This is an optimization exercise on Yosys and OpenROAD, whose aim is small area and a short achievable clock period, not a production implementation. At most, simulation tests tie the RTL to the original design; equivalence was not proved. The series may have gaps, and a smaller design here may also do less where the tests do not look. Function not checked in runs 1 to 5 and 17: the RTL went through the layout flow alone.

==> flow/design.v <==
module float_larger (sa, ea, ma, sb, eb, mb, isLarger);
  input        sa, sb;
  input  [4:0] ea, eb;
  input  [9:0] ma, mb;
  output       isLarger;
  assign isLarger = (~sa & sb) | ((sa ~^ sb) & ({ea, ma} > {eb, mb}));
endmodule
module add_float (za, sa, pa, ha, ma, zb, sb, pb, hb, mb, c);
  input        za, sa, ha, zb, sb, hb;
  input  [4:0] pa, pb;
  input  [9:0] ma, mb;
  output [15:0] c;
  wire        s1 = ~za & sa;
  wire        s2 = ~zb & sb;
  wire        h1 = ~za & ha;
  wire        h2 = ~zb & hb;
  wire [4:0]  p1 = za ? 5'd0 : pa;
  wire [4:0]  p2 = zb ? 5'd0 : pb;
  wire [9:0]  m1 = za ? 10'd0 : ma;
  wire [9:0]  m2 = zb ? 10'd0 : mb;
  wire [4:0]  e1 = p1 + {4'd0, h1};
  wire [4:0]  e2 = p2 + {4'd0, h2};
  wire l;
  float_larger fl (.sa(s1), .ea(e1), .ma(m1),
                   .sb(s2), .eb(e2), .mb(m2), .isLarger(l));
  wire [4:0]  da = e1 - e2;
  wire [4:0]  db = e2 - e1;
  wire [10:0] ya = align({1'b1, m2}, da);    
  wire [10:0] yb = align({1'b1, m1}, db);    
  wire        sx = l ? s1 : s2;
  wire        sy = l ? s2 : s1;
  wire [4:0]  ex = l ? e1 : e2;
  wire [9:0]  mx = l ? m1 : m2;
  wire [10:0] ys = l ? ya : yb;
  wire [11:0] s = ({2'b01, mx} ^ {12{sx}}) + ({1'b0, ys} ^ {12{sy}})
                  + {10'd0, sx, sy & ~sx};
  reg  [3:0]  lz;
  integer i;
  always @* begin
    lz = 4'd0;
    for (i = 0; i <= 10; i = i + 1)
      if (s[i]) lz = 4'd10 - i[3:0];
  end
  wire [10:0] sn = s[10:0] << lz;
  wire zero = (s == 12'd0);
  assign c[15]    = sx;
  assign c[14:10] = s[11] ? ex + 5'd1 :
                    zero  ? 5'd0 : ex - {1'b0, lz};
  assign c[9:0]   = s[11] ? 10'd0 : sn[9:0];
  function [10:0] align(input [10:0] mm, input [4:0] sh);
    reg [10:0] t;
    begin
      t = sh[0] ? {1'd0, mm[10:1]} : mm;
      t = sh[1] ? {2'd0, t[10:2]} : t;
      t = sh[2] ? {4'd0, t[10:4]} : t;
      t = sh[3] ? {8'd0, t[10:8]} : t;
      align = sh[4] ? 11'd0 : t;
    end
  endfunction
endmodule
module sub_float (b, x, se, zs);
  input  [14:0] b;
  output [9:0]  x;
  output [4:0]  se;
  output        zs;
  wire [4:0]  e   = b[14:10];
  wire        mid = ~e[4] & (e >= 5'd5) & (e <= 5'd13);
  wire        e14 = (e == 5'd14);
  wire        e15 = (e == 5'd15);
  wire [10:0] v   = {1'b1, b[9:0]} >> ~e[3:0];
  wire [8:0]  u   = b[9:1];
  wire [9:0]  t;
  assign t[0] = 1'b1;
  genvar j;
  generate
    for (j = 1; j < 9; j = j + 1) begin : th
      assign t[j] = ~(&u[8:j] & |u[j-1:0]);
    end
  endgenerate
  assign t[9] = ~|u;
  wire [9:0]  oh  = t & ~{1'b0, t[9:1]};
  reg  [9:0]  us;
  reg  [3:0]  lz;
  integer q;
  always @* begin
    us = 10'd0;
    lz = 4'd0;
    for (q = 0; q <= 9; q = q + 1)
      if (oh[q]) begin
        us = us | ({u, 10'd0} >> q);
        lz = lz | (4'd10 - q[3:0]);
      end
  end
  assign x = mid ? {v[8:0], 1'b0} : e14 ? us : 10'd0;
  wire   xz = (x == 10'd0);
  assign se = e14 ? 5'd15 - {1'b0, lz} - {4'd0, xz} :
              e15 ? 5'd15 : 5'd14;
  assign zs = e15 & (b[9:0] == 10'd0);
endmodule
module Multiply (a, b, z, s, ep, h, m);
  input  [15:0] a, b;
  output        z;       
  output        s;       
  output [4:0]  ep;      
  output        h;       
  output [9:0]  m;       
  wire [9:0] an = ~a[9:0];
  wire [9:0] bn = ~b[9:0];
  wire pn0_0 = ~(a[0] & b[0]);
  wire pn0_1 = ~(a[0] & b[1]);
  wire pn0_2 = ~(a[0] & b[2]);
  wire pn0_3 = ~(a[0] & b[3]);
  wire pn0_4 = ~(a[0] & b[4]);
  wire pn0_5 = ~(a[0] & b[5]);
  wire pn0_6 = ~(a[0] & b[6]);
  wire pn0_7 = ~(a[0] & b[7]);
  wire pn0_8 = ~(a[0] & b[8]);
  wire pn0_9 = ~(a[0] & b[9]);
  wire pn1_0 = ~(a[1] & b[0]);
  wire pn1_1 = ~(a[1] & b[1]);
  wire pn1_2 = ~(a[1] & b[2]);
  wire pn1_3 = ~(a[1] & b[3]);
  wire pn1_4 = ~(a[1] & b[4]);
  wire pn1_5 = ~(a[1] & b[5]);
  wire pn1_6 = ~(a[1] & b[6]);
  wire pn1_7 = ~(a[1] & b[7]);
  wire pn1_8 = ~(a[1] & b[8]);
  wire pn1_9 = ~(a[1] & b[9]);
  wire pn2_0 = ~(a[2] & b[0]);
  wire pn2_1 = ~(a[2] & b[1]);
  wire pn2_2 = ~(a[2] & b[2]);
  wire pn2_3 = ~(a[2] & b[3]);
  wire pn2_4 = ~(a[2] & b[4]);
  wire pn2_5 = ~(a[2] & b[5]);
  wire pn2_6 = ~(a[2] & b[6]);
  wire pn2_7 = ~(a[2] & b[7]);
  wire pn2_8 = ~(a[2] & b[8]);
  wire pn2_9 = ~(a[2] & b[9]);
  wire pn3_0 = ~(a[3] & b[0]);
  wire pn3_1 = ~(a[3] & b[1]);
  wire pn3_2 = ~(a[3] & b[2]);
  wire pn3_3 = ~(a[3] & b[3]);
  wire pn3_4 = ~(a[3] & b[4]);
  wire pn3_5 = ~(a[3] & b[5]);
  wire pn3_6 = ~(a[3] & b[6]);
  wire pn3_7 = ~(a[3] & b[7]);
  wire pn3_8 = ~(a[3] & b[8]);
  wire pn3_9 = ~(a[3] & b[9]);
  wire pn4_0 = ~(a[4] & b[0]);
  wire pn4_1 = ~(a[4] & b[1]);
  wire pn4_2 = ~(a[4] & b[2]);
  wire pn4_3 = ~(a[4] & b[3]);
  wire pn4_4 = ~(a[4] & b[4]);
  wire pn4_5 = ~(a[4] & b[5]);
  wire pn4_6 = ~(a[4] & b[6]);
  wire pn4_7 = ~(a[4] & b[7]);
  wire pn4_8 = ~(a[4] & b[8]);
  wire pn4_9 = ~(a[4] & b[9]);
  wire pn5_0 = ~(a[5] & b[0]);
  wire pn5_1 = ~(a[5] & b[1]);
  wire pn5_2 = ~(a[5] & b[2]);
  wire pn5_3 = ~(a[5] & b[3]);
  wire pn5_4 = ~(a[5] & b[4]);
  wire pn5_5 = ~(a[5] & b[5]);
  wire pn5_6 = ~(a[5] & b[6]);
  wire pn5_7 = ~(a[5] & b[7]);
  wire pn5_8 = ~(a[5] & b[8]);
  wire pn5_9 = ~(a[5] & b[9]);
  wire pn6_0 = ~(a[6] & b[0]);
  wire pn6_1 = ~(a[6] & b[1]);
  wire pn6_2 = ~(a[6] & b[2]);
  wire pn6_3 = ~(a[6] & b[3]);
  wire pn6_4 = ~(a[6] & b[4]);
  wire pn6_5 = ~(a[6] & b[5]);
  wire pn6_6 = ~(a[6] & b[6]);
  wire pn6_7 = ~(a[6] & b[7]);
  wire pn6_8 = ~(a[6] & b[8]);
  wire pn6_9 = ~(a[6] & b[9]);
  wire pn7_0 = ~(a[7] & b[0]);
  wire pn7_1 = ~(a[7] & b[1]);
  wire pn7_2 = ~(a[7] & b[2]);
  wire pn7_3 = ~(a[7] & b[3]);
  wire pn7_4 = ~(a[7] & b[4]);
  wire pn7_5 = ~(a[7] & b[5]);
  wire pn7_6 = ~(a[7] & b[6]);
  wire pn7_7 = ~(a[7] & b[7]);
  wire pn7_8 = ~(a[7] & b[8]);
  wire pn7_9 = ~(a[7] & b[9]);
  wire pn8_0 = ~(a[8] & b[0]);
  wire pn8_1 = ~(a[8] & b[1]);
  wire pn8_2 = ~(a[8] & b[2]);
  wire pn8_3 = ~(a[8] & b[3]);
  wire pn8_4 = ~(a[8] & b[4]);
  wire pn8_5 = ~(a[8] & b[5]);
  wire pn8_6 = ~(a[8] & b[6]);
  wire pn8_7 = ~(a[8] & b[7]);
  wire pn8_8 = ~(a[8] & b[8]);
  wire pn8_9 = ~(a[8] & b[9]);
  wire pn9_0 = ~(a[9] & b[0]);
  wire pn9_1 = ~(a[9] & b[1]);
  wire pn9_2 = ~(a[9] & b[2]);
  wire pn9_3 = ~(a[9] & b[3]);
  wire pn9_4 = ~(a[9] & b[4]);
  wire pn9_5 = ~(a[9] & b[5]);
  wire pn9_6 = ~(a[9] & b[6]);
  wire pn9_7 = ~(a[9] & b[7]);
  wire pn9_8 = ~(a[9] & b[8]);
  wire pn9_9 = ~(a[9] & b[9]);
  wire s0, c0;
  fa u0 (.a(pn0_9), .b(pn1_8), .c(1'b1), .s(s0), .co(c0));
  wire s1, c1;
  fa u1 (.a(pn1_9), .b(pn2_8), .c(pn3_7), .s(s1), .co(c1));
  wire s2, c2;
  fa u2 (.a(pn4_6), .b(pn5_5), .c(1'b1), .s(s2), .co(c2));
  wire s3, c3;
  fa u3 (.a(pn2_9), .b(pn3_8), .c(pn4_7), .s(s3), .co(c3));
  wire s4, c4;
  fa u4 (.a(pn5_6), .b(pn6_5), .c(1'b1), .s(s4), .co(c4));
  wire s5, c5;
  fa u5 (.a(pn3_9), .b(pn4_8), .c(pn5_7), .s(s5), .co(c5));
  wire s6, c6;
  fa u6 (.a(pn0_6), .b(pn1_5), .c(1'b1), .s(s6), .co(c6));
  wire s7, c7;
  fa u7 (.a(pn0_7), .b(pn1_6), .c(pn2_5), .s(s7), .co(c7));
  wire s8, c8;
  fa u8 (.a(pn3_4), .b(pn4_3), .c(1'b1), .s(s8), .co(c8));
  wire s9, c9;
  fa u9 (.a(pn0_8), .b(pn1_7), .c(pn2_6), .s(s9), .co(c9));
  wire s10, c10;
  fa u10 (.a(pn3_5), .b(pn4_4), .c(pn5_3), .s(s10), .co(c10));
  wire s11, c11;
  fa u11 (.a(pn6_2), .b(pn7_1), .c(1'b1), .s(s11), .co(c11));
  wire s12, c12;
  fa u12 (.a(s0), .b(pn2_7), .c(pn3_6), .s(s12), .co(c12));
  wire s13, c13;
  fa u13 (.a(pn4_5), .b(pn5_4), .c(pn6_3), .s(s13), .co(c13));
  wire s14, c14;
  fa u14 (.a(pn7_2), .b(pn8_1), .c(pn9_0), .s(s14), .co(c14));
  wire s15, c15;
  fa u15 (.a(c0), .b(s1), .c(s2), .s(s15), .co(c15));
  wire s16, c16;
  fa u16 (.a(pn6_4), .b(pn7_3), .c(pn8_2), .s(s16), .co(c16));
  wire s17, c17;
  fa u17 (.a(pn9_1), .b(an[0]), .c(bn[0]), .s(s17), .co(c17));
  wire s18, c18;
  fa u18 (.a(c1), .b(c2), .c(s3), .s(s18), .co(c18));
  wire s19, c19;
  fa u19 (.a(s4), .b(pn7_4), .c(pn8_3), .s(s19), .co(c19));
  wire s20, c20;
  fa u20 (.a(pn9_2), .b(an[1]), .c(bn[1]), .s(s20), .co(c20));
  wire s21, c21;
  fa u21 (.a(c3), .b(c4), .c(s5), .s(s21), .co(c21));
  wire s22, c22;
  fa u22 (.a(pn6_6), .b(pn7_5), .c(pn8_4), .s(s22), .co(c22));
  wire s23, c23;
  fa u23 (.a(pn9_3), .b(an[2]), .c(bn[2]), .s(s23), .co(c23));
  wire s24, c24;
  fa u24 (.a(c5), .b(pn4_9), .c(pn5_8), .s(s24), .co(c24));
  wire s25, c25;
  fa u25 (.a(pn6_7), .b(pn7_6), .c(pn8_5), .s(s25), .co(c25));
  wire s26, c26;
  fa u26 (.a(pn9_4), .b(an[3]), .c(bn[3]), .s(s26), .co(c26));
  wire s27, c27;
  fa u27 (.a(pn5_9), .b(pn6_8), .c(pn7_7), .s(s27), .co(c27));
  wire s28, c28;
  fa u28 (.a(pn8_6), .b(pn9_5), .c(an[4]), .s(s28), .co(c28));
  wire s29, c29;
  fa u29 (.a(pn6_9), .b(pn7_8), .c(pn8_7), .s(s29), .co(c29));
  wire s30, c30;
  fa u30 (.a(pn0_4), .b(pn1_3), .c(1'b1), .s(s30), .co(c30));
  wire s31, c31;
  fa u31 (.a(pn0_5), .b(pn1_4), .c(pn2_3), .s(s31), .co(c31));
  wire s32, c32;
  fa u32 (.a(pn3_2), .b(pn4_1), .c(1'b1), .s(s32), .co(c32));
  wire s33, c33;
  fa u33 (.a(s6), .b(pn2_4), .c(pn3_3), .s(s33), .co(c33));
  wire s34, c34;
  fa u34 (.a(pn4_2), .b(pn5_1), .c(pn6_0), .s(s34), .co(c34));
  wire s35, c35;
  fa u35 (.a(c6), .b(s7), .c(s8), .s(s35), .co(c35));
  wire s36, c36;
  fa u36 (.a(pn5_2), .b(pn6_1), .c(pn7_0), .s(s36), .co(c36));
  wire s37, c37;
  fa u37 (.a(c7), .b(c8), .c(s9), .s(s37), .co(c37));
  wire s38, c38;
  fa u38 (.a(s10), .b(s11), .c(pn8_0), .s(s38), .co(c38));
  wire s39, c39;
  fa u39 (.a(c9), .b(c10), .c(c11), .s(s39), .co(c39));
  wire s40, c40;
  fa u40 (.a(s12), .b(s13), .c(s14), .s(s40), .co(c40));
  wire s41, c41;
  fa u41 (.a(c12), .b(c13), .c(c14), .s(s41), .co(c41));
  wire s42, c42;
  fa u42 (.a(s15), .b(s16), .c(s17), .s(s42), .co(c42));
  wire s43, c43;
  fa u43 (.a(c15), .b(c16), .c(c17), .s(s43), .co(c43));
  wire s44, c44;
  fa u44 (.a(s18), .b(s19), .c(s20), .s(s44), .co(c44));
  wire s45, c45;
  fa u45 (.a(c18), .b(c19), .c(c20), .s(s45), .co(c45));
  wire s46, c46;
  fa u46 (.a(s21), .b(s22), .c(s23), .s(s46), .co(c46));
  wire s47, c47;
  fa u47 (.a(c21), .b(c22), .c(c23), .s(s47), .co(c47));
  wire s48, c48;
  fa u48 (.a(s24), .b(s25), .c(s26), .s(s48), .co(c48));
  wire s49, c49;
  fa u49 (.a(c24), .b(c25), .c(c26), .s(s49), .co(c49));
  wire s50, c50;
  fa u50 (.a(s27), .b(s28), .c(bn[4]), .s(s50), .co(c50));
  wire s51, c51;
  fa u51 (.a(c27), .b(c28), .c(s29), .s(s51), .co(c51));
  wire s52, c52;
  fa u52 (.a(pn9_6), .b(an[5]), .c(bn[5]), .s(s52), .co(c52));
  wire s53, c53;
  fa u53 (.a(c29), .b(pn7_9), .c(pn8_8), .s(s53), .co(c53));
  wire s54, c54;
  fa u54 (.a(pn9_7), .b(an[6]), .c(bn[6]), .s(s54), .co(c54));
  wire s55, c55;
  fa u55 (.a(pn8_9), .b(pn9_8), .c(an[7]), .s(s55), .co(c55));
  wire s56, c56;
  fa u56 (.a(pn0_3), .b(pn1_2), .c(1'b1), .s(s56), .co(c56));
  wire s57, c57;
  fa u57 (.a(s30), .b(pn2_2), .c(pn3_1), .s(s57), .co(c57));
  wire s58, c58;
  fa u58 (.a(c30), .b(s31), .c(s32), .s(s58), .co(c58));
  wire s59, c59;
  fa u59 (.a(c31), .b(c32), .c(s33), .s(s59), .co(c59));
  wire s60, c60;
  fa u60 (.a(c33), .b(c34), .c(s35), .s(s60), .co(c60));
  wire s61, c61;
  fa u61 (.a(c35), .b(c36), .c(s37), .s(s61), .co(c61));
  wire s62, c62;
  fa u62 (.a(c37), .b(c38), .c(s39), .s(s62), .co(c62));
  wire s63, c63;
  fa u63 (.a(c39), .b(c40), .c(s41), .s(s63), .co(c63));
  wire s64, c64;
  fa u64 (.a(c41), .b(c42), .c(s43), .s(s64), .co(c64));
  wire s65, c65;
  fa u65 (.a(c43), .b(c44), .c(s45), .s(s65), .co(c65));
  wire s66, c66;
  fa u66 (.a(c45), .b(c46), .c(s47), .s(s66), .co(c66));
  wire s67, c67;
  fa u67 (.a(c47), .b(c48), .c(s49), .s(s67), .co(c67));
  wire s68, c68;
  fa u68 (.a(c49), .b(c50), .c(s51), .s(s68), .co(c68));
  wire s69, c69;
  fa u69 (.a(c51), .b(c52), .c(s53), .s(s69), .co(c69));
  wire s70, c70;
  fa u70 (.a(c53), .b(c54), .c(s55), .s(s70), .co(c70));
  wire s71, c71;
  fa u71 (.a(c55), .b(pn9_9), .c(an[8]), .s(s71), .co(c71));
  wire s72, c72;
  fa u72 (.a(pn0_2), .b(pn1_1), .c(1'b1), .s(s72), .co(c72));
  wire s73, c73;
  fa u73 (.a(s56), .b(pn2_1), .c(pn3_0), .s(s73), .co(c73));
  wire s74, c74;
  fa u74 (.a(c56), .b(s57), .c(pn4_0), .s(s74), .co(c74));
  wire s75, c75;
  fa u75 (.a(c57), .b(s58), .c(pn5_0), .s(s75), .co(c75));
  wire s76, c76;
  fa u76 (.a(c58), .b(s59), .c(s34), .s(s76), .co(c76));
  wire s77, c77;
  fa u77 (.a(c59), .b(s60), .c(s36), .s(s77), .co(c77));
  wire s78, c78;
  fa u78 (.a(c60), .b(s61), .c(s38), .s(s78), .co(c78));
  wire s79, c79;
  fa u79 (.a(c61), .b(s62), .c(s40), .s(s79), .co(c79));
  wire s80, c80;
  fa u80 (.a(c62), .b(s63), .c(s42), .s(s80), .co(c80));
  wire s81, c81;
  fa u81 (.a(c63), .b(s64), .c(s44), .s(s81), .co(c81));
  wire s82, c82;
  fa u82 (.a(c64), .b(s65), .c(s46), .s(s82), .co(c82));
  wire s83, c83;
  fa u83 (.a(c65), .b(s66), .c(s48), .s(s83), .co(c83));
  wire s84, c84;
  fa u84 (.a(c66), .b(s67), .c(s50), .s(s84), .co(c84));
  wire s85, c85;
  fa u85 (.a(c67), .b(s68), .c(s52), .s(s85), .co(c85));
  wire s86, c86;
  fa u86 (.a(c68), .b(s69), .c(s54), .s(s86), .co(c86));
  wire s87, c87;
  fa u87 (.a(c69), .b(s70), .c(bn[7]), .s(s87), .co(c87));
  wire s88, c88;
  fa u88 (.a(c70), .b(s71), .c(bn[8]), .s(s88), .co(c88));
  wire s89, c89;
  fa u89 (.a(c71), .b(an[9]), .c(bn[9]), .s(s89), .co(c89));
  wire [21:0] ran = {1'b1, c89, c88, c87, c86, c85, c84, c83, c82, c81, c80, c79, c78, c77, c76, c75, c74, c73, c72, s72, pn0_1, pn0_0};
  wire [21:0] rbn = {1'b1, 1'b0, s89, s88, s87, s86, s85, s84, s83, s82, s81, s80, s79, s78, s77, s76, s75, s74, s73, pn2_0, pn1_0, 1'b1};
  wire [21:0] g0 = ~(ran | rbn);
  wire [21:0] p0 = ~(ran & rbn);
  wire [21:0] x0 = ran ^ rbn;
  wire G1_1 = g0[1] | (p0[1] & g0[0]);
  wire P1_1 = p0[1] & p0[0];
  wire G1_3 = g0[3] | (p0[3] & g0[2]);
  wire P1_3 = p0[3] & p0[2];
  wire G1_5 = g0[5] | (p0[5] & g0[4]);
  wire P1_5 = p0[5] & p0[4];
  wire G1_7 = g0[7] | (p0[7] & g0[6]);
  wire P1_7 = p0[7] & p0[6];
  wire G1_9 = g0[9] | (p0[9] & g0[8]);
  wire P1_9 = p0[9] & p0[8];
  wire G1_11 = g0[11] | (p0[11] & g0[10]);
  wire P1_11 = p0[11] & p0[10];
  wire G1_13 = g0[13] | (p0[13] & g0[12]);
  wire P1_13 = p0[13] & p0[12];
  wire G1_15 = g0[15] | (p0[15] & g0[14]);
  wire P1_15 = p0[15] & p0[14];
  wire G1_17 = g0[17] | (p0[17] & g0[16]);
  wire P1_17 = p0[17] & p0[16];
  wire G1_19 = g0[19] | (p0[19] & g0[18]);
  wire P1_19 = p0[19] & p0[18];
  wire G1_21 = g0[21] | (p0[21] & g0[20]);
  wire P1_21 = p0[21] & p0[20];
  wire G2_2 = g0[2] | (p0[2] & G1_1);
  wire P2_2 = p0[2] & P1_1;
  wire G2_3 = G1_3 | (P1_3 & G1_1);
  wire P2_3 = P1_3 & P1_1;
  wire G2_6 = g0[6] | (p0[6] & G1_5);
  wire P2_6 = p0[6] & P1_5;
  wire G2_7 = G1_7 | (P1_7 & G1_5);
  wire P2_7 = P1_7 & P1_5;
  wire G2_10 = g0[10] | (p0[10] & G1_9);
  wire P2_10 = p0[10] & P1_9;
  wire G2_11 = G1_11 | (P1_11 & G1_9);
  wire P2_11 = P1_11 & P1_9;
  wire G2_14 = g0[14] | (p0[14] & G1_13);
  wire P2_14 = p0[14] & P1_13;
  wire G2_15 = G1_15 | (P1_15 & G1_13);
  wire P2_15 = P1_15 & P1_13;
  wire G2_18 = g0[18] | (p0[18] & G1_17);
  wire P2_18 = p0[18] & P1_17;
  wire G2_19 = G1_19 | (P1_19 & G1_17);
  wire P2_19 = P1_19 & P1_17;
  wire G3_4 = g0[4] | (p0[4] & G2_3);
  wire P3_4 = p0[4] & P2_3;
  wire G3_5 = G1_5 | (P1_5 & G2_3);
  wire P3_5 = P1_5 & P2_3;
  wire G3_6 = G2_6 | (P2_6 & G2_3);
  wire P3_6 = P2_6 & P2_3;
  wire G3_7 = G2_7 | (P2_7 & G2_3);
  wire P3_7 = P2_7 & P2_3;
  wire G3_12 = g0[12] | (p0[12] & G2_11);
  wire P3_12 = p0[12] & P2_11;
  wire G3_13 = G1_13 | (P1_13 & G2_11);
  wire P3_13 = P1_13 & P2_11;
  wire G3_14 = G2_14 | (P2_14 & G2_11);
  wire P3_14 = P2_14 & P2_11;
  wire G3_15 = G2_15 | (P2_15 & G2_11);
  wire P3_15 = P2_15 & P2_11;
  wire G3_20 = g0[20] | (p0[20] & G2_19);
  wire P3_20 = p0[20] & P2_19;
  wire G3_21 = G1_21 | (P1_21 & G2_19);
  wire P3_21 = P1_21 & P2_19;
  wire G4_8 = g0[8] | (p0[8] & G3_7);
  wire P4_8 = p0[8] & P3_7;
  wire G4_9 = G1_9 | (P1_9 & G3_7);
  wire P4_9 = P1_9 & P3_7;
  wire G4_10 = G2_10 | (P2_10 & G3_7);
  wire P4_10 = P2_10 & P3_7;
  wire G4_11 = G2_11 | (P2_11 & G3_7);
  wire P4_11 = P2_11 & P3_7;
  wire G4_12 = G3_12 | (P3_12 & G3_7);
  wire P4_12 = P3_12 & P3_7;
  wire G4_13 = G3_13 | (P3_13 & G3_7);
  wire P4_13 = P3_13 & P3_7;
  wire G4_14 = G3_14 | (P3_14 & G3_7);
  wire P4_14 = P3_14 & P3_7;
  wire G4_15 = G3_15 | (P3_15 & G3_7);
  wire P4_15 = P3_15 & P3_7;
  wire G5_16 = g0[16] | (p0[16] & G4_15);
  wire P5_16 = p0[16] & P4_15;
  wire G5_17 = G1_17 | (P1_17 & G4_15);
  wire P5_17 = P1_17 & P4_15;
  wire G5_18 = G2_18 | (P2_18 & G4_15);
  wire P5_18 = P2_18 & P4_15;
  wire G5_19 = G2_19 | (P2_19 & G4_15);
  wire P5_19 = P2_19 & P4_15;
  wire G5_20 = G3_20 | (P3_20 & G4_15);
  wire P5_20 = P3_20 & P4_15;
  wire G5_21 = G3_21 | (P3_21 & G4_15);
  wire P5_21 = P3_21 & P4_15;
  wire [21:0] t;
  assign t[0] = x0[0];
  assign t[1] = x0[1] ^ g0[0];
  assign t[2] = x0[2] ^ G1_1;
  assign t[3] = x0[3] ^ G2_2;
  assign t[4] = x0[4] ^ G2_3;
  assign t[5] = x0[5] ^ G3_4;
  assign t[6] = x0[6] ^ G3_5;
  assign t[7] = x0[7] ^ G3_6;
  assign t[8] = x0[8] ^ G3_7;
  assign t[9] = x0[9] ^ G4_8;
  assign t[10] = x0[10] ^ G4_9;
  assign t[11] = x0[11] ^ G4_10;
  assign t[12] = x0[12] ^ G4_11;
  assign t[13] = x0[13] ^ G4_12;
  assign t[14] = x0[14] ^ G4_13;
  assign t[15] = x0[15] ^ G4_14;
  assign t[16] = x0[16] ^ G4_15;
  assign t[17] = x0[17] ^ G5_16;
  assign t[18] = x0[18] ^ G5_17;
  assign t[19] = x0[19] ^ G5_18;
  assign t[20] = x0[20] ^ G5_19;
  assign t[21] = x0[21] ^ G5_20;
  assign h  = t[21];
  assign m  = h ? t[20:11] : t[19:10];
  assign ep = a[14:10] + b[14:10] + 5'd17;    
  assign s  = a[15] ^ b[15];
  assign z  = (a == 16'd0) | (b == 16'd0);
endmodule
module Multiply_one_minus (a, x, se, zs, z, s, ep, h, m);
  input  [15:0] a;
  input  [9:0]  x;       
  input  [4:0]  se;      
  input         zs;      
  output        z;       
  output        s;       
  output [4:0]  ep;      
  output        h;       
  output [9:0]  m;       
  wire [9:0] an = ~a[9:0];
  wire pn0_0 = ~(a[0] & ~x[0]);
  wire pn0_1 = ~(a[0] & ~x[1]);
  wire pn0_2 = ~(a[0] & ~x[2]);
  wire pn0_3 = ~(a[0] & ~x[3]);
  wire pn0_4 = ~(a[0] & ~x[4]);
  wire pn0_5 = ~(a[0] & ~x[5]);
  wire pn0_6 = ~(a[0] & ~x[6]);
  wire pn0_7 = ~(a[0] & ~x[7]);
  wire pn0_8 = ~(a[0] & ~x[8]);
  wire pn0_9 = ~(a[0] & ~x[9]);
  wire pn1_0 = ~(a[1] & ~x[0]);
  wire pn1_1 = ~(a[1] & ~x[1]);
  wire pn1_2 = ~(a[1] & ~x[2]);
  wire pn1_3 = ~(a[1] & ~x[3]);
  wire pn1_4 = ~(a[1] & ~x[4]);
  wire pn1_5 = ~(a[1] & ~x[5]);
  wire pn1_6 = ~(a[1] & ~x[6]);
  wire pn1_7 = ~(a[1] & ~x[7]);
  wire pn1_8 = ~(a[1] & ~x[8]);
  wire pn1_9 = ~(a[1] & ~x[9]);
  wire pn2_0 = ~(a[2] & ~x[0]);
  wire pn2_1 = ~(a[2] & ~x[1]);
  wire pn2_2 = ~(a[2] & ~x[2]);
  wire pn2_3 = ~(a[2] & ~x[3]);
  wire pn2_4 = ~(a[2] & ~x[4]);
  wire pn2_5 = ~(a[2] & ~x[5]);
  wire pn2_6 = ~(a[2] & ~x[6]);
  wire pn2_7 = ~(a[2] & ~x[7]);
  wire pn2_8 = ~(a[2] & ~x[8]);
  wire pn2_9 = ~(a[2] & ~x[9]);
  wire pn3_0 = ~(a[3] & ~x[0]);
  wire pn3_1 = ~(a[3] & ~x[1]);
  wire pn3_2 = ~(a[3] & ~x[2]);
  wire pn3_3 = ~(a[3] & ~x[3]);
  wire pn3_4 = ~(a[3] & ~x[4]);
  wire pn3_5 = ~(a[3] & ~x[5]);
  wire pn3_6 = ~(a[3] & ~x[6]);
  wire pn3_7 = ~(a[3] & ~x[7]);
  wire pn3_8 = ~(a[3] & ~x[8]);
  wire pn3_9 = ~(a[3] & ~x[9]);
  wire pn4_0 = ~(a[4] & ~x[0]);
  wire pn4_1 = ~(a[4] & ~x[1]);
  wire pn4_2 = ~(a[4] & ~x[2]);
  wire pn4_3 = ~(a[4] & ~x[3]);
  wire pn4_4 = ~(a[4] & ~x[4]);
  wire pn4_5 = ~(a[4] & ~x[5]);
  wire pn4_6 = ~(a[4] & ~x[6]);
  wire pn4_7 = ~(a[4] & ~x[7]);
  wire pn4_8 = ~(a[4] & ~x[8]);
  wire pn4_9 = ~(a[4] & ~x[9]);
  wire pn5_0 = ~(a[5] & ~x[0]);
  wire pn5_1 = ~(a[5] & ~x[1]);
  wire pn5_2 = ~(a[5] & ~x[2]);
  wire pn5_3 = ~(a[5] & ~x[3]);
  wire pn5_4 = ~(a[5] & ~x[4]);
  wire pn5_5 = ~(a[5] & ~x[5]);
  wire pn5_6 = ~(a[5] & ~x[6]);
  wire pn5_7 = ~(a[5] & ~x[7]);
  wire pn5_8 = ~(a[5] & ~x[8]);
  wire pn5_9 = ~(a[5] & ~x[9]);
  wire pn6_0 = ~(a[6] & ~x[0]);
  wire pn6_1 = ~(a[6] & ~x[1]);
  wire pn6_2 = ~(a[6] & ~x[2]);
  wire pn6_3 = ~(a[6] & ~x[3]);
  wire pn6_4 = ~(a[6] & ~x[4]);
  wire pn6_5 = ~(a[6] & ~x[5]);
  wire pn6_6 = ~(a[6] & ~x[6]);
  wire pn6_7 = ~(a[6] & ~x[7]);
  wire pn6_8 = ~(a[6] & ~x[8]);
  wire pn6_9 = ~(a[6] & ~x[9]);
  wire pn7_0 = ~(a[7] & ~x[0]);
  wire pn7_1 = ~(a[7] & ~x[1]);
  wire pn7_2 = ~(a[7] & ~x[2]);
  wire pn7_3 = ~(a[7] & ~x[3]);
  wire pn7_4 = ~(a[7] & ~x[4]);
  wire pn7_5 = ~(a[7] & ~x[5]);
  wire pn7_6 = ~(a[7] & ~x[6]);
  wire pn7_7 = ~(a[7] & ~x[7]);
  wire pn7_8 = ~(a[7] & ~x[8]);
  wire pn7_9 = ~(a[7] & ~x[9]);
  wire pn8_0 = ~(a[8] & ~x[0]);
  wire pn8_1 = ~(a[8] & ~x[1]);
  wire pn8_2 = ~(a[8] & ~x[2]);
  wire pn8_3 = ~(a[8] & ~x[3]);
  wire pn8_4 = ~(a[8] & ~x[4]);
  wire pn8_5 = ~(a[8] & ~x[5]);
  wire pn8_6 = ~(a[8] & ~x[6]);
  wire pn8_7 = ~(a[8] & ~x[7]);
  wire pn8_8 = ~(a[8] & ~x[8]);
  wire pn8_9 = ~(a[8] & ~x[9]);
  wire pn9_0 = ~(a[9] & ~x[0]);
  wire pn9_1 = ~(a[9] & ~x[1]);
  wire pn9_2 = ~(a[9] & ~x[2]);
  wire pn9_3 = ~(a[9] & ~x[3]);
  wire pn9_4 = ~(a[9] & ~x[4]);
  wire pn9_5 = ~(a[9] & ~x[5]);
  wire pn9_6 = ~(a[9] & ~x[6]);
  wire pn9_7 = ~(a[9] & ~x[7]);
  wire pn9_8 = ~(a[9] & ~x[8]);
  wire pn9_9 = ~(a[9] & ~x[9]);
  wire s0, c0;
  fa u0 (.a(pn0_8), .b(pn1_7), .c(1'b1), .s(s0), .co(c0));
  wire s1, c1;
  fa u1 (.a(pn0_9), .b(pn1_8), .c(pn2_7), .s(s1), .co(c1));
  wire s2, c2;
  fa u2 (.a(pn3_6), .b(pn4_5), .c(1'b1), .s(s2), .co(c2));
  wire s3, c3;
  fa u3 (.a(pn1_9), .b(pn2_8), .c(pn3_7), .s(s3), .co(c3));
  wire s4, c4;
  fa u4 (.a(pn4_6), .b(pn5_5), .c(pn6_4), .s(s4), .co(c4));
  wire s5, c5;
  fa u5 (.a(pn7_3), .b(pn8_2), .c(1'b1), .s(s5), .co(c5));
  wire s6, c6;
  fa u6 (.a(pn2_9), .b(pn3_8), .c(pn4_7), .s(s6), .co(c6));
  wire s7, c7;
  fa u7 (.a(pn5_6), .b(pn6_5), .c(pn7_4), .s(s7), .co(c7));
  wire s8, c8;
  fa u8 (.a(pn3_9), .b(pn4_8), .c(pn5_7), .s(s8), .co(c8));
  wire s9, c9;
  fa u9 (.a(pn0_5), .b(pn1_4), .c(1'b1), .s(s9), .co(c9));
  wire s10, c10;
  fa u10 (.a(pn0_6), .b(pn1_5), .c(pn2_4), .s(s10), .co(c10));
  wire s11, c11;
  fa u11 (.a(pn3_3), .b(pn4_2), .c(1'b1), .s(s11), .co(c11));
  wire s12, c12;
  fa u12 (.a(pn0_7), .b(pn1_6), .c(pn2_5), .s(s12), .co(c12));
  wire s13, c13;
  fa u13 (.a(pn3_4), .b(pn4_3), .c(pn5_2), .s(s13), .co(c13));
  wire s14, c14;
  fa u14 (.a(pn6_1), .b(pn7_0), .c(1'b1), .s(s14), .co(c14));
  wire s15, c15;
  fa u15 (.a(s0), .b(pn2_6), .c(pn3_5), .s(s15), .co(c15));
  wire s16, c16;
  fa u16 (.a(pn4_4), .b(pn5_3), .c(pn6_2), .s(s16), .co(c16));
  wire s17, c17;
  fa u17 (.a(pn7_1), .b(pn8_0), .c(an[8]), .s(s17), .co(c17));
  wire s18, c18;
  fa u18 (.a(c0), .b(s1), .c(s2), .s(s18), .co(c18));
  wire s19, c19;
  fa u19 (.a(pn5_4), .b(pn6_3), .c(pn7_2), .s(s19), .co(c19));
  wire s20, c20;
  fa u20 (.a(pn8_1), .b(pn9_0), .c(an[9]), .s(s20), .co(c20));
  wire s21, c21;
  fa u21 (.a(c1), .b(c2), .c(s3), .s(s21), .co(c21));
  wire s22, c22;
  fa u22 (.a(s4), .b(s5), .c(pn9_1), .s(s22), .co(c22));
  wire s23, c23;
  fa u23 (.a(an[0]), .b(x[0]), .c(1'b0), .s(s23), .co(c23));
  wire s24, c24;
  fa u24 (.a(c3), .b(c4), .c(c5), .s(s24), .co(c24));
  wire s25, c25;
  fa u25 (.a(s6), .b(s7), .c(pn8_3), .s(s25), .co(c25));
  wire s26, c26;
  fa u26 (.a(pn9_2), .b(an[1]), .c(x[1]), .s(s26), .co(c26));
  wire s27, c27;
  fa u27 (.a(c6), .b(c7), .c(s8), .s(s27), .co(c27));
  wire s28, c28;
  fa u28 (.a(pn6_6), .b(pn7_5), .c(pn8_4), .s(s28), .co(c28));
  wire s29, c29;
  fa u29 (.a(pn9_3), .b(an[2]), .c(x[2]), .s(s29), .co(c29));
  wire s30, c30;
  fa u30 (.a(c8), .b(pn4_9), .c(pn5_8), .s(s30), .co(c30));
  wire s31, c31;
  fa u31 (.a(pn6_7), .b(pn7_6), .c(pn8_5), .s(s31), .co(c31));
  wire s32, c32;
  fa u32 (.a(pn9_4), .b(an[3]), .c(x[3]), .s(s32), .co(c32));
  wire s33, c33;
  fa u33 (.a(pn5_9), .b(pn6_8), .c(pn7_7), .s(s33), .co(c33));
  wire s34, c34;
  fa u34 (.a(pn8_6), .b(pn9_5), .c(an[4]), .s(s34), .co(c34));
  wire s35, c35;
  fa u35 (.a(pn6_9), .b(pn7_8), .c(pn8_7), .s(s35), .co(c35));
  wire s36, c36;
  fa u36 (.a(pn0_3), .b(pn1_2), .c(1'b1), .s(s36), .co(c36));
  wire s37, c37;
  fa u37 (.a(pn0_4), .b(pn1_3), .c(pn2_2), .s(s37), .co(c37));
  wire s38, c38;
  fa u38 (.a(pn3_1), .b(pn4_0), .c(1'b1), .s(s38), .co(c38));
  wire s39, c39;
  fa u39 (.a(s9), .b(pn2_3), .c(pn3_2), .s(s39), .co(c39));
  wire s40, c40;
  fa u40 (.a(pn4_1), .b(pn5_0), .c(an[5]), .s(s40), .co(c40));
  wire s41, c41;
  fa u41 (.a(c9), .b(s10), .c(s11), .s(s41), .co(c41));
  wire s42, c42;
  fa u42 (.a(pn5_1), .b(pn6_0), .c(an[6]), .s(s42), .co(c42));
  wire s43, c43;
  fa u43 (.a(c10), .b(c11), .c(s12), .s(s43), .co(c43));
  wire s44, c44;
  fa u44 (.a(s13), .b(s14), .c(an[7]), .s(s44), .co(c44));
  wire s45, c45;
  fa u45 (.a(c12), .b(c13), .c(c14), .s(s45), .co(c45));
  wire s46, c46;
  fa u46 (.a(s15), .b(s16), .c(s17), .s(s46), .co(c46));
  wire s47, c47;
  fa u47 (.a(c15), .b(c16), .c(c17), .s(s47), .co(c47));
  wire s48, c48;
  fa u48 (.a(s18), .b(s19), .c(s20), .s(s48), .co(c48));
  wire s49, c49;
  fa u49 (.a(c18), .b(c19), .c(c20), .s(s49), .co(c49));
  wire s50, c50;
  fa u50 (.a(s21), .b(s22), .c(s23), .s(s50), .co(c50));
  wire s51, c51;
  fa u51 (.a(c21), .b(c22), .c(c23), .s(s51), .co(c51));
  wire s52, c52;
  fa u52 (.a(s24), .b(s25), .c(s26), .s(s52), .co(c52));
  wire s53, c53;
  fa u53 (.a(c24), .b(c25), .c(c26), .s(s53), .co(c53));
  wire s54, c54;
  fa u54 (.a(s27), .b(s28), .c(s29), .s(s54), .co(c54));
  wire s55, c55;
  fa u55 (.a(c27), .b(c28), .c(c29), .s(s55), .co(c55));
  wire s56, c56;
  fa u56 (.a(s30), .b(s31), .c(s32), .s(s56), .co(c56));
  wire s57, c57;
  fa u57 (.a(c30), .b(c31), .c(c32), .s(s57), .co(c57));
  wire s58, c58;
  fa u58 (.a(s33), .b(s34), .c(x[4]), .s(s58), .co(c58));
  wire s59, c59;
  fa u59 (.a(c33), .b(c34), .c(s35), .s(s59), .co(c59));
  wire s60, c60;
  fa u60 (.a(pn9_6), .b(an[5]), .c(x[5]), .s(s60), .co(c60));
  wire s61, c61;
  fa u61 (.a(c35), .b(pn7_9), .c(pn8_8), .s(s61), .co(c61));
  wire s62, c62;
  fa u62 (.a(pn9_7), .b(an[6]), .c(x[6]), .s(s62), .co(c62));
  wire s63, c63;
  fa u63 (.a(pn8_9), .b(pn9_8), .c(an[7]), .s(s63), .co(c63));
  wire s64, c64;
  fa u64 (.a(pn0_2), .b(pn1_1), .c(1'b1), .s(s64), .co(c64));
  wire s65, c65;
  fa u65 (.a(s36), .b(pn2_1), .c(pn3_0), .s(s65), .co(c65));
  wire s66, c66;
  fa u66 (.a(c36), .b(s37), .c(s38), .s(s66), .co(c66));
  wire s67, c67;
  fa u67 (.a(c37), .b(c38), .c(s39), .s(s67), .co(c67));
  wire s68, c68;
  fa u68 (.a(c39), .b(c40), .c(s41), .s(s68), .co(c68));
  wire s69, c69;
  fa u69 (.a(c41), .b(c42), .c(s43), .s(s69), .co(c69));
  wire s70, c70;
  fa u70 (.a(c43), .b(c44), .c(s45), .s(s70), .co(c70));
  wire s71, c71;
  fa u71 (.a(c45), .b(c46), .c(s47), .s(s71), .co(c71));
  wire s72, c72;
  fa u72 (.a(c47), .b(c48), .c(s49), .s(s72), .co(c72));
  wire s73, c73;
  fa u73 (.a(c49), .b(c50), .c(s51), .s(s73), .co(c73));
  wire s74, c74;
  fa u74 (.a(c51), .b(c52), .c(s53), .s(s74), .co(c74));
  wire s75, c75;
  fa u75 (.a(c53), .b(c54), .c(s55), .s(s75), .co(c75));
  wire s76, c76;
  fa u76 (.a(c55), .b(c56), .c(s57), .s(s76), .co(c76));
  wire s77, c77;
  fa u77 (.a(c57), .b(c58), .c(s59), .s(s77), .co(c77));
  wire s78, c78;
  fa u78 (.a(c59), .b(c60), .c(s61), .s(s78), .co(c78));
  wire s79, c79;
  fa u79 (.a(c61), .b(c62), .c(s63), .s(s79), .co(c79));
  wire s80, c80;
  fa u80 (.a(c63), .b(pn9_9), .c(an[8]), .s(s80), .co(c80));
  wire s81, c81;
  fa u81 (.a(pn0_1), .b(pn1_0), .c(1'b1), .s(s81), .co(c81));
  wire s82, c82;
  fa u82 (.a(s64), .b(pn2_0), .c(an[2]), .s(s82), .co(c82));
  wire s83, c83;
  fa u83 (.a(c64), .b(s65), .c(an[3]), .s(s83), .co(c83));
  wire s84, c84;
  fa u84 (.a(c65), .b(s66), .c(an[4]), .s(s84), .co(c84));
  wire s85, c85;
  fa u85 (.a(c66), .b(s67), .c(s40), .s(s85), .co(c85));
  wire s86, c86;
  fa u86 (.a(c67), .b(s68), .c(s42), .s(s86), .co(c86));
  wire s87, c87;
  fa u87 (.a(c68), .b(s69), .c(s44), .s(s87), .co(c87));
  wire s88, c88;
  fa u88 (.a(c69), .b(s70), .c(s46), .s(s88), .co(c88));
  wire s89, c89;
  fa u89 (.a(c70), .b(s71), .c(s48), .s(s89), .co(c89));
  wire s90, c90;
  fa u90 (.a(c71), .b(s72), .c(s50), .s(s90), .co(c90));
  wire s91, c91;
  fa u91 (.a(c72), .b(s73), .c(s52), .s(s91), .co(c91));
  wire s92, c92;
  fa u92 (.a(c73), .b(s74), .c(s54), .s(s92), .co(c92));
  wire s93, c93;
  fa u93 (.a(c74), .b(s75), .c(s56), .s(s93), .co(c93));
  wire s94, c94;
  fa u94 (.a(c75), .b(s76), .c(s58), .s(s94), .co(c94));
  wire s95, c95;
  fa u95 (.a(c76), .b(s77), .c(s60), .s(s95), .co(c95));
  wire s96, c96;
  fa u96 (.a(c77), .b(s78), .c(s62), .s(s96), .co(c96));
  wire s97, c97;
  fa u97 (.a(c78), .b(s79), .c(x[7]), .s(s97), .co(c97));
  wire s98, c98;
  fa u98 (.a(c79), .b(s80), .c(x[8]), .s(s98), .co(c98));
  wire s99, c99;
  fa u99 (.a(c80), .b(an[9]), .c(x[9]), .s(s99), .co(c99));
  wire [21:0] ran = {1'b1, c99, c98, c97, c96, c95, c94, c93, c92, c91, c90, c89, c88, c87, c86, c85, c84, c83, c82, c81, s81, pn0_0};
  wire [21:0] rbn = {1'b1, 1'b0, s99, s98, s97, s96, s95, s94, s93, s92, s91, s90, s89, s88, s87, s86, s85, s84, s83, s82, an[1], an[0]};
  wire [21:0] g0 = ~(ran | rbn);
  wire [21:0] p0 = ~(ran & rbn);
  wire [21:0] x0 = ran ^ rbn;
  wire G1_1 = g0[1] | (p0[1] & g0[0]);
  wire P1_1 = p0[1] & p0[0];
  wire G1_3 = g0[3] | (p0[3] & g0[2]);
  wire P1_3 = p0[3] & p0[2];
  wire G1_5 = g0[5] | (p0[5] & g0[4]);
  wire P1_5 = p0[5] & p0[4];
  wire G1_7 = g0[7] | (p0[7] & g0[6]);
  wire P1_7 = p0[7] & p0[6];
  wire G1_9 = g0[9] | (p0[9] & g0[8]);
  wire P1_9 = p0[9] & p0[8];
  wire G1_11 = g0[11] | (p0[11] & g0[10]);
  wire P1_11 = p0[11] & p0[10];
  wire G1_13 = g0[13] | (p0[13] & g0[12]);
  wire P1_13 = p0[13] & p0[12];
  wire G1_15 = g0[15] | (p0[15] & g0[14]);
  wire P1_15 = p0[15] & p0[14];
  wire G1_17 = g0[17] | (p0[17] & g0[16]);
  wire P1_17 = p0[17] & p0[16];
  wire G1_19 = g0[19] | (p0[19] & g0[18]);
  wire P1_19 = p0[19] & p0[18];
  wire G1_21 = g0[21] | (p0[21] & g0[20]);
  wire P1_21 = p0[21] & p0[20];
  wire G2_2 = g0[2] | (p0[2] & G1_1);
  wire P2_2 = p0[2] & P1_1;
  wire G2_3 = G1_3 | (P1_3 & G1_1);
  wire P2_3 = P1_3 & P1_1;
  wire G2_6 = g0[6] | (p0[6] & G1_5);
  wire P2_6 = p0[6] & P1_5;
  wire G2_7 = G1_7 | (P1_7 & G1_5);
  wire P2_7 = P1_7 & P1_5;
  wire G2_10 = g0[10] | (p0[10] & G1_9);
  wire P2_10 = p0[10] & P1_9;
  wire G2_11 = G1_11 | (P1_11 & G1_9);
  wire P2_11 = P1_11 & P1_9;
  wire G2_14 = g0[14] | (p0[14] & G1_13);
  wire P2_14 = p0[14] & P1_13;
  wire G2_15 = G1_15 | (P1_15 & G1_13);
  wire P2_15 = P1_15 & P1_13;
  wire G2_18 = g0[18] | (p0[18] & G1_17);
  wire P2_18 = p0[18] & P1_17;
  wire G2_19 = G1_19 | (P1_19 & G1_17);
  wire P2_19 = P1_19 & P1_17;
  wire G3_4 = g0[4] | (p0[4] & G2_3);
  wire P3_4 = p0[4] & P2_3;
  wire G3_5 = G1_5 | (P1_5 & G2_3);
  wire P3_5 = P1_5 & P2_3;
  wire G3_6 = G2_6 | (P2_6 & G2_3);
  wire P3_6 = P2_6 & P2_3;
  wire G3_7 = G2_7 | (P2_7 & G2_3);
  wire P3_7 = P2_7 & P2_3;
  wire G3_12 = g0[12] | (p0[12] & G2_11);
  wire P3_12 = p0[12] & P2_11;
  wire G3_13 = G1_13 | (P1_13 & G2_11);
  wire P3_13 = P1_13 & P2_11;
  wire G3_14 = G2_14 | (P2_14 & G2_11);
  wire P3_14 = P2_14 & P2_11;
  wire G3_15 = G2_15 | (P2_15 & G2_11);
  wire P3_15 = P2_15 & P2_11;
  wire G3_20 = g0[20] | (p0[20] & G2_19);
  wire P3_20 = p0[20] & P2_19;
  wire G3_21 = G1_21 | (P1_21 & G2_19);
  wire P3_21 = P1_21 & P2_19;
  wire G4_8 = g0[8] | (p0[8] & G3_7);
  wire P4_8 = p0[8] & P3_7;
  wire G4_9 = G1_9 | (P1_9 & G3_7);
  wire P4_9 = P1_9 & P3_7;
  wire G4_10 = G2_10 | (P2_10 & G3_7);
  wire P4_10 = P2_10 & P3_7;
  wire G4_11 = G2_11 | (P2_11 & G3_7);
  wire P4_11 = P2_11 & P3_7;
  wire G4_12 = G3_12 | (P3_12 & G3_7);
  wire P4_12 = P3_12 & P3_7;
  wire G4_13 = G3_13 | (P3_13 & G3_7);
  wire P4_13 = P3_13 & P3_7;
  wire G4_14 = G3_14 | (P3_14 & G3_7);
  wire P4_14 = P3_14 & P3_7;
  wire G4_15 = G3_15 | (P3_15 & G3_7);
  wire P4_15 = P3_15 & P3_7;
  wire G5_16 = g0[16] | (p0[16] & G4_15);
  wire P5_16 = p0[16] & P4_15;
  wire G5_17 = G1_17 | (P1_17 & G4_15);
  wire P5_17 = P1_17 & P4_15;
  wire G5_18 = G2_18 | (P2_18 & G4_15);
  wire P5_18 = P2_18 & P4_15;
  wire G5_19 = G2_19 | (P2_19 & G4_15);
  wire P5_19 = P2_19 & P4_15;
  wire G5_20 = G3_20 | (P3_20 & G4_15);
  wire P5_20 = P3_20 & P4_15;
  wire G5_21 = G3_21 | (P3_21 & G4_15);
  wire P5_21 = P3_21 & P4_15;
  wire [21:0] t;
  assign t[0] = x0[0];
  assign t[1] = x0[1] ^ g0[0];
  assign t[2] = x0[2] ^ G1_1;
  assign t[3] = x0[3] ^ G2_2;
  assign t[4] = x0[4] ^ G2_3;
  assign t[5] = x0[5] ^ G3_4;
  assign t[6] = x0[6] ^ G3_5;
  assign t[7] = x0[7] ^ G3_6;
  assign t[8] = x0[8] ^ G3_7;
  assign t[9] = x0[9] ^ G4_8;
  assign t[10] = x0[10] ^ G4_9;
  assign t[11] = x0[11] ^ G4_10;
  assign t[12] = x0[12] ^ G4_11;
  assign t[13] = x0[13] ^ G4_12;
  assign t[14] = x0[14] ^ G4_13;
  assign t[15] = x0[15] ^ G4_14;
  assign t[16] = x0[16] ^ G4_15;
  assign t[17] = x0[17] ^ G5_16;
  assign t[18] = x0[18] ^ G5_17;
  assign t[19] = x0[19] ^ G5_18;
  assign t[20] = x0[20] ^ G5_19;
  assign t[21] = x0[21] ^ G5_20;
  assign h  = t[21];
  assign m  = h ? t[20:11] : t[19:10];
  assign ep = a[14:10] + se + 5'd17;    
  assign s  = a[15];
  assign z  = (a == 16'd0) | zs;
endmodule
module fa (a, b, c, s, co);
  input a, b, c;
  output s, co;
  assign s  = a ^ b ^ c;
  assign co = (a & b) | (a & c) | (b & c);
endmodule
module resize_datapath (
  clk,
  reset_n,
  enable,
  data_in1,
  data_in2,
  scale,
  data_out
);
  input wire [15:0] data_in1, data_in2, scale;
  input wire clk, reset_n, enable;
  output reg [15:0] data_out;
  wire [15:0] fsum;
  wire        z1, s1, h1, z2, s2, h2;
  wire [4:0]  p1, p2;
  wire [9:0]  q1, q2;
  wire [9:0] sx;
  wire [4:0] se;
  wire       zs;
  Multiply           m1 (.a(data_in2), .b(scale), .z(z1), .s(s1), .ep(p1), .h(h1), .m(q1));
  sub_float          sf (.b(scale[14:0]), .x(sx), .se(se), .zs(zs));   
  Multiply_one_minus m2 (.a(data_in1), .x(sx), .se(se), .zs(zs),
                         .z(z2), .s(s2), .ep(p2), .h(h2), .m(q2));
  add_float          af (.za(z1), .sa(s1), .pa(p1), .ha(h1), .ma(q1),
                         .zb(z2), .sb(s2), .pb(p2), .hb(h2), .mb(q2), .c(fsum));
  always @(posedge clk or negedge reset_n) begin
    if (~reset_n)
      data_out <= 16'd0;
    else if (enable)
      data_out <= fsum;
  end
endmodule
==> flow/flow/run.sh <==
#!/bin/bash
# Own layout flow: the standard flow, except that the layout steps may not
# use the delay cells (so that the port buffers are plain buffers). The
# platform's own don't-use cells stay don't-use.
set -euo pipefail
W=$(pwd)
bash standard.sh synth > "$W/flow_synth.log" 2>&1
DONT="sky130_fd_sc_hd__clkdlybuf4s15_1 sky130_fd_sc_hd__clkdlybuf4s15_2 sky130_fd_sc_hd__clkdlybuf4s18_1 sky130_fd_sc_hd__clkdlybuf4s18_2 sky130_fd_sc_hd__clkdlybuf4s25_1 sky130_fd_sc_hd__clkdlybuf4s25_2 sky130_fd_sc_hd__clkdlybuf4s50_1 sky130_fd_sc_hd__clkdlybuf4s50_2 sky130_fd_sc_hd__dlygate4sd1_1 sky130_fd_sc_hd__dlygate4sd2_1 sky130_fd_sc_hd__dlygate4sd3_1 sky130_fd_sc_hd__dlymetal6s2s_1 sky130_fd_sc_hd__dlymetal6s4s_1 sky130_fd_sc_hd__dlymetal6s6s_1"
DONT="$DONT $(sed -n '/^export DONT_USE_CELLS/,/^[^ ]/p' "$FLOW_HOME/platforms/sky130hd/config.mk" | grep -o 'sky130_fd_sc_hd__[A-Za-z0-9_]*' | tr '\n' ' ')"
bash standard.sh "DONT_USE_CELLS=$DONT" finish > "$W/flow_finish.log" 2>&1
==> flow/standard.sh <==
#!/bin/bash
# synth_recipe.tcl (not shown) runs the flow's synth.tcl, then flattens the netlist and writes it again
# the make line also repeats each setting of config.mk as NAME=value (left out here)
make -C /OpenROAD-flow-scripts/flow DESIGN_CONFIG=/design/flow/config.mk WORK_HOME=/design/flow/orfs CLKGATE_MAP_FILE= SYNTH_SCRIPT=/design/flow/synth_recipe.tcl "${@:-finish}"
==> flow/config.mk <==
export PLATFORM = sky130hd
export DESIGN_NAME = resize_datapath
export DESIGN_NICKNAME = resize_datapath
export VERILOG_FILES = /design/flow/design.v
export SDC_FILE = /design/flow/constraint.sdc
export NUM_CORES = 4
export LEC_CHECK = 0
export ABC_AREA = 1
export CAP_MARGIN = 20
export CORE_MARGIN = 2
export CORE_UTILIZATION = 40
export PLACE_DENSITY = 0.6
export SETUP_SLACK_MARGIN = 5
export SLEW_MARGIN = 20
export SYNTH_HIERARCHICAL = 1
export SYNTH_MINIMUM_KEEP_SIZE = 0
==> flow/constraint.sdc <==
create_clock -name core_clock -period 25.0 [get_ports {clk}]
set_input_delay 5.0000 -clock core_clock [delete_from_list [all_inputs] [get_ports {clk}]]
set_output_delay 5.0000 -clock core_clock [all_outputs]
set_load 0.01 [all_outputs]
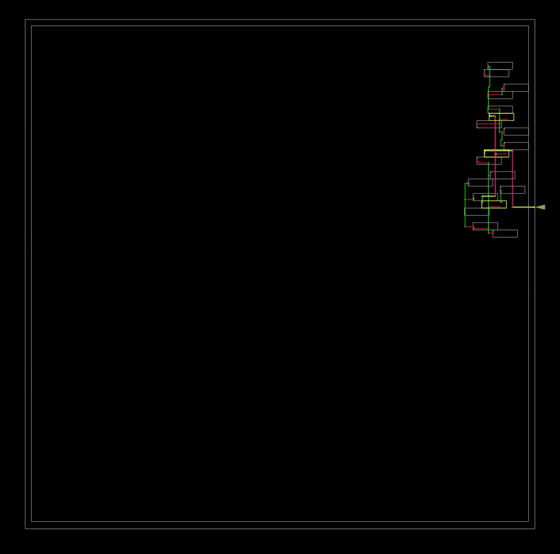
**Above:** run 1 (clock nets).
CLK BUF: 3
Inserted Clock Buffers: 3
seq_cells: 16
Worst-Skew Late Latency: 0.24 ns
worst clock skew: 0 ns

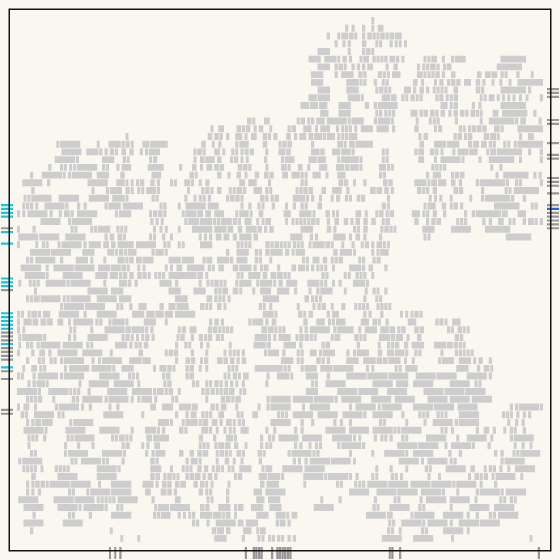
**Above:** run 1 (I/O pins on the die edge).
Pins as bars across the die edge, other pins in gray.
Blue is clk, pins 1, direction input, edge east. Cyan is data_in2, pins 16, direction input, edge west.

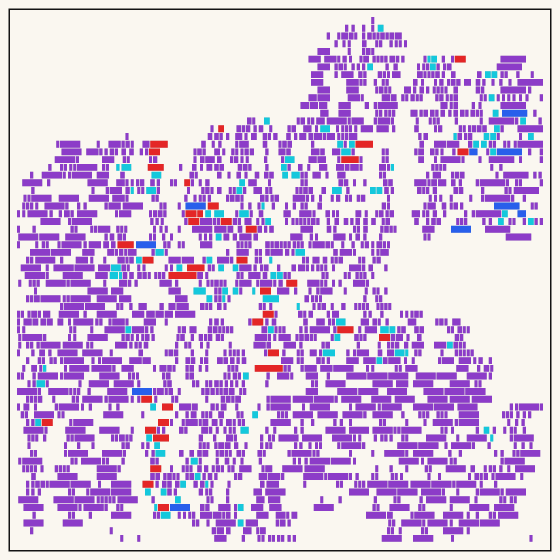
**Above:** run 1 (drive-strength map).
Purple is drive 1 or less, cells 1919, share 93%. Red is drive 3 to 4, cells 37, share 1.8%. Blue is drive 6 and up, cells 10, share 0.48%. Cyan is drive 2, cells 102, share 4.9%.
Finished Cell Area: 0.0145 mm²
synth-to-layout area growth: 4.74%

==> results.yml, run 1 <==
grt:
  busiest_layer: "met2"
  grt_max_degree: 23
critical_path:
  crit_required_ns: 25.14
  crit_path_end_kind: "flip-flop"
  cp_slowest_cell: "buf_1"
yosys:
  synth_area_leader_cell: "fa_1"
  synthDistinctLibCells: 61
  yosys.area_share.simple: 0.350
  syn_inst: 2031
  synth.area.mux_share: 0.00145
  yosysMostFrequentCell: "nand2_1"
  synth.top_cell.area_share: 0.288
  ys.flop_type: "dfrtp_1"
flow_run:
  cap_viol_max_count: 0
final_layout:
  multiInputGateArea_mm2: 0.0119
  seq_area_um2: 400
timing:
  final_max_slew_viol_count: 0
  fin_crit_ns: 18.10
outcome:
  status: "no timing/DRC/antenna violations"
cts:
  cts.sinks: 16
  cts_resized: 0
  clk_pin_slew_worst_paths_ns: 0.05
  ctsHoldBuffers: 0
  cts_tree: "built"
drt:
  drtIter0Drc: 709
[run 1: modules after synthesis (local to each module, per instance), a selection]
module              area [µm²]  cells inside
add_float                 3810           702
Multiply                  1890           356
Multiply_one_minus        1760           348
sub_float                 1450           287
resize_datapath            644            68
fa                        20.0             1
[run 1: critical path: cells and delay by family]
family	cells	cell delay [ns]
adder cells (fa/ha/maj)	14	5.02
buffers and inverters	14	2.93
XOR/XNOR	2	0.49
AND/OR/NAND/NOR	39	4.11
AO/OA/AOI/OAI	5	0.65
[run 1: cell families after synthesis]
group	Yosys count
AOI/OAI and AO/OA	191
xor gates and xnor gates	48
adders and majority gates	308
buffers and inverters	401
DFF	16
muxes	2
other	4
and+or+nand+nor	1061
[run 1: metal layers]
metal	wire length [µm]	vias up
li1	-	6318
met1	16200	6076
met2	18200	309
met3	1660	40
met4	552	0
met5	0	-
[run 1: area by class of cell]
class	count	area share
multi-input combinational	1632	0.819
inverter	340	0.0892
tap	455	0.0393
sequential	16	0.0276
timing repair buffer	77	0.0199
clock buffer	3	0.00518
[run 1: placed cells by master, fill, tap and decap left out, types with 19 or more instances in the layout]
cell | synthesis | routed
a21oi_1 | 43 | 43
inv_1 | 308 | 308
o21ai_0 | 78 | 77
xnor2_1 | 22 | 22
nor2_1 | 100 | 100
ha_1 | 109 | 109
nand2_1 | 672 | 672
buf_1 | 1 | 77
fa_1 | 199 | 199
conb_1 | 4 | 22
nand3_1 | 129 | 129
nor2_2 | 19 | 19
nand2_2 | 38 | 38
o21ai_1 | 19 | 20
xor2_1 | 23 | 23
[run 1: metrics by stage]
stage | worst slack, ns | std cells | util | cell area (µm²) | hold WS [ns]
floorplan | 8.84 | 2049 | - | 13900 | 0.505
global placement | 7.17 | 2520 | 0.421 | 14400 | 0.453
detailed placement | 6.77 | 2520 | 0.421 | 14400 | 0.459
CTS | 7.00 | 2523 | 0.423 | 14500 | 0.471
global route | 5.54 | 2523 | 0.423 | 14500 | 0.499
finish | 6.90 | 2523 | 0.423 | 14500 | 0.472
[run 1: path summary, 6_finish.rpt]
check	start	endpoint	slack, ns	cells after the start
max in group asynchronous	reset_n	data_out[7]$_DFFE_PN0P_	19.63	1
setup reg to reg	data_out[4]$_DFFE_PN0P_	data_out[4]$_DFFE_PN0P_	24.39	2
hold / removal	data_out[13]$_DFFE_PN0P_	data_out[13]$_DFFE_PN0P_	0.47	2
setup / recovery	scale[1]	data_out[14]$_DFFE_PN0P_	6.90	74
hold reg to reg	data_out[13]$_DFFE_PN0P_	data_out[13]$_DFFE_PN0P_	0.47	2
min in group asynchronous	reset_n	data_out[13]$_DFFE_PN0P_	4.84	1
**Run 1: gate-type map**

Bar = 50 µm.
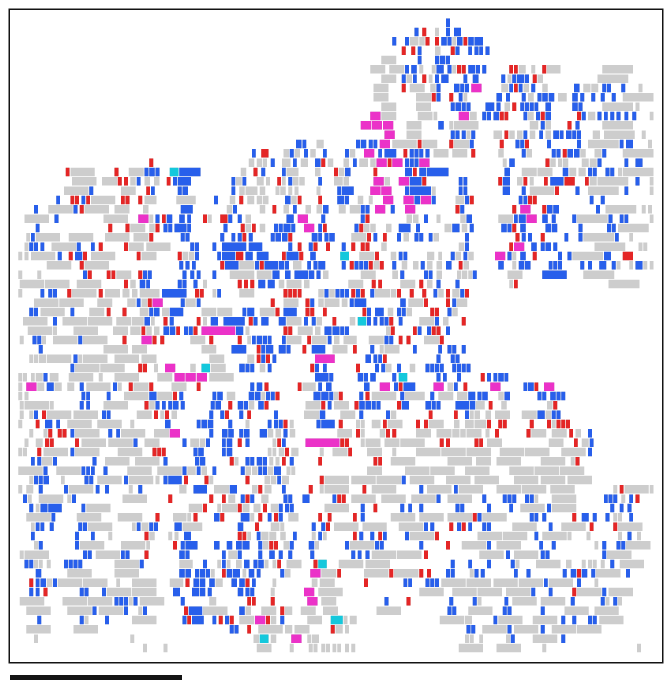

==> run 2: changes to the inputs <==
==> flow/flow/run.sh (replaced) <==
#!/bin/bash
# Own layout flow: the standard synthesis, then the combinational logic
# between the registers and the adder cells is mapped again by ABC for area,
# then the standard layout from the floorplan on.
set -euo pipefail
W=$(pwd)
R=$W/orfs/results/$FLOW_PLATFORM/resize_datapath/base
YOSYS=$FLOW_HOME/../tools/install/yosys/bin/yosys
LIB=$FLOW_HOME/platforms/sky130hd/lib/sky130_fd_sc_hd__tt_025C_1v80.lib

bash standard.sh synth > "$W/flow_synth.log" 2>&1
cp "$R/1_2_yosys.v" "$W/standard_1_2_yosys.v"

# cells the platform marks don't-use
DL="sky130_fd_sc_hd__clkdlybuf4s15_1 sky130_fd_sc_hd__clkdlybuf4s15_2 sky130_fd_sc_hd__clkdlybuf4s18_1 sky130_fd_sc_hd__clkdlybuf4s18_2 sky130_fd_sc_hd__clkdlybuf4s25_1 sky130_fd_sc_hd__clkdlybuf4s25_2 sky130_fd_sc_hd__clkdlybuf4s50_1 sky130_fd_sc_hd__clkdlybuf4s50_2 sky130_fd_sc_hd__dlygate4sd1_1 sky130_fd_sc_hd__dlygate4sd2_1 sky130_fd_sc_hd__dlygate4sd3_1 sky130_fd_sc_hd__dlymetal6s2s_1 sky130_fd_sc_hd__dlymetal6s4s_1 sky130_fd_sc_hd__dlymetal6s6s_1"
DONT_ALL="$DL $(sed -n '/^export DONT_USE_CELLS/,/^[^ ]/p' "$FLOW_HOME/platforms/sky130hd/config.mk" | grep -o 'sky130_fd_sc_hd__[A-Za-z0-9_]*' | tr '\n' ' ')"
DONT=$( (echo $DL; sed -n '/^export DONT_USE_CELLS/,/^[^ ]/p' "$FLOW_HOME/platforms/sky130hd/config.mk") \
       | grep -o 'sky130_fd_sc_hd__[A-Za-z0-9_]*' | sed 's/^/-dont_use /' | tr '\n' ' ')
# ABC is not to map to the multi-output adder cells
MO=$(for c in fa_1 fa_2 fa_4 fah_1 fahcin_1 fahcon_1 ha_1 ha_2 ha_4; do printf -- "-dont_use sky130_fd_sc_hd__$c "; done)
printf 'set_driving_cell sky130_fd_sc_hd__buf_1\nset_load 5\n' > "$W/resyn.constr"
cat > "$W/resyn.ys" <<EOS
read_liberty -ignore_miss_func $LIB
blackbox sky130_fd_sc_hd__fa_1 sky130_fd_sc_hd__fa_2 sky130_fd_sc_hd__fa_4 sky130_fd_sc_hd__ha_1 sky130_fd_sc_hd__ha_2 sky130_fd_sc_hd__ha_4 sky130_fd_sc_hd__dfrtp_1 sky130_fd_sc_hd__dfrtp_2 sky130_fd_sc_hd__dfrtp_4
read_verilog $W/standard_1_2_yosys.v
hierarchy -top $FLOW_TOP
flatten
opt_clean -purge
abc -liberty $LIB -constr $W/resyn.constr $DONT $MO
opt_clean -purge
hilomap -singleton -hicell sky130_fd_sc_hd__conb_1 HI -locell sky130_fd_sc_hd__conb_1 LO
splitnets
opt_clean -purge
stat -liberty $LIB
write_verilog -noattr -nohex -nodec $W/resyn.v
EOS
"$YOSYS" -s "$W/resyn.ys" > "$W/flow_resyn.log" 2>&1
# read the new netlist back on its own and check it
"$YOSYS" -p "read_liberty -lib $LIB; read_verilog $W/resyn.v; hierarchy -check -top $FLOW_TOP; check -assert -mapped" > "$W/flow_resyn_check.log" 2>&1
cp "$W/resyn.v" "$R/1_2_yosys.v"
touch "$R/1_2_yosys.v"

bash standard.sh "DONT_USE_CELLS=$DONT_ALL" finish > "$W/flow_finish.log" 2>&1
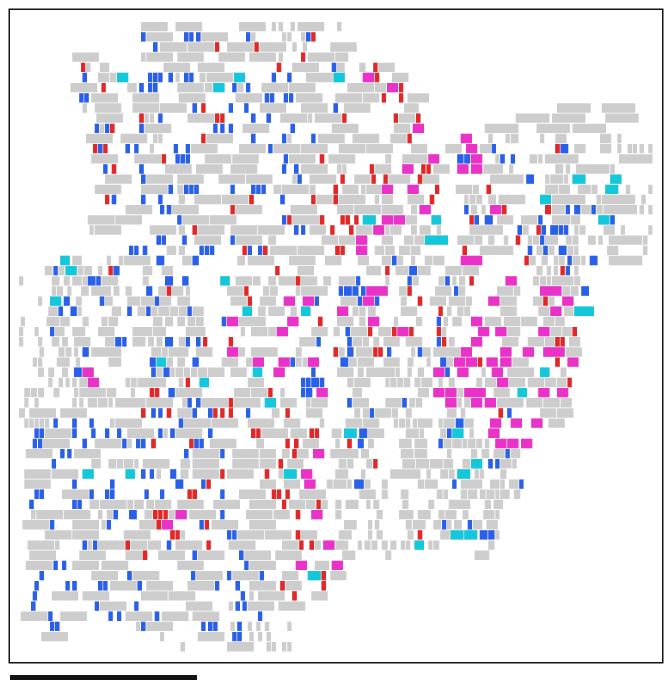
**Above:** run 2 (gate-type map).
Bar = 50 µm.
Blue is NAND gates, cells 302, where widely spread. Magenta is XOR/XNOR gates, cells 85. Cyan is AND-OR and OR-AND gates, cells 36. Red is inverters, cells 146.

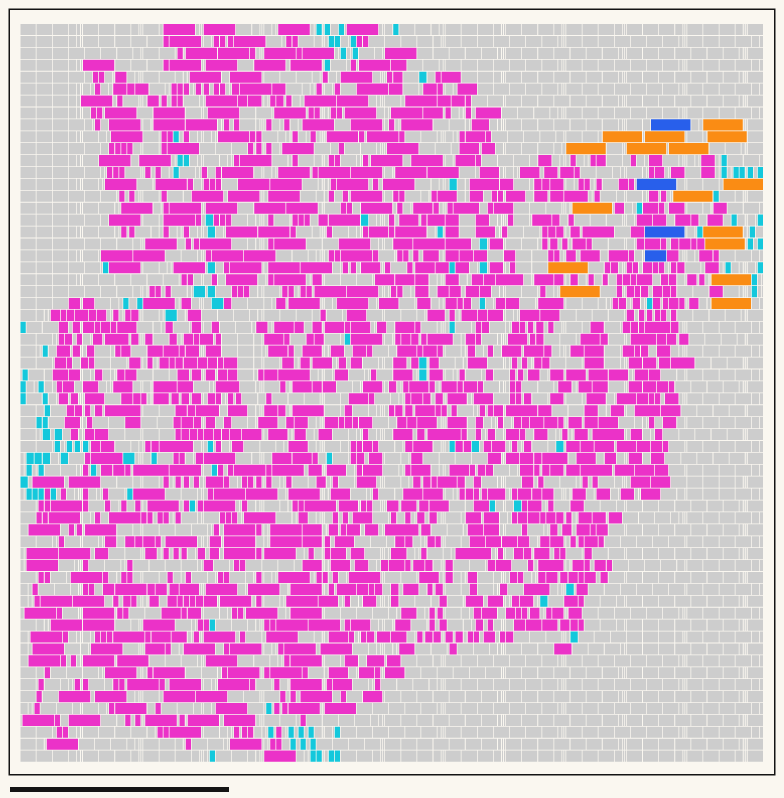
**Above:** run 2 (placement by cell class).
Bar = 50 µm. Fill, decap, tap and diode cells in gray.
Orange is flip-flops, cells 16. Blue is clock drivers and dummy loads, cells 4. Cyan is other buffers and delay cells, cells 113. Magenta is all other logic, cells 1329.
Finished Cell Area: 0.0126 mm²
Finished Core Util: 0.441
Core Region: 0.0286 mm²
sequential share of cell area: 0.0317
FP Rows: 62

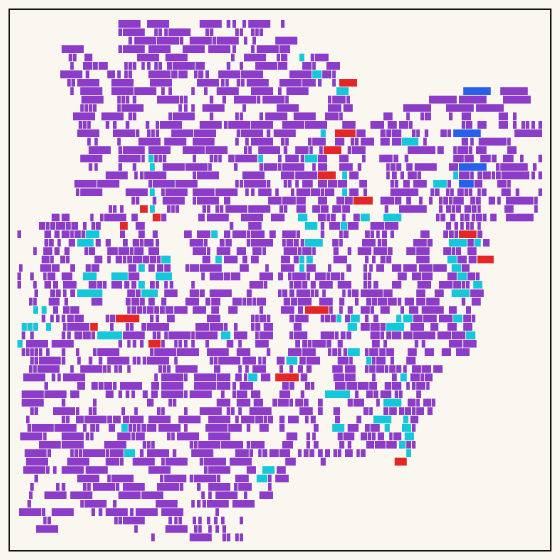
**Above:** run 2 (drive-strength map).
final worst slack: 5.67 ns
synth-to-layout area growth: 8.64%
Non-clock buffers: 113

==> run 2 against run 1 <==
Via count decreased by 19%. Routed wire length decreased by 9.0%. Flip-flop and latch count is the same. Register-to-register slack got worse by 0.12 ns. Still clean. Critical path depth decreased by 9. Largest cell class unchanged. Sequential share of layout area rose by 0.41 points. Hold slack gained 0.0079 ns. Design area is 13% lower. First-iteration DRC count rose by 30%.
==> results.yml, run 2 <==
cts:
  clk_pin_slew_worst_paths_ns: 0.05
  cts.sinks: 16
  cts_tree: "built"
  clk_latency_ns: 0.24
critical_path:
  endpoint: "data_out[14]$_DFFE_PN0P_"
  rrSetupSlack_ns: 24.27
  r2r-end: "data_out[10]$_DFFE_PN0P_"
  cp_slowest_cell: "fa_1"
  crit_required_ns: 25.13
  worstRegToRegCells: 2
  r2r_start: "data_out[10]$_DFFE_PN0P_"
  crit_path_end_kind: "flip-flop"
  worstSetupStartpoint: "scale[2]"
outcome:
  status: "no timing/DRC/antenna violations"
timing:
  finClkSkew_ns: 0
  final_max_slew_viol_count: 0
  fin_crit_ns: 19.33
  fin_hold_ws_ns: 0.480
worst_hold_path:
  hold_start: "data_out[3]$_DFFE_PN0P_"
final_layout:
  layout_common_cells: "nand2_1 (258), fa_1 (199), inv_1 (145)"
grt:
  grt_max_degree: 30
yosys:
  syn_inst: 1403
drt:
  drtIter0Drc: 925
run 2: changes by cell type in the layout (fill, tap and decap cells not counted), moves of 29 or more:
cell     before  now
nand2_2      38    3
nand3_1     129   22
nand2_1     672  258
inv_1       308  145
a21oi_1      43   72
xnor2_1      22   54
o21ai_0      77   35
run 2: worst min path at each step:
stage / end / slack [ns] / cells after the start
global route: data_out[3]$_DFFE_PN0P_ / 0.50 / 1
global placement: data_out[3]$_DFFE_PN0P_ / 0.47 / 1
CTS: data_out[3]$_DFFE_PN0P_ / 0.49 / 1
finish: data_out[3]$_DFFE_PN0P_ / 0.48 / 1
floorplan: data_out[1]$_DFFE_PN0P_ / 0.52 / 1
detailed placement: data_out[3]$_DFFE_PN0P_ / 0.47 / 1
run 2: critical path: cells and delay by family:
family	cells	cell delay, ns
adder cells (fa/ha/maj)	13	4.79
buffers and inverters	7	1.33
AO/OA/AOI/OAI	26	5.07
multiplexers	1	0.31
AND/OR/NAND/NOR	14	2.30
XOR/XNOR	4	0.62
run 2: repair_timing:
item / in CTS / in global routing
endpoints found under the hold margin: 0 / 0
gates resized for setup: 23 / 36
setup buffers: 4 / 18
pin swaps: 2 / 10
setup endpoints to repair: 15 / 15
run 2: per-layer routing:
metal  global-route usage  share of wire
met5                    0              0
met4               0.0511          0.025
met3               0.0254          0.070
met2                0.363           0.47
met1                0.302           0.44
run 2: area by class of cell:
| class | count | area (µm²) | area share |
|---|---|---|---|
| inverters | 146 | 549 | 0.0435 |
| clock buffers | 4 | 88.8 | 0.00703 |
| well taps | 384 | 480 | 0.0380 |
| repair buffers | 113 | 469 | 0.0372 |
| flip-flops and latches | 16 | 400 | 0.0317 |
| multi-input cells | 1183 | 10600 | 0.843 |
run 2: through the flow:
| stage | utilization | setup slack, ns | std cells | cell area, µm² |
|---|---|---|---|---|
| final | 0.441 | 5.67 | 1846 | 12600 |
| after global routing | 0.441 | 4.99 | 1846 | 12600 |
| after CTS | 0.433 | 5.06 | 1828 | 12400 |
| after detailed placement | 0.427 | 3.37 | 1820 | 12200 |
| after global placement | 0.427 | 3.70 | 1820 | 12200 |
| after floorplan | - | 5.50 | 1423 | 11700 |
**Run 2: I/O pins on the die edge**

Pins as bars across the die edge, other pins in gray.
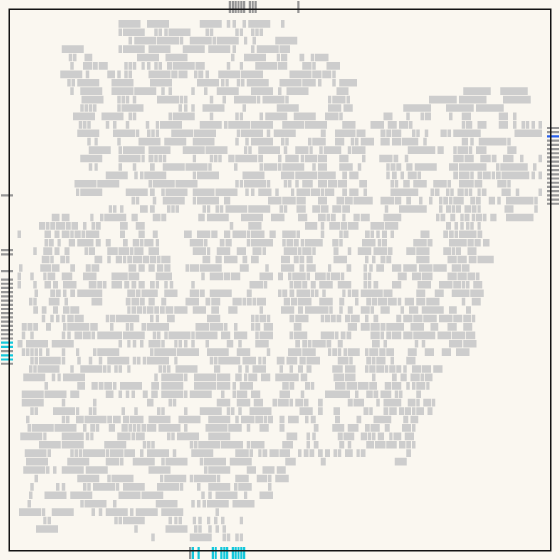

==> run 3: changes to the inputs <==
--- a/flow/design.v
+++ b/flow/design.v
@@ -1,8 +1,7 @@
-module float_larger (sa, ea, ma, sb, eb, mb, isLarger);
+module float_larger (sa, ea, sb, eb, isLarger);
   input        sa, sb;
   input  [4:0] ea, eb;
-  input  [9:0] ma, mb;
   output       isLarger;
-  assign isLarger = (~sa & sb) | ((sa ~^ sb) & ({ea, ma} > {eb, mb}));
+  assign isLarger = (sa ^ sb) ? ~sa : (ea >= eb);
 endmodule
 module add_float (za, sa, pa, ha, ma, zb, sb, pb, hb, mb, c);
@@ -22,14 +21,11 @@
   wire [4:0]  e2 = p2 + {4'd0, h2};
   wire l;
-  float_larger fl (.sa(s1), .ea(e1), .ma(m1),
-                   .sb(s2), .eb(e2), .mb(m2), .isLarger(l));
-  wire [4:0]  da = e1 - e2;
-  wire [4:0]  db = e2 - e1;
-  wire [10:0] ya = align({1'b1, m2}, da);    
-  wire [10:0] yb = align({1'b1, m1}, db);    
+  float_larger fl (.sa(s1), .ea(e1), .sb(s2), .eb(e2), .isLarger(l));
   wire        sx = l ? s1 : s2;
   wire        sy = l ? s2 : s1;
   wire [4:0]  ex = l ? e1 : e2;
   wire [9:0]  mx = l ? m1 : m2;
+  wire [10:0] ya = align({1'b1, m2}, e1 - e2);    
+  wire [10:0] yb = align({1'b1, m1}, e2 - e1);    
   wire [10:0] ys = l ? ya : yb;
   wire [11:0] s = ({2'b01, mx} ^ {12{sx}}) + ({1'b0, ys} ^ {12{sy}})
@@ -392,117 +388,99 @@
   wire [21:0] p0 = ~(ran & rbn);
   wire [21:0] x0 = ran ^ rbn;
-  wire G1_1 = g0[1] | (p0[1] & g0[0]);
-  wire P1_1 = p0[1] & p0[0];
-  wire G1_3 = g0[3] | (p0[3] & g0[2]);
-  wire P1_3 = p0[3] & p0[2];
-  wire G1_5 = g0[5] | (p0[5] & g0[4]);
-  wire P1_5 = p0[5] & p0[4];
-  wire G1_7 = g0[7] | (p0[7] & g0[6]);
-  wire P1_7 = p0[7] & p0[6];
-  wire G1_9 = g0[9] | (p0[9] & g0[8]);
-  wire P1_9 = p0[9] & p0[8];
-  wire G1_11 = g0[11] | (p0[11] & g0[10]);
-  wire P1_11 = p0[11] & p0[10];
-  wire G1_13 = g0[13] | (p0[13] & g0[12]);
-  wire P1_13 = p0[13] & p0[12];
-  wire G1_15 = g0[15] | (p0[15] & g0[14]);
-  wire P1_15 = p0[15] & p0[14];
-  wire G1_17 = g0[17] | (p0[17] & g0[16]);
-  wire P1_17 = p0[17] & p0[16];
-  wire G1_19 = g0[19] | (p0[19] & g0[18]);
-  wire P1_19 = p0[19] & p0[18];
-  wire G1_21 = g0[21] | (p0[21] & g0[20]);
-  wire P1_21 = p0[21] & p0[20];
-  wire G2_2 = g0[2] | (p0[2] & G1_1);
-  wire P2_2 = p0[2] & P1_1;
-  wire G2_3 = G1_3 | (P1_3 & G1_1);
-  wire P2_3 = P1_3 & P1_1;
-  wire G2_6 = g0[6] | (p0[6] & G1_5);
-  wire P2_6 = p0[6] & P1_5;
-  wire G2_7 = G1_7 | (P1_7 & G1_5);
-  wire P2_7 = P1_7 & P1_5;
-  wire G2_10 = g0[10] | (p0[10] & G1_9);
-  wire P2_10 = p0[10] & P1_9;
-  wire G2_11 = G1_11 | (P1_11 & G1_9);
-  wire P2_11 = P1_11 & P1_9;
-  wire G2_14 = g0[14] | (p0[14] & G1_13);
-  wire P2_14 = p0[14] & P1_13;
-  wire G2_15 = G1_15 | (P1_15 & G1_13);
-  wire P2_15 = P1_15 & P1_13;
-  wire G2_18 = g0[18] | (p0[18] & G1_17);
-  wire P2_18 = p0[18] & P1_17;
-  wire G2_19 = G1_19 | (P1_19 & G1_17);
-  wire P2_19 = P1_19 & P1_17;
-  wire G3_4 = g0[4] | (p0[4] & G2_3);
-  wire P3_4 = p0[4] & P2_3;
-  wire G3_5 = G1_5 | (P1_5 & G2_3);
-  wire P3_5 = P1_5 & P2_3;
-  wire G3_6 = G2_6 | (P2_6 & G2_3);
-  wire P3_6 = P2_6 & P2_3;
-  wire G3_7 = G2_7 | (P2_7 & G2_3);
-  wire P3_7 = P2_7 & P2_3;
-  wire G3_12 = g0[12] | (p0[12] & G2_11);
-  wire P3_12 = p0[12] & P2_11;
-  wire G3_13 = G1_13 | (P1_13 & G2_11);
-  wire P3_13 = P1_13 & P2_11;
-  wire G3_14 = G2_14 | (P2_14 & G2_11);
-  wire P3_14 = P2_14 & P2_11;
-  wire G3_15 = G2_15 | (P2_15 & G2_11);
-  wire P3_15 = P2_15 & P2_11;
-  wire G3_20 = g0[20] | (p0[20] & G2_19);
-  wire P3_20 = p0[20] & P2_19;
-  wire G3_21 = G1_21 | (P1_21 & G2_19);
-  wire P3_21 = P1_21 & P2_19;
-  wire G4_8 = g0[8] | (p0[8] & G3_7);
-  wire P4_8 = p0[8] & P3_7;
-  wire G4_9 = G1_9 | (P1_9 & G3_7);
-  wire P4_9 = P1_9 & P3_7;
-  wire G4_10 = G2_10 | (P2_10 & G3_7);
-  wire P4_10 = P2_10 & P3_7;
-  wire G4_11 = G2_11 | (P2_11 & G3_7);
-  wire P4_11 = P2_11 & P3_7;
-  wire G4_12 = G3_12 | (P3_12 & G3_7);
-  wire P4_12 = P3_12 & P3_7;
-  wire G4_13 = G3_13 | (P3_13 & G3_7);
-  wire P4_13 = P3_13 & P3_7;
-  wire G4_14 = G3_14 | (P3_14 & G3_7);
-  wire P4_14 = P3_14 & P3_7;
-  wire G4_15 = G3_15 | (P3_15 & G3_7);
-  wire P4_15 = P3_15 & P3_7;
-  wire G5_16 = g0[16] | (p0[16] & G4_15);
-  wire P5_16 = p0[16] & P4_15;
-  wire G5_17 = G1_17 | (P1_17 & G4_15);
-  wire P5_17 = P1_17 & P4_15;
-  wire G5_18 = G2_18 | (P2_18 & G4_15);
-  wire P5_18 = P2_18 & P4_15;
-  wire G5_19 = G2_19 | (P2_19 & G4_15);
-  wire P5_19 = P2_19 & P4_15;
-  wire G5_20 = G3_20 | (P3_20 & G4_15);
-  wire P5_20 = P3_20 & P4_15;
-  wire G5_21 = G3_21 | (P3_21 & G4_15);
-  wire P5_21 = P3_21 & P4_15;
+  wire G_1 = g0[1] | (p0[1] & g0[0]);
+  wire P_1 = p0[1] & p0[0];
+  wire G_2 = g0[3] | (p0[3] & g0[2]);
+  wire P_2 = p0[3] & p0[2];
+  wire G_3 = g0[5] | (p0[5] & g0[4]);
+  wire P_3 = p0[5] & p0[4];
+  wire G_4 = g0[7] | (p0[7] & g0[6]);
+  wire P_4 = p0[7] & p0[6];
+  wire G_5 = g0[9] | (p0[9] & g0[8]);
+  wire P_5 = p0[9] & p0[8];
+  wire G_6 = g0[11] | (p0[11] & g0[10]);
+  wire P_6 = p0[11] & p0[10];
+  wire G_7 = g0[13] | (p0[13] & g0[12]);
+  wire P_7 = p0[13] & p0[12];
+  wire G_8 = g0[15] | (p0[15] & g0[14]);
+  wire P_8 = p0[15] & p0[14];
+  wire G_9 = g0[17] | (p0[17] & g0[16]);
+  wire P_9 = p0[17] & p0[16];
+  wire G_10 = g0[19] | (p0[19] & g0[18]);
+  wire P_10 = p0[19] & p0[18];
+  wire G_11 = g0[21] | (p0[21] & g0[20]);
+  wire P_11 = p0[21] & p0[20];
+  wire G_12 = G_2 | (P_2 & G_1);
+  wire P_12 = P_2 & P_1;
+  wire G_13 = G_4 | (P_4 & G_3);
+  wire P_13 = P_4 & P_3;
+  wire G_14 = G_6 | (P_6 & G_5);
+  wire P_14 = P_6 & P_5;
+  wire G_15 = G_8 | (P_8 & G_7);
+  wire P_15 = P_8 & P_7;
+  wire G_16 = G_10 | (P_10 & G_9);
+  wire P_16 = P_10 & P_9;
+  wire G_17 = G_13 | (P_13 & G_12);
+  wire P_17 = P_13 & P_12;
+  wire G_18 = G_15 | (P_15 & G_14);
+  wire P_18 = P_15 & P_14;
+  wire G_19 = G_18 | (P_18 & G_17);
+  wire P_19 = P_18 & P_17;
+  wire G_20 = G_14 | (P_14 & G_17);
+  wire P_20 = P_14 & P_17;
+  wire G_21 = G_16 | (P_16 & G_19);
+  wire P_21 = P_16 & P_19;
+  wire G_22 = G_3 | (P_3 & G_12);
+  wire P_22 = P_3 & P_12;
+  wire G_23 = G_5 | (P_5 & G_17);
+  wire P_23 = P_5 & P_17;
+  wire G_24 = G_7 | (P_7 & G_20);
+  wire P_24 = P_7 & P_20;
+  wire G_25 = G_9 | (P_9 & G_19);
+  wire P_25 = P_9 & P_19;
+  wire G_26 = G_11 | (P_11 & G_21);
+  wire P_26 = P_11 & P_21;
+  wire G_27 = g0[2] | (p0[2] & G_1);
+  wire P_27 = p0[2] & P_1;
+  wire G_28 = g0[4] | (p0[4] & G_12);
+  wire P_28 = p0[4] & P_12;
+  wire G_29 = g0[6] | (p0[6] & G_22);
+  wire P_29 = p0[6] & P_22;
+  wire G_30 = g0[8] | (p0[8] & G_17);
+  wire P_30 = p0[8] & P_17;
+  wire G_31 = g0[10] | (p0[10] & G_23);
+  wire P_31 = p0[10] & P_23;
+  wire G_32 = g0[12] | (p0[12] & G_20);
+  wire P_32 = p0[12] & P_20;
+  wire G_33 = g0[14] | (p0[14] & G_24);
+  wire P_33 = p0[14] & P_24;
+  wire G_34 = g0[16] | (p0[16] & G_19);
+  wire P_34 = p0[16] & P_19;
+  wire G_35 = g0[18] | (p0[18] & G_25);
+  wire P_35 = p0[18] & P_25;
+  wire G_36 = g0[20] | (p0[20] & G_21);
+  wire P_36 = p0[20] & P_21;
   wire [21:0] t;
   assign t[0] = x0[0];
   assign t[1] = x0[1] ^ g0[0];
-  assign t[2] = x0[2] ^ G1_1;
-  assign t[3] = x0[3] ^ G2_2;
-  assign t[4] = x0[4] ^ G2_3;
-  assign t[5] = x0[5] ^ G3_4;
-  assign t[6] = x0[6] ^ G3_5;
-  assign t[7] = x0[7] ^ G3_6;
-  assign t[8] = x0[8] ^ G3_7;
-  assign t[9] = x0[9] ^ G4_8;
-  assign t[10] = x0[10] ^ G4_9;
-  assign t[11] = x0[11] ^ G4_10;
-  assign t[12] = x0[12] ^ G4_11;
-  assign t[13] = x0[13] ^ G4_12;
-  assign t[14] = x0[14] ^ G4_13;
-  assign t[15] = x0[15] ^ G4_14;
-  assign t[16] = x0[16] ^ G4_15;
-  assign t[17] = x0[17] ^ G5_16;
-  assign t[18] = x0[18] ^ G5_17;
-  assign t[19] = x0[19] ^ G5_18;
-  assign t[20] = x0[20] ^ G5_19;
-  assign t[21] = x0[21] ^ G5_20;
+  assign t[2] = x0[2] ^ G_1;
+  assign t[3] = x0[3] ^ G_27;
+  assign t[4] = x0[4] ^ G_12;
+  assign t[5] = x0[5] ^ G_28;
+  assign t[6] = x0[6] ^ G_22;
+  assign t[7] = x0[7] ^ G_29;
+  assign t[8] = x0[8] ^ G_17;
+  assign t[9] = x0[9] ^ G_30;
+  assign t[10] = x0[10] ^ G_23;
+  assign t[11] = x0[11] ^ G_31;
+  assign t[12] = x0[12] ^ G_20;
+  assign t[13] = x0[13] ^ G_32;
+  assign t[14] = x0[14] ^ G_24;
+  assign t[15] = x0[15] ^ G_33;
+  assign t[16] = x0[16] ^ G_19;
+  assign t[17] = x0[17] ^ G_34;
+  assign t[18] = x0[18] ^ G_25;
+  assign t[19] = x0[19] ^ G_35;
+  assign t[20] = x0[20] ^ G_21;
+  assign t[21] = x0[21] ^ G_36;
   assign h  = t[21];
   assign m  = h ? t[20:11] : t[19:10];
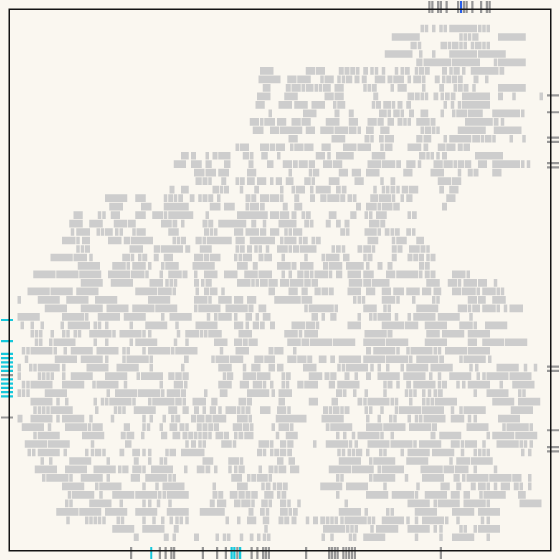
**Above:** run 3 (I/O pins on the die edge).
Pins as bars across the die edge, other pins in gray.
Blue is clk, pins 1, direction input, edge north. Cyan is data_in2, pins 16, direction input, edge 12 west, 4 south.
All pins by edge: 29 south, 14 west, 13 north, 11 east.

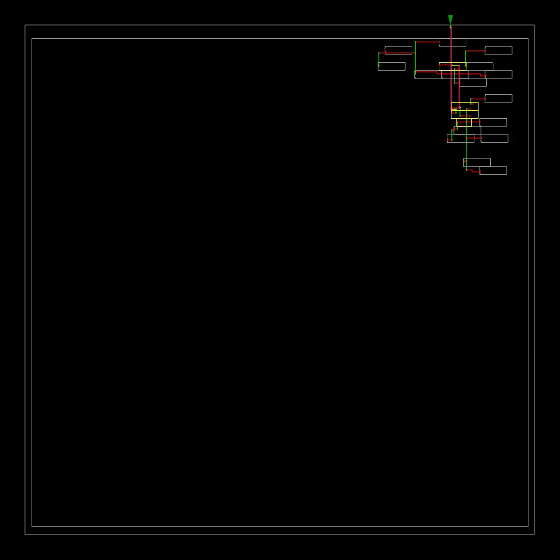
**Above:** run 3 (clock nets).
# clock sinks: 16
CLK BUF: 4

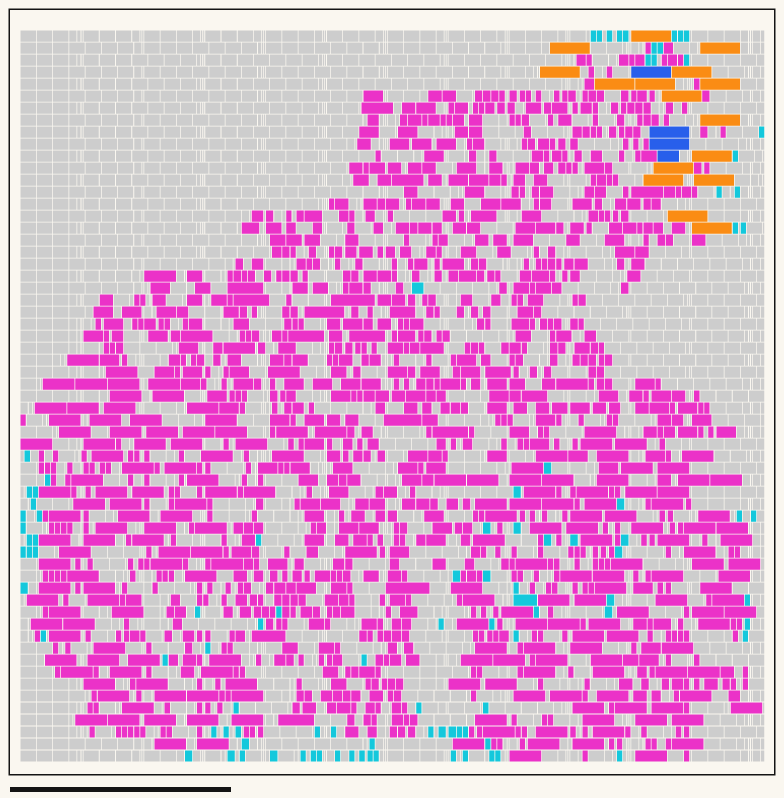
**Above:** run 3 (placement by cell class).
Bar = 50 µm. Fill, decap, tap and diode cells in gray.
Blue is clock drivers and dummy loads, cells 4. Cyan is other buffers and delay cells, cells 99. Orange is flip-flops, cells 16. Magenta is all other logic, cells 1329.

==> run 3 against run 2 <==
Sequential share of layout area grew 0.076 points. Area after synthesis shrank 1.5%. First-iteration DRC count shrank 17%. Register-to-register slack is essentially flat. Final cell count shrank 1.1%. Largest cell class unchanged. Utilization shrank 0.091 points. Fmax grew 1.8%. Non-clock buffer count shrank 14. Critical path type unchanged. Flip-flop and latch count is the same.
==> results.yml, run 3 <==
place:
  dpl_cell_area_mm2: 0.0120
  gp_congestion: 0.920
  hpwl_mm: 25.9
timing:
  fmax_mhz: 52.7
  worst_slew_pin_slew_ns: 0.981
  finClkSkew_ns: 0
  final_max_slew_viol_count: 0
  rsz0062_at_grt: "false"
  fin_crit_ns: 18.98
final_layout:
  fin_nets: 1800
  postLayoutCellArea_mm2: 0.0123
  largest_reg_flops: 16
  seq_area_um2: 400
  top_regs: "data_out x16"
  multiInputGateArea_mm2: 0.0104
  final_util: 0.440
  fillCellCount: 2818
  area_growth_pct: 7.66
  regMostFlops: "data_out"
  layout_common_cells: "nand2_1 (268), fa_1 (202), inv_1 (154)"
  drive_gt1_frac: 0.0497
critical_path:
  crit_cells: 60
  cp_slowest_cell: "fa_2"
  critPathTopFamily: "adder cells"
  crit_path_end_kind: "flip-flop"
  crit_buf_inv: 8
  start_kind: "primary input"
  crit_required_ns: 25.16
  worstRegToRegCells: 2
  crit_arrival_ns: 19.14
  critPathKind: "in2reg"
  crit_fanout: 17
floorplan:
  rows: 61
  die_area_mm2: 0.0300
  coreArea_mm2: 0.0280
  start_util: 0.409
  io_pins: 67
yosys:
  ys_warn_count: 9
  syn_area_mm2: 0.0115
  syn_inst: 1401
drt:
  firstDrtPassIters: 7
  drtIter0Drc: 772
  antenna_left: 0
  via_count: 9993
  via_per_inst: 5.47
  wl_per_cell_um: 17.2
grt:
  grt_pass1_vias: 10200
  grt_max_degree: 33
cts:
  cts_tree: "built"
  clk_latency_ns: 0.24
  clk_pin_slew_worst_paths_ns: 0.05
worst_hold_path:
  hold_depth: 1
  hp-class: "reg2reg"
outcome:
  status: "no timing/DRC/antenna violations"
[run 3: changes by cell type in the layout (fill, tap and decap cells not counted), moves of 8 or more]
cell / change
o211ai_1: -10
o22ai_1: +9
nand2_1: +10
ha_1: -13
inv_1: +9
buf_1: -8
o21ai_0: +22
[run 3: what timing repair did]
item | CTS | global route
setup buffers | 0 | 15
pin swaps | 0 | 1
gates resized for setup | 5 | 26
endpoints found under the setup margin | 6 | 15
gates cloned | 0 | 0
[run 3: metal layers]
metal	global-route usage	vias to the layer above	wire length (µm)
met1	0.300	4940	14300
met2	0.367	338	15100
met4	0.0353	0	479
met5	0	-	0
met3	0.0110	32	1670
li1	-	4683	-
[run 3: worst paths after layout]
| check | start | end | slack [ns] |
|---|---|---|---|
| worst max-delay path | scale[1] | data_out[14]$_DFFE_PN0P_ | 6.02 |
| worst max register to register | data_out[10]$_DFFE_PN0P_ | data_out[10]$_DFFE_PN0P_ | 24.26 |
| min in group asynchronous | reset_n | data_out[1]$_DFFE_PN0P_ | 4.84 |
| worst min-delay path | data_out[13]$_DFFE_PN0P_ | data_out[13]$_DFFE_PN0P_ | 0.51 |
| max in group asynchronous | reset_n | data_out[13]$_DFFE_PN0P_ | 19.64 |
| worst min register to register | data_out[13]$_DFFE_PN0P_ | data_out[13]$_DFFE_PN0P_ | 0.51 |
[run 3: cell type report]
class | count | share of cell area
clock buffer | 4 | 0.00720
timing repair buffer | 99 | 0.0334
tap | 378 | 0.0384
inverter | 156 | 0.0478
sequential | 16 | 0.0325
multi-input combinational | 1173 | 0.841
[run 3: metrics by stage]
step / instances / hold slack, ns / setup slack (ns)
floorplan: 1421 / 0.549 / 6.36
finish: 1826 / 0.506 / 6.02
global route: 1826 / 0.539 / 5.03
detailed placement: 1807 / 0.503 / 4.24
CTS: 1811 / 0.514 / 5.05
global placement: 1807 / 0.496 / 4.63
**Run 3: gate-type map**

Bar = 50 µm.
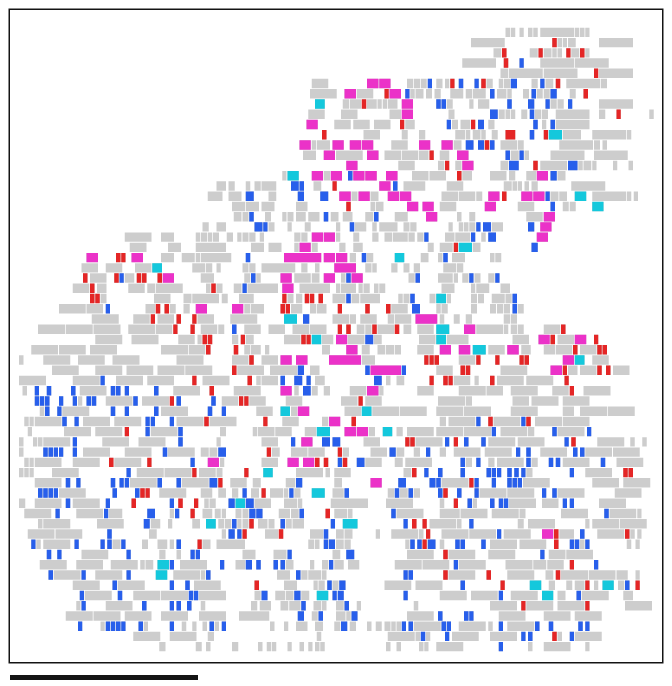

==> run 4: changes to the inputs <==
==> flow/flow/run.sh (replaced) <==
#!/bin/bash
# Own layout flow: the standard flow, except that the layout steps may not
# use the delay cells (so that the port buffers are plain buffers). The
# platform's own don't-use cells stay don't-use.
set -euo pipefail
W=$(pwd)
bash standard.sh synth > "$W/flow_synth.log" 2>&1
DONT="sky130_fd_sc_hd__clkdlybuf4s15_1 sky130_fd_sc_hd__clkdlybuf4s15_2 sky130_fd_sc_hd__clkdlybuf4s18_1 sky130_fd_sc_hd__clkdlybuf4s18_2 sky130_fd_sc_hd__clkdlybuf4s25_1 sky130_fd_sc_hd__clkdlybuf4s25_2 sky130_fd_sc_hd__clkdlybuf4s50_1 sky130_fd_sc_hd__clkdlybuf4s50_2 sky130_fd_sc_hd__dlygate4sd1_1 sky130_fd_sc_hd__dlygate4sd2_1 sky130_fd_sc_hd__dlygate4sd3_1 sky130_fd_sc_hd__dlymetal6s2s_1 sky130_fd_sc_hd__dlymetal6s4s_1 sky130_fd_sc_hd__dlymetal6s6s_1"
DONT="$DONT $(sed -n '/^export DONT_USE_CELLS/,/^[^ ]/p' "$FLOW_HOME/platforms/sky130hd/config.mk" | grep -o 'sky130_fd_sc_hd__[A-Za-z0-9_]*' | tr '\n' ' ')"
bash standard.sh "DONT_USE_CELLS=$DONT" finish > "$W/flow_finish.log" 2>&1
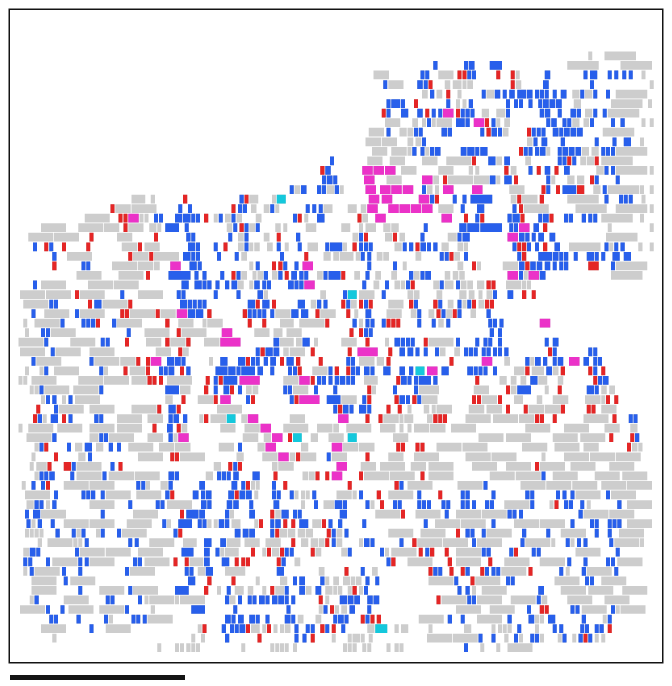
**Above:** run 4 (gate-type map).
Bar = 50 µm.
Red is inverters, cells 292. Blue is NAND gates, cells 865, where widely spread. Magenta is XOR/XNOR gates, cells 54. Cyan is AND-OR and OR-AND gates, cells 7.
most common cell after layout, fill and taps aside: nand2_1
Post-Layout Cell Count: 2406

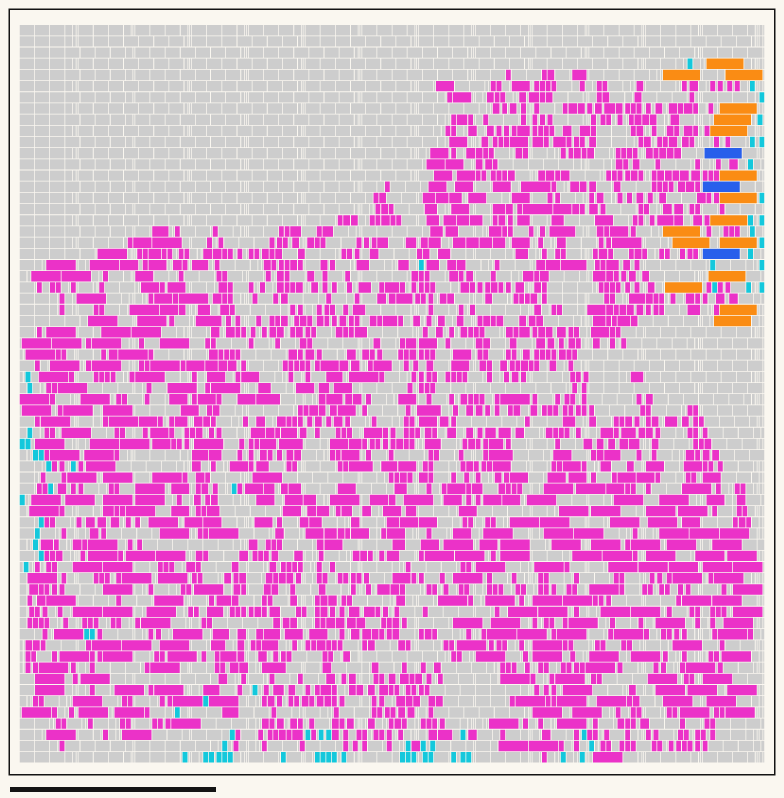
**Above:** run 4 (placement by cell class).
Bar = 50 µm. Fill, decap, tap and diode cells in gray.
Orange is flip-flops, cells 16. Blue is cells driving clock nets, cells 3. Cyan is other buffers and delay cells, cells 74. Magenta is all other logic, cells 1870.
FP Rows: 66
Finished Core Util: 0.426
Core Region: 0.0325 mm²
Finished Cell Area: 0.0138 mm²

==> run 4 against run 3 <==
Still clean on timing, DRC and antenna. Synthesized cell count rose by 38%. Sequential share of layout area fell by 0.36 points. Final cell count rose by 32%. Clock skew did not move. Via count rose by 22%. Count of clock-buffer cells in the layout fell by 1. Area after synthesis rose by 15%. Die area rose by 15%. Critical endpoint unchanged. Highest routed layer unchanged.
==> results.yml, run 4 <==
grt:
  grt_max_degree: 24
  grt_pass1_vias: 12200
timing:
  layout_worst_path_cycle_share: 0.718
  relSlewSlack: 0.302
  final_max_slew_viol_count: 0
  finClkSkew_ns: 0
  worst_slew_pin_slew_ns: 1.05
  rsz0062_at_grt: "false"
  fin_crit_ns: 17.95
  fmax_mhz: 55.7
worst_hold_path:
  holdPathEnd: "data_out[8]$_DFFE_PN0P_"
  hp-class: "reg2reg"
  hold_start: "data_out[8]$_DFFE_PN0P_"
  hold_depth: 2
final_layout:
  largest_reg_flops: 16
  top_regs: "data_out x16"
  layout_common_cells: "nand2_1 (655), inv_1 (255), fa_1 (203)"
  fillCellCount: 3493
  regMostFlops: "data_out"
  fin_nets: 2316
  drive_gt1_frac: 0.0662
  area_growth_pct: 4.76
cts:
  cts_resized: 0
  clk_pin_slew_worst_paths_ns: 0.04
  clk_latency_ns: 0.24
  post-cts-setup-buffers: 0
  cts.sinks: 16
  cts_tree: "built"
critical_path:
  crit_arrival_ns: 18.08
  crit_path_end_kind: "flip-flop"
  r2r-end: "data_out[4]$_DFFE_PN0P_"
  r2r_start: "data_out[4]$_DFFE_PN0P_"
  start_kind: "primary input"
  rrSetupSlack_ns: 24.39
  worstRegToRegCells: 2
  critPathKind: "in2reg"
  cp_slowest_cell: "buf_1"
drt:
  via_per_inst: 5.05
  drtIter0Drc: 780
  via_count: 12200
  antenna_left: 0
  wl_per_cell_um: 14.7
outcome:
  status: "no timing/DRC/antenna violations"
yosys:
  ys_warn_count: 9
  syn_inst: 1935
floorplan:
  die_area_mm2: 0.0345
  fp.dieH_um: 186
  io_pins: 67
place:
  gp_congestion: 0.971
  hpwl_mm: 30.0
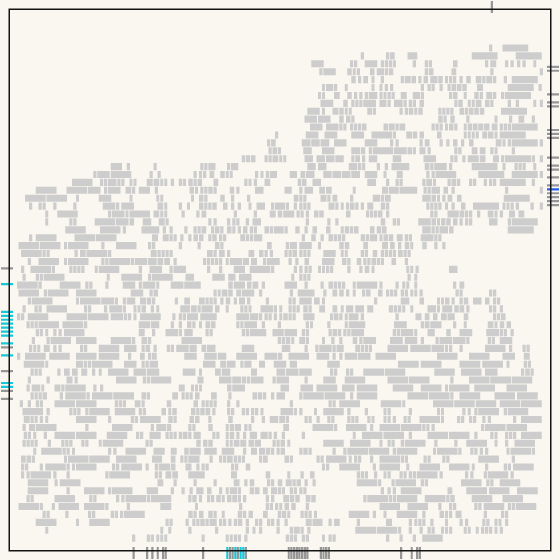
**Above:** run 4 (I/O pins on the die edge).
Pins as bars across the die edge, other pins in gray.
Blue is clk, pins 1, direction input, edge east. Cyan is data_in2, pins 16, direction input, edge 12 west, 4 south.
All pins by edge: 31 south, 18 east, 17 west, 1 north.

-- run 4: cell types whose count changed in the layout (fill, tap and decap cells not counted), sizes merged, moves of 35 or more --
cell / delta
nand2: +429
inv: +126
nand3: +109
nor2: +57
a21oi: -45
xnor2: -35
-- run 4: how the worst max path moves through the flow --
stage / to / cells after the start / start
2_1_floorplan: data_out[14]$_DFFE_PN0P_ / 73 / scale[4]
3_3_place_gp: data_out[14]$_DFFE_PN0P_ / 71 / scale[7]
3_5_place_dp: data_out[14]$_DFFE_PN0P_ / 71 / scale[7]
4_1_cts: data_out[14]$_DFFE_PN0P_ / 71 / scale[7]
5_1_grt: data_out[14]$_DFFE_PN0P_ / 72 / scale[7]
6_report: data_out[14]$_DFFE_PN0P_ / 72 / scale[7]
-- run 4: layout make-up --
type                       instances  area (µm²)  share of cell area
clock buffer                       3        75.1             0.00542
inverter                         292        1110              0.0799
sequential                        16         400              0.0289
timing repair buffer              74         278              0.0201
multi-input combinational       1578       11400               0.826
tap                              442         553              0.0399
antenna                            1        2.50            0.000181
-- run 4: kinds of logic after synthesis --
kind of cell / synth area share
AOI/OAI and AO/OA: 0.0737
xor gates and xnor gates: 0.0380
adders and majority gates: 0.399
buffers and inverters: 0.110
DFF: 0.0303
other: 0.00114
and+or+nand+nor: 0.347
-- run 4: stage by stage --
step	cell area (µm²)	setup slack (ns)	std cells	hold slack, ns
floorplan	13300	9.22	1953	0.505
global placement	13800	7.01	2402	0.453
detailed placement	13800	6.63	2402	0.458
CTS	13800	6.86	2405	0.470
global route	13800	5.72	2405	0.499
finish	13800	7.05	2406	0.467
-- run 4: critical path, delay by kind of cell --
kind            cells  cell delay [ns]
xor+xnor            2             0.40
buf+inv            18             3.81
simple gates       31             2.78
fa+ha+maj          14             5.00
compound gates      7             1.06
-- run 4: routing by layer --
metal / up-vias / share of wire / GRT usage
met2: 298 / 0.48 / 0.376
met3: 48 / 0.046 / 0.0113
met4: 0 / 0.024 / 0.0441
li1: 6010 / - / -
met5: - / 0 / 0
met1: 5803 / 0.45 / 0.289
-- run 4: per-module statistics from Yosys (local to each module, per instance) --
module	cells inside	times used	area, µm²
float_larger	31	1	161
sub_float	287	1	1450
add_float	684	1	3630
Multiply_one_minus	348	1	1760
resize_datapath	68	1	644
fa	1	190	20.0
Multiply	327	1	1770
**Run 4: clock nets**

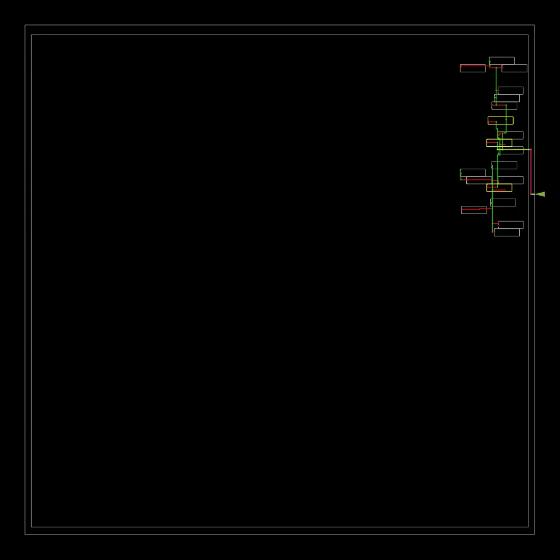

==> run 5: changes to the inputs <==
--- a/flow/flow/run.sh
+++ b/flow/flow/run.sh
@@ -8,3 +8,3 @@
 DONT="sky130_fd_sc_hd__clkdlybuf4s15_1 sky130_fd_sc_hd__clkdlybuf4s15_2 sky130_fd_sc_hd__clkdlybuf4s18_1 sky130_fd_sc_hd__clkdlybuf4s18_2 sky130_fd_sc_hd__clkdlybuf4s25_1 sky130_fd_sc_hd__clkdlybuf4s25_2 sky130_fd_sc_hd__clkdlybuf4s50_1 sky130_fd_sc_hd__clkdlybuf4s50_2 sky130_fd_sc_hd__dlygate4sd1_1 sky130_fd_sc_hd__dlygate4sd2_1 sky130_fd_sc_hd__dlygate4sd3_1 sky130_fd_sc_hd__dlymetal6s2s_1 sky130_fd_sc_hd__dlymetal6s4s_1 sky130_fd_sc_hd__dlymetal6s6s_1"
 DONT="$DONT $(sed -n '/^export DONT_USE_CELLS/,/^[^ ]/p' "$FLOW_HOME/platforms/sky130hd/config.mk" | grep -o 'sky130_fd_sc_hd__[A-Za-z0-9_]*' | tr '\n' ' ')"
-bash standard.sh "DONT_USE_CELLS=$DONT" finish > "$W/flow_finish.log" 2>&1
+bash standard.sh "DONT_USE_CELLS=$DONT" SETUP_SLACK_MARGIN=7 finish > "$W/flow_finish.log" 2>&1
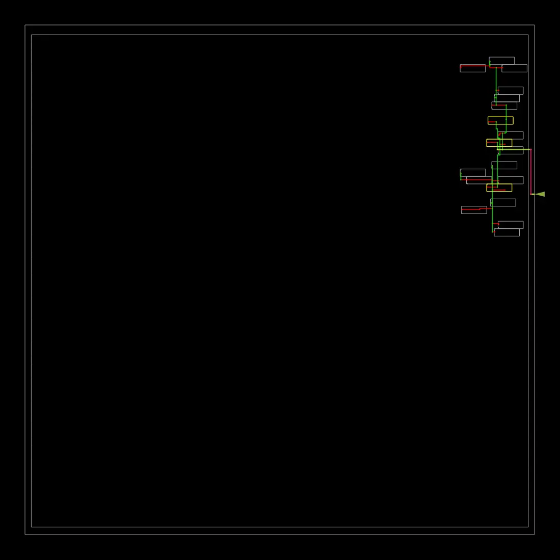
**Above:** run 5 (clock nets).
CLK BUF: 3

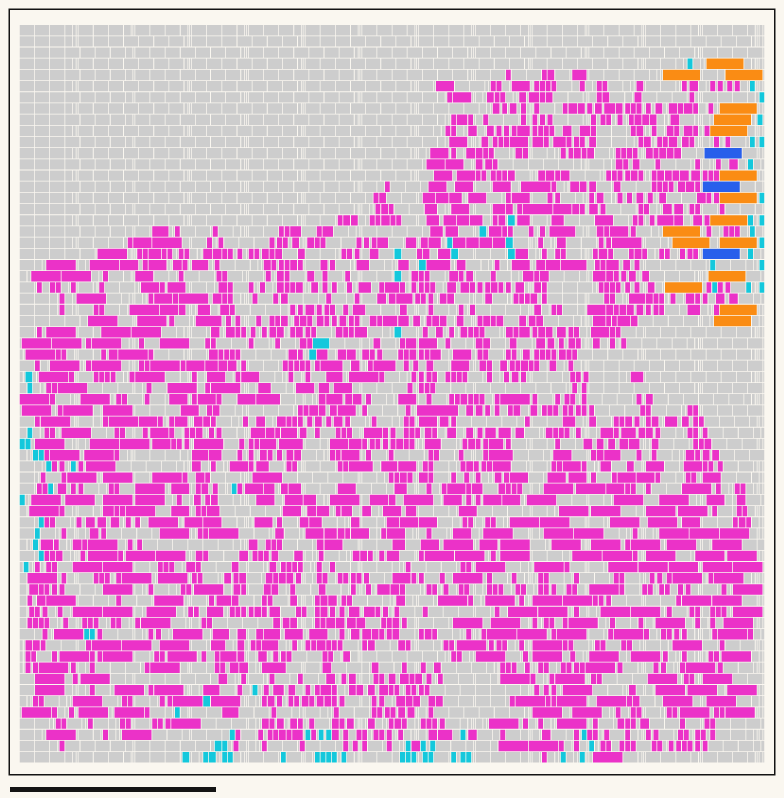
**Above:** run 5 (placement by cell class).
Bar = 50 µm. Fill, decap, tap and diode cells in gray.
Magenta is all other logic, cells 1872. Orange is flip-flops, cells 16. Blue is cells driving clock nets, cells 3. Cyan is other buffers and delay cells, cells 85.

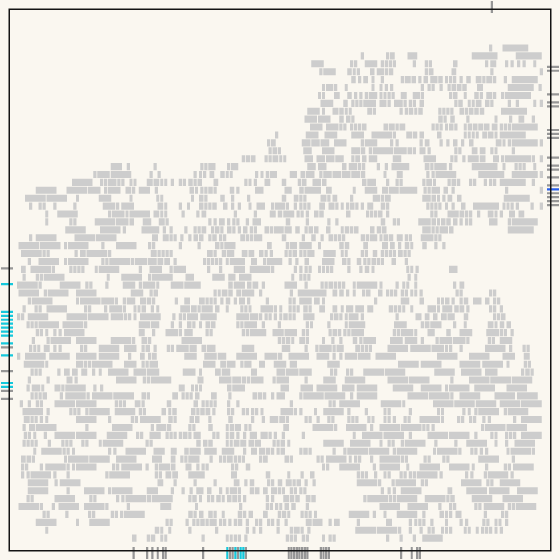
**Above:** run 5 (I/O pins on the die edge).
Pins as bars across the die edge, other pins in gray.
Blue is clk, pins 1, direction input, edge east. Cyan is data_in2, pins 16, direction input, edge 12 west, 4 south.
die height: 186 µm
width of the die: 186 µm
# port buffers: 66

==> run 5 against run 4 <==
Final cell count grew 0.54%. Register-to-register slack about the same. Flip-flop and latch count stayed put. Setup slack better by 1.0 ns. Non-clock buffer count up 11. Design area up 0.81%.
==> results.yml, run 5 <==
grt:
  grt_max_degree: 24
  overflow: 0
  grt_pass1_vias: 12200
final_layout:
  top_regs: "data_out x16"
  area_growth_pct: 5.61
  largest_reg_flops: 16
  fin_nets: 2329
  regMostFlops: "data_out"
  final_common_cell: "nand2_1"
  layout_common_cells: "nand2_1 (655), inv_1 (253), fa_1 (203)"
  final-instance-count-excl-fill: 2419
  fillCellCount: 3478
  drive_gt1_frac: 0.0774
critical_path:
  crit_buf_inv: 12
  crit_arrival_ns: 17.05
  crit_path_end_kind: "flip-flop"
  critPathTopFamily: "adder cells"
  crit_cells: 65
  path_common_cell: "nand2_1"
  worstRegToRegCells: 2
  start_kind: "primary input"
timing:
  rsz0062_at_grt: "false"
  fin_crit_ns: 16.92
  finClkSkew_ns: 0
  final_max_slew_viol_count: 0
  relSlewSlack: 0.302
  layout_worst_path_cycle_share: 0.677
  fmax_mhz: 59.1
drt:
  via_count: 12200
  antenna_left: 0
  wl_per_cell_um: 14.7
  drc: 0
  drtIter0Drc: 731
  via_per_inst: 5.05
worst_hold_path:
  hp-class: "reg2reg"
  hold_depth: 2
cts:
  clk_pin_slew_worst_paths_ns: 0.05
  clk_latency_ns: 0.24
  cts_tree: "built"
  cts.sinks: 16
  htreeDepth: 1
yosys:
  synth_compound_gate_area_share: 0.0737
  synth.area.mux_share: 0
  yosys.area_share.simple: 0.347
  synth_xor_area_frac: 0.0380
  synth_top_family_by_area: "adder cells"
  syn_inst: 1935
  ys_warn_count: 9
  synth_fa_ha_area_frac: 0.399
floorplan:
  rows: 66
  die_area_mm2: 0.0345
  io_pins: 67
  coreArea_mm2: 0.0325
place:
  hpwl_mm: 30.0
  gp_congestion: 0.971
outcome:
  status: "no timing/DRC/antenna violations"
-- run 5: Yosys stat by module (local to each module, per instance) --
module / cell area (µm²) / flip-flops and latches
Multiply: 1770 / 0
sub_float: 1450 / 0
float_larger: 161 / 0
Multiply_one_minus: 1760 / 0
resize_datapath: 644 / 16
fa: 20.0 / 0
add_float: 3630 / 0
-- run 5: per-layer routing --
layer  GRT usage  wire length, µm
met2       0.376            17000
met5           0                0
met4      0.0441              816
met1       0.289            16000
met3      0.0113             1690
-- run 5: metrics by stage --
step	hold WS (ns)	setup WS [ns]	area, µm²	utilization
floorplan	0.505	9.22	13300	-
global placement	0.453	7.01	13800	0.423
detailed placement	0.458	6.63	13800	0.423
CTS	0.470	7.13	13800	0.426
global route	0.499	7.00	14000	0.429
finish	0.467	8.08	14000	0.429
-- run 5: cell type report --
type	count	area (µm²)	area share
Multi-Input combinational cell	1578	11500	0.821
Clock buffer	3	75.1	0.00538
Timing Repair inverter	2	10.0	0.000717
Antenna cell	1	2.50	0.000179
Tap cell	442	553	0.0396
Inverter	292	1120	0.0800
Timing Repair Buffer	85	345	0.0247
Sequential cell	16	400	0.0287
-- run 5: final timing paths --
path                                             to  slack [ns]               startpoint
setup reg to reg            data_out[4]$_DFFE_PN0P_       24.39  data_out[4]$_DFFE_PN0P_
hold reg to reg             data_out[8]$_DFFE_PN0P_        0.47  data_out[8]$_DFFE_PN0P_
max in group asynchronous   data_out[6]$_DFFE_PN0P_       19.66                  reset_n
setup / recovery           data_out[14]$_DFFE_PN0P_        8.08                 scale[3]
hold / removal              data_out[8]$_DFFE_PN0P_        0.47  data_out[8]$_DFFE_PN0P_
min in group asynchronous   data_out[0]$_DFFE_PN0P_        4.83                  reset_n
-- run 5: worst register-to-register path, delay by kind of cell, from the launching register on --
family	cells	cell delay [ns]
DFF	1	0.39
and+or+nand+nor	2	0.12
-- run 5: kinds of logic after synthesis --
| kind of cell | after synthesis |
|---|---|
| other cells | 4 |
| xor+xnor | 54 |
| compound gates | 167 |
| buf+inv | 359 |
| flops | 16 |
| simple gates | 1035 |
| fa+ha+maj | 300 |
-- run 5: what timing repair did --
item / CTS / global route
setup buffers: 0 / 11
setup endpoints to repair: 2 / 15
hold endpoints to repair: 0 / 0
pin swaps: 0 / 1
gates cloned: 0 / 2
resized for setup: 1 / 14
**Run 5: gate-type map**

Bar = 50 µm.
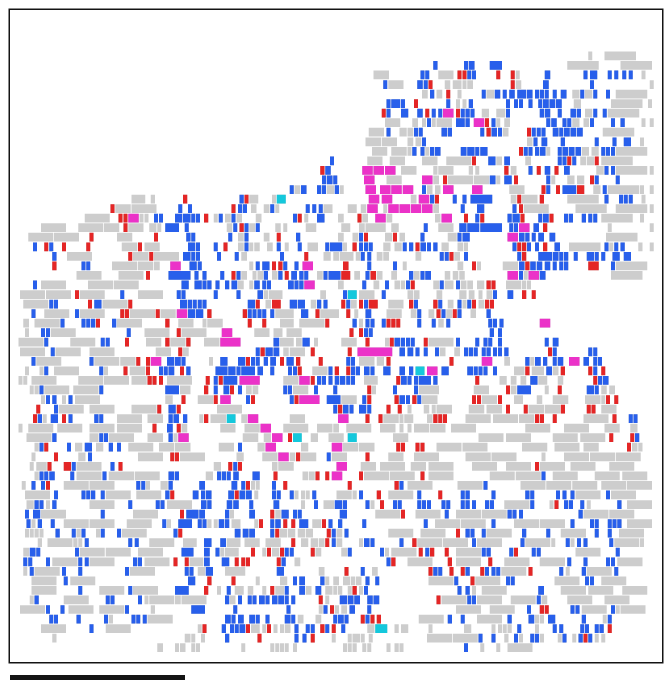

==> run 6: changes to the inputs <==
--- a/flow/design.v
+++ b/flow/design.v
@@ -26,7 +26,8 @@
   wire [4:0]  ex = l ? e1 : e2;
   wire [9:0]  mx = l ? m1 : m2;
-  wire [10:0] ya = align({1'b1, m2}, e1 - e2);    
-  wire [10:0] yb = align({1'b1, m1}, e2 - e1);    
-  wire [10:0] ys = l ? ya : yb;
+  wire [9:0]  my = l ? m2 : m1;
+  wire [4:0]  da = e1 - e2;
+  wire [4:0]  db = e2 - e1;
+  wire [10:0] ys = align({1'b1, my}, l ? da : db);
   wire [11:0] s = ({2'b01, mx} ^ {12{sx}}) + ({1'b0, ys} ^ {12{sy}})
                   + {10'd0, sx, sy & ~sx};
@@ -204,21 +205,26 @@
   wire pn9_9 = ~(a[9] & b[9]);
   wire s0, c0;
-  fa u0 (.a(pn0_9), .b(pn1_8), .c(1'b1), .s(s0), .co(c0));
+  assign s0 = ~(pn0_9 ^ pn1_8);
+  assign c0 = pn0_9 | pn1_8;
   wire s1, c1;
   fa u1 (.a(pn1_9), .b(pn2_8), .c(pn3_7), .s(s1), .co(c1));
   wire s2, c2;
-  fa u2 (.a(pn4_6), .b(pn5_5), .c(1'b1), .s(s2), .co(c2));
+  assign s2 = ~(pn4_6 ^ pn5_5);
+  assign c2 = pn4_6 | pn5_5;
   wire s3, c3;
   fa u3 (.a(pn2_9), .b(pn3_8), .c(pn4_7), .s(s3), .co(c3));
   wire s4, c4;
-  fa u4 (.a(pn5_6), .b(pn6_5), .c(1'b1), .s(s4), .co(c4));
+  assign s4 = ~(pn5_6 ^ pn6_5);
+  assign c4 = pn5_6 | pn6_5;
   wire s5, c5;
   fa u5 (.a(pn3_9), .b(pn4_8), .c(pn5_7), .s(s5), .co(c5));
   wire s6, c6;
-  fa u6 (.a(pn0_6), .b(pn1_5), .c(1'b1), .s(s6), .co(c6));
+  assign s6 = ~(pn0_6 ^ pn1_5);
+  assign c6 = pn0_6 | pn1_5;
   wire s7, c7;
   fa u7 (.a(pn0_7), .b(pn1_6), .c(pn2_5), .s(s7), .co(c7));
   wire s8, c8;
-  fa u8 (.a(pn3_4), .b(pn4_3), .c(1'b1), .s(s8), .co(c8));
+  assign s8 = ~(pn3_4 ^ pn4_3);
+  assign c8 = pn3_4 | pn4_3;
   wire s9, c9;
   fa u9 (.a(pn0_8), .b(pn1_7), .c(pn2_6), .s(s9), .co(c9));
@@ -226,5 +232,6 @@
   fa u10 (.a(pn3_5), .b(pn4_4), .c(pn5_3), .s(s10), .co(c10));
   wire s11, c11;
-  fa u11 (.a(pn6_2), .b(pn7_1), .c(1'b1), .s(s11), .co(c11));
+  assign s11 = ~(pn6_2 ^ pn7_1);
+  assign c11 = pn6_2 | pn7_1;
   wire s12, c12;
   fa u12 (.a(s0), .b(pn2_7), .c(pn3_6), .s(s12), .co(c12));
@@ -264,9 +271,11 @@
   fa u29 (.a(pn6_9), .b(pn7_8), .c(pn8_7), .s(s29), .co(c29));
   wire s30, c30;
-  fa u30 (.a(pn0_4), .b(pn1_3), .c(1'b1), .s(s30), .co(c30));
+  assign s30 = ~(pn0_4 ^ pn1_3);
+  assign c30 = pn0_4 | pn1_3;
   wire s31, c31;
   fa u31 (.a(pn0_5), .b(pn1_4), .c(pn2_3), .s(s31), .co(c31));
   wire s32, c32;
-  fa u32 (.a(pn3_2), .b(pn4_1), .c(1'b1), .s(s32), .co(c32));
+  assign s32 = ~(pn3_2 ^ pn4_1);
+  assign c32 = pn3_2 | pn4_1;
   wire s33, c33;
   fa u33 (.a(s6), .b(pn2_4), .c(pn3_3), .s(s33), .co(c33));
@@ -316,5 +325,6 @@
   fa u55 (.a(pn8_9), .b(pn9_8), .c(an[7]), .s(s55), .co(c55));
   wire s56, c56;
-  fa u56 (.a(pn0_3), .b(pn1_2), .c(1'b1), .s(s56), .co(c56));
+  assign s56 = ~(pn0_3 ^ pn1_2);
+  assign c56 = pn0_3 | pn1_2;
   wire s57, c57;
   fa u57 (.a(s30), .b(pn2_2), .c(pn3_1), .s(s57), .co(c57));
@@ -348,5 +358,6 @@
   fa u71 (.a(c55), .b(pn9_9), .c(an[8]), .s(s71), .co(c71));
   wire s72, c72;
-  fa u72 (.a(pn0_2), .b(pn1_1), .c(1'b1), .s(s72), .co(c72));
+  assign s72 = ~(pn0_2 ^ pn1_1);
+  assign c72 = pn0_2 | pn1_1;
   wire s73, c73;
   fa u73 (.a(s56), .b(pn2_1), .c(pn3_0), .s(s73), .co(c73));
@@ -601,9 +612,11 @@
   wire pn9_9 = ~(a[9] & ~x[9]);
   wire s0, c0;
-  fa u0 (.a(pn0_8), .b(pn1_7), .c(1'b1), .s(s0), .co(c0));
+  assign s0 = ~(pn0_8 ^ pn1_7);
+  assign c0 = pn0_8 | pn1_7;
   wire s1, c1;
   fa u1 (.a(pn0_9), .b(pn1_8), .c(pn2_7), .s(s1), .co(c1));
   wire s2, c2;
-  fa u2 (.a(pn3_6), .b(pn4_5), .c(1'b1), .s(s2), .co(c2));
+  assign s2 = ~(pn3_6 ^ pn4_5);
+  assign c2 = pn3_6 | pn4_5;
   wire s3, c3;
   fa u3 (.a(pn1_9), .b(pn2_8), .c(pn3_7), .s(s3), .co(c3));
@@ -611,5 +624,6 @@
   fa u4 (.a(pn4_6), .b(pn5_5), .c(pn6_4), .s(s4), .co(c4));
   wire s5, c5;
-  fa u5 (.a(pn7_3), .b(pn8_2), .c(1'b1), .s(s5), .co(c5));
+  assign s5 = ~(pn7_3 ^ pn8_2);
+  assign c5 = pn7_3 | pn8_2;
   wire s6, c6;
   fa u6 (.a(pn2_9), .b(pn3_8), .c(pn4_7), .s(s6), .co(c6));
@@ -619,9 +633,11 @@
   fa u8 (.a(pn3_9), .b(pn4_8), .c(pn5_7), .s(s8), .co(c8));
   wire s9, c9;
-  fa u9 (.a(pn0_5), .b(pn1_4), .c(1'b1), .s(s9), .co(c9));
+  assign s9 = ~(pn0_5 ^ pn1_4);
+  assign c9 = pn0_5 | pn1_4;
   wire s10, c10;
   fa u10 (.a(pn0_6), .b(pn1_5), .c(pn2_4), .s(s10), .co(c10));
   wire s11, c11;
-  fa u11 (.a(pn3_3), .b(pn4_2), .c(1'b1), .s(s11), .co(c11));
+  assign s11 = ~(pn3_3 ^ pn4_2);
+  assign c11 = pn3_3 | pn4_2;
   wire s12, c12;
   fa u12 (.a(pn0_7), .b(pn1_6), .c(pn2_5), .s(s12), .co(c12));
@@ -629,5 +645,6 @@
   fa u13 (.a(pn3_4), .b(pn4_3), .c(pn5_2), .s(s13), .co(c13));
   wire s14, c14;
-  fa u14 (.a(pn6_1), .b(pn7_0), .c(1'b1), .s(s14), .co(c14));
+  assign s14 = ~(pn6_1 ^ pn7_0);
+  assign c14 = pn6_1 | pn7_0;
   wire s15, c15;
   fa u15 (.a(s0), .b(pn2_6), .c(pn3_5), .s(s15), .co(c15));
@@ -647,5 +664,6 @@
   fa u22 (.a(s4), .b(s5), .c(pn9_1), .s(s22), .co(c22));
   wire s23, c23;
-  fa u23 (.a(an[0]), .b(x[0]), .c(1'b0), .s(s23), .co(c23));
+  assign s23 = an[0] ^ x[0];
+  assign c23 = an[0] & x[0];
   wire s24, c24;
   fa u24 (.a(c3), .b(c4), .c(c5), .s(s24), .co(c24));
@@ -673,9 +691,11 @@
   fa u35 (.a(pn6_9), .b(pn7_8), .c(pn8_7), .s(s35), .co(c35));
   wire s36, c36;
-  fa u36 (.a(pn0_3), .b(pn1_2), .c(1'b1), .s(s36), .co(c36));
+  assign s36 = ~(pn0_3 ^ pn1_2);
+  assign c36 = pn0_3 | pn1_2;
   wire s37, c37;
   fa u37 (.a(pn0_4), .b(pn1_3), .c(pn2_2), .s(s37), .co(c37));
   wire s38, c38;
-  fa u38 (.a(pn3_1), .b(pn4_0), .c(1'b1), .s(s38), .co(c38));
+  assign s38 = ~(pn3_1 ^ pn4_0);
+  assign c38 = pn3_1 | pn4_0;
   wire s39, c39;
   fa u39 (.a(s9), .b(pn2_3), .c(pn3_2), .s(s39), .co(c39));
@@ -729,5 +749,6 @@
   fa u63 (.a(pn8_9), .b(pn9_8), .c(an[7]), .s(s63), .co(c63));
   wire s64, c64;
-  fa u64 (.a(pn0_2), .b(pn1_1), .c(1'b1), .s(s64), .co(c64));
+  assign s64 = ~(pn0_2 ^ pn1_1);
+  assign c64 = pn0_2 | pn1_1;
   wire s65, c65;
   fa u65 (.a(s36), .b(pn2_1), .c(pn3_0), .s(s65), .co(c65));
@@ -763,5 +784,6 @@
   fa u80 (.a(c63), .b(pn9_9), .c(an[8]), .s(s80), .co(c80));
   wire s81, c81;
-  fa u81 (.a(pn0_1), .b(pn1_0), .c(1'b1), .s(s81), .co(c81));
+  assign s81 = ~(pn0_1 ^ pn1_0);
+  assign c81 = pn0_1 | pn1_0;
   wire s82, c82;
   fa u82 (.a(s64), .b(pn2_0), .c(an[2]), .s(s82), .co(c82));
==> flow/flow/run.sh (replaced) <==
#!/bin/bash
# Own layout flow:
#  1. the standard synthesis (bash standard.sh synth);
#  2. the logic between the registers and the full-adder cells is mapped
#     again by ABC for area (registers and full adders kept as they are);
#  3. the standard layout from the floorplan on, except that the delay
#     cells may not be used (so the port buffers are plain buffers); the
#     platform's own don't-use cells stay don't-use.
# Each tool's output goes to a log file of its own here (flow_*.log).
set -euo pipefail
W=$(pwd)
R=$W/orfs/results/$FLOW_PLATFORM/resize_datapath/base
YOSYS=$FLOW_HOME/../tools/install/yosys/bin/yosys
LIB=$FLOW_HOME/platforms/sky130hd/lib/sky130_fd_sc_hd__tt_025C_1v80.lib

bash standard.sh synth > "$W/flow_synth.log" 2>&1
cp "$R/1_2_yosys.v" "$W/standard_1_2_yosys.v"

DL="sky130_fd_sc_hd__clkdlybuf4s15_1 sky130_fd_sc_hd__clkdlybuf4s15_2 sky130_fd_sc_hd__clkdlybuf4s18_1 sky130_fd_sc_hd__clkdlybuf4s18_2 sky130_fd_sc_hd__clkdlybuf4s25_1 sky130_fd_sc_hd__clkdlybuf4s25_2 sky130_fd_sc_hd__clkdlybuf4s50_1 sky130_fd_sc_hd__clkdlybuf4s50_2 sky130_fd_sc_hd__dlygate4sd1_1 sky130_fd_sc_hd__dlygate4sd2_1 sky130_fd_sc_hd__dlygate4sd3_1 sky130_fd_sc_hd__dlymetal6s2s_1 sky130_fd_sc_hd__dlymetal6s4s_1 sky130_fd_sc_hd__dlymetal6s6s_1"
PLAT=$(sed -n '/^export DONT_USE_CELLS/,/^[^ ]/p' "$FLOW_HOME/platforms/sky130hd/config.mk" | grep -o 'sky130_fd_sc_hd__[A-Za-z0-9_]*' | tr '\n' ' ')
DONT_ALL="$DL $PLAT"
# ABC may not use the don't-use cells, nor the multi-output adder cells
ABC_DONT=$(for c in $DONT_ALL sky130_fd_sc_hd__fa_1 sky130_fd_sc_hd__fa_2 sky130_fd_sc_hd__fa_4 sky130_fd_sc_hd__fah_1 sky130_fd_sc_hd__fahcin_1 sky130_fd_sc_hd__fahcon_1 sky130_fd_sc_hd__ha_1 sky130_fd_sc_hd__ha_2 sky130_fd_sc_hd__ha_4; do printf -- "-dont_use $c "; done)
printf 'set_driving_cell sky130_fd_sc_hd__buf_1\nset_load 5\n' > "$W/resyn.constr"
echo 'strash; dch; map -a; topo; stime -c; upsize -c; dnsize -c' > "$W/resyn.abc"
cat > "$W/resyn.ys" <<EOS
read_liberty -ignore_miss_func $LIB
blackbox sky130_fd_sc_hd__fa_1 sky130_fd_sc_hd__fa_2 sky130_fd_sc_hd__fa_4 sky130_fd_sc_hd__dfrtp_1 sky130_fd_sc_hd__dfrtp_2 sky130_fd_sc_hd__dfrtp_4
read_verilog $W/standard_1_2_yosys.v
hierarchy -top $FLOW_TOP
flatten
opt_clean -purge
abc -liberty $LIB -constr $W/resyn.constr -script $W/resyn.abc $ABC_DONT
opt_clean -purge
hilomap -singleton -hicell sky130_fd_sc_hd__conb_1 HI -locell sky130_fd_sc_hd__conb_1 LO
splitnets
opt_clean -purge
write_verilog -noattr -nohex -nodec $W/resyn.v
EOS
"$YOSYS" -s "$W/resyn.ys" > "$W/flow_resyn.log" 2>&1
# read the new netlist back on its own and check it
"$YOSYS" -p "read_liberty -lib $LIB; read_verilog $W/resyn.v; hierarchy -check -top $FLOW_TOP; check -assert -mapped; stat -liberty $LIB" > "$W/flow_resyn_check.log" 2>&1
cp "$W/resyn.v" "$R/1_2_yosys.v"
touch "$R/1_2_yosys.v"

bash standard.sh "DONT_USE_CELLS=$DONT_ALL" SETUP_SLACK_MARGIN=8 finish > "$W/flow_finish.log" 2>&1
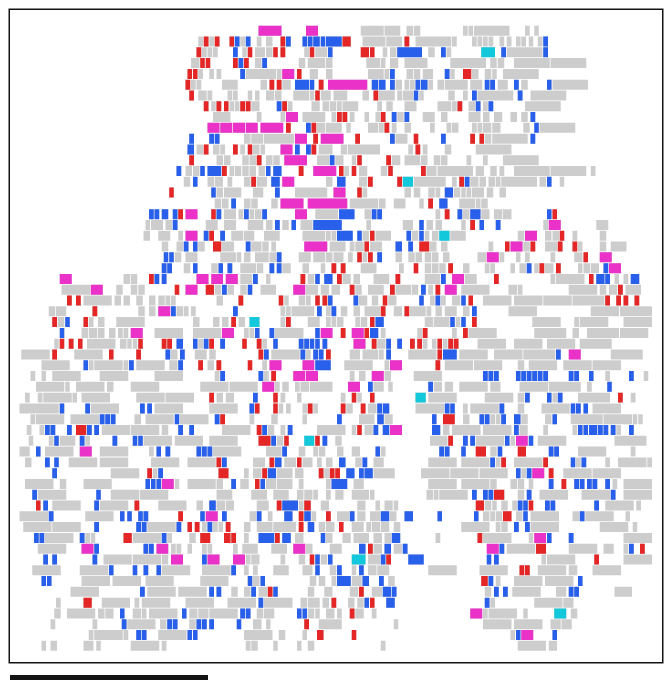
**Above:** run 6 (gate-type map).
Bar = 50 µm.
Post-Layout Cell Count: 2014
multi-input combinational area share: 0.781

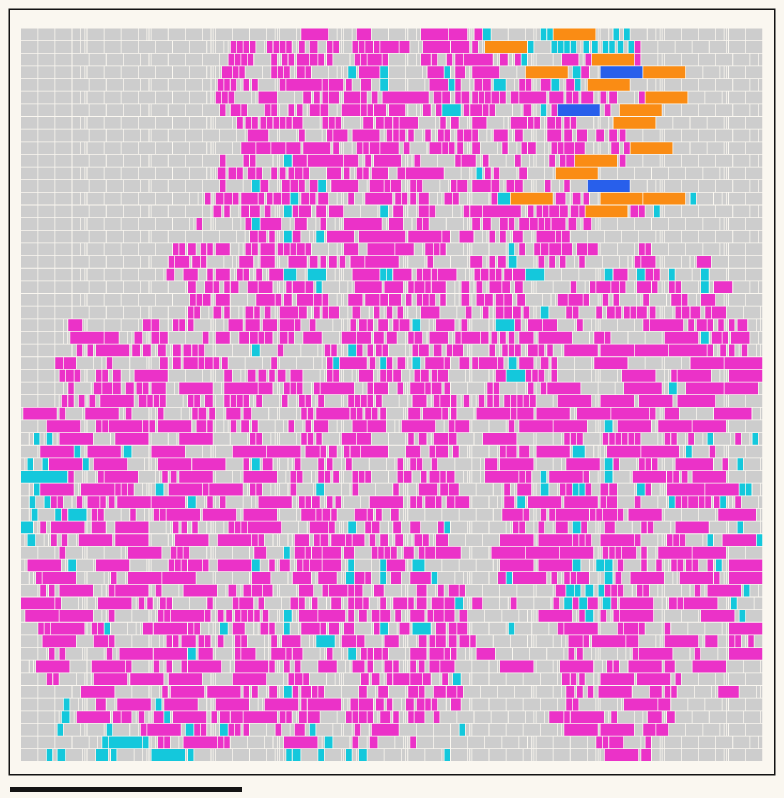
**Above:** run 6 (placement by cell class).
Bar = 50 µm. Fill, decap, tap and diode cells in gray.
Finished Cell Area: 0.0124 mm²
FP Rows: 58
Core Region: 0.0252 mm²
sequential share of cell area: 0.0324

==> run 6 against run 5 <==
Still clean. Routed wire length down 6.7%. Sequential share of layout area up 0.37 points. Design area is 11% lower. Hold slack improved by 0.019 ns. Non-clock buffer count grew 90. Count of clock-buffer cells in the layout is the same. Fmax grew 1.9%. Flip-flop and latch count stayed put. Utilization rose by 6.2 points. Area after synthesis decreased by 22%. Critical path type unchanged. Critical endpoint unchanged. Highest routed layer unchanged.
==> results.yml, run 6 <==
drt:
  routed_wl_mm: 33.1
  via_per_inst: 5.36
  via_count: 10800
  antenna_left: 0
  wl_per_cell_um: 16.4
timing:
  relSlewSlack: 0.223
  rsz0062_at_grt: "true"
  worst_slack_ns: 8.40
  fin_crit_ns: 16.60
floorplan:
  fp.dieH_um: 164
  die_area_mm2: 0.0270
  io_pins: 67
  die_w_um: 164
outcome:
  status: "no timing/DRC/antenna violations"
critical_path:
  worstRegToRegCells: 1
  crit_arrival_ns: 16.72
  path_common_cell: "nor2_4"
  start_kind: "primary input"
  crit_required_ns: 25.12
  crit_path_end_kind: "flip-flop"
place:
  port_buffers: 66
  hpwl_mm: 25.7
  dpl_cell_area_mm2: 0.0109
yosys:
  syn_inst: 1507
  ys_warn_count: 9
cts:
  clk_latency_ns: 0.24
  htreeDepth: 1
  cts_tree: "built"
  cts.sinks: 16
  clk_pin_slew_worst_paths_ns: 0.05
grt:
  grt.met1_usage: 0.335
  grtUsageMet3: 0.0101
  grt_max_degree: 22
  overflow: 0
  grt_pass1_vias: 10000
  grt_use_met2: 0.405
final_layout:
  final_util: 0.491
  regMostFlops: "data_out"
  largest_reg_flops: 16
  top_regs: "data_out x16"
  final_common_cell: "nand2_1"
  drive_gt1_frac: 0.212
  area_growth_pct: 20.2
  fin_nets: 1919
worst_hold_path:
  hold_depth: 2
  hp-class: "reg2reg"
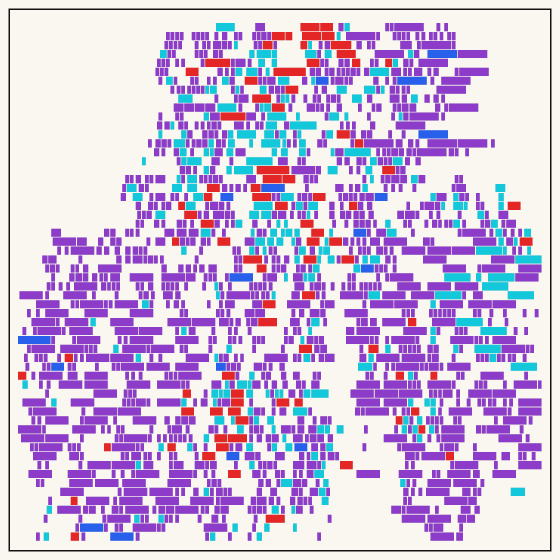
**Above:** run 6 (drive-strength map).
Red is drive 3 to 4, cells 84, share 5.0%. Blue is drive 6 and up, cells 17, share 1.0%. Purple is drive 1 or less, cells 1327, share 79%. Cyan is drive 2, cells 256, share 15%.

-- run 6: cell count changes in the layout (fill, tap and decap cells not counted), sizes merged, moves of 24 or more --
cell and change:
nor2 +140, a21oi +41, nand4 -24, buf +88, ha -97, nand3 -112, nand2 -318, o21ai +28
clkinv +133, inv -199
-- run 6: per-layer routing --
metal,up-vias,part of all wire
li1,5154,-
met1,5151,0.42
met2,429,0.48
met3,66,0.064
met4,0,0.030
met5,-,0
-- run 6: stage by stage --
stage               std cells  hold slack (ns)
global placement         1902            0.467
global route             2014            0.513
finish                   2014            0.486
detailed placement       1902            0.473
CTS                      1922            0.490
floorplan                1507            0.517
-- run 6: path summary, 6_finish.rpt --
| kind | startpoint | to | slack, ns |
|---|---|---|---|
| max | scale[2] | data_out[14]$_DFFE_PN0P_ | 8.40 |
| min | data_out[6]$_DFFE_PN0P_ | data_out[6]$_DFFE_PN0P_ | 0.49 |
| max reg2reg | data_out[0]$_DFFE_PN0P_ | data_out[0]$_DFFE_PN0P_ | 24.31 |
| min reg2reg | data_out[6]$_DFFE_PN0P_ | data_out[6]$_DFFE_PN0P_ | 0.49 |
| max in group asynchronous | reset_n | data_out[13]$_DFFE_PN0P_ | 19.63 |
| min in group asynchronous | reset_n | data_out[0]$_DFFE_PN0P_ | 4.84 |
-- run 6: area by class of cell --
type                            instances  area [µm²]
Sequential cell                        16         400
Tap cell                              330         413
Multi-Input combinational cell       1260        9660
Timing Repair Buffer                  175         887
Clock buffer                            3        75.1
Fill cell                            2565       12800
Inverter                              230         930
-- run 6: critical path, delay by kind of cell --
kind / cells / cell delay, ns
AOI/OAI and AO/OA: 18 / 2.70
buffers and inverters: 16 / 1.09
adders and majority gates: 8 / 3.33
and+or+nand+nor: 40 / 4.22
xor gates and xnor gates: 2 / 0.34
-- run 6: what timing repair did --
item                       CTS  global route
gates cloned                 3             2
pin swaps                   10           103
resized for setup           30           219
setup endpoints to repair   15            15
setup buffers               14            90
**Run 6: I/O pins on the die edge**

Pins as bars across the die edge, other pins in gray.
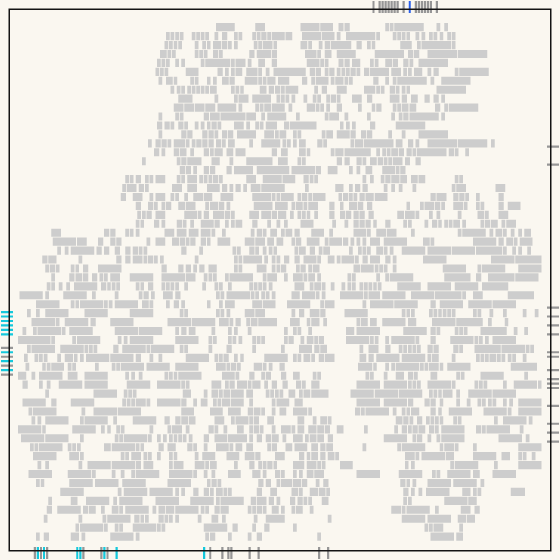

==> run 7: changes to the inputs <==
--- a/flow/flow/run.sh
+++ b/flow/flow/run.sh
@@ -44,3 +44,3 @@
 touch "$R/1_2_yosys.v"
 
-bash standard.sh "DONT_USE_CELLS=$DONT_ALL" SETUP_SLACK_MARGIN=8 finish > "$W/flow_finish.log" 2>&1
+bash standard.sh "DONT_USE_CELLS=$DONT_ALL" finish > "$W/flow_finish.log" 2>&1
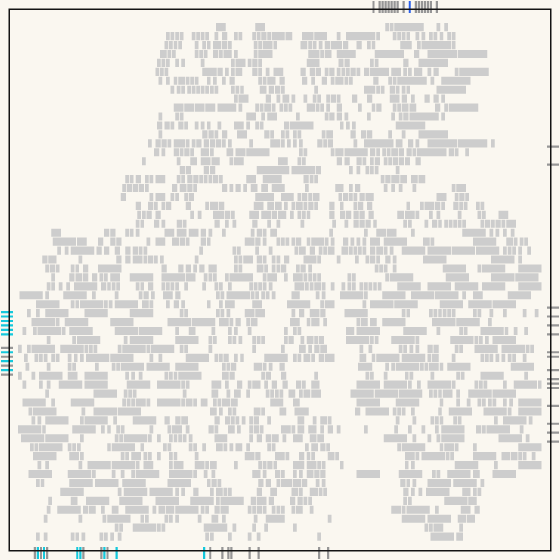
**Above:** run 7 (I/O pins on the die edge).
Pins as bars across the die edge, other pins in gray.
Cyan is data_in2, pins 16, direction input, edge 9 west, 7 south. Blue is clk, pins 1, direction input, edge north.
All pins by edge: 21 south, 17 north, 16 east, 13 west.
die height: 164 µm
width of the die: 164 µm

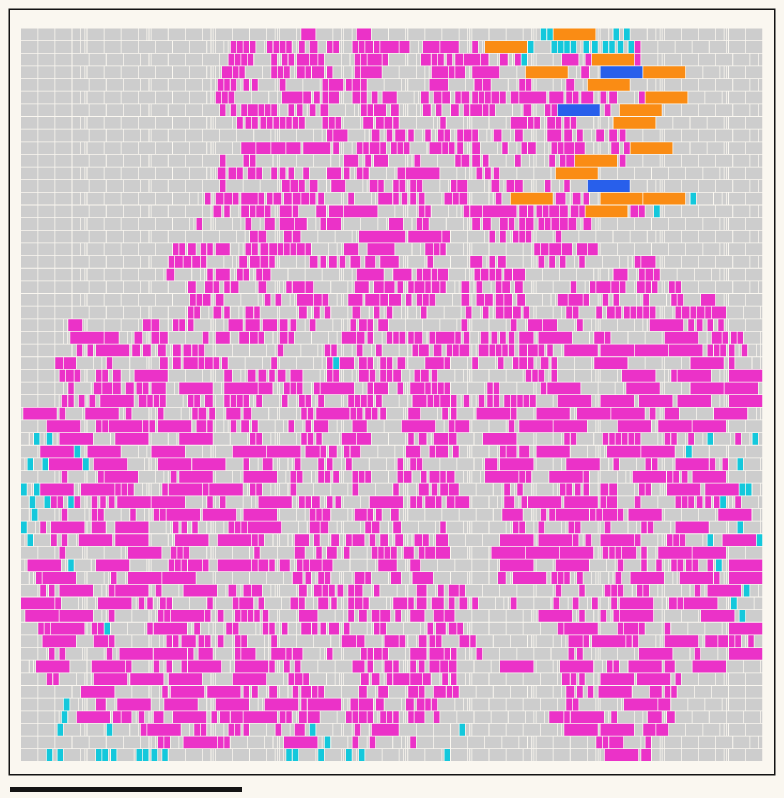
**Above:** run 7 (placement by cell class).
Bar = 50 µm. Fill, decap, tap and diode cells in gray.
sequential share of cell area: 0.0363
Finished Core Util: 0.437
Finished Cell Area: 0.0110 mm²

==> run 7 against run 6 <==
Setup slack worse by 2.0 ns. Non-clock buffer count shrank 104. Fmax is 11% lower. First-iteration DRC count shrank 1.9%. Largest cell class unchanged.
==> results.yml, run 7 <==
critical_path:
  r2r-end: "data_out[12]$_DFFE_PN0P_"
  worstRegToRegCells: 2
  worstSetupStartpoint: "scale[9]"
  start_kind: "primary input"
  crit_required_ns: 25.12
  rrSetupSlack_ns: 24.31
  r2r_start: "data_out[12]$_DFFE_PN0P_"
  path_common_cell: "nor2_1"
floorplan:
  die_area_mm2: 0.0270
  coreArea_mm2: 0.0252
  io_pins: 67
drt:
  antenna_left: 0
  via_count: 9969
  wl_per_cell_um: 15.9
grt:
  grt_max_degree: 50
final_layout:
  final_common_cell: "nand2_1"
  top_regs: "data_out x16"
  area_growth_pct: 7.12
  drive_gt1_frac: 0.0787
  regMostFlops: "data_out"
  largest_reg_flops: 16
cts:
  clk_latency_ns: 0.24
  cts.sinks: 16
outcome:
  status: "no timing/DRC/antenna violations"
place:
  hpwl_mm: 25.7
yosys:
  ys_warn_count: 9
worst_hold_path:
  hold_depth: 2
  holdPathEnd: "data_out[6]$_DFFE_PN0P_"
timing:
  fin_crit_ns: 18.60
  fin_hold_ws_ns: 0.488
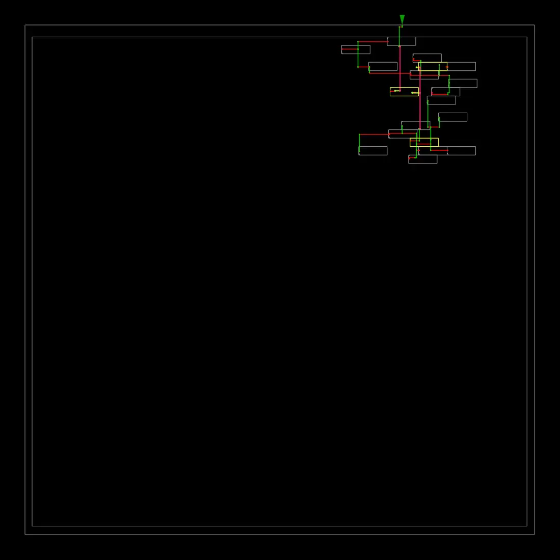
**Above:** run 7 (clock nets).

[run 7: changes by cell type in the layout (fill, tap and decap cells not counted), moves of 16 or more]
cell and change:
buf_1 -16, buf_2 -63, clkinv_1 +22, nand2_1 +19, nor2_1 +37, nor2_4 -29
[run 7: metal layers]
layer  vias to the layer above  global-route usage  part of all wire
met1                      4704               0.330              0.46
met4                         0              0.0578             0.029
met2                       283               0.394              0.47
met3                        56              0.0111             0.049
met5                         -                   0                 0
li1                       4926                   -                 -
[run 7: layout make-up]
type / count / area (µm²) / area share
Multi-Input combinational cell: 1255 / 8980 / 0.815
Sequential cell: 16 / 400 / 0.0363
Timing Repair Buffer: 71 / 267 / 0.0242
Clock buffer: 3 / 75.1 / 0.00681
Inverter: 230 / 878 / 0.0797
Tap cell: 330 / 413 / 0.0375
[run 7: critical path, delay by kind of cell]
kind                     cells  cell delay, ns
AO/OA/AOI/OAI               21            2.65
adder cells (fa/ha/maj)      8            3.44
XOR/XNOR                     2            0.50
buffers and inverters       17            2.35
AND/OR/NAND/NOR             34            4.77
[run 7: worst max-delay path by stage]
stage          slack [ns]                        to  cells after the start
2_1_floorplan        8.46  data_out[14]$_DFFE_PN0P_                     85
3_3_place_gp         6.53  data_out[14]$_DFFE_PN0P_                     85
3_5_place_dp         6.37  data_out[14]$_DFFE_PN0P_                     85
4_1_cts              6.56  data_out[14]$_DFFE_PN0P_                     85
5_1_grt              5.04  data_out[14]$_DFFE_PN0P_                     86
6_report             6.40  data_out[14]$_DFFE_PN0P_                     82
[run 7: stage by stage]
step / instance area, µm² / setup WS (ns) / instances / util
3_3_place_gp: 10900 / 6.53 / 1902 / 0.435
5_1_grt: 11000 / 5.04 / 1905 / 0.437
2_1_floorplan: 10300 / 8.46 / 1507 / -
3_5_place_dp: 10900 / 6.37 / 1902 / 0.435
4_1_cts: 11000 / 6.56 / 1905 / 0.437
6_report: 11000 / 6.40 / 1905 / 0.437
**Run 7: drive-strength map**

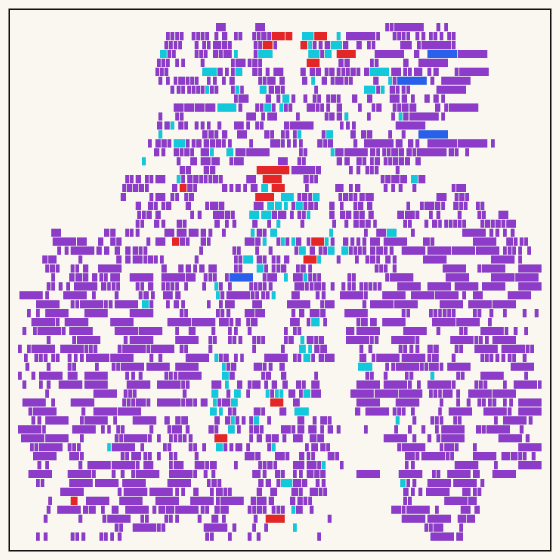

==> run 8: changes to the inputs <==
--- a/flow/config.mk
+++ b/flow/config.mk
@@ -9,6 +9,6 @@
 export CAP_MARGIN = 20
 export CORE_MARGIN = 2
-export CORE_UTILIZATION = 40
-export PLACE_DENSITY = 0.6
+export CORE_UTILIZATION = 55
+export PLACE_DENSITY = 0.7
 export SETUP_SLACK_MARGIN = 5
 export SLEW_MARGIN = 20
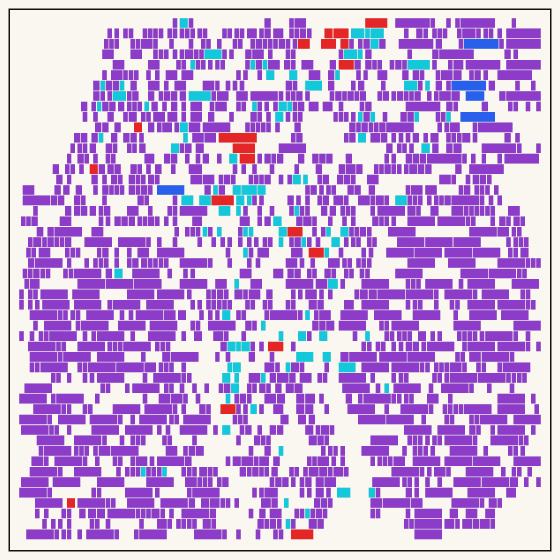
**Above:** run 8 (drive-strength map).
Blue is drive 6 and up, cells 5, share 0.32%. Red is drive 3 to 4, cells 19, share 1.2%. Purple is drive 1 or less, cells 1449, share 92%. Cyan is drive 2, cells 101, share 6.4%.

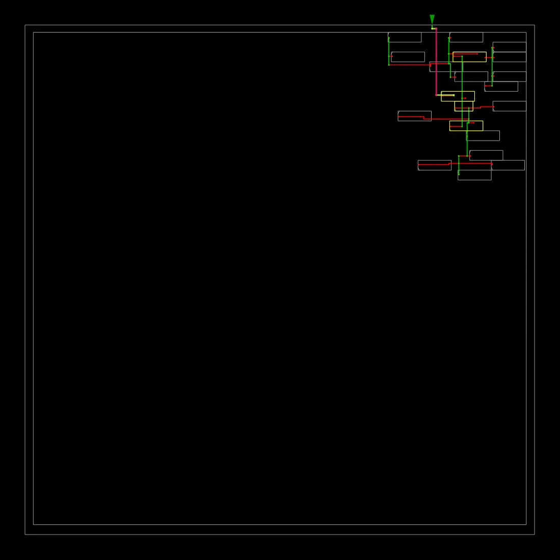
**Above:** run 8 (clock nets).
CLK BUF: 4

==> run 8 against run 7 <==
Still clean. Global-route usage grew 7.3 points. Flip-flop and latch count stayed put. Via count increased by 2.4%. Fmax rose by 1.8%. Count of clock-buffer cells in the layout increased by 1. Register-to-register slack hardly changed. Clock skew is the same. First-iteration DRC count fell by 3.0%. Die area down 27%. Setup slack gained 0.34 ns. Critical path type unchanged. Critical endpoint unchanged.
==> results.yml, run 8 <==
final_layout:
  drive_gt1_frac: 0.0794
  area_growth_pct: 6.01
  largest_reg_flops: 16
  final_common_cell: "nand2_1"
  top_regs: "data_out x16"
  fillCellCount: 1830
  regMostFlops: "data_out"
floorplan:
  die_w_um: 141
  die_area_mm2: 0.0198
  coreArea_mm2: 0.0185
  fp.dieH_um: 141
  io_pins: 67
drt:
  drtIter0Drc: 732
  via_per_inst: 5.65
  via_count: 10200
  routed_wl_mm: 29.4
  antenna_left: 0
  wl_per_cell_um: 16.3
critical_path:
  worstRegToRegCells: 1
  start_kind: "primary input"
  r2r_start: "data_out[0]$_DFFE_PN0P_"
  cp_slowest_cell: "fa_1"
  worstSetupStartpoint: "scale[9]"
  path_common_cell: "nor2_1"
  crit_required_ns: 25.13
  endpoint: "data_out[14]$_DFFE_PN0P_"
  r2r-end: "data_out[0]$_DFFE_PN0P_"
  rrSetupSlack_ns: 24.31
place:
  hpwl_mm: 24.6
grt:
  overflow: 0
  grt_max_degree: 50
timing:
  fin_crit_ns: 18.27
  finalHoldViolCount: 0
  relSlewSlack: 0.359
worst_hold_path:
  hp-class: "reg2reg"
yosys:
  synth.avg_cell_area_um2: 6.82
  ys_warn_count: 9
outcome:
  status: "no timing/DRC/antenna violations"
cts:
  clk_latency_ns: 0.24
  cts.sinks: 16
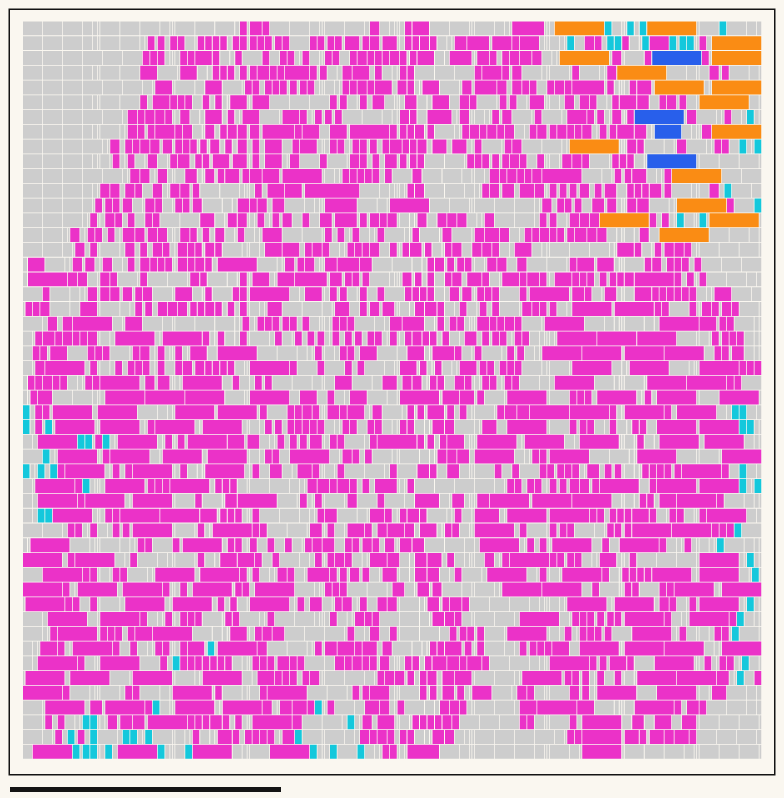
**Above:** run 8 (placement by cell class).
Bar = 50 µm. Fill, decap, tap and diode cells in gray.
Magenta is all other logic, cells 1485. Cyan is other buffers and delay cells, cells 69. Blue is clock drivers and dummy loads, cells 4. Orange is flip-flops, cells 16.

## run 8: layer usage
metal	wire, µm	GRT usage	vias up	part of all wire
li1	-	-	4939	-
met1	12500	0.428	4737	0.43
met2	13300	0.488	459	0.45
met3	2620	0.0486	78	0.089
met4	1000	0.108	0	0.034
met5	0	0	-	0
## run 8: worst max-delay path: cells and delay by family
family          cells  cell delay, ns
buf+inv            16            2.41
simple gates       34            4.77
fa+ha+maj           8            3.46
compound gates     17            2.07
xor+xnor            2            0.62
## run 8: layout make-up
type / count / area, µm² / area share
timing repair buffer: 69 / 259 / 0.0238
clock buffer: 4 / 88.8 / 0.00815
inverter: 230 / 878 / 0.0806
multi-input combinational: 1255 / 8980 / 0.824
tap: 234 / 293 / 0.0269
sequential: 16 / 400 / 0.0367
## run 8: how the worst min path moves through the flow
| stage | slack [ns] | cells past startpoint | endpoint |
|---|---|---|---|
| 6_report | 0.48 | 2 | data_out[8]$_DFFE_PN0P_ |
| 5_1_grt | 0.50 | 2 | data_out[3]$_DFFE_PN0P_ |
| 4_1_cts | 0.49 | 2 | data_out[15]$_DFFE_PN0P_ |
| 3_5_place_dp | 0.48 | 2 | data_out[15]$_DFFE_PN0P_ |
| 3_3_place_gp | 0.47 | 2 | data_out[11]$_DFFE_PN0P_ |
| 2_1_floorplan | 0.52 | 2 | data_out[8]$_DFFE_PN0P_ |
## run 8: metrics by stage
step	setup WS, ns	instance area [µm²]	hold WS, ns	cells	util
6_report	6.73	10900	0.482	1808	0.589
5_1_grt	5.23	10900	0.503	1808	0.589
4_1_cts	6.83	10900	0.489	1808	0.589
3_5_place_dp	6.63	10800	0.476	1804	0.584
3_3_place_gp	6.77	10800	0.466	1804	0.584
2_1_floorplan	8.46	10300	0.517	1507	-
**Run 8: I/O pins on the die edge**

Pins as bars across the die edge, other pins in gray.
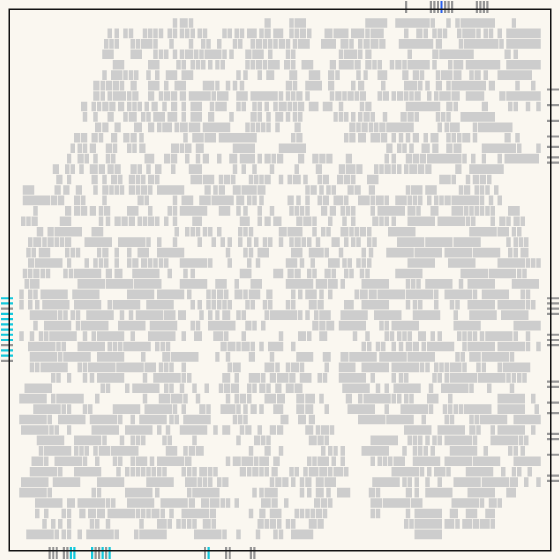

==> run 9: changes to the inputs <==
--- a/flow/design.v
+++ b/flow/design.v
@@ -30,6 +30,8 @@
   wire [4:0]  db = e2 - e1;
   wire [10:0] ys = align({1'b1, my}, l ? da : db);
-  wire [11:0] s = ({2'b01, mx} ^ {12{sx}}) + ({1'b0, ys} ^ {12{sy}})
-                  + {10'd0, sx, sy & ~sx};
+  wire [11:0] xp = {2'b01, mx};
+  wire [11:0] xn = ~xp + 12'd1;
+  wire [11:0] ax = sx ? xn : xp;
+  wire [11:0] s  = ax + ({1'b0, ys} ^ {12{sy}}) + {11'd0, sy};
   reg  [3:0]  lz;
   integer i;
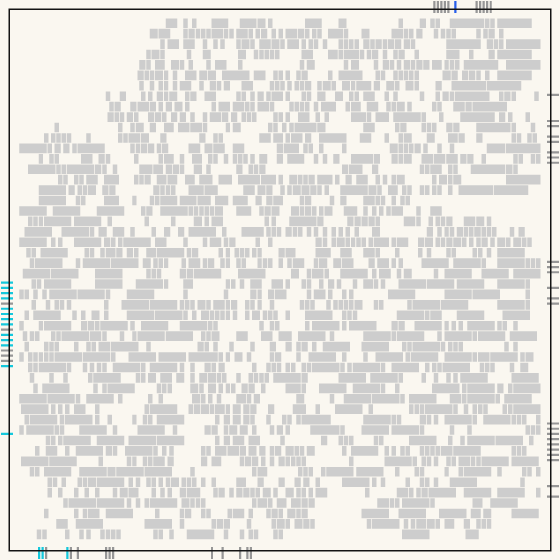
**Above:** run 9 (I/O pins on the die edge).
Pins as bars across the die edge, other pins in gray.
width of the die: 141 µm
die height: 141 µm

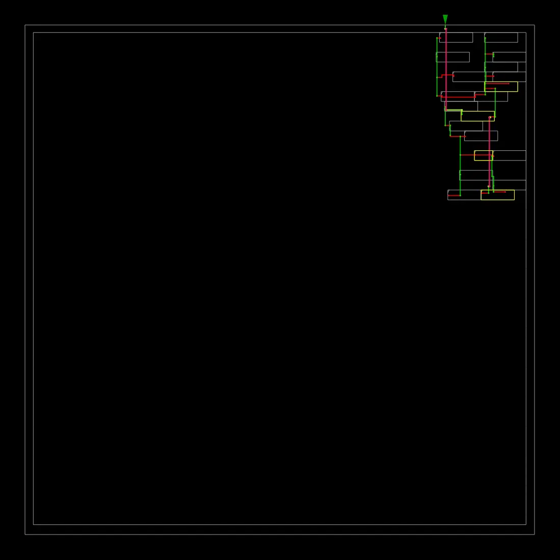
**Above:** run 9 (clock nets).

==> run 9 against run 8 <==
Count of clock-buffer cells in the layout is the same. Non-clock buffer count grew 5. Register-to-register slack lost 0.02 ns. Design area grew 0.25%. Area after synthesis is essentially flat.
==> results.yml, run 9 <==
drt:
  via_count: 9915
  routed_wl_mm: 28.9
  drtIter0Drc: 774
  antenna_left: 0
  wl_per_cell_um: 16.3
  via_per_inst: 5.58
place:
  hpwl_mm: 24.3
  port_buffers: 66
  dpl_cell_area_mm2: 0.0108
  dp_cells: 1774
  gp_congestion: 0.961
  dp_slack_ns: 6.72
worst_hold_path:
  holdPathEnd: "data_out[11]$_DFFE_PN0P_"
  hp-class: "reg2reg"
critical_path:
  critPathTopFamily: "simple AND/OR/NAND/NOR gates"
  r2r_start: "data_out[9]$_DFFE_PN0P_"
  rrSetupSlack_ns: 24.29
  crit_required_ns: 25.16
  cp_slowest_cell: "fa_1"
  r2r-end: "data_out[9]$_DFFE_PN0P_"
  path_common_cell: "inv_2"
  start_kind: "primary input"
  crit_buf_inv: 17
  worstRegToRegCells: 1
final_layout:
  final_common_cell: "nand2_1"
  largest_reg_flops: 16
  drive_gt1_frac: 0.0978
  final-instance-count-excl-fill: 1778
  area_growth_pct: 6.19
  top_regs: "data_out x16"
  postLayoutCellArea_mm2: 0.0109
  fillCellCount: 1849
  regMostFlops: "data_out"
yosys:
  synth.avg_cell_area_um2: 6.99
  ys_warn_count: 9
floorplan:
  die_area_mm2: 0.0198
  coreArea_mm2: 0.0185
  io_pins: 67
cts:
  clk_latency_ns: 0.24
  cts.sinks: 16
timing:
  finalHoldViolCount: 0
  setup_viol: 0
  relSlewSlack: 0.331
  fmax_mhz: 55.0
  fin_crit_ns: 18.18
  worst_slack_ns: 6.82
grt:
  grt_max_degree: 23
  overflow: 0
flow_run:
  cap_viol_max_count: 0
outcome:
  status: "no timing/DRC/antenna violations"
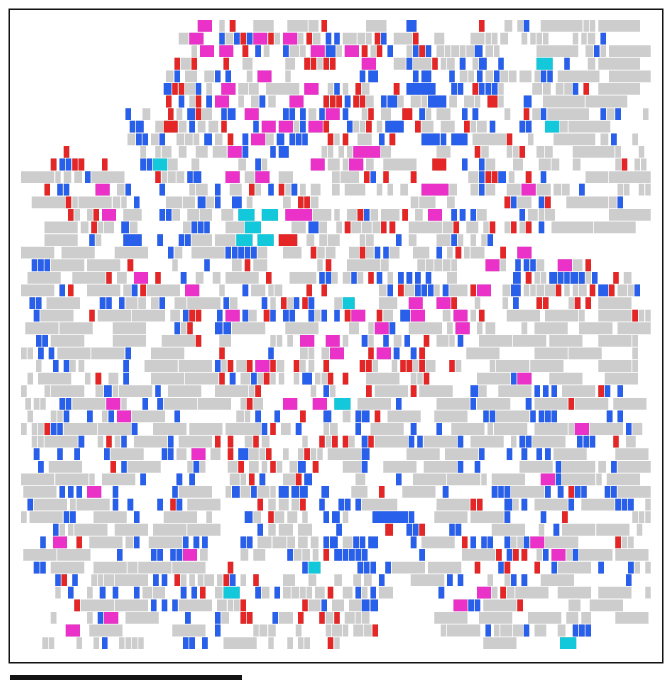
**Above:** run 9 (gate-type map).
Bar = 50 µm.
Cyan is AND-OR and OR-AND gates, cells 13. Red is inverters, cells 216. Magenta is XOR/XNOR gates, cells 68, where widely spread. Blue is NAND gates, cells 460, where widely spread.

[run 9: layout make-up]
| type | instances | area (µm²) | area share |
|---|---|---|---|
| clock buffers | 4 | 88.8 | 0.00813 |
| inverters | 216 | 835 | 0.0764 |
| multi-input cells | 1234 | 9040 | 0.827 |
| flip-flops and latches | 16 | 400 | 0.0366 |
| well taps | 234 | 293 | 0.0268 |
| repair buffers | 74 | 278 | 0.0254 |
[run 9: tightest hold or removal path, cell delays in order, from the launching register on]
cell     delay, ns
dfrtp_1       0.34
nand2_1       0.05
o21ai_0       0.06
[run 9: how the worst max path moves through the flow]
stage | start | end | slack, ns | cells after the start
4_1_cts | scale[1] | data_out[14]$_DFFE_PN0P_ | 6.96 | 78
3_5_place_dp | scale[1] | data_out[14]$_DFFE_PN0P_ | 6.72 | 81
5_1_grt | scale[1] | data_out[14]$_DFFE_PN0P_ | 5.61 | 81
6_report | scale[1] | data_out[14]$_DFFE_PN0P_ | 6.82 | 78
2_1_floorplan | scale[1] | data_out[14]$_DFFE_PN0P_ | 8.67 | 82
3_3_place_gp | scale[1] | data_out[14]$_DFFE_PN0P_ | 7.03 | 81
[run 9: metal layers]
metal,GRT usage,wire length [µm],share of wire,up-vias
met5,0,0,0,-
met4,0.0758,770,0.027,0
met3,0.0197,1910,0.066,67
met2,0.522,13700,0.47,373
met1,0.420,12600,0.44,4628
li1,-,-,-,4847
[run 9: metrics by stage]
| stage | utilization | hold WS, ns |
|---|---|---|
| final | 0.590 | 0.483 |
| after detailed placement | 0.585 | 0.476 |
| after global routing | 0.590 | 0.504 |
| after global placement | 0.585 | 0.466 |
| after floorplan | - | 0.519 |
| after CTS | 0.590 | 0.488 |
**Run 9: placement by cell class**

Bar = 50 µm. Fill, decap, tap and diode cells in gray.
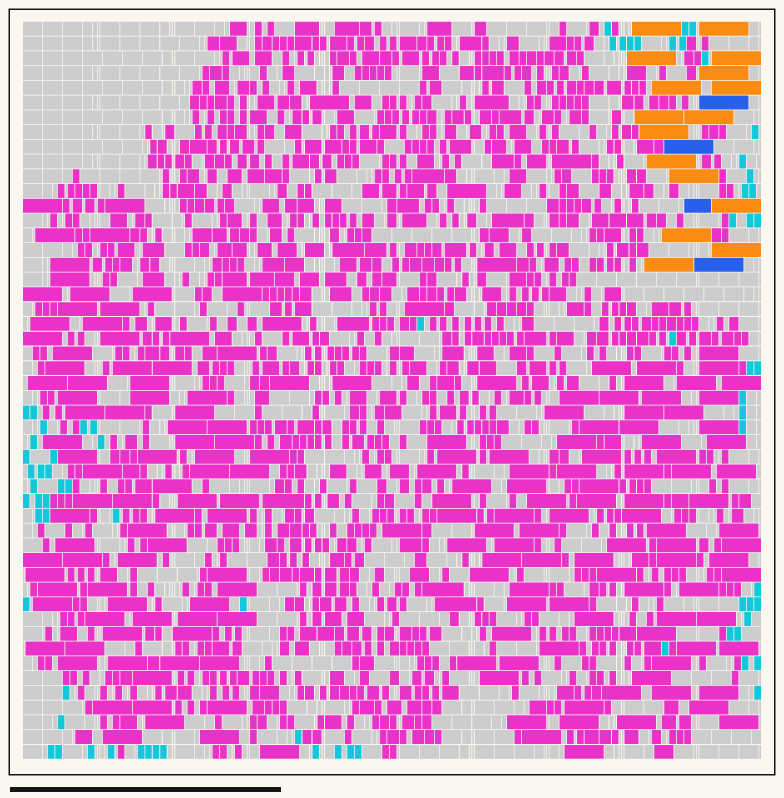

==> run 10: changes to the inputs <==
--- a/flow/flow/run.sh
+++ b/flow/flow/run.sh
@@ -44,3 +44,3 @@
 touch "$R/1_2_yosys.v"
 
-bash standard.sh "DONT_USE_CELLS=$DONT_ALL" finish > "$W/flow_finish.log" 2>&1
+bash standard.sh "DONT_USE_CELLS=$DONT_ALL" SETUP_SLACK_MARGIN=6.5 finish > "$W/flow_finish.log" 2>&1
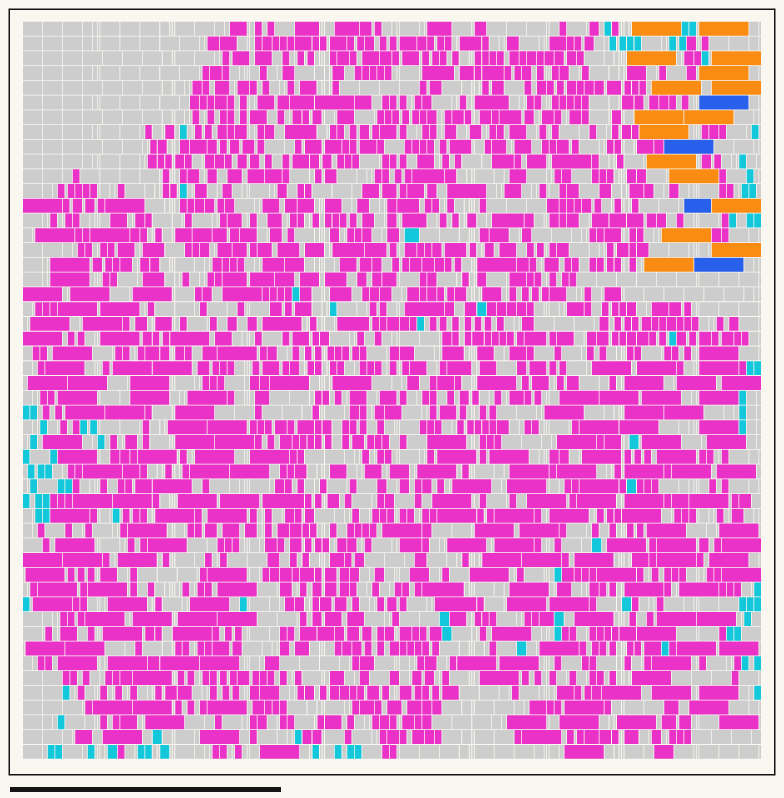
**Above:** run 10 (placement by cell class).
Bar = 50 µm. Fill, decap, tap and diode cells in gray.
Core Region: 0.0185 mm²
Finished Cell Area: 0.0111 mm²
sequential share of cell area: 0.0361
Finished Core Util: 0.598

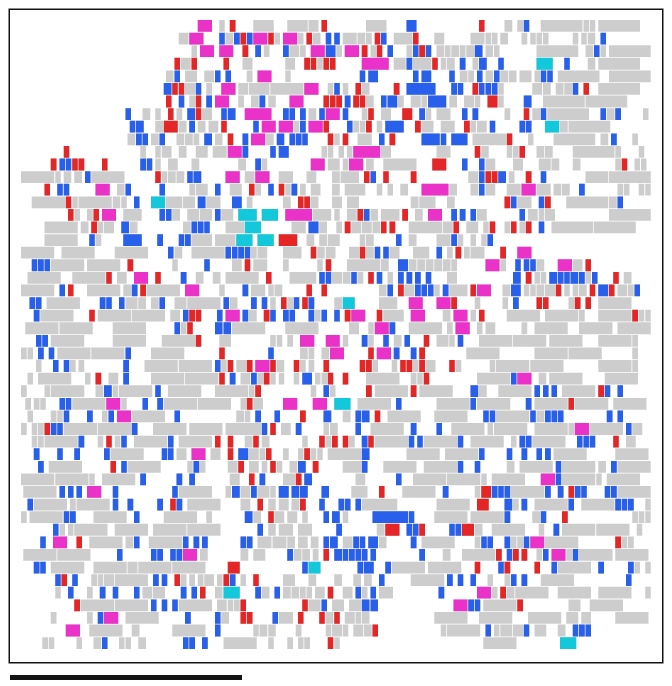
**Above:** run 10 (gate-type map).
Bar = 50 µm.
Red is inverters, cells 216. Magenta is XOR/XNOR gates, cells 68, where widely spread. Blue is NAND gates, cells 460, where widely spread. Cyan is AND-OR and OR-AND gates, cells 13.
multi-input combinational area share: 0.820
Post-Layout Cell Count: 1796

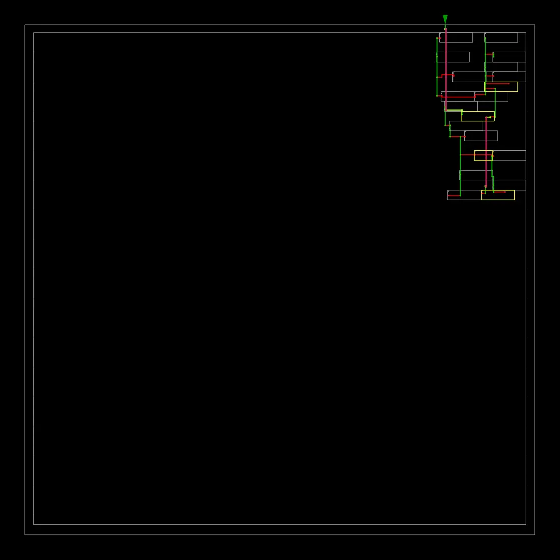
**Above:** run 10 (clock nets).

==> run 10 against run 9 <==
Via count increased by 1.8%. Hold slack hardly changed. Final cell count increased by 1.0%. Flip-flop and latch count is the same. Setup slack improved by 0.65 ns. Largest cell class unchanged. Highest routed layer unchanged.
==> results.yml, run 10 <==
place:
  port_buffers: 66
  dp_cells: 1774
  hpwl_mm: 24.3
  gp_congestion: 0.961
critical_path:
  cp_slowest_cell: "fa_1"
  path_common_cell: "inv_2"
  crit_required_ns: 25.16
  worstRegToRegCells: 1
  r2r_start: "data_out[9]$_DFFE_PN0P_"
  start_kind: "primary input"
  rrSetupSlack_ns: 24.29
  r2r-end: "data_out[9]$_DFFE_PN0P_"
outcome:
  status: "no timing/DRC/antenna violations"
timing:
  fin_crit_ns: 17.53
  relSlewSlack: 0.363
  setup_viol: 0
  finalHoldViolCount: 0
  worst_slew_pin_slew_ns: 0.955
  fmax_mhz: 57.0
worst_hold_path:
  holdPathEnd: "data_out[11]$_DFFE_PN0P_"
  hp-class: "reg2reg"
yosys:
  ys_warn_count: 9
  synth.avg_cell_area_um2: 6.99
grt:
  overflow: 0
  grt_max_degree: 23
drt:
  antenna_left: 0
  routed_wl_mm: 29.4
  drtIter0Drc: 751
  via_count: 10100
  wl_per_cell_um: 16.3
  via_per_inst: 5.62
final_layout:
  regMostFlops: "data_out"
  drive_gt1_frac: 0.114
  final_common_cell: "nand2_1"
  area_growth_pct: 7.63
  largest_reg_flops: 16
  top_regs: "data_out x16"
flow_run:
  cap_viol_max_count: 0
cts:
  cts.sinks: 16
floorplan:
  die_area_mm2: 0.0198
  io_pins: 67
  die_w_um: 141
  rows: 50
  fp.dieH_um: 141
[run 10: final cells by class]
cell class	count	area, µm²
multi-input cells	1236	9090
repair buffers	90	357
flip-flops and latches	16	400
inverters	216	852
clock buffers	4	88.8
well taps	234	293
fillers	1847	7440
[run 10: critical path, delay by kind of cell]
kind | cells | cell delay, ns
AO/OA/AOI/OAI | 28 | 4.46
XOR/XNOR | 2 | 0.25
adder cells (fa/ha/maj) | 6 | 2.87
buffers and inverters | 18 | 1.85
AND/OR/NAND/NOR | 28 | 3.25
[run 10: worst max path at each step]
stage,start,endpoint,slack [ns],cells past startpoint
2_1_floorplan,scale[1],data_out[14]$_DFFE_PN0P_,8.67,82
3_3_place_gp,scale[1],data_out[14]$_DFFE_PN0P_,7.03,81
3_5_place_dp,scale[1],data_out[14]$_DFFE_PN0P_,6.72,81
4_1_cts,scale[1],data_out[14]$_DFFE_PN0P_,6.96,78
5_1_grt,scale[1],data_out[14]$_DFFE_PN0P_,6.41,79
6_report,scale[1],data_out[14]$_DFFE_PN0P_,7.47,82
[run 10: routing by layer]
layer	vias to the layer above	part of all wire	track usage
li1	4884	-	-
met1	4742	0.43	0.420
met2	409	0.48	0.522
met3	57	0.072	0.0197
met4	0	0.026	0.0758
met5	-	0	0
[run 10: through the flow]
| stage | util | instance area (µm²) | hold slack (ns) | setup slack, ns |
|---|---|---|---|---|
| after global routing | 0.598 | 11100 | 0.504 | 6.41 |
| final | 0.598 | 11100 | 0.483 | 7.47 |
| after detailed placement | 0.585 | 10800 | 0.476 | 6.72 |
| after floorplan | - | 10300 | 0.519 | 8.67 |
| after CTS | 0.590 | 10900 | 0.488 | 6.96 |
| after global placement | 0.585 | 10800 | 0.466 | 7.03 |
[run 10: what timing repair did]
action | 4_1_cts | 5_1_grt
buffers inserted | 0 | 16
setup endpoints to repair | 0 | 15
resized for setup | 0 | 22
**Run 10: I/O pins on the die edge**

Pins as bars across the die edge, other pins in gray.
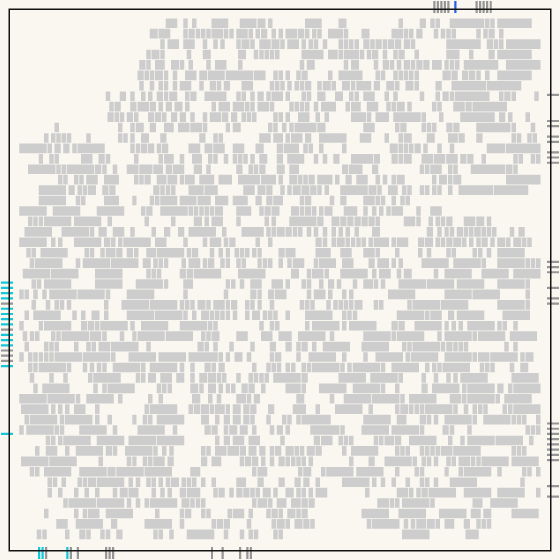

==> run 11: changes to the inputs <==
--- a/flow/flow/run.sh
+++ b/flow/flow/run.sh
@@ -23,5 +23,5 @@
 ABC_DONT=$(for c in $DONT_ALL sky130_fd_sc_hd__fa_1 sky130_fd_sc_hd__fa_2 sky130_fd_sc_hd__fa_4 sky130_fd_sc_hd__fah_1 sky130_fd_sc_hd__fahcin_1 sky130_fd_sc_hd__fahcon_1 sky130_fd_sc_hd__ha_1 sky130_fd_sc_hd__ha_2 sky130_fd_sc_hd__ha_4; do printf -- "-dont_use $c "; done)
 printf 'set_driving_cell sky130_fd_sc_hd__buf_1\nset_load 5\n' > "$W/resyn.constr"
-echo 'strash; dch; map -a; topo; stime -c; upsize -c; dnsize -c' > "$W/resyn.abc"
+echo 'strash; balance; dch; map -a; topo; stime -c; upsize -c; dnsize -c' > "$W/resyn.abc"
 cat > "$W/resyn.ys" <<EOS
 read_liberty -ignore_miss_func $LIB
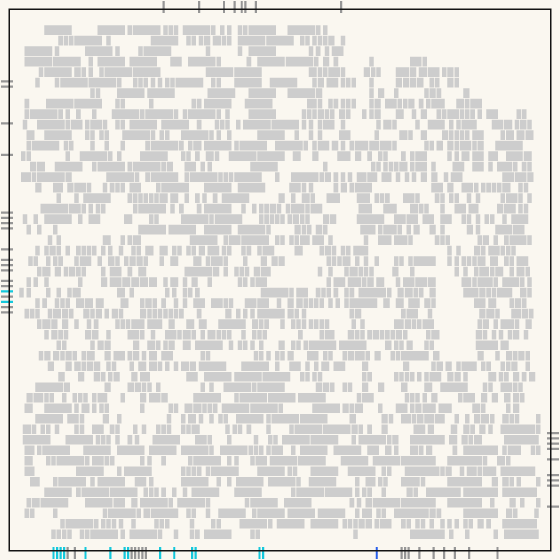
**Above:** run 11 (I/O pins on the die edge).
Pins as bars across the die edge, other pins in gray.
Blue is clk, pins 1, direction input, edge south. Cyan is data_in2, pins 16, direction input, edge 14 south, 2 west.

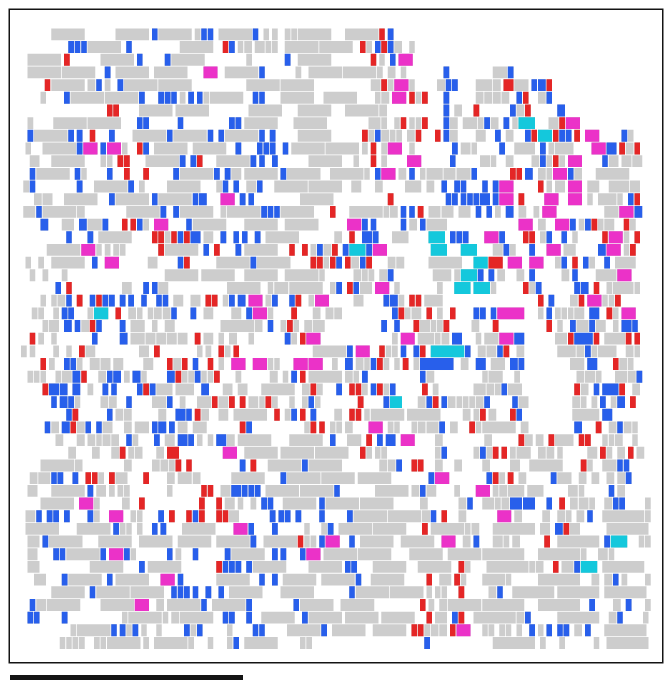
**Above:** run 11 (gate-type map).
Bar = 50 µm.
Post-Layout Cell Count: 1769
multi-input combinational area share: 0.829

==> run 11 against run 10 <==
Hold slack improved by 0.00058 ns. Clock skew did not move. Still clean. Count of clock-buffer cells in the layout did not move. Global-route usage rose by 0.16 points. Area after synthesis fell by 1.4%. Largest cell class unchanged. Register-to-register slack improved by 0.02 ns. Final cell count fell by 1.5%.
==> results.yml, run 11 <==
critical_path:
  start_kind: "primary input"
  worstRegToRegCells: 1
  critPathTopFamily: "simple AND/OR/NAND/NOR gates"
  r2r_start: "data_out[1]$_DFFE_PN0P_"
  path_common_cell: "nand2_1"
  r2r-end: "data_out[1]$_DFFE_PN0P_"
timing:
  setup_viol: 0
  worst_slack_ns: 7.55
  fin_crit_ns: 17.45
  finalHoldViolCount: 0
  worst_slew_pin_slew_ns: 1.01
final_layout:
  largest_reg_flops: 16
  top_regs: "data_out x16"
  regMostFlops: "data_out"
  area_growth_pct: 6.31
  final_util: 0.599
place:
  dp_slack_ns: 7.24
  gp_congestion: 0.991
  port_buffers: 66
  dp_cells: 1761
worst_hold_path:
  hp-class: "reg2reg"
grt:
  overflow: 0
  grt_max_degree: 24
outcome:
  status: "no timing/DRC/antenna violations"
floorplan:
  die_area_mm2: 0.0196
  fp.dieH_um: 140
  rows: 49
  io_pins: 67
  coreArea_mm2: 0.0180
drt:
  routed_wl_mm: 29.4
  antenna_left: 0
cts:
  cts.sinks: 16
flow_run:
  cap_viol_max_count: 0
yosys:
  ys_warn_count: 9
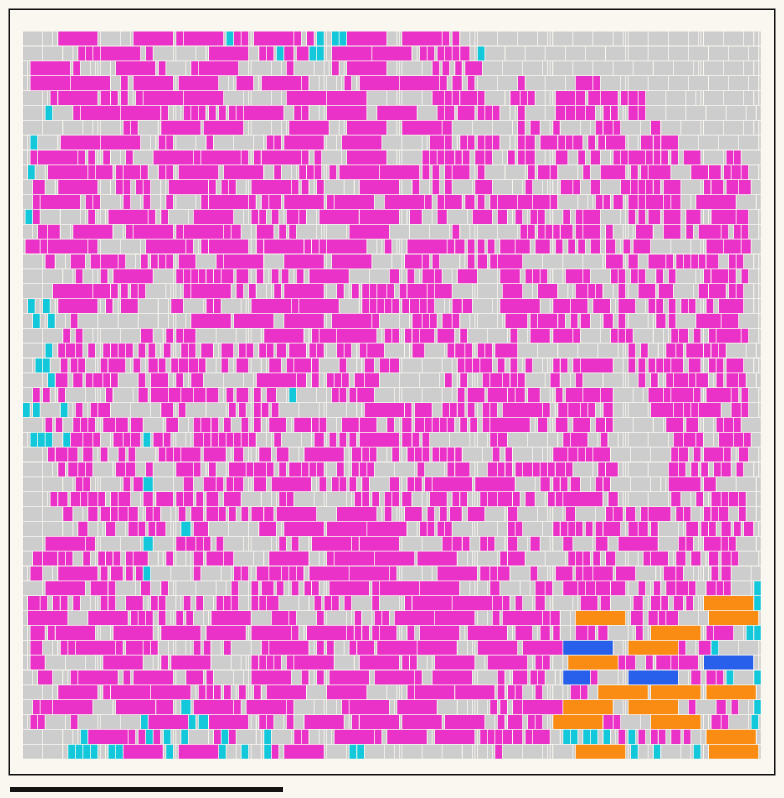
**Above:** run 11 (placement by cell class).
Bar = 50 µm. Fill, decap, tap and diode cells in gray.
Orange is flip-flops, cells 16. Cyan is other buffers and delay cells, cells 73. Magenta is all other logic, cells 1447. Blue is clock drivers and dummy loads, cells 4.

-- run 11: worst max path at each step --
stage / endpoint / from / slack, ns
floorplan: data_out[14]$_DFFE_PN0P_ / scale[1] / 9.25
global placement: data_out[14]$_DFFE_PN0P_ / scale[9] / 7.39
detailed placement: data_out[14]$_DFFE_PN0P_ / scale[9] / 7.24
CTS: data_out[14]$_DFFE_PN0P_ / scale[9] / 7.46
global route: data_out[14]$_DFFE_PN0P_ / scale[7] / 6.50
finish: data_out[14]$_DFFE_PN0P_ / scale[2] / 7.55
-- run 11: area by class of cell --
| cell class | instances | area (µm²) |
|---|---|---|
| Timing Repair Buffer | 73 | 280 |
| Inverter | 206 | 785 |
| Sequential cell | 16 | 400 |
| Clock buffer | 4 | 88.8 |
| Fill cell | 1792 | 7230 |
| Multi-Input combinational cell | 1241 | 8950 |
| Tap cell | 229 | 287 |
-- run 11: stage by stage --
step / area (µm²) / hold WS [ns]
4_1_cts: 10800 / 0.489
6_report: 10800 / 0.484
2_1_floorplan: 10200 / 0.516
3_5_place_dp: 10700 / 0.477
5_1_grt: 10800 / 0.511
3_3_place_gp: 10700 / 0.462
-- run 11: metal layers --
metal / GRT usage / up-vias / part of all wire
met2: 0.498 / 393 / 0.46
met5: 0 / - / 0
met3: 0.0475 / 58 / 0.074
met4: 0.0584 / 0 / 0.025
li1: - / 4860 / -
met1: 0.435 / 4701 / 0.44
-- run 11: repair_timing --
action / 4_1_cts / 5_1_grt
hold buffers: 0 / 0
setup buffers: 0 / 4
gates resized for setup: 0 / 4
endpoints found under the setup margin: 0 / 5
**Run 11: clock nets**

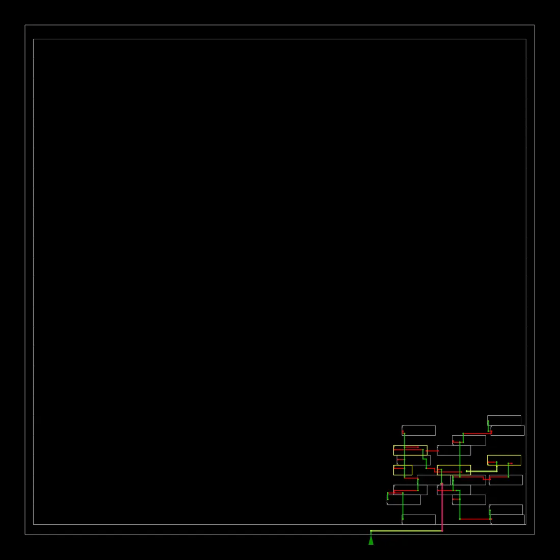

==> run 12: changes to the inputs <==
--- a/flow/flow/run.sh
+++ b/flow/flow/run.sh
@@ -44,3 +44,3 @@
 touch "$R/1_2_yosys.v"
 
-bash standard.sh "DONT_USE_CELLS=$DONT_ALL" SETUP_SLACK_MARGIN=6.5 finish > "$W/flow_finish.log" 2>&1
+bash standard.sh "DONT_USE_CELLS=$DONT_ALL" SETUP_SLACK_MARGIN=8.5 finish > "$W/flow_finish.log" 2>&1
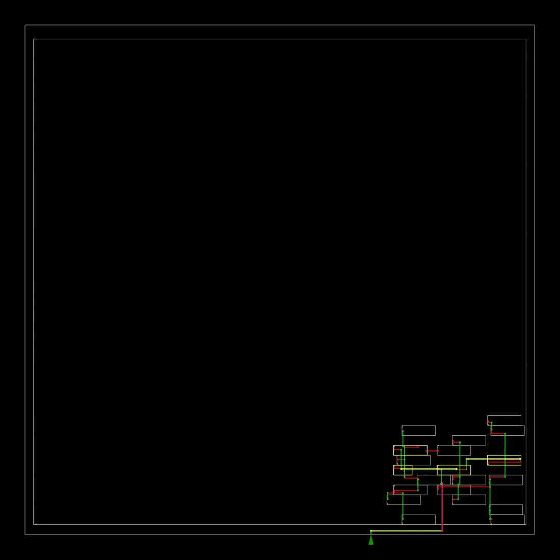
**Above:** run 12 (clock nets).
Worst-Skew Late Latency: 0.25 ns

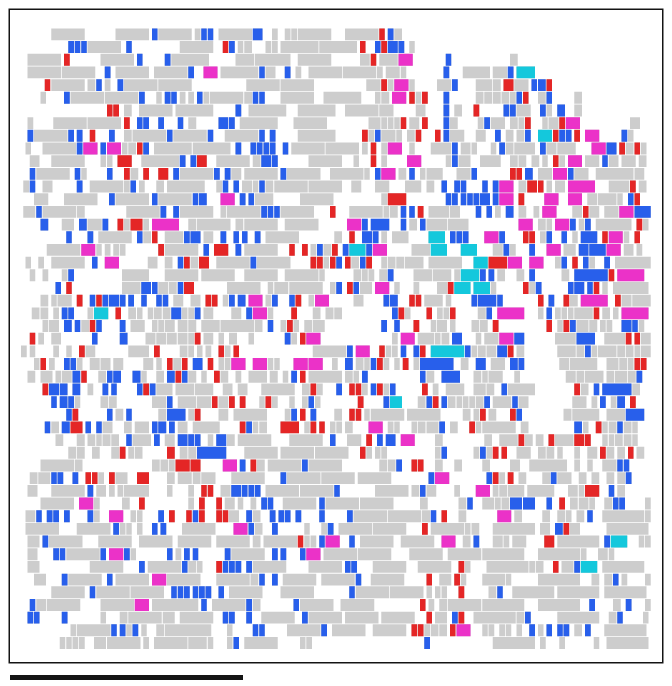
**Above:** run 12 (gate-type map).
Bar = 50 µm.
Magenta is XOR/XNOR gates, cells 67. Cyan is AND-OR and OR-AND gates, cells 15. Blue is NAND gates, cells 441, where widely spread. Red is inverters, cells 206.

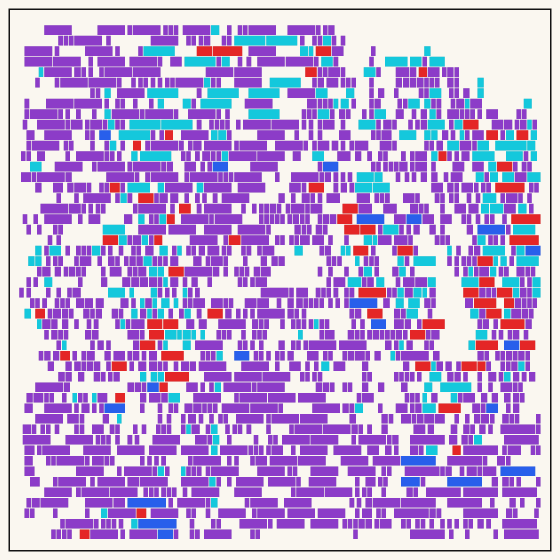
**Above:** run 12 (drive-strength map).
Non-clock buffers: 158
final worst slack: 8.76 ns
Finished Cell Area: 0.0119 mm²

==> run 12 against run 11 <==
Synthesized cell count is the same. Non-clock buffer count grew 85. Flip-flop and latch count is the same. Area after synthesis is the same. Clock skew is the same. Global-route usage grew 0.27 points. Highest routed layer unchanged. Fmax grew 7.4%. Final cell count grew 5.0%.
==> results.yml, run 12 <==
yosys:
  ys_warn_count: 9
critical_path:
  worstRegToRegCells: 1
  r2r-end: "data_out[1]$_DFFE_PN0P_"
  endpoint: "data_out[14]$_DFFE_PN0P_"
  path_common_cell: "nor2_4"
  worstSetupStartpoint: "scale[5]"
  critPathTopFamily: "simple AND/OR/NAND/NOR gates"
  start_kind: "primary input"
drt:
  antenna_left: 0
floorplan:
  coreArea_mm2: 0.0180
  die_area_mm2: 0.0196
  fp.dieH_um: 140
final_layout:
  final-instance-count-excl-fill: 1857
  seq_area_um2: 400
  multiInputGateArea_mm2: 0.00948
  regMostFlops: "data_out"
  top_regs: "data_out x16"
  largest_reg_flops: 16
  area_growth_pct: 17.0
  fillCellCount: 1666
place:
  gp_congestion: 0.991
  port_buffers: 66
  dp_cells: 1761
grt:
  overflow: 0
  grt_max_degree: 23
cts:
  cts.sinks: 16
outcome:
  status: "no timing/DRC/antenna violations"
timing:
  fin_crit_ns: 16.24
  setup_viol: 0
  worst_slew_pin_slew_ns: 1.26
## run 12: through the flow
stage | hold slack (ns) | area [µm²] | util
after floorplan | 0.516 | 10200 | -
after detailed placement | 0.477 | 10700 | 0.592
after global routing | 0.511 | 11900 | 0.659
final | 0.484 | 11900 | 0.659
after global placement | 0.462 | 10700 | 0.592
after CTS | 0.489 | 10900 | 0.606
## run 12: cell type report
type	count	share of cell area
Clock buffer	4	0.00748
Tap cell	229	0.0241
Inverter	206	0.0716
Timing Repair Buffer	158	0.0653
Sequential cell	16	0.0337
Multi-Input combinational cell	1244	0.798
## run 12: per-layer routing
layer,track usage,part of all wire,vias up
li1,-,-,5031
met1,0.434,0.41,4967
met2,0.508,0.48,503
met3,0.0499,0.085,67
met4,0.0547,0.025,0
met5,0,0,-
## run 12: repair_timing
action / CTS / global route
pin swaps: 8 / 92
setup buffers: 7 / 82
gates resized for setup: 41 / 161
cloned: 1 / 2
endpoints found under the setup margin: 15 / 15
## run 12: worst min path at each step
| stage | slack, ns | cells past startpoint | startpoint | end |
|---|---|---|---|---|
| detailed placement | 0.48 | 2 | data_out[3]$_DFFE_PN0P_ | data_out[3]$_DFFE_PN0P_ |
| finish | 0.48 | 2 | data_out[3]$_DFFE_PN0P_ | data_out[3]$_DFFE_PN0P_ |
| CTS | 0.49 | 2 | data_out[8]$_DFFE_PN0P_ | data_out[8]$_DFFE_PN0P_ |
| global placement | 0.46 | 2 | data_out[8]$_DFFE_PN0P_ | data_out[8]$_DFFE_PN0P_ |
| global route | 0.51 | 2 | data_out[5]$_DFFE_PN0P_ | data_out[5]$_DFFE_PN0P_ |
| floorplan | 0.52 | 2 | data_out[8]$_DFFE_PN0P_ | data_out[8]$_DFFE_PN0P_ |
**Run 12: placement by cell class**

Bar = 50 µm. Fill, decap, tap and diode cells in gray.
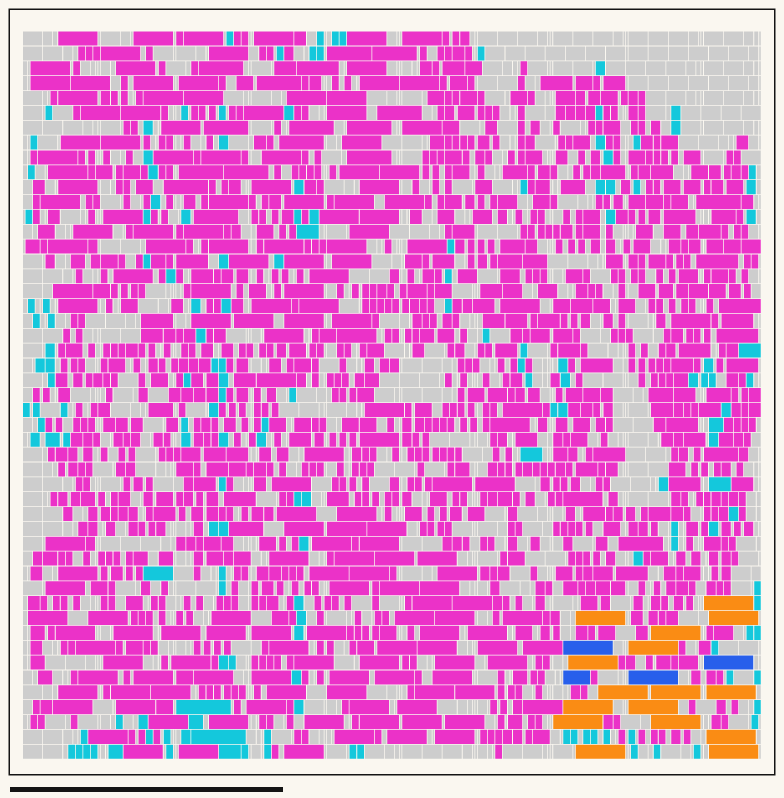

==> run 13: changes to the inputs <==
--- a/flow/flow/run.sh
+++ b/flow/flow/run.sh
@@ -44,3 +44,3 @@
 touch "$R/1_2_yosys.v"
 
-bash standard.sh "DONT_USE_CELLS=$DONT_ALL" SETUP_SLACK_MARGIN=8.5 finish > "$W/flow_finish.log" 2>&1
+bash standard.sh "DONT_USE_CELLS=$DONT_ALL" SETUP_SLACK_MARGIN=7 finish > "$W/flow_finish.log" 2>&1
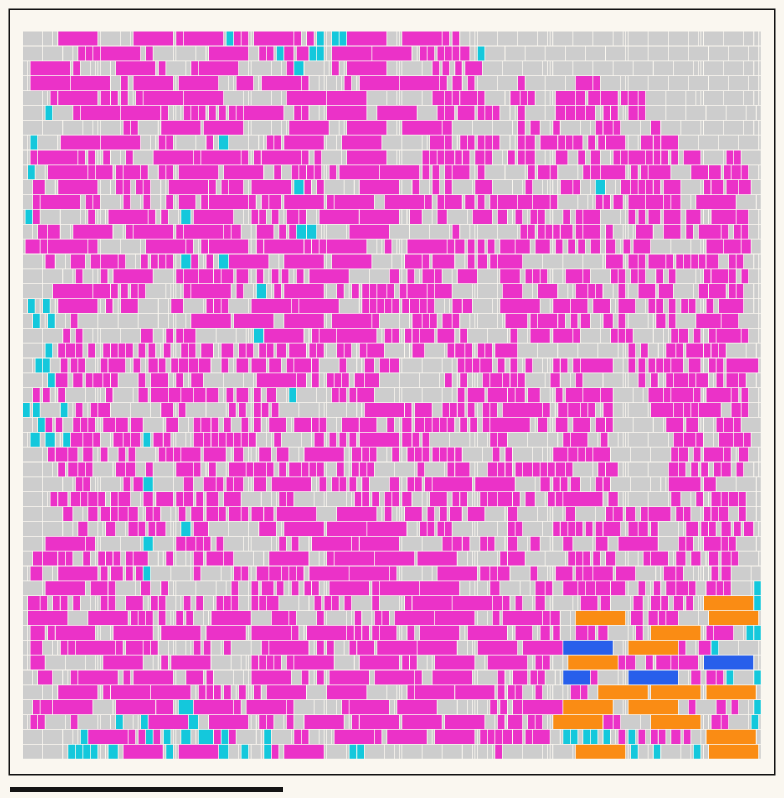
**Above:** run 13 (placement by cell class).
Bar = 50 µm. Fill, decap, tap and diode cells in gray.
Blue is clock drivers and dummy loads, cells 4. Magenta is all other logic, cells 1447. Orange is flip-flops, cells 16. Cyan is other buffers and delay cells, cells 84.
Core Region: 0.0180 mm²
sequential share of cell area: 0.0367
Finished Cell Area: 0.0109 mm²

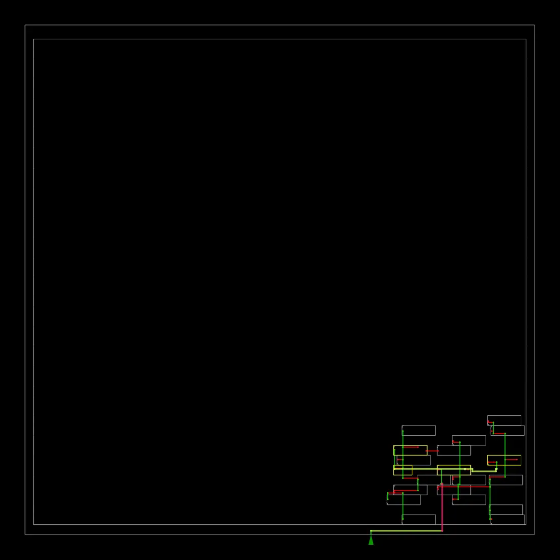
**Above:** run 13 (clock nets).

==> run 13 against run 12 <==
Still clean on timing, DRC and antenna. Register-to-register slack about the same. Routed wire length shrank 7.3%. Synthesized cell count did not move. Count of clock-buffer cells in the layout stayed put. Flip-flop and latch count unchanged. Global-route usage is 0.27 points lower. Critical endpoint unchanged.
==> results.yml, run 13 <==
outcome:
  status: "no timing/DRC/antenna violations"
timing:
  setup_viol: 0
  fin_crit_ns: 17.07
  fin_hold_ws_ns: 0.484
  worst_slew_pin_slew_ns: 0.999
place:
  port_buffers: 66
  gp_congestion: 0.991
  dpl_cell_area_mm2: 0.0107
  dp_cells: 1761
yosys:
  ys_warn_count: 9
final_layout:
  top_regs: "data_out x16"
  area_growth_pct: 7.36
  fillCellCount: 1787
cts:
  clk_latency_ns: 0.25
  cts.sinks: 16
drt:
  antenna_left: 0
floorplan:
  die_area_mm2: 0.0196
critical_path:
  start_kind: "primary input"
  r2r-end: "data_out[1]$_DFFE_PN0P_"
  worstRegToRegCells: 1
  path_common_cell: "nand2_1"
worst_hold_path:
  hold_start: "data_out[3]$_DFFE_PN0P_"
grt:
  overflow: 0
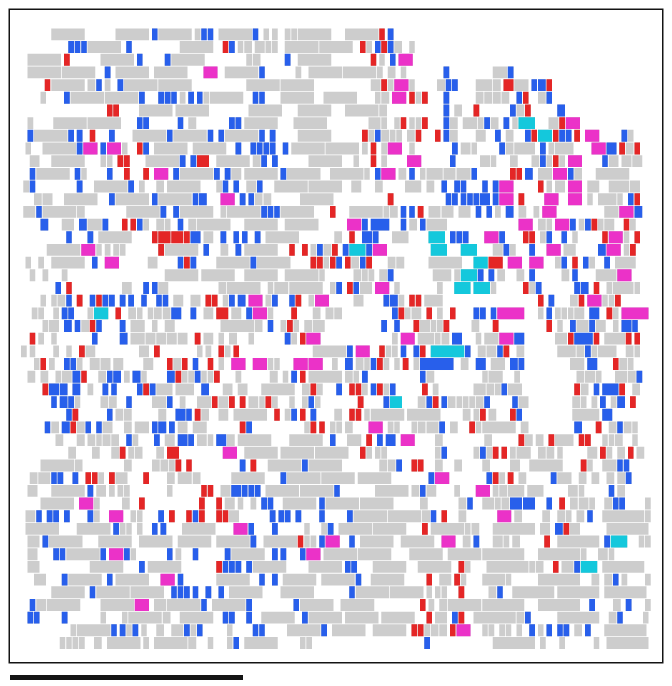
**Above:** run 13 (gate-type map).
Bar = 50 µm.
Red is inverters, cells 206. Blue is NAND gates, cells 439, where widely spread. Magenta is XOR/XNOR gates, cells 67. Cyan is AND-OR and OR-AND gates, cells 15.

-- run 13: worst max-delay path by stage --
stage	start	to	cells after the start
finish	scale[3]	data_out[14]$_DFFE_PN0P_	73
global route	scale[3]	data_out[14]$_DFFE_PN0P_	72
CTS	scale[9]	data_out[14]$_DFFE_PN0P_	79
detailed placement	scale[9]	data_out[14]$_DFFE_PN0P_	79
global placement	scale[9]	data_out[14]$_DFFE_PN0P_	75
floorplan	scale[1]	data_out[14]$_DFFE_PN0P_	72
-- run 13: timing repair --
action,in CTS,in global routing
resized for setup,0,25
buffers inserted,0,15
setup endpoints to repair,0,15
-- run 13: worst max-delay path, delay by kind of cell --
kind                     cells  cell delay [ns]
AND/OR/NAND/NOR             32             3.48
multiplexers                 1             0.11
adder cells (fa/ha/maj)      7             3.26
AO/OA/AOI/OAI               20             3.45
buffers and inverters       13             1.90
-- run 13: layer usage --
metal | vias to the layer above | track usage | part of all wire
li1 | 4874 | - | -
met1 | 4722 | 0.435 | 0.43
met2 | 418 | 0.498 | 0.47
met3 | 53 | 0.0475 | 0.085
met4 | 0 | 0.0584 | 0.023
met5 | - | 0 | 0
-- run 13: area by class of cell --
cell class / count / area [µm²] / area share
Tap cell: 229 / 287 / 0.0263
Sequential cell: 16 / 400 / 0.0367
Clock buffer: 4 / 88.8 / 0.00815
Inverter: 206 / 800 / 0.0733
Timing Repair Buffer: 84 / 348 / 0.0319
Multi-Input combinational cell: 1241 / 8980 / 0.824
-- run 13: through the flow --
step | util
after global routing | 0.605
final | 0.605
after detailed placement | 0.592
after floorplan | -
after CTS | 0.597
after global placement | 0.592
**Run 13: I/O pins on the die edge**

Pins as bars across the die edge, other pins in gray.
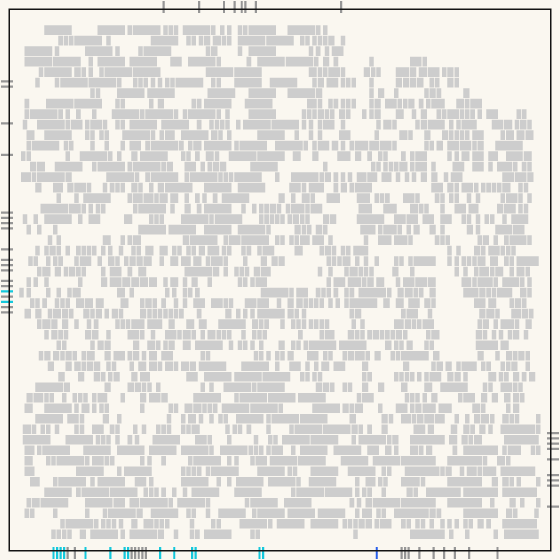

==> run 14: changes to the inputs <==
--- a/flow/config.mk
+++ b/flow/config.mk
@@ -9,6 +9,6 @@
 export CAP_MARGIN = 20
 export CORE_MARGIN = 2
-export CORE_UTILIZATION = 55
-export PLACE_DENSITY = 0.7
+export CORE_UTILIZATION = 65
+export PLACE_DENSITY = 0.8
 export SETUP_SLACK_MARGIN = 5
 export SLEW_MARGIN = 20
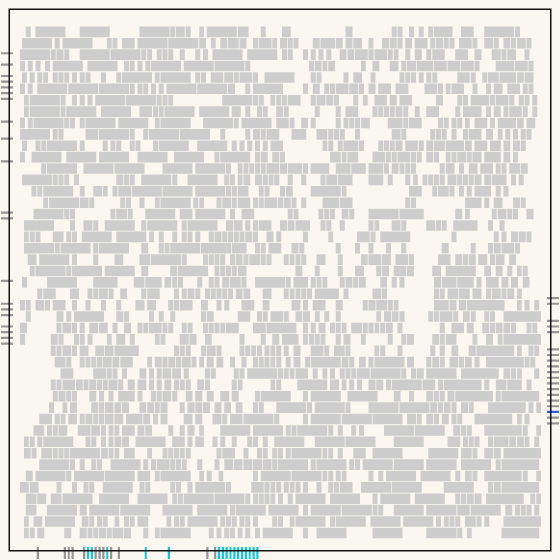
**Above:** run 14 (I/O pins on the die edge).
Pins as bars across the die edge, other pins in gray.
die height: 129 µm
width of the die: 129 µm

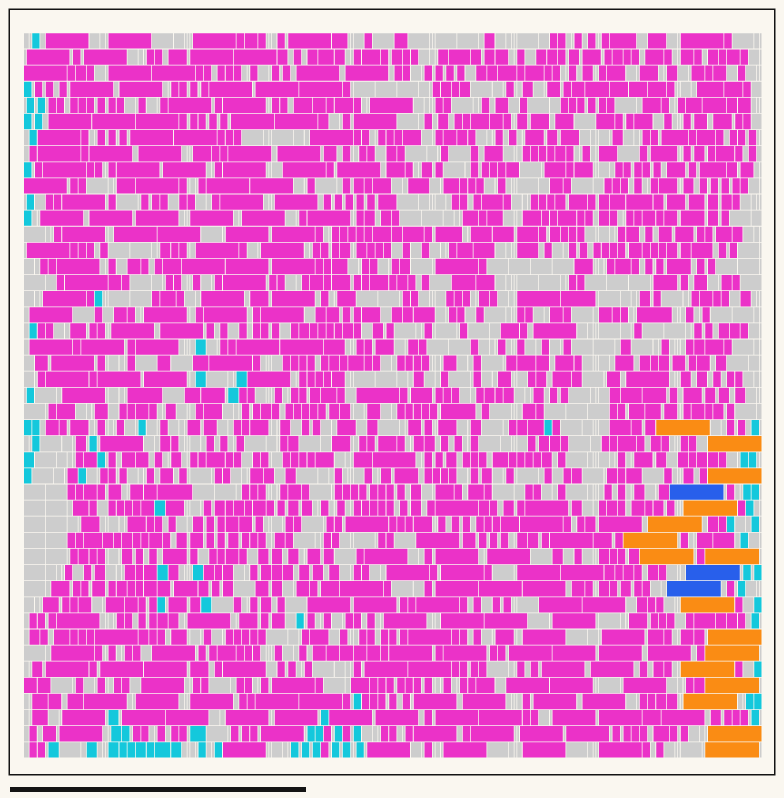
**Above:** run 14 (placement by cell class).
Bar = 50 µm. Fill, decap, tap and diode cells in gray.
Cyan is other buffers and delay cells, cells 78. Orange is flip-flops, cells 16. Magenta is all other logic, cells 1447. Blue is cells driving clock nets, cells 3.
Core Region: 0.0153 mm²
FP Rows: 45
Finished Core Util: 0.712

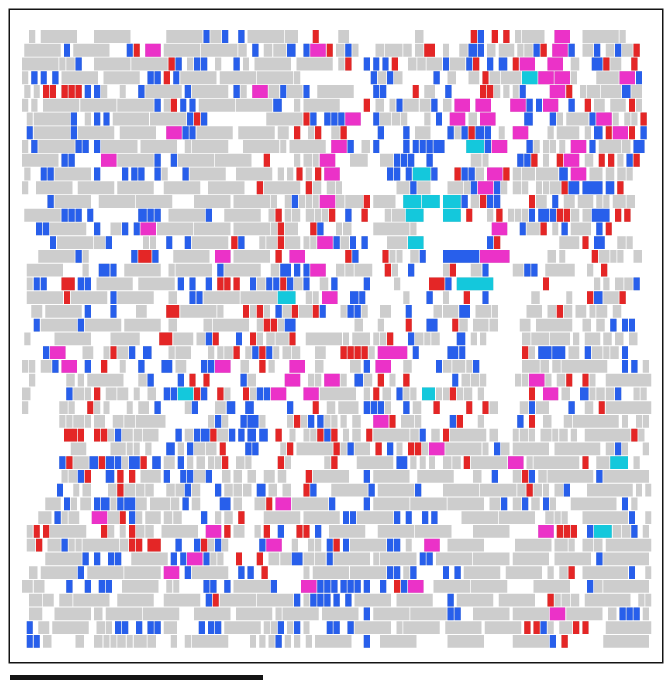
**Above:** run 14 (gate-type map).
Bar = 50 µm.
Post-Layout Cell Count: 1755
multi-input combinational area share: 0.828

==> run 14 against run 13 <==
Fmax down 0.25%. Count of clock-buffer cells in the layout decreased by 1. Flip-flop and latch count unchanged. Routed wire length is 2.6% higher. Highest routed layer unchanged.
==> results.yml, run 14 <==
yosys:
  ys_warn_count: 9
final_layout:
  multiInputGateArea_mm2: 0.00900
  diodes: 0
  area_growth_pct: 6.99
  top_regs: "data_out x16"
  postLayoutCellArea_mm2: 0.0109
  seq_area_um2: 400
  final_common_cell: "nand2_1"
  fillCellCount: 1316
  largest_reg_flops: 16
flow_run:
  cap_viol_max_count: 0
critical_path:
  worstRegToRegCells: 2
  crit_path_end_kind: "flip-flop"
  r2r-end: "data_out[11]$_DFFE_PN0P_"
  start_kind: "primary input"
  path_common_cell: "nor2_1"
  crit_arrival_ns: 17.27
grt:
  grt_max_degree: 24
  overflow: 0
timing:
  setup_viol: 0
  fin_crit_ns: 17.11
  worst_slew_pin_slew_ns: 1.08
  fin_hold_ws_ns: 0.478
  fmax_mhz: 58.5
  rsz0062_at_grt: "false"
drt:
  via_per_inst: 5.92
  firstDrtPassIters: 8
  antenna_left: 0
floorplan:
  die_area_mm2: 0.0166
place:
  port_buffers: 66
  hpwl_mm: 25.3
  gp_congestion: 0.984
  dpl_cell_area_mm2: 0.0107
worst_hold_path:
  hold_start: "data_out[15]$_DFFE_PN0P_"
cts:
  clk_latency_ns: 0.24
  cts.sinks: 16
outcome:
  status: "no timing/DRC/antenna violations"
run 14: how the worst max path moves through the flow:
stage | startpoint | slack [ns] | cells past startpoint | to
2_1_floorplan | scale[1] | 9.25 | 72 | data_out[14]$_DFFE_PN0P_
3_3_place_gp | scale[9] | 7.47 | 79 | data_out[14]$_DFFE_PN0P_
3_5_place_dp | scale[9] | 7.18 | 79 | data_out[14]$_DFFE_PN0P_
4_1_cts | scale[9] | 7.38 | 79 | data_out[14]$_DFFE_PN0P_
5_1_grt | scale[3] | 6.89 | 76 | data_out[14]$_DFFE_PN0P_
6_report | scale[3] | 7.89 | 76 | data_out[14]$_DFFE_PN0P_
run 14: per-layer routing:
layer  up-vias  global-route usage  share of wire
li1       4876                   -              -
met1      4856               0.496           0.40
met2       549               0.613           0.46
met3       103              0.0711           0.10
met4         0               0.123          0.040
met5         -                   0              0
run 14: stage by stage:
stage / cells
after floorplan: 1469
after global placement: 1743
after detailed placement: 1743
after CTS: 1746
after global routing: 1755
final: 1755
run 14: layout make-up:
class / count / share of cell area
clock buffers: 3 / 0.00691
well taps: 211 / 0.0243
flip-flops and latches: 16 / 0.0369
repair buffers: 78 / 0.0295
multi-input cells: 1241 / 0.828
inverters: 206 / 0.0739
run 14: worst max-delay path, delay by kind of cell:
| kind | cells | cell delay, ns |
|---|---|---|
| buf+inv | 14 | 1.57 |
| fa+ha+maj | 6 | 2.79 |
| compound gates | 17 | 2.77 |
| simple gates | 37 | 4.66 |
| xor+xnor | 2 | 0.47 |
run 14: timing repair:
item,CTS,global route
endpoints found under the hold margin,0,0
setup buffers,0,9
gates resized for setup,0,32
hold buffers,0,0
setup endpoints to repair,0,15
**Run 14: clock nets**

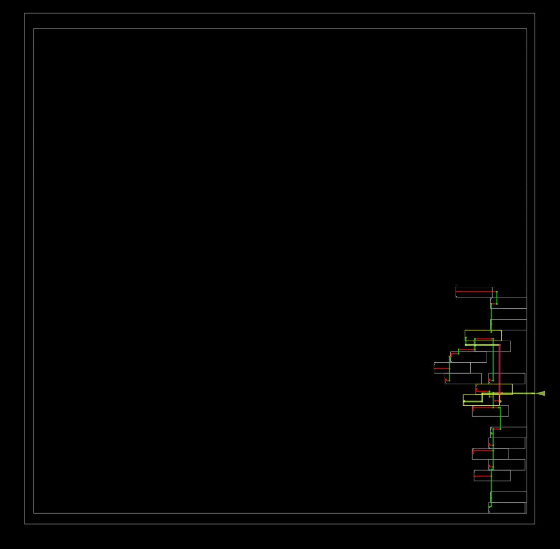

==> run 15: changes to the inputs <==
--- a/flow/flow/run.sh
+++ b/flow/flow/run.sh
@@ -23,5 +23,5 @@
 ABC_DONT=$(for c in $DONT_ALL sky130_fd_sc_hd__fa_1 sky130_fd_sc_hd__fa_2 sky130_fd_sc_hd__fa_4 sky130_fd_sc_hd__fah_1 sky130_fd_sc_hd__fahcin_1 sky130_fd_sc_hd__fahcon_1 sky130_fd_sc_hd__ha_1 sky130_fd_sc_hd__ha_2 sky130_fd_sc_hd__ha_4; do printf -- "-dont_use $c "; done)
 printf 'set_driving_cell sky130_fd_sc_hd__buf_1\nset_load 5\n' > "$W/resyn.constr"
-echo 'strash; balance; dch; map -a; topo; stime -c; upsize -c; dnsize -c' > "$W/resyn.abc"
+echo 'strash; dc2; balance; dch; map -a; topo; stime -c; upsize -c; dnsize -c' > "$W/resyn.abc"
 cat > "$W/resyn.ys" <<EOS
 read_liberty -ignore_miss_func $LIB
--- a/flow/config.mk
+++ b/flow/config.mk
@@ -9,6 +9,6 @@
 export CAP_MARGIN = 20
 export CORE_MARGIN = 2
-export CORE_UTILIZATION = 65
-export PLACE_DENSITY = 0.8
+export CORE_UTILIZATION = 55
+export PLACE_DENSITY = 0.7
 export SETUP_SLACK_MARGIN = 5
 export SLEW_MARGIN = 20
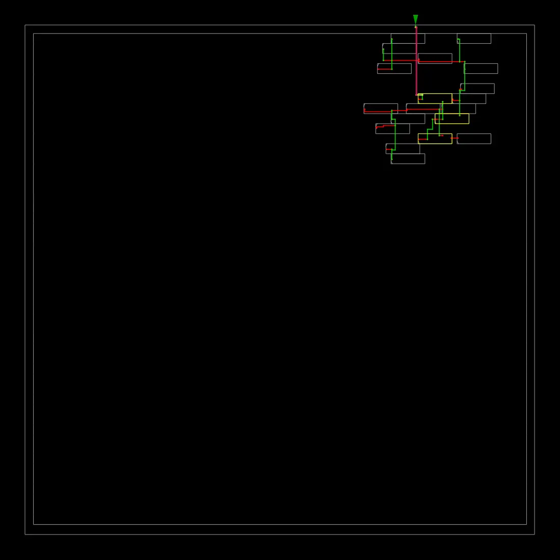
**Above:** run 15 (clock nets).
CLK BUF: 3
Worst-Skew Late Latency: 0.24 ns

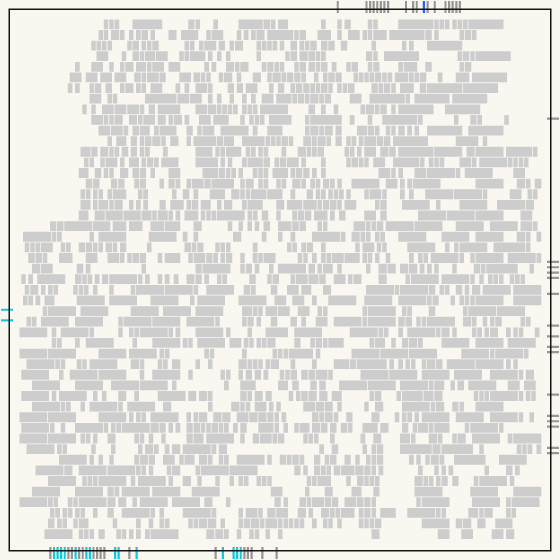
**Above:** run 15 (I/O pins on the die edge).
Pins as bars across the die edge, other pins in gray.
Cyan is data_in2, pins 16, direction input, edge 14 south, 2 west. Blue is clk, pins 1, direction input, edge north.
All pins by edge: 30 south, 19 north, 16 east, 2 west.

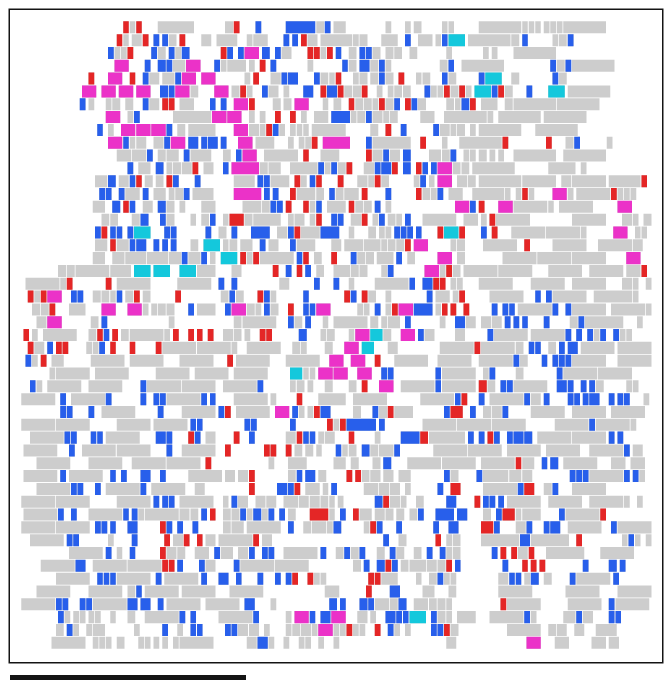
**Above:** run 15 (gate-type map).
Bar = 50 µm.
Post-Layout Cell Count: 1740
multi-input combinational area share: 0.817

==> run 15 against run 14 <==
Final cell count shrank 0.85%. Design area rose by 2.1%. Utilization shrank 9.0 points. Sequential share of layout area down 0.077 points. Synthesized cell count down 5.6%. Critical path type unchanged. First-iteration DRC count rose by 0.79%. Count of clock-buffer cells in the layout is the same.
==> results.yml, run 15 <==
timing:
  rsz0062_at_grt: "false"
  setup_tns_ns: 0
  worst_slew_pin_slew_ns: 1.00
  setup_viol: 0
  fin_crit_ns: 17.11
  fmax_mhz: 58.4
drt:
  antenna_left: 0
  top_layer_used: "met4"
  routed_wl_mm: 29.5
  via_count: 10100
  dr_wl_met2_mm: 13.6
  via_per_inst: 5.82
  dr_wl_met3_mm: 2.56
  drt-met1-wl_mm: 12.2
floorplan:
  fp.dieH_um: 138
  rows: 49
  die_w_um: 138
  die_area_mm2: 0.0191
  coreArea_mm2: 0.0178
critical_path:
  path_common_cell: "nand2_1"
  start_kind: "primary input"
  crit_path_end_kind: "flip-flop"
  crit_arrival_ns: 17.28
final_layout:
  top_regs: "data_out x16"
  area_growth_pct: 11.8
  fin_nets: 1744
  largest_reg_flops: 16
place:
  hpwl_mm: 23.7
  port_buffers: 66
  gp_congestion: 0.993
outcome:
  status: "no timing/DRC/antenna violations"
yosys:
  ys_warn_count: 9
  syn_area_mm2: 0.00992
grt:
  grt_max_degree: 28
  overflow: 0
cts:
  cts.sinks: 16
flow_run:
  cap_viol_max_count: 0
[run 15: worst max-delay path, delay by kind of cell]
kind,cells,cell delay [ns]
buf+inv,14,1.10
compound gates,22,3.19
simple gates,46,4.94
xor+xnor,2,0.36
fa+ha+maj,6,2.66
[run 15: metrics by stage]
stage | cell area [µm²] | hold WS [ns] | util | cells
finish | 11100 | 0.474 | 0.622 | 1740
global route | 11100 | 0.516 | 0.622 | 1739
CTS | 10500 | 0.484 | 0.591 | 1688
detailed placement | 10500 | 0.472 | 0.587 | 1685
global placement | 10500 | 0.475 | 0.587 | 1685
floorplan | 9920 | 0.519 | - | 1387
[run 15: layout make-up]
cell class / count / area (µm²)
Antenna cell: 1 / 2.50
Clock buffer: 3 / 75.1
Fill cell: 1680 / 6750
Inverter: 184 / 721
Tap cell: 229 / 287
Multi-Input combinational cell: 1184 / 9070
Timing Repair Buffer: 122 / 538
Timing Repair inverter: 1 / 5.00
Sequential cell: 16 / 400
[run 15: per-layer routing]
layer | up-vias | track usage
met5 | - | 0
met4 | 0 | 0.105
met3 | 84 | 0.0551
met2 | 483 | 0.491
met1 | 4785 | 0.419
li1 | 4781 | -
[run 15: repair_timing]
action	4_1_cts	5_1_grt
pin swaps	0	44
cloned	0	4
gates resized for setup	3	79
buffers inserted	0	47
setup endpoints to repair	1	15
hold buffers	0	0
[run 15: path summary, 6_finish.rpt]
kind / from / end / slack (ns) / cells past startpoint
hold reg to reg: data_out[15]$_DFFE_PN0P_ / data_out[15]$_DFFE_PN0P_ / 0.47 / 2
hold / removal: data_out[15]$_DFFE_PN0P_ / data_out[15]$_DFFE_PN0P_ / 0.47 / 2
setup / recovery: scale[2] / data_out[14]$_DFFE_PN0P_ / 7.89 / 90
max in group asynchronous: reset_n / data_out[15]$_DFFE_PN0P_ / 19.67 / 1
min in group asynchronous: reset_n / data_out[6]$_DFFE_PN0P_ / 4.83 / 1
setup reg to reg: data_out[5]$_DFFE_PN0P_ / data_out[5]$_DFFE_PN0P_ / 24.27 / 1
**Run 15: placement by cell class**

Bar = 50 µm. Fill, decap, tap and diode cells in gray.
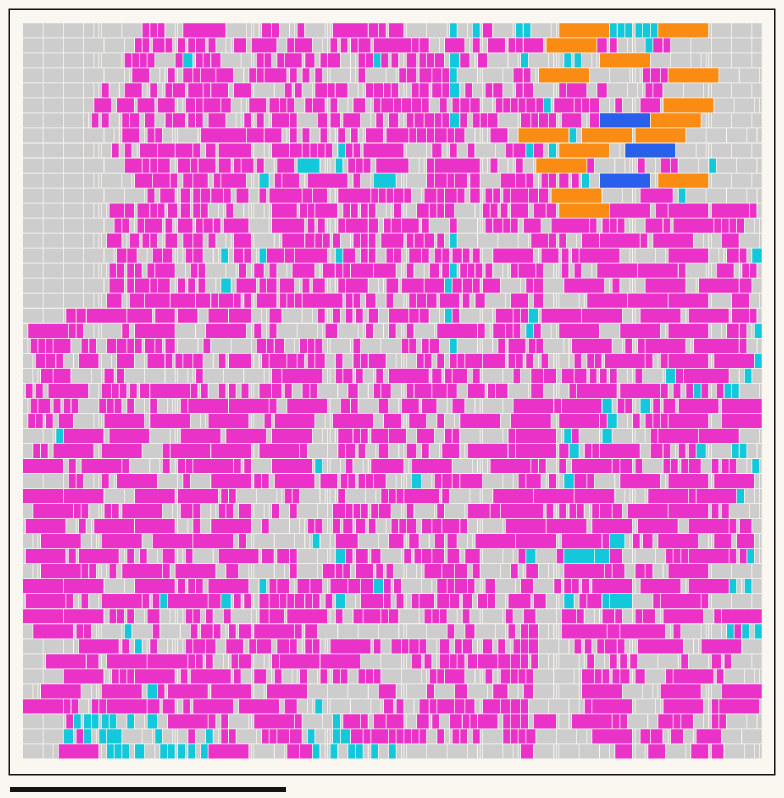

==> run 16: changes to the inputs <==
--- a/flow/flow/run.sh
+++ b/flow/flow/run.sh
@@ -23,5 +23,5 @@
 ABC_DONT=$(for c in $DONT_ALL sky130_fd_sc_hd__fa_1 sky130_fd_sc_hd__fa_2 sky130_fd_sc_hd__fa_4 sky130_fd_sc_hd__fah_1 sky130_fd_sc_hd__fahcin_1 sky130_fd_sc_hd__fahcon_1 sky130_fd_sc_hd__ha_1 sky130_fd_sc_hd__ha_2 sky130_fd_sc_hd__ha_4; do printf -- "-dont_use $c "; done)
 printf 'set_driving_cell sky130_fd_sc_hd__buf_1\nset_load 5\n' > "$W/resyn.constr"
-echo 'strash; dc2; balance; dch; map -a; topo; stime -c; upsize -c; dnsize -c' > "$W/resyn.abc"
+echo 'strash; &get -n; &syn2; &put; dc2; balance; dch; map -a; topo; stime -c; upsize -c; dnsize -c' > "$W/resyn.abc"
 cat > "$W/resyn.ys" <<EOS
 read_liberty -ignore_miss_func $LIB
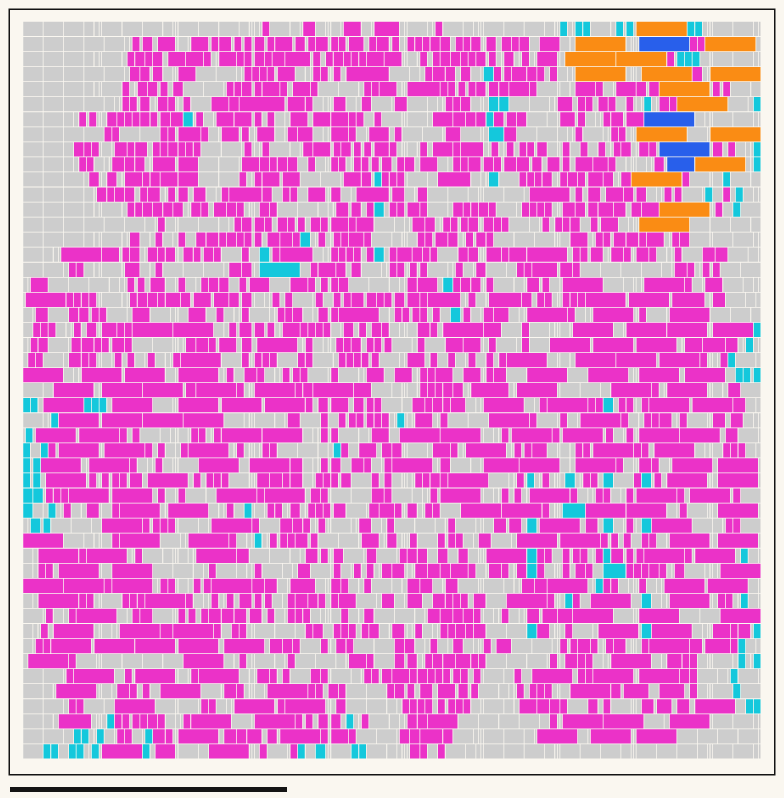
**Above:** run 16 (placement by cell class).
Bar = 50 µm. Fill, decap, tap and diode cells in gray.
Magenta is all other logic, cells 1369. Blue is clock drivers and dummy loads, cells 4. Cyan is other buffers and delay cells, cells 106. Orange is flip-flops, cells 16.

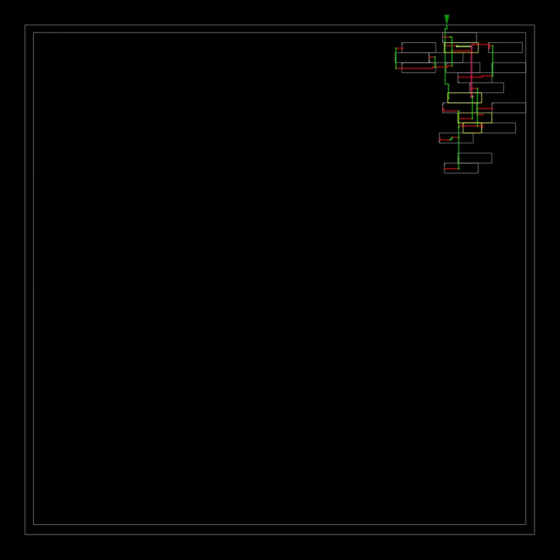
**Above:** run 16 (clock nets).
CLK BUF: 4

==> run 16 against run 15 <==
Count of clock-buffer cells in the layout increased by 1. Register-to-register slack about the same. Flip-flop and latch count unchanged. Global-route usage decreased by 0.13 points. Clock skew unchanged. Synthesized cell count increased by 0.14%. Largest cell class unchanged. Highest routed layer unchanged.
==> results.yml, run 16 <==
outcome:
  status: "no timing/DRC/antenna violations"
flow_run:
  cap_viol_max_count: 0
worst_hold_path:
  hold_start: "data_out[9]$_DFFE_PN0P_"
  holdPathEnd: "data_out[9]$_DFFE_PN0P_"
  hold_depth: 2
critical_path:
  r2r-end: "data_out[8]$_DFFE_PN0P_"
  rrSetupSlack_ns: 24.28
  worstRegToRegCells: 1
  path_common_cell: "nand2_2"
  critPathTopFamily: "simple AND/OR/NAND/NOR gates"
  r2r_start: "data_out[8]$_DFFE_PN0P_"
  crit_buf_inv: 14
final_layout:
  top_regs: "data_out x16"
  largest_reg_flops: 16
  fin_nets: 1728
  final_util: 0.607
  area_growth_pct: 9.19
  postLayoutCellArea_mm2: 0.0108
drt:
  routed_wl_mm: 29.1
  via_per_inst: 5.82
  antenna_left: 0
place:
  hpwl_mm: 23.8
  gp_congestion: 0.944
  port_buffers: 66
  dpl_cell_area_mm2: 0.0104
timing:
  worst_slew_pin_slew_ns: 0.935
  fmax_mhz: 58.0
  fin_crit_ns: 17.24
  fin_hold_ws_ns: 0.477
floorplan:
  die_area_mm2: 0.0191
yosys:
  syn_area_mm2: 0.00989
  ys_warn_count: 9
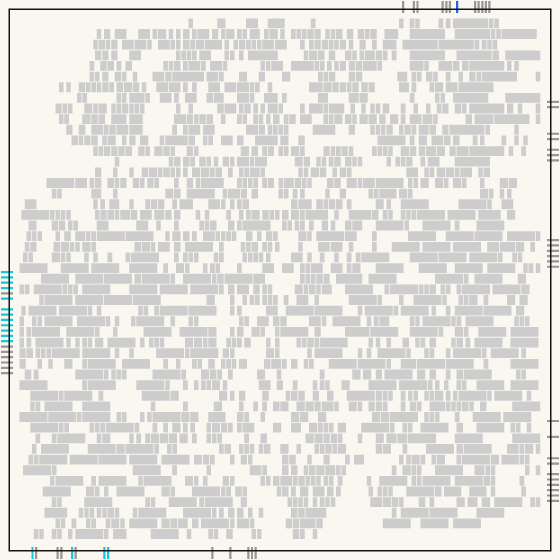
**Above:** run 16 (I/O pins on the die edge).
Pins as bars across the die edge, other pins in gray.
Blue is clk, pins 1, direction input, edge north. Cyan is data_in2, pins 16, direction input, edge 12 west, 4 south.
All pins by edge: 23 east, 19 west, 13 south, 12 north.

-- run 16: stage by stage --
step	cells	setup WS, ns
3_3_place_gp	1686	6.26
3_5_place_dp	1686	5.96
6_report	1724	7.76
5_1_grt	1724	6.97
4_1_cts	1691	7.10
2_1_floorplan	1389	8.46
-- run 16: layout make-up --
| class | count | area (µm²) |
|---|---|---|
| timing repair buffer | 106 | 468 |
| clock buffer | 4 | 88.8 |
| tap | 229 | 287 |
| fill | 1667 | 6990 |
| inverter | 185 | 729 |
| multi-input combinational | 1183 | 8820 |
| timing repair inverter | 1 | 5.00 |
| sequential | 16 | 400 |
-- run 16: timing repair --
action                     CTS  global route
gates cloned                 1             1
setup buffers                0            32
setup endpoints to repair   15            15
hold buffers                 0             0
gates resized for setup      6            24
pin swaps                    1             9
-- run 16: worst max-delay path by stage --
stage	cells after the start	slack, ns	endpoint	start
2_1_floorplan	75	8.46	data_out[14]$_DFFE_PN0P_	scale[3]
3_3_place_gp	69	6.26	data_out[14]$_DFFE_PN0P_	scale[4]
3_5_place_dp	69	5.96	data_out[14]$_DFFE_PN0P_	scale[4]
4_1_cts	69	7.10	data_out[14]$_DFFE_PN0P_	scale[11]
5_1_grt	82	6.97	data_out[14]$_DFFE_PN0P_	scale[2]
6_report	82	7.76	data_out[14]$_DFFE_PN0P_	scale[2]
-- run 16: metal layers --
| metal | track usage | part of all wire | vias up | wire length (µm) |
|---|---|---|---|---|
| li1 | - | - | 4762 | - |
| met1 | 0.431 | 0.43 | 4738 | 12500 |
| met2 | 0.497 | 0.46 | 468 | 13300 |
| met3 | 0.0291 | 0.080 | 74 | 2340 |
| met4 | 0.0967 | 0.033 | 0 | 948 |
| met5 | 0 | 0 | - | 0 |
**Run 16: drive-strength map**

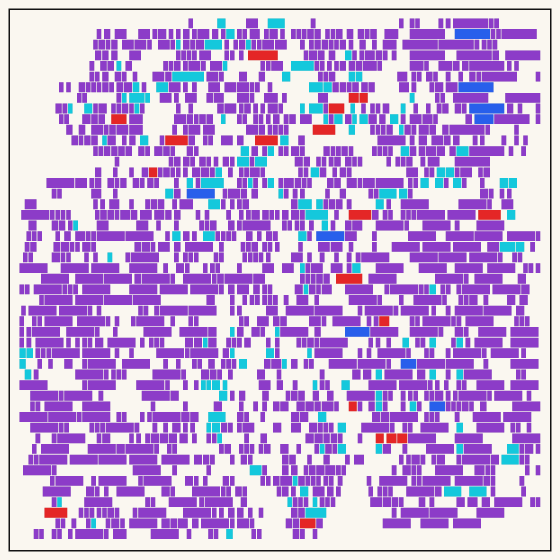

==> run 17: changes to the inputs <==
--- a/flow/design.v
+++ b/flow/design.v
@@ -26,8 +26,7 @@
   wire [4:0]  ex = l ? e1 : e2;
   wire [9:0]  mx = l ? m1 : m2;
-  wire [9:0]  my = l ? m2 : m1;
-  wire [4:0]  da = e1 - e2;
-  wire [4:0]  db = e2 - e1;
-  wire [10:0] ys = align({1'b1, my}, l ? da : db);
+  wire [10:0] ya = align({1'b1, m2}, e1 - e2);    
+  wire [10:0] yb = align({1'b1, m1}, e2 - e1);    
+  wire [10:0] ys = l ? ya : yb;
   wire [11:0] xp = {2'b01, mx};
   wire [11:0] xn = ~xp + 12'd1;
--- a/flow/flow/run.sh
+++ b/flow/flow/run.sh
@@ -23,5 +23,5 @@
 ABC_DONT=$(for c in $DONT_ALL sky130_fd_sc_hd__fa_1 sky130_fd_sc_hd__fa_2 sky130_fd_sc_hd__fa_4 sky130_fd_sc_hd__fah_1 sky130_fd_sc_hd__fahcin_1 sky130_fd_sc_hd__fahcon_1 sky130_fd_sc_hd__ha_1 sky130_fd_sc_hd__ha_2 sky130_fd_sc_hd__ha_4; do printf -- "-dont_use $c "; done)
 printf 'set_driving_cell sky130_fd_sc_hd__buf_1\nset_load 5\n' > "$W/resyn.constr"
-echo 'strash; &get -n; &syn2; &put; dc2; balance; dch; map -a; topo; stime -c; upsize -c; dnsize -c' > "$W/resyn.abc"
+echo 'strash; balance; dch; map -a; topo; stime -c; upsize -c; dnsize -c' > "$W/resyn.abc"
 cat > "$W/resyn.ys" <<EOS
 read_liberty -ignore_miss_func $LIB
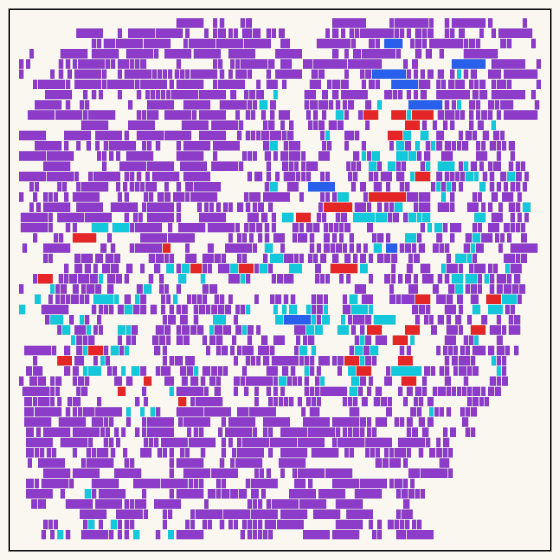
**Above:** run 17 (drive-strength map).
Cyan is drive 2, cells 147, share 9.0%. Purple is drive 1 or less, cells 1446, share 89%. Red is drive 3 to 4, cells 30, share 1.8%. Blue is drive 6 and up, cells 8, share 0.49%.

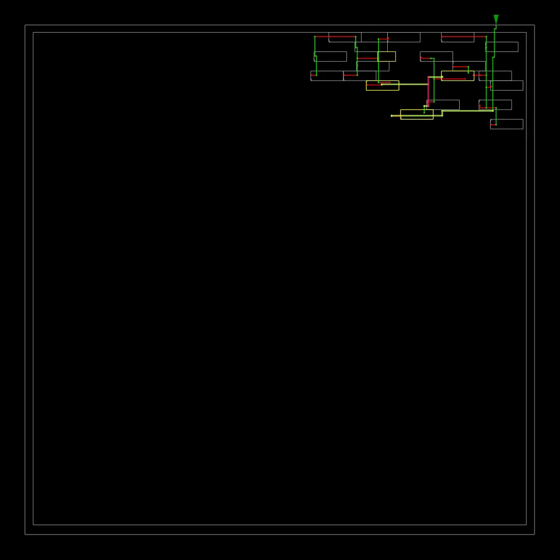
**Above:** run 17 (clock nets).
Worst-Skew Late Latency: 0.25 ns

==> run 17 against run 16 <==
Count of clock-buffer cells in the layout stayed put. Final cell count rose by 10%. Utilization down 1.7 points. Non-clock buffer count fell by 38. Via count increased by 3.7%. Critical path depth is 3 lower. Die area grew 8.1%. Routed wire length up 3.3%. Area after synthesis increased by 8.3%. Sequential share of layout area shrank 0.19 points.
==> results.yml, run 17 <==
drt:
  via_per_inst: 5.49
  antenna_left: 0
  firstDrtPassIters: 5
  routed_wl_mm: 30.1
  drc: 0
grt:
  antenna_found_initial: 0
  overflow: 0
  track_usage: 0.302
cts:
  ctsHoldBuffers: 0
  cts_buffer_depth: 2
  cts_tree: "built"
  cts_buffers: 3
  clk_pin_slew_worst_paths_ns: 0.05
flow_run:
  cap_viol_max_count: 0
timing:
  finalHoldViolCount: 0
  fmax_mhz: 59.6
  fin_crit_ns: 16.79
  fin_hold_ws_ns: 0.478
  worst_slew_pin_slew_ns: 0.955
  finClkSkew_ns: 0
  setup_tns_ns: 0
yosys:
  syn_area_mm2: 0.0107
  ys_warn_count: 9
final_layout:
  final-instance-count-excl-fill: 1896
  area_growth_pct: 6.24
  final_util: 0.590
  fin_nets: 1864
  final_common_cell: "nand2_1"
  diodes: 0
  top_regs: "data_out x16"
  largest_reg_flops: 16
critical_path:
  rrSetupSlack_ns: 24.32
  r2r-end: "data_out[7]$_DFFE_PN0P_"
  path_common_cell: "inv_2"
  worstRegToRegCells: 1
  cpPeakStageDelay_ns: 0.68
  crit_required_ns: 25.13
  r2r_start: "data_out[7]$_DFFE_PN0P_"
floorplan:
  die_area_mm2: 0.0206
  start_util: 0.556
  coreArea_mm2: 0.0193
worst_hold_path:
  holdPathEnd: "data_out[2]$_DFFE_PN0P_"
  hold_depth: 2
  hold_start: "data_out[2]$_DFFE_PN0P_"
place:
  dp_cells: 1892
  port_buffers: 66
  hpwl_mm: 25.4
  gp_congestion: 0.995
outcome:
  status: "no timing/DRC/antenna violations"
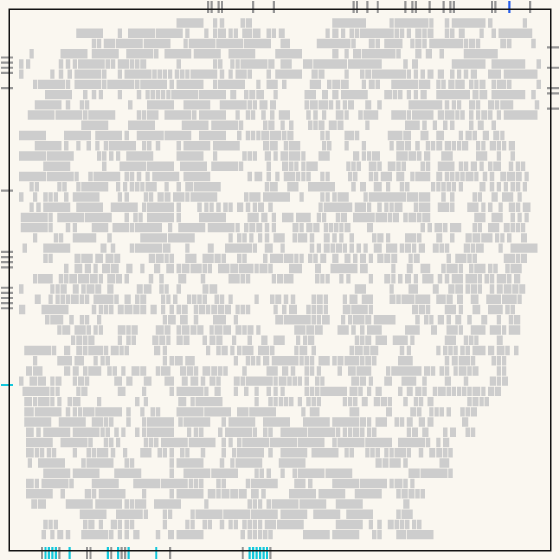
**Above:** run 17 (I/O pins on the die edge).
Pins as bars across the die edge, other pins in gray.
die height: 144 µm
width of the die: 144 µm

==> run 17: worst max path at each step <==
stage / startpoint / endpoint / slack (ns) / cells past startpoint
after CTS: scale[8] / data_out[14]$_DFFE_PN0P_ / 7.82 / 79
after detailed placement: scale[8] / data_out[14]$_DFFE_PN0P_ / 7.61 / 79
after global placement: scale[8] / data_out[14]$_DFFE_PN0P_ / 7.89 / 76
after floorplan: scale[9] / data_out[14]$_DFFE_PN0P_ / 9.40 / 78
final: scale[9] / data_out[14]$_DFFE_PN0P_ / 8.21 / 79
after global routing: scale[3] / data_out[14]$_DFFE_PN0P_ / 7.05 / 73
==> run 17: cell type report <==
class | instances | area (µm²)
Timing Repair Buffer | 68 | 265
Clock buffer | 4 | 88.8
Fill cell | 1910 | 7900
Multi-Input combinational cell | 1303 | 9370
Inverter | 240 | 917
Sequential cell | 16 | 400
Tap cell | 265 | 332
==> run 17: through the flow <==
stage / worst slack, ns / area (µm²)
2_1_floorplan: 9.40 / 10700
3_3_place_gp: 7.89 / 11300
3_5_place_dp: 7.61 / 11300
4_1_cts: 7.82 / 11400
5_1_grt: 7.05 / 11400
6_report: 8.21 / 11400
==> run 17: per-layer routing <==
metal  routed length (µm)  track usage  part of all wire
met1                13100        0.424              0.44
met2                13300        0.472              0.44
met3                 2800       0.0750             0.093
met4                  862       0.0743             0.029
met5                    0            0                 0
==> run 17: repair_timing <==
action                                  CTS  global route
endpoints found under the setup margin    0             4
resized for setup                         0            10
buffers inserted                          0             0
==> run 17: worst max-delay path: cells and delay by family <==
kind | cells | cell delay [ns]
and+or+nand+nor | 32 | 3.41
AOI/OAI and AO/OA | 20 | 2.43
xor gates and xnor gates | 2 | 0.43
adders and majority gates | 8 | 3.77
buffers and inverters | 17 | 1.85
**Run 17: placement by cell class**

Bar = 50 µm. Fill, decap, tap and diode cells in gray.
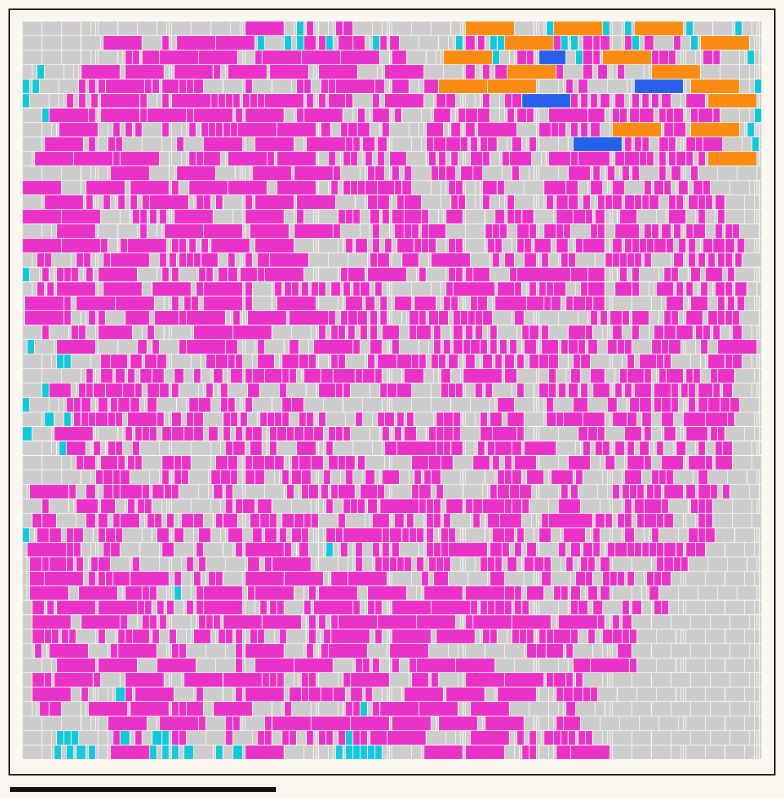

==> run 18: changes to the inputs <==
--- a/flow/design.v
+++ b/flow/design.v
@@ -26,7 +26,8 @@
   wire [4:0]  ex = l ? e1 : e2;
   wire [9:0]  mx = l ? m1 : m2;
-  wire [10:0] ya = align({1'b1, m2}, e1 - e2);    
-  wire [10:0] yb = align({1'b1, m1}, e2 - e1);    
-  wire [10:0] ys = l ? ya : yb;
+  wire [9:0]  my = l ? m2 : m1;
+  wire [4:0]  da = e1 - e2;
+  wire [4:0]  db = e2 - e1;
+  wire [10:0] ys = align({1'b1, my}, l ? da : db);
   wire [11:0] xp = {2'b01, mx};
   wire [11:0] xn = ~xp + 12'd1;
--- a/flow/flow/run.sh
+++ b/flow/flow/run.sh
@@ -44,3 +44,3 @@
 touch "$R/1_2_yosys.v"
 
-bash standard.sh "DONT_USE_CELLS=$DONT_ALL" SETUP_SLACK_MARGIN=7 finish > "$W/flow_finish.log" 2>&1
+bash standard.sh "DONT_USE_CELLS=$DONT_ALL" SETUP_SLACK_MARGIN=7.5 finish > "$W/flow_finish.log" 2>&1
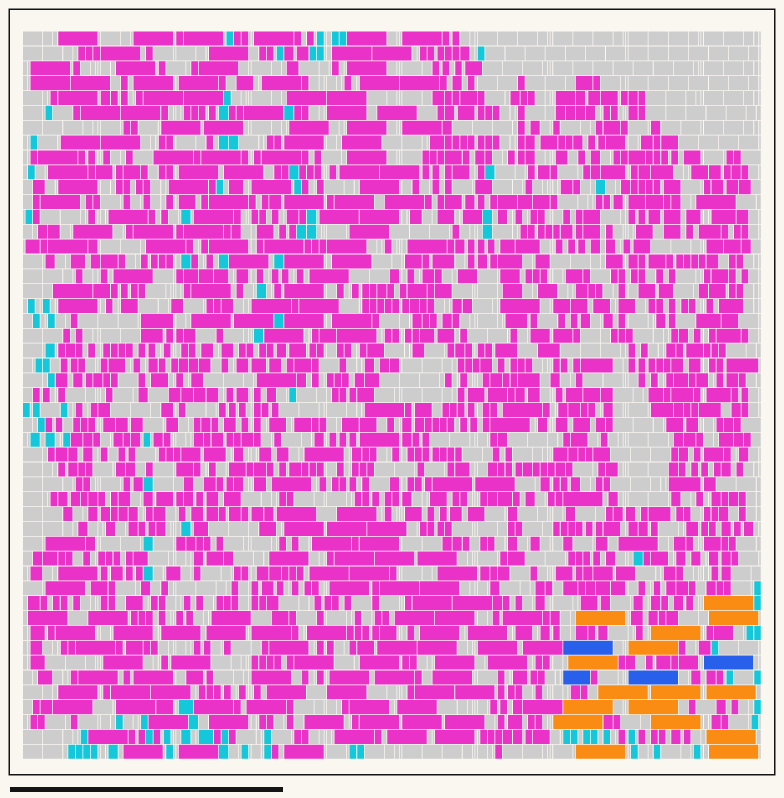
**Above:** run 18 (placement by cell class).
Bar = 50 µm. Fill, decap, tap and diode cells in gray.
Blue is clock drivers and dummy loads, cells 4. Cyan is other buffers and delay cells, cells 96. Magenta is all other logic, cells 1448. Orange is flip-flops, cells 16.

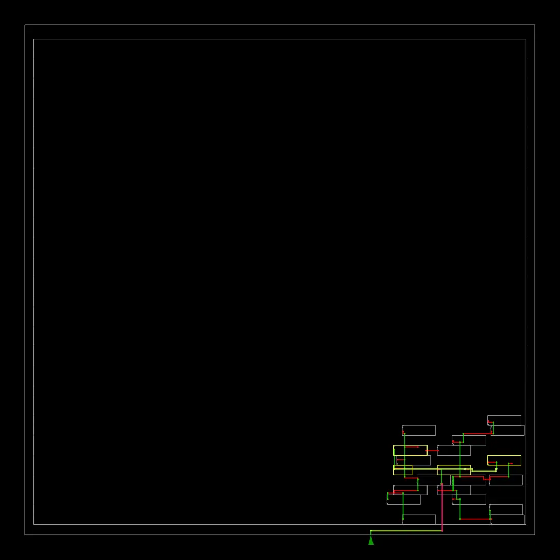
**Above:** run 18 (clock nets).

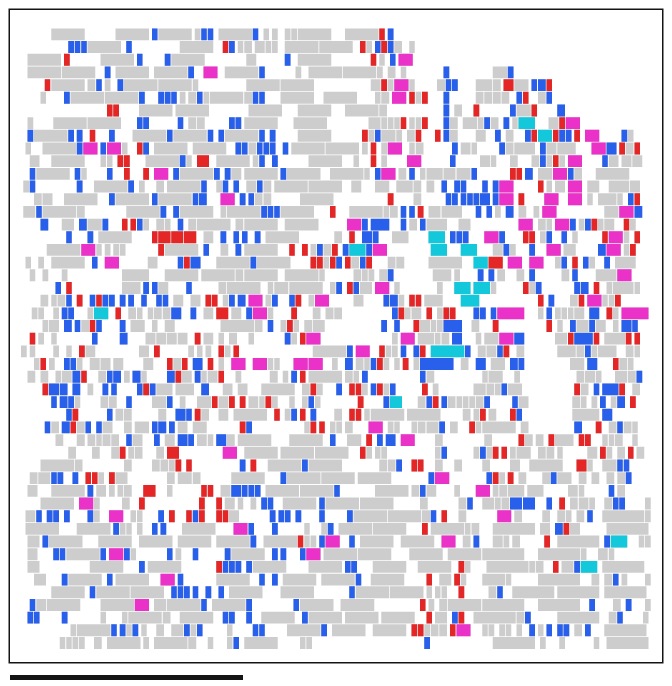
**Above:** run 18 (gate-type map).
Bar = 50 µm.
Red is inverters, cells 206. Magenta is XOR/XNOR gates, cells 67. Cyan is AND-OR and OR-AND gates, cells 15. Blue is NAND gates, cells 440, where widely spread.

==> run 18 against run 17 <==
Synthesized cell count fell by 6.1%. Critical path depth down 6. Utilization up 2.1 points. Non-clock buffer count is 28 higher. Flip-flop and latch count unchanged. Critical endpoint unchanged. Fmax increased by 0.46%. Global-route usage rose by 0.23 points. Count of clock-buffer cells in the layout unchanged. Clock skew unchanged.
==> results.yml, run 18 <==
outcome:
  status: "no timing/DRC/antenna violations"
final_layout:
  diodes: 0
  area_growth_pct: 8.59
  final_common_cell: "nand2_1"
  largest_reg_flops: 16
cts:
  ctsHoldBuffers: 0
  clk_pin_slew_worst_paths_ns: 0.05
  cts_tree: "built"
  clk_latency_ns: 0.25
critical_path:
  crit_required_ns: 25.17
  r2r-end: "data_out[1]$_DFFE_PN0P_"
  endpoint: "data_out[14]$_DFFE_PN0P_"
  worstRegToRegCells: 1
  rrSetupSlack_ns: 24.31
  worstSetupStartpoint: "scale[4]"
floorplan:
  die_area_mm2: 0.0196
  start_util: 0.563
grt:
  track_usage: 0.305
place:
  hpwl_mm: 24.7
drt:
  routed_wl_mm: 29.7
  antenna_left: 0
  firstDrtPassIters: 5
  drc: 0
timing:
  worst_slew_pin_slew_ns: 1.00
  fmax_mhz: 59.8
  finClkSkew_ns: 0
yosys:
  syn_area_mm2: 0.0102
flow_run:
  cap_viol_max_count: 0
==> run 18: layer usage <==
metal	share of wire	up-vias	track usage	wire, µm
met5	0	-	0	0
met4	0.024	0	0.0584	699
met3	0.082	53	0.0475	2440
met2	0.47	443	0.498	13900
met1	0.43	4779	0.435	12800
li1	-	4903	-	-
==> run 18: worst max-delay path, delay by kind of cell <==
| kind | cells | cell delay [ns] |
|---|---|---|
| multiplexers | 1 | 0.11 |
| buffers and inverters | 14 | 1.96 |
| AND/OR/NAND/NOR | 33 | 3.40 |
| AO/OA/AOI/OAI | 18 | 2.99 |
| adder cells (fa/ha/maj) | 7 | 3.40 |
==> run 18: worst min-delay path by stage <==
stage	endpoint	depth (start not counted)	start	slack [ns]
2_1_floorplan	data_out[8]$_DFFE_PN0P_	2	data_out[8]$_DFFE_PN0P_	0.52
4_1_cts	data_out[8]$_DFFE_PN0P_	2	data_out[8]$_DFFE_PN0P_	0.49
3_3_place_gp	data_out[8]$_DFFE_PN0P_	2	data_out[8]$_DFFE_PN0P_	0.46
5_1_grt	data_out[5]$_DFFE_PN0P_	2	data_out[5]$_DFFE_PN0P_	0.51
3_5_place_dp	data_out[3]$_DFFE_PN0P_	2	data_out[3]$_DFFE_PN0P_	0.48
6_report	data_out[3]$_DFFE_PN0P_	2	data_out[3]$_DFFE_PN0P_	0.48
==> run 18: final cells by class <==
| type | count | area, µm² |
|---|---|---|
| Tap cell | 229 | 287 |
| Fill cell | 1775 | 7000 |
| Sequential cell | 16 | 400 |
| Inverter | 206 | 810 |
| Timing Repair Buffer | 96 | 407 |
| Multi-Input combinational cell | 1242 | 9030 |
| Clock buffer | 4 | 88.8 |
==> run 18: timing repair <==
item / 4_1_cts / 5_1_grt
buffers inserted: 0 / 27
setup endpoints to repair: 1 / 15
pin swaps: 0 / 10
resized for setup: 1 / 43
cloned: 0 / 1
==> run 18: stage by stage <==
step	cell area, µm²	std cells	utilization
floorplan	10200	1469	-
global placement	10700	1761	0.592
detailed placement	10700	1761	0.592
CTS	10800	1765	0.597
global route	11000	1793	0.612
finish	11000	1793	0.612

==> notes/layouts.md <==
Pictures saved along the way, in no particular order.

Gate-type map.
Bar = 50 µm.
panel A
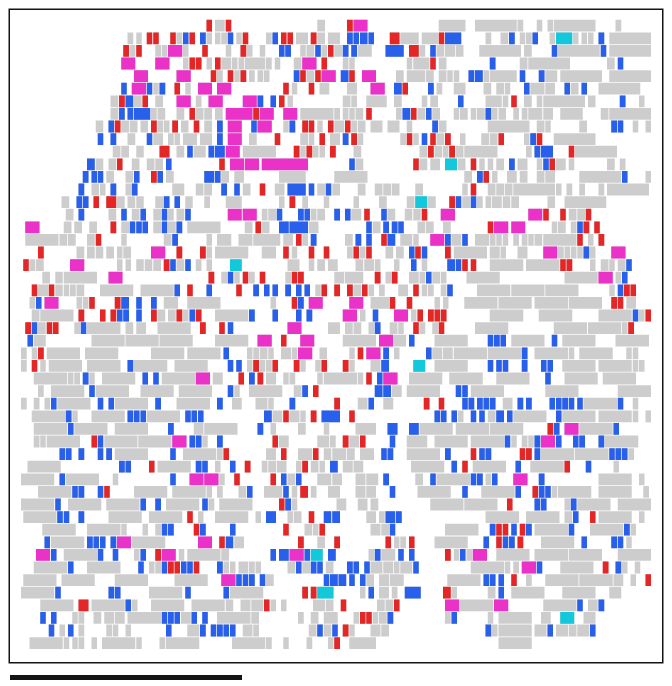
panel B
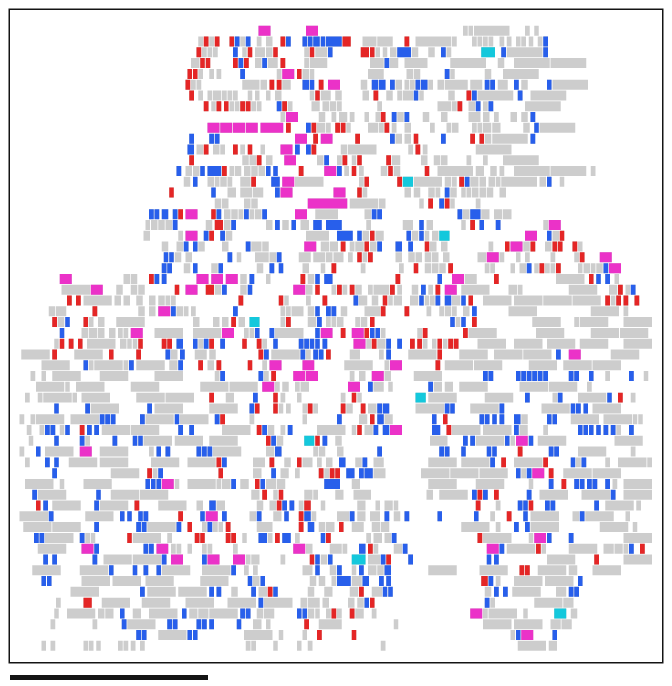
panel C
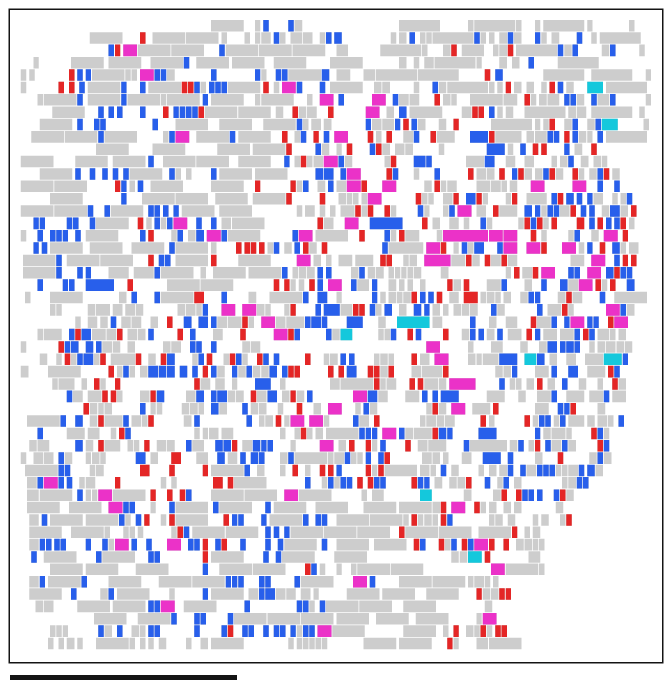
run 8: panel A
run 17: panel C
run 7: panel B
- largest die: panel B

Key to panel C:
Blue is NAND gates, cells 471, where widely spread. Magenta is XOR/XNOR gates, cells 65, where widely spread. Cyan is AND-OR and OR-AND gates, cells 8. Red is inverters, cells 240.


==> screenshots <==
Drive-strength map.
(a)
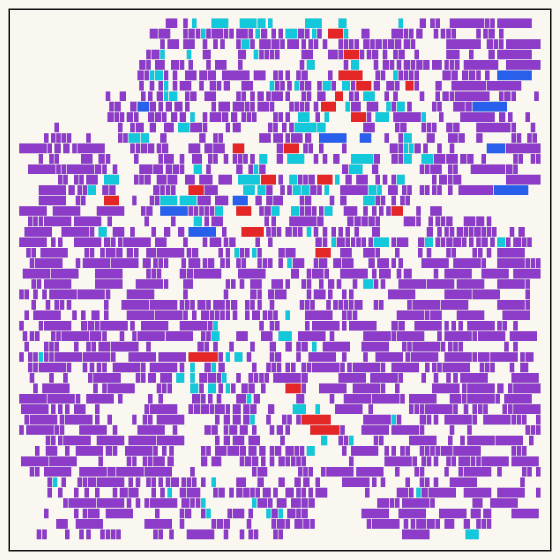
(b)
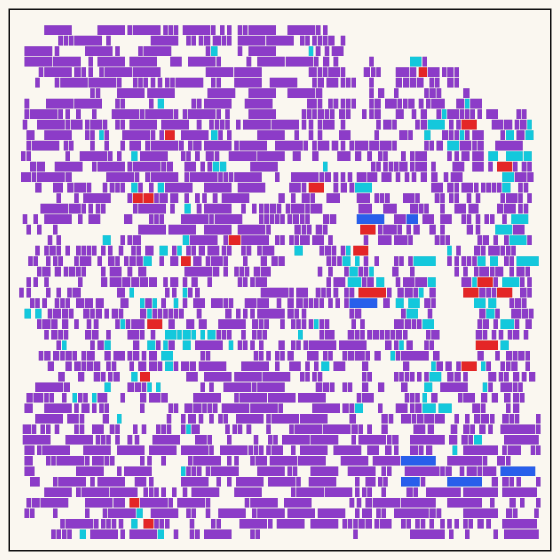
(c)
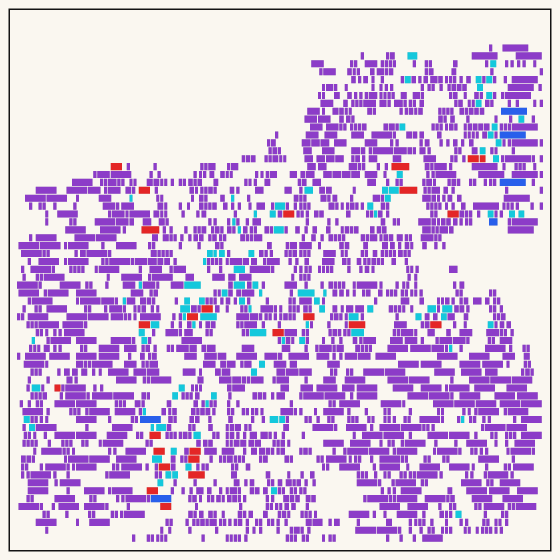
(d)
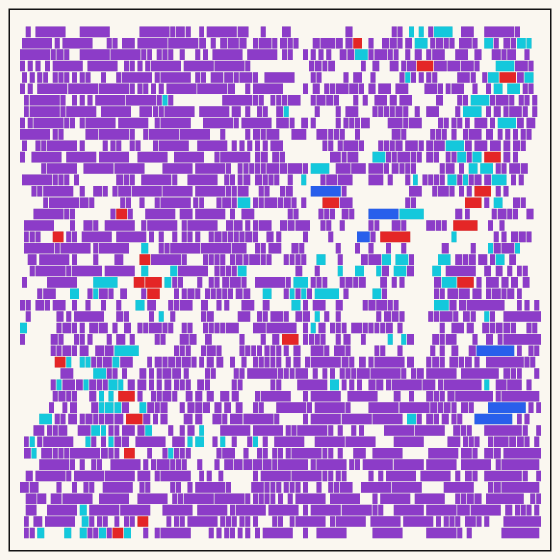
(e)
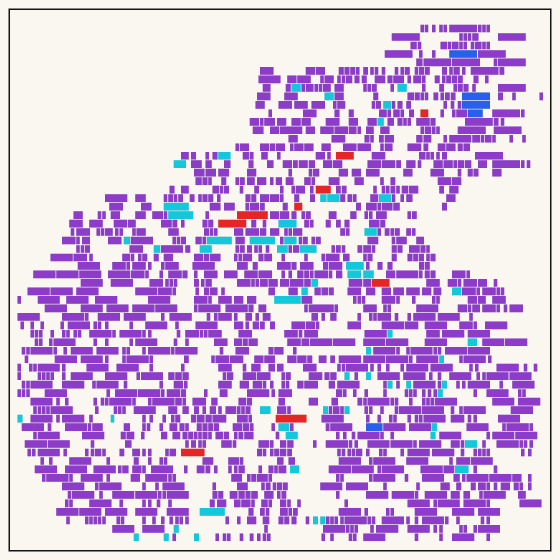
(f)
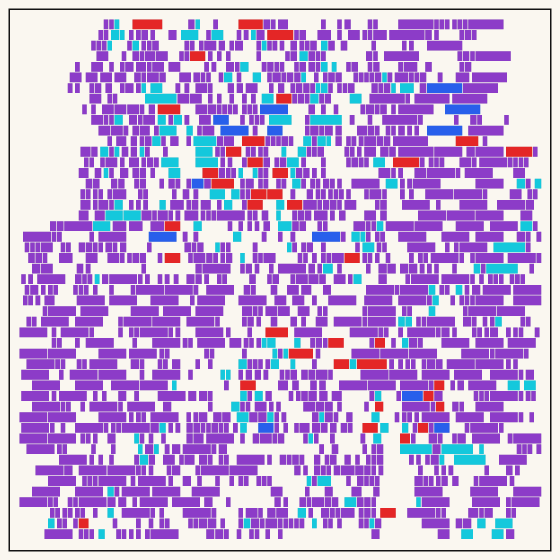
- (c) = run 4
- (e) = run 3
- (f) = run 15
- (d) = run 14
- (b) = run 13
- (a) = run 9

## port drivers added, routing unchanged
In the flow no input, the clock included, has a driving cell. The finished layouts below were timed again as built, in two steps.
Step 1 assumes that a clkbuf_16 drives the clock port and a buf_2 every other input.
Step 2, shift: input delay + t, output delay - t, t = (earliest + latest rising clock arrival at the registers) / 2. This alone moves slack from input paths to output paths.
a / b / c = ideal / step 1 / step 2; a / b = the first two.
run | t, ns | slack for setup (ns) | latest minus earliest clock arrival (ns)
run 1 | 0.271 | 6.897 / 6.899 / 6.628 | 0.003 / 0.004
run 2 | 0.272 | 5.673 / 5.677 / 5.405 | 0.004 / 0.004
run 3 | 0.270 | 6.019 / 6.026 / 5.756 | 0.004 / 0.005
run 4 | 0.265 | 7.054 / 7.054 / 6.789 | 0.001 / 0.000
run 5 | 0.266 | 8.084 / 8.089 / 7.824 | 0.000 / 0.001
run 6 | 0.268 | 8.397 / 8.352 / 8.084 | 0.001 / 0.001
run 7 | 0.268 | 6.398 / 6.401 / 6.134 | 0.002 / 0.001
run 8 | 0.267 | 6.735 / 6.738 / 6.471 | 0.002 / 0.002
run 9 | 0.269 | 6.820 / 6.827 / 6.558 | 0.003 / 0.003
run 10 | 0.269 | 7.466 / 7.472 / 7.204 | 0.003 / 0.003
run 11 | 0.269 | 7.551 / 7.549 / 7.281 | 0.005 / 0.005
run 12 | 0.272 | 8.758 / 8.703 / 8.431 | 0.005 / 0.005
run 13 | 0.269 | 7.935 / 7.938 / 7.669 | 0.006 / 0.006
run 14 | 0.266 | 7.893 / 7.896 / 7.631 | 0.001 / 0.001
run 15 | 0.260 | 7.886 / 7.885 / 7.625 | 0.002 / 0.002
run 16 | 0.265 | 7.765 / 7.769 / 7.505 | 0.003 / 0.003
run 17 | 0.275 | 8.213 / 8.221 / 7.946 | 0.003 / 0.004
run 18 | 0.270 | 8.290 / 8.294 / 8.024 | 0.006 / 0.006
After both steps every run listed still meets setup and hold. The setup slack of run 12, which loses most, moves by -0.055 ns with the drivers and by -0.327 ns with both steps.
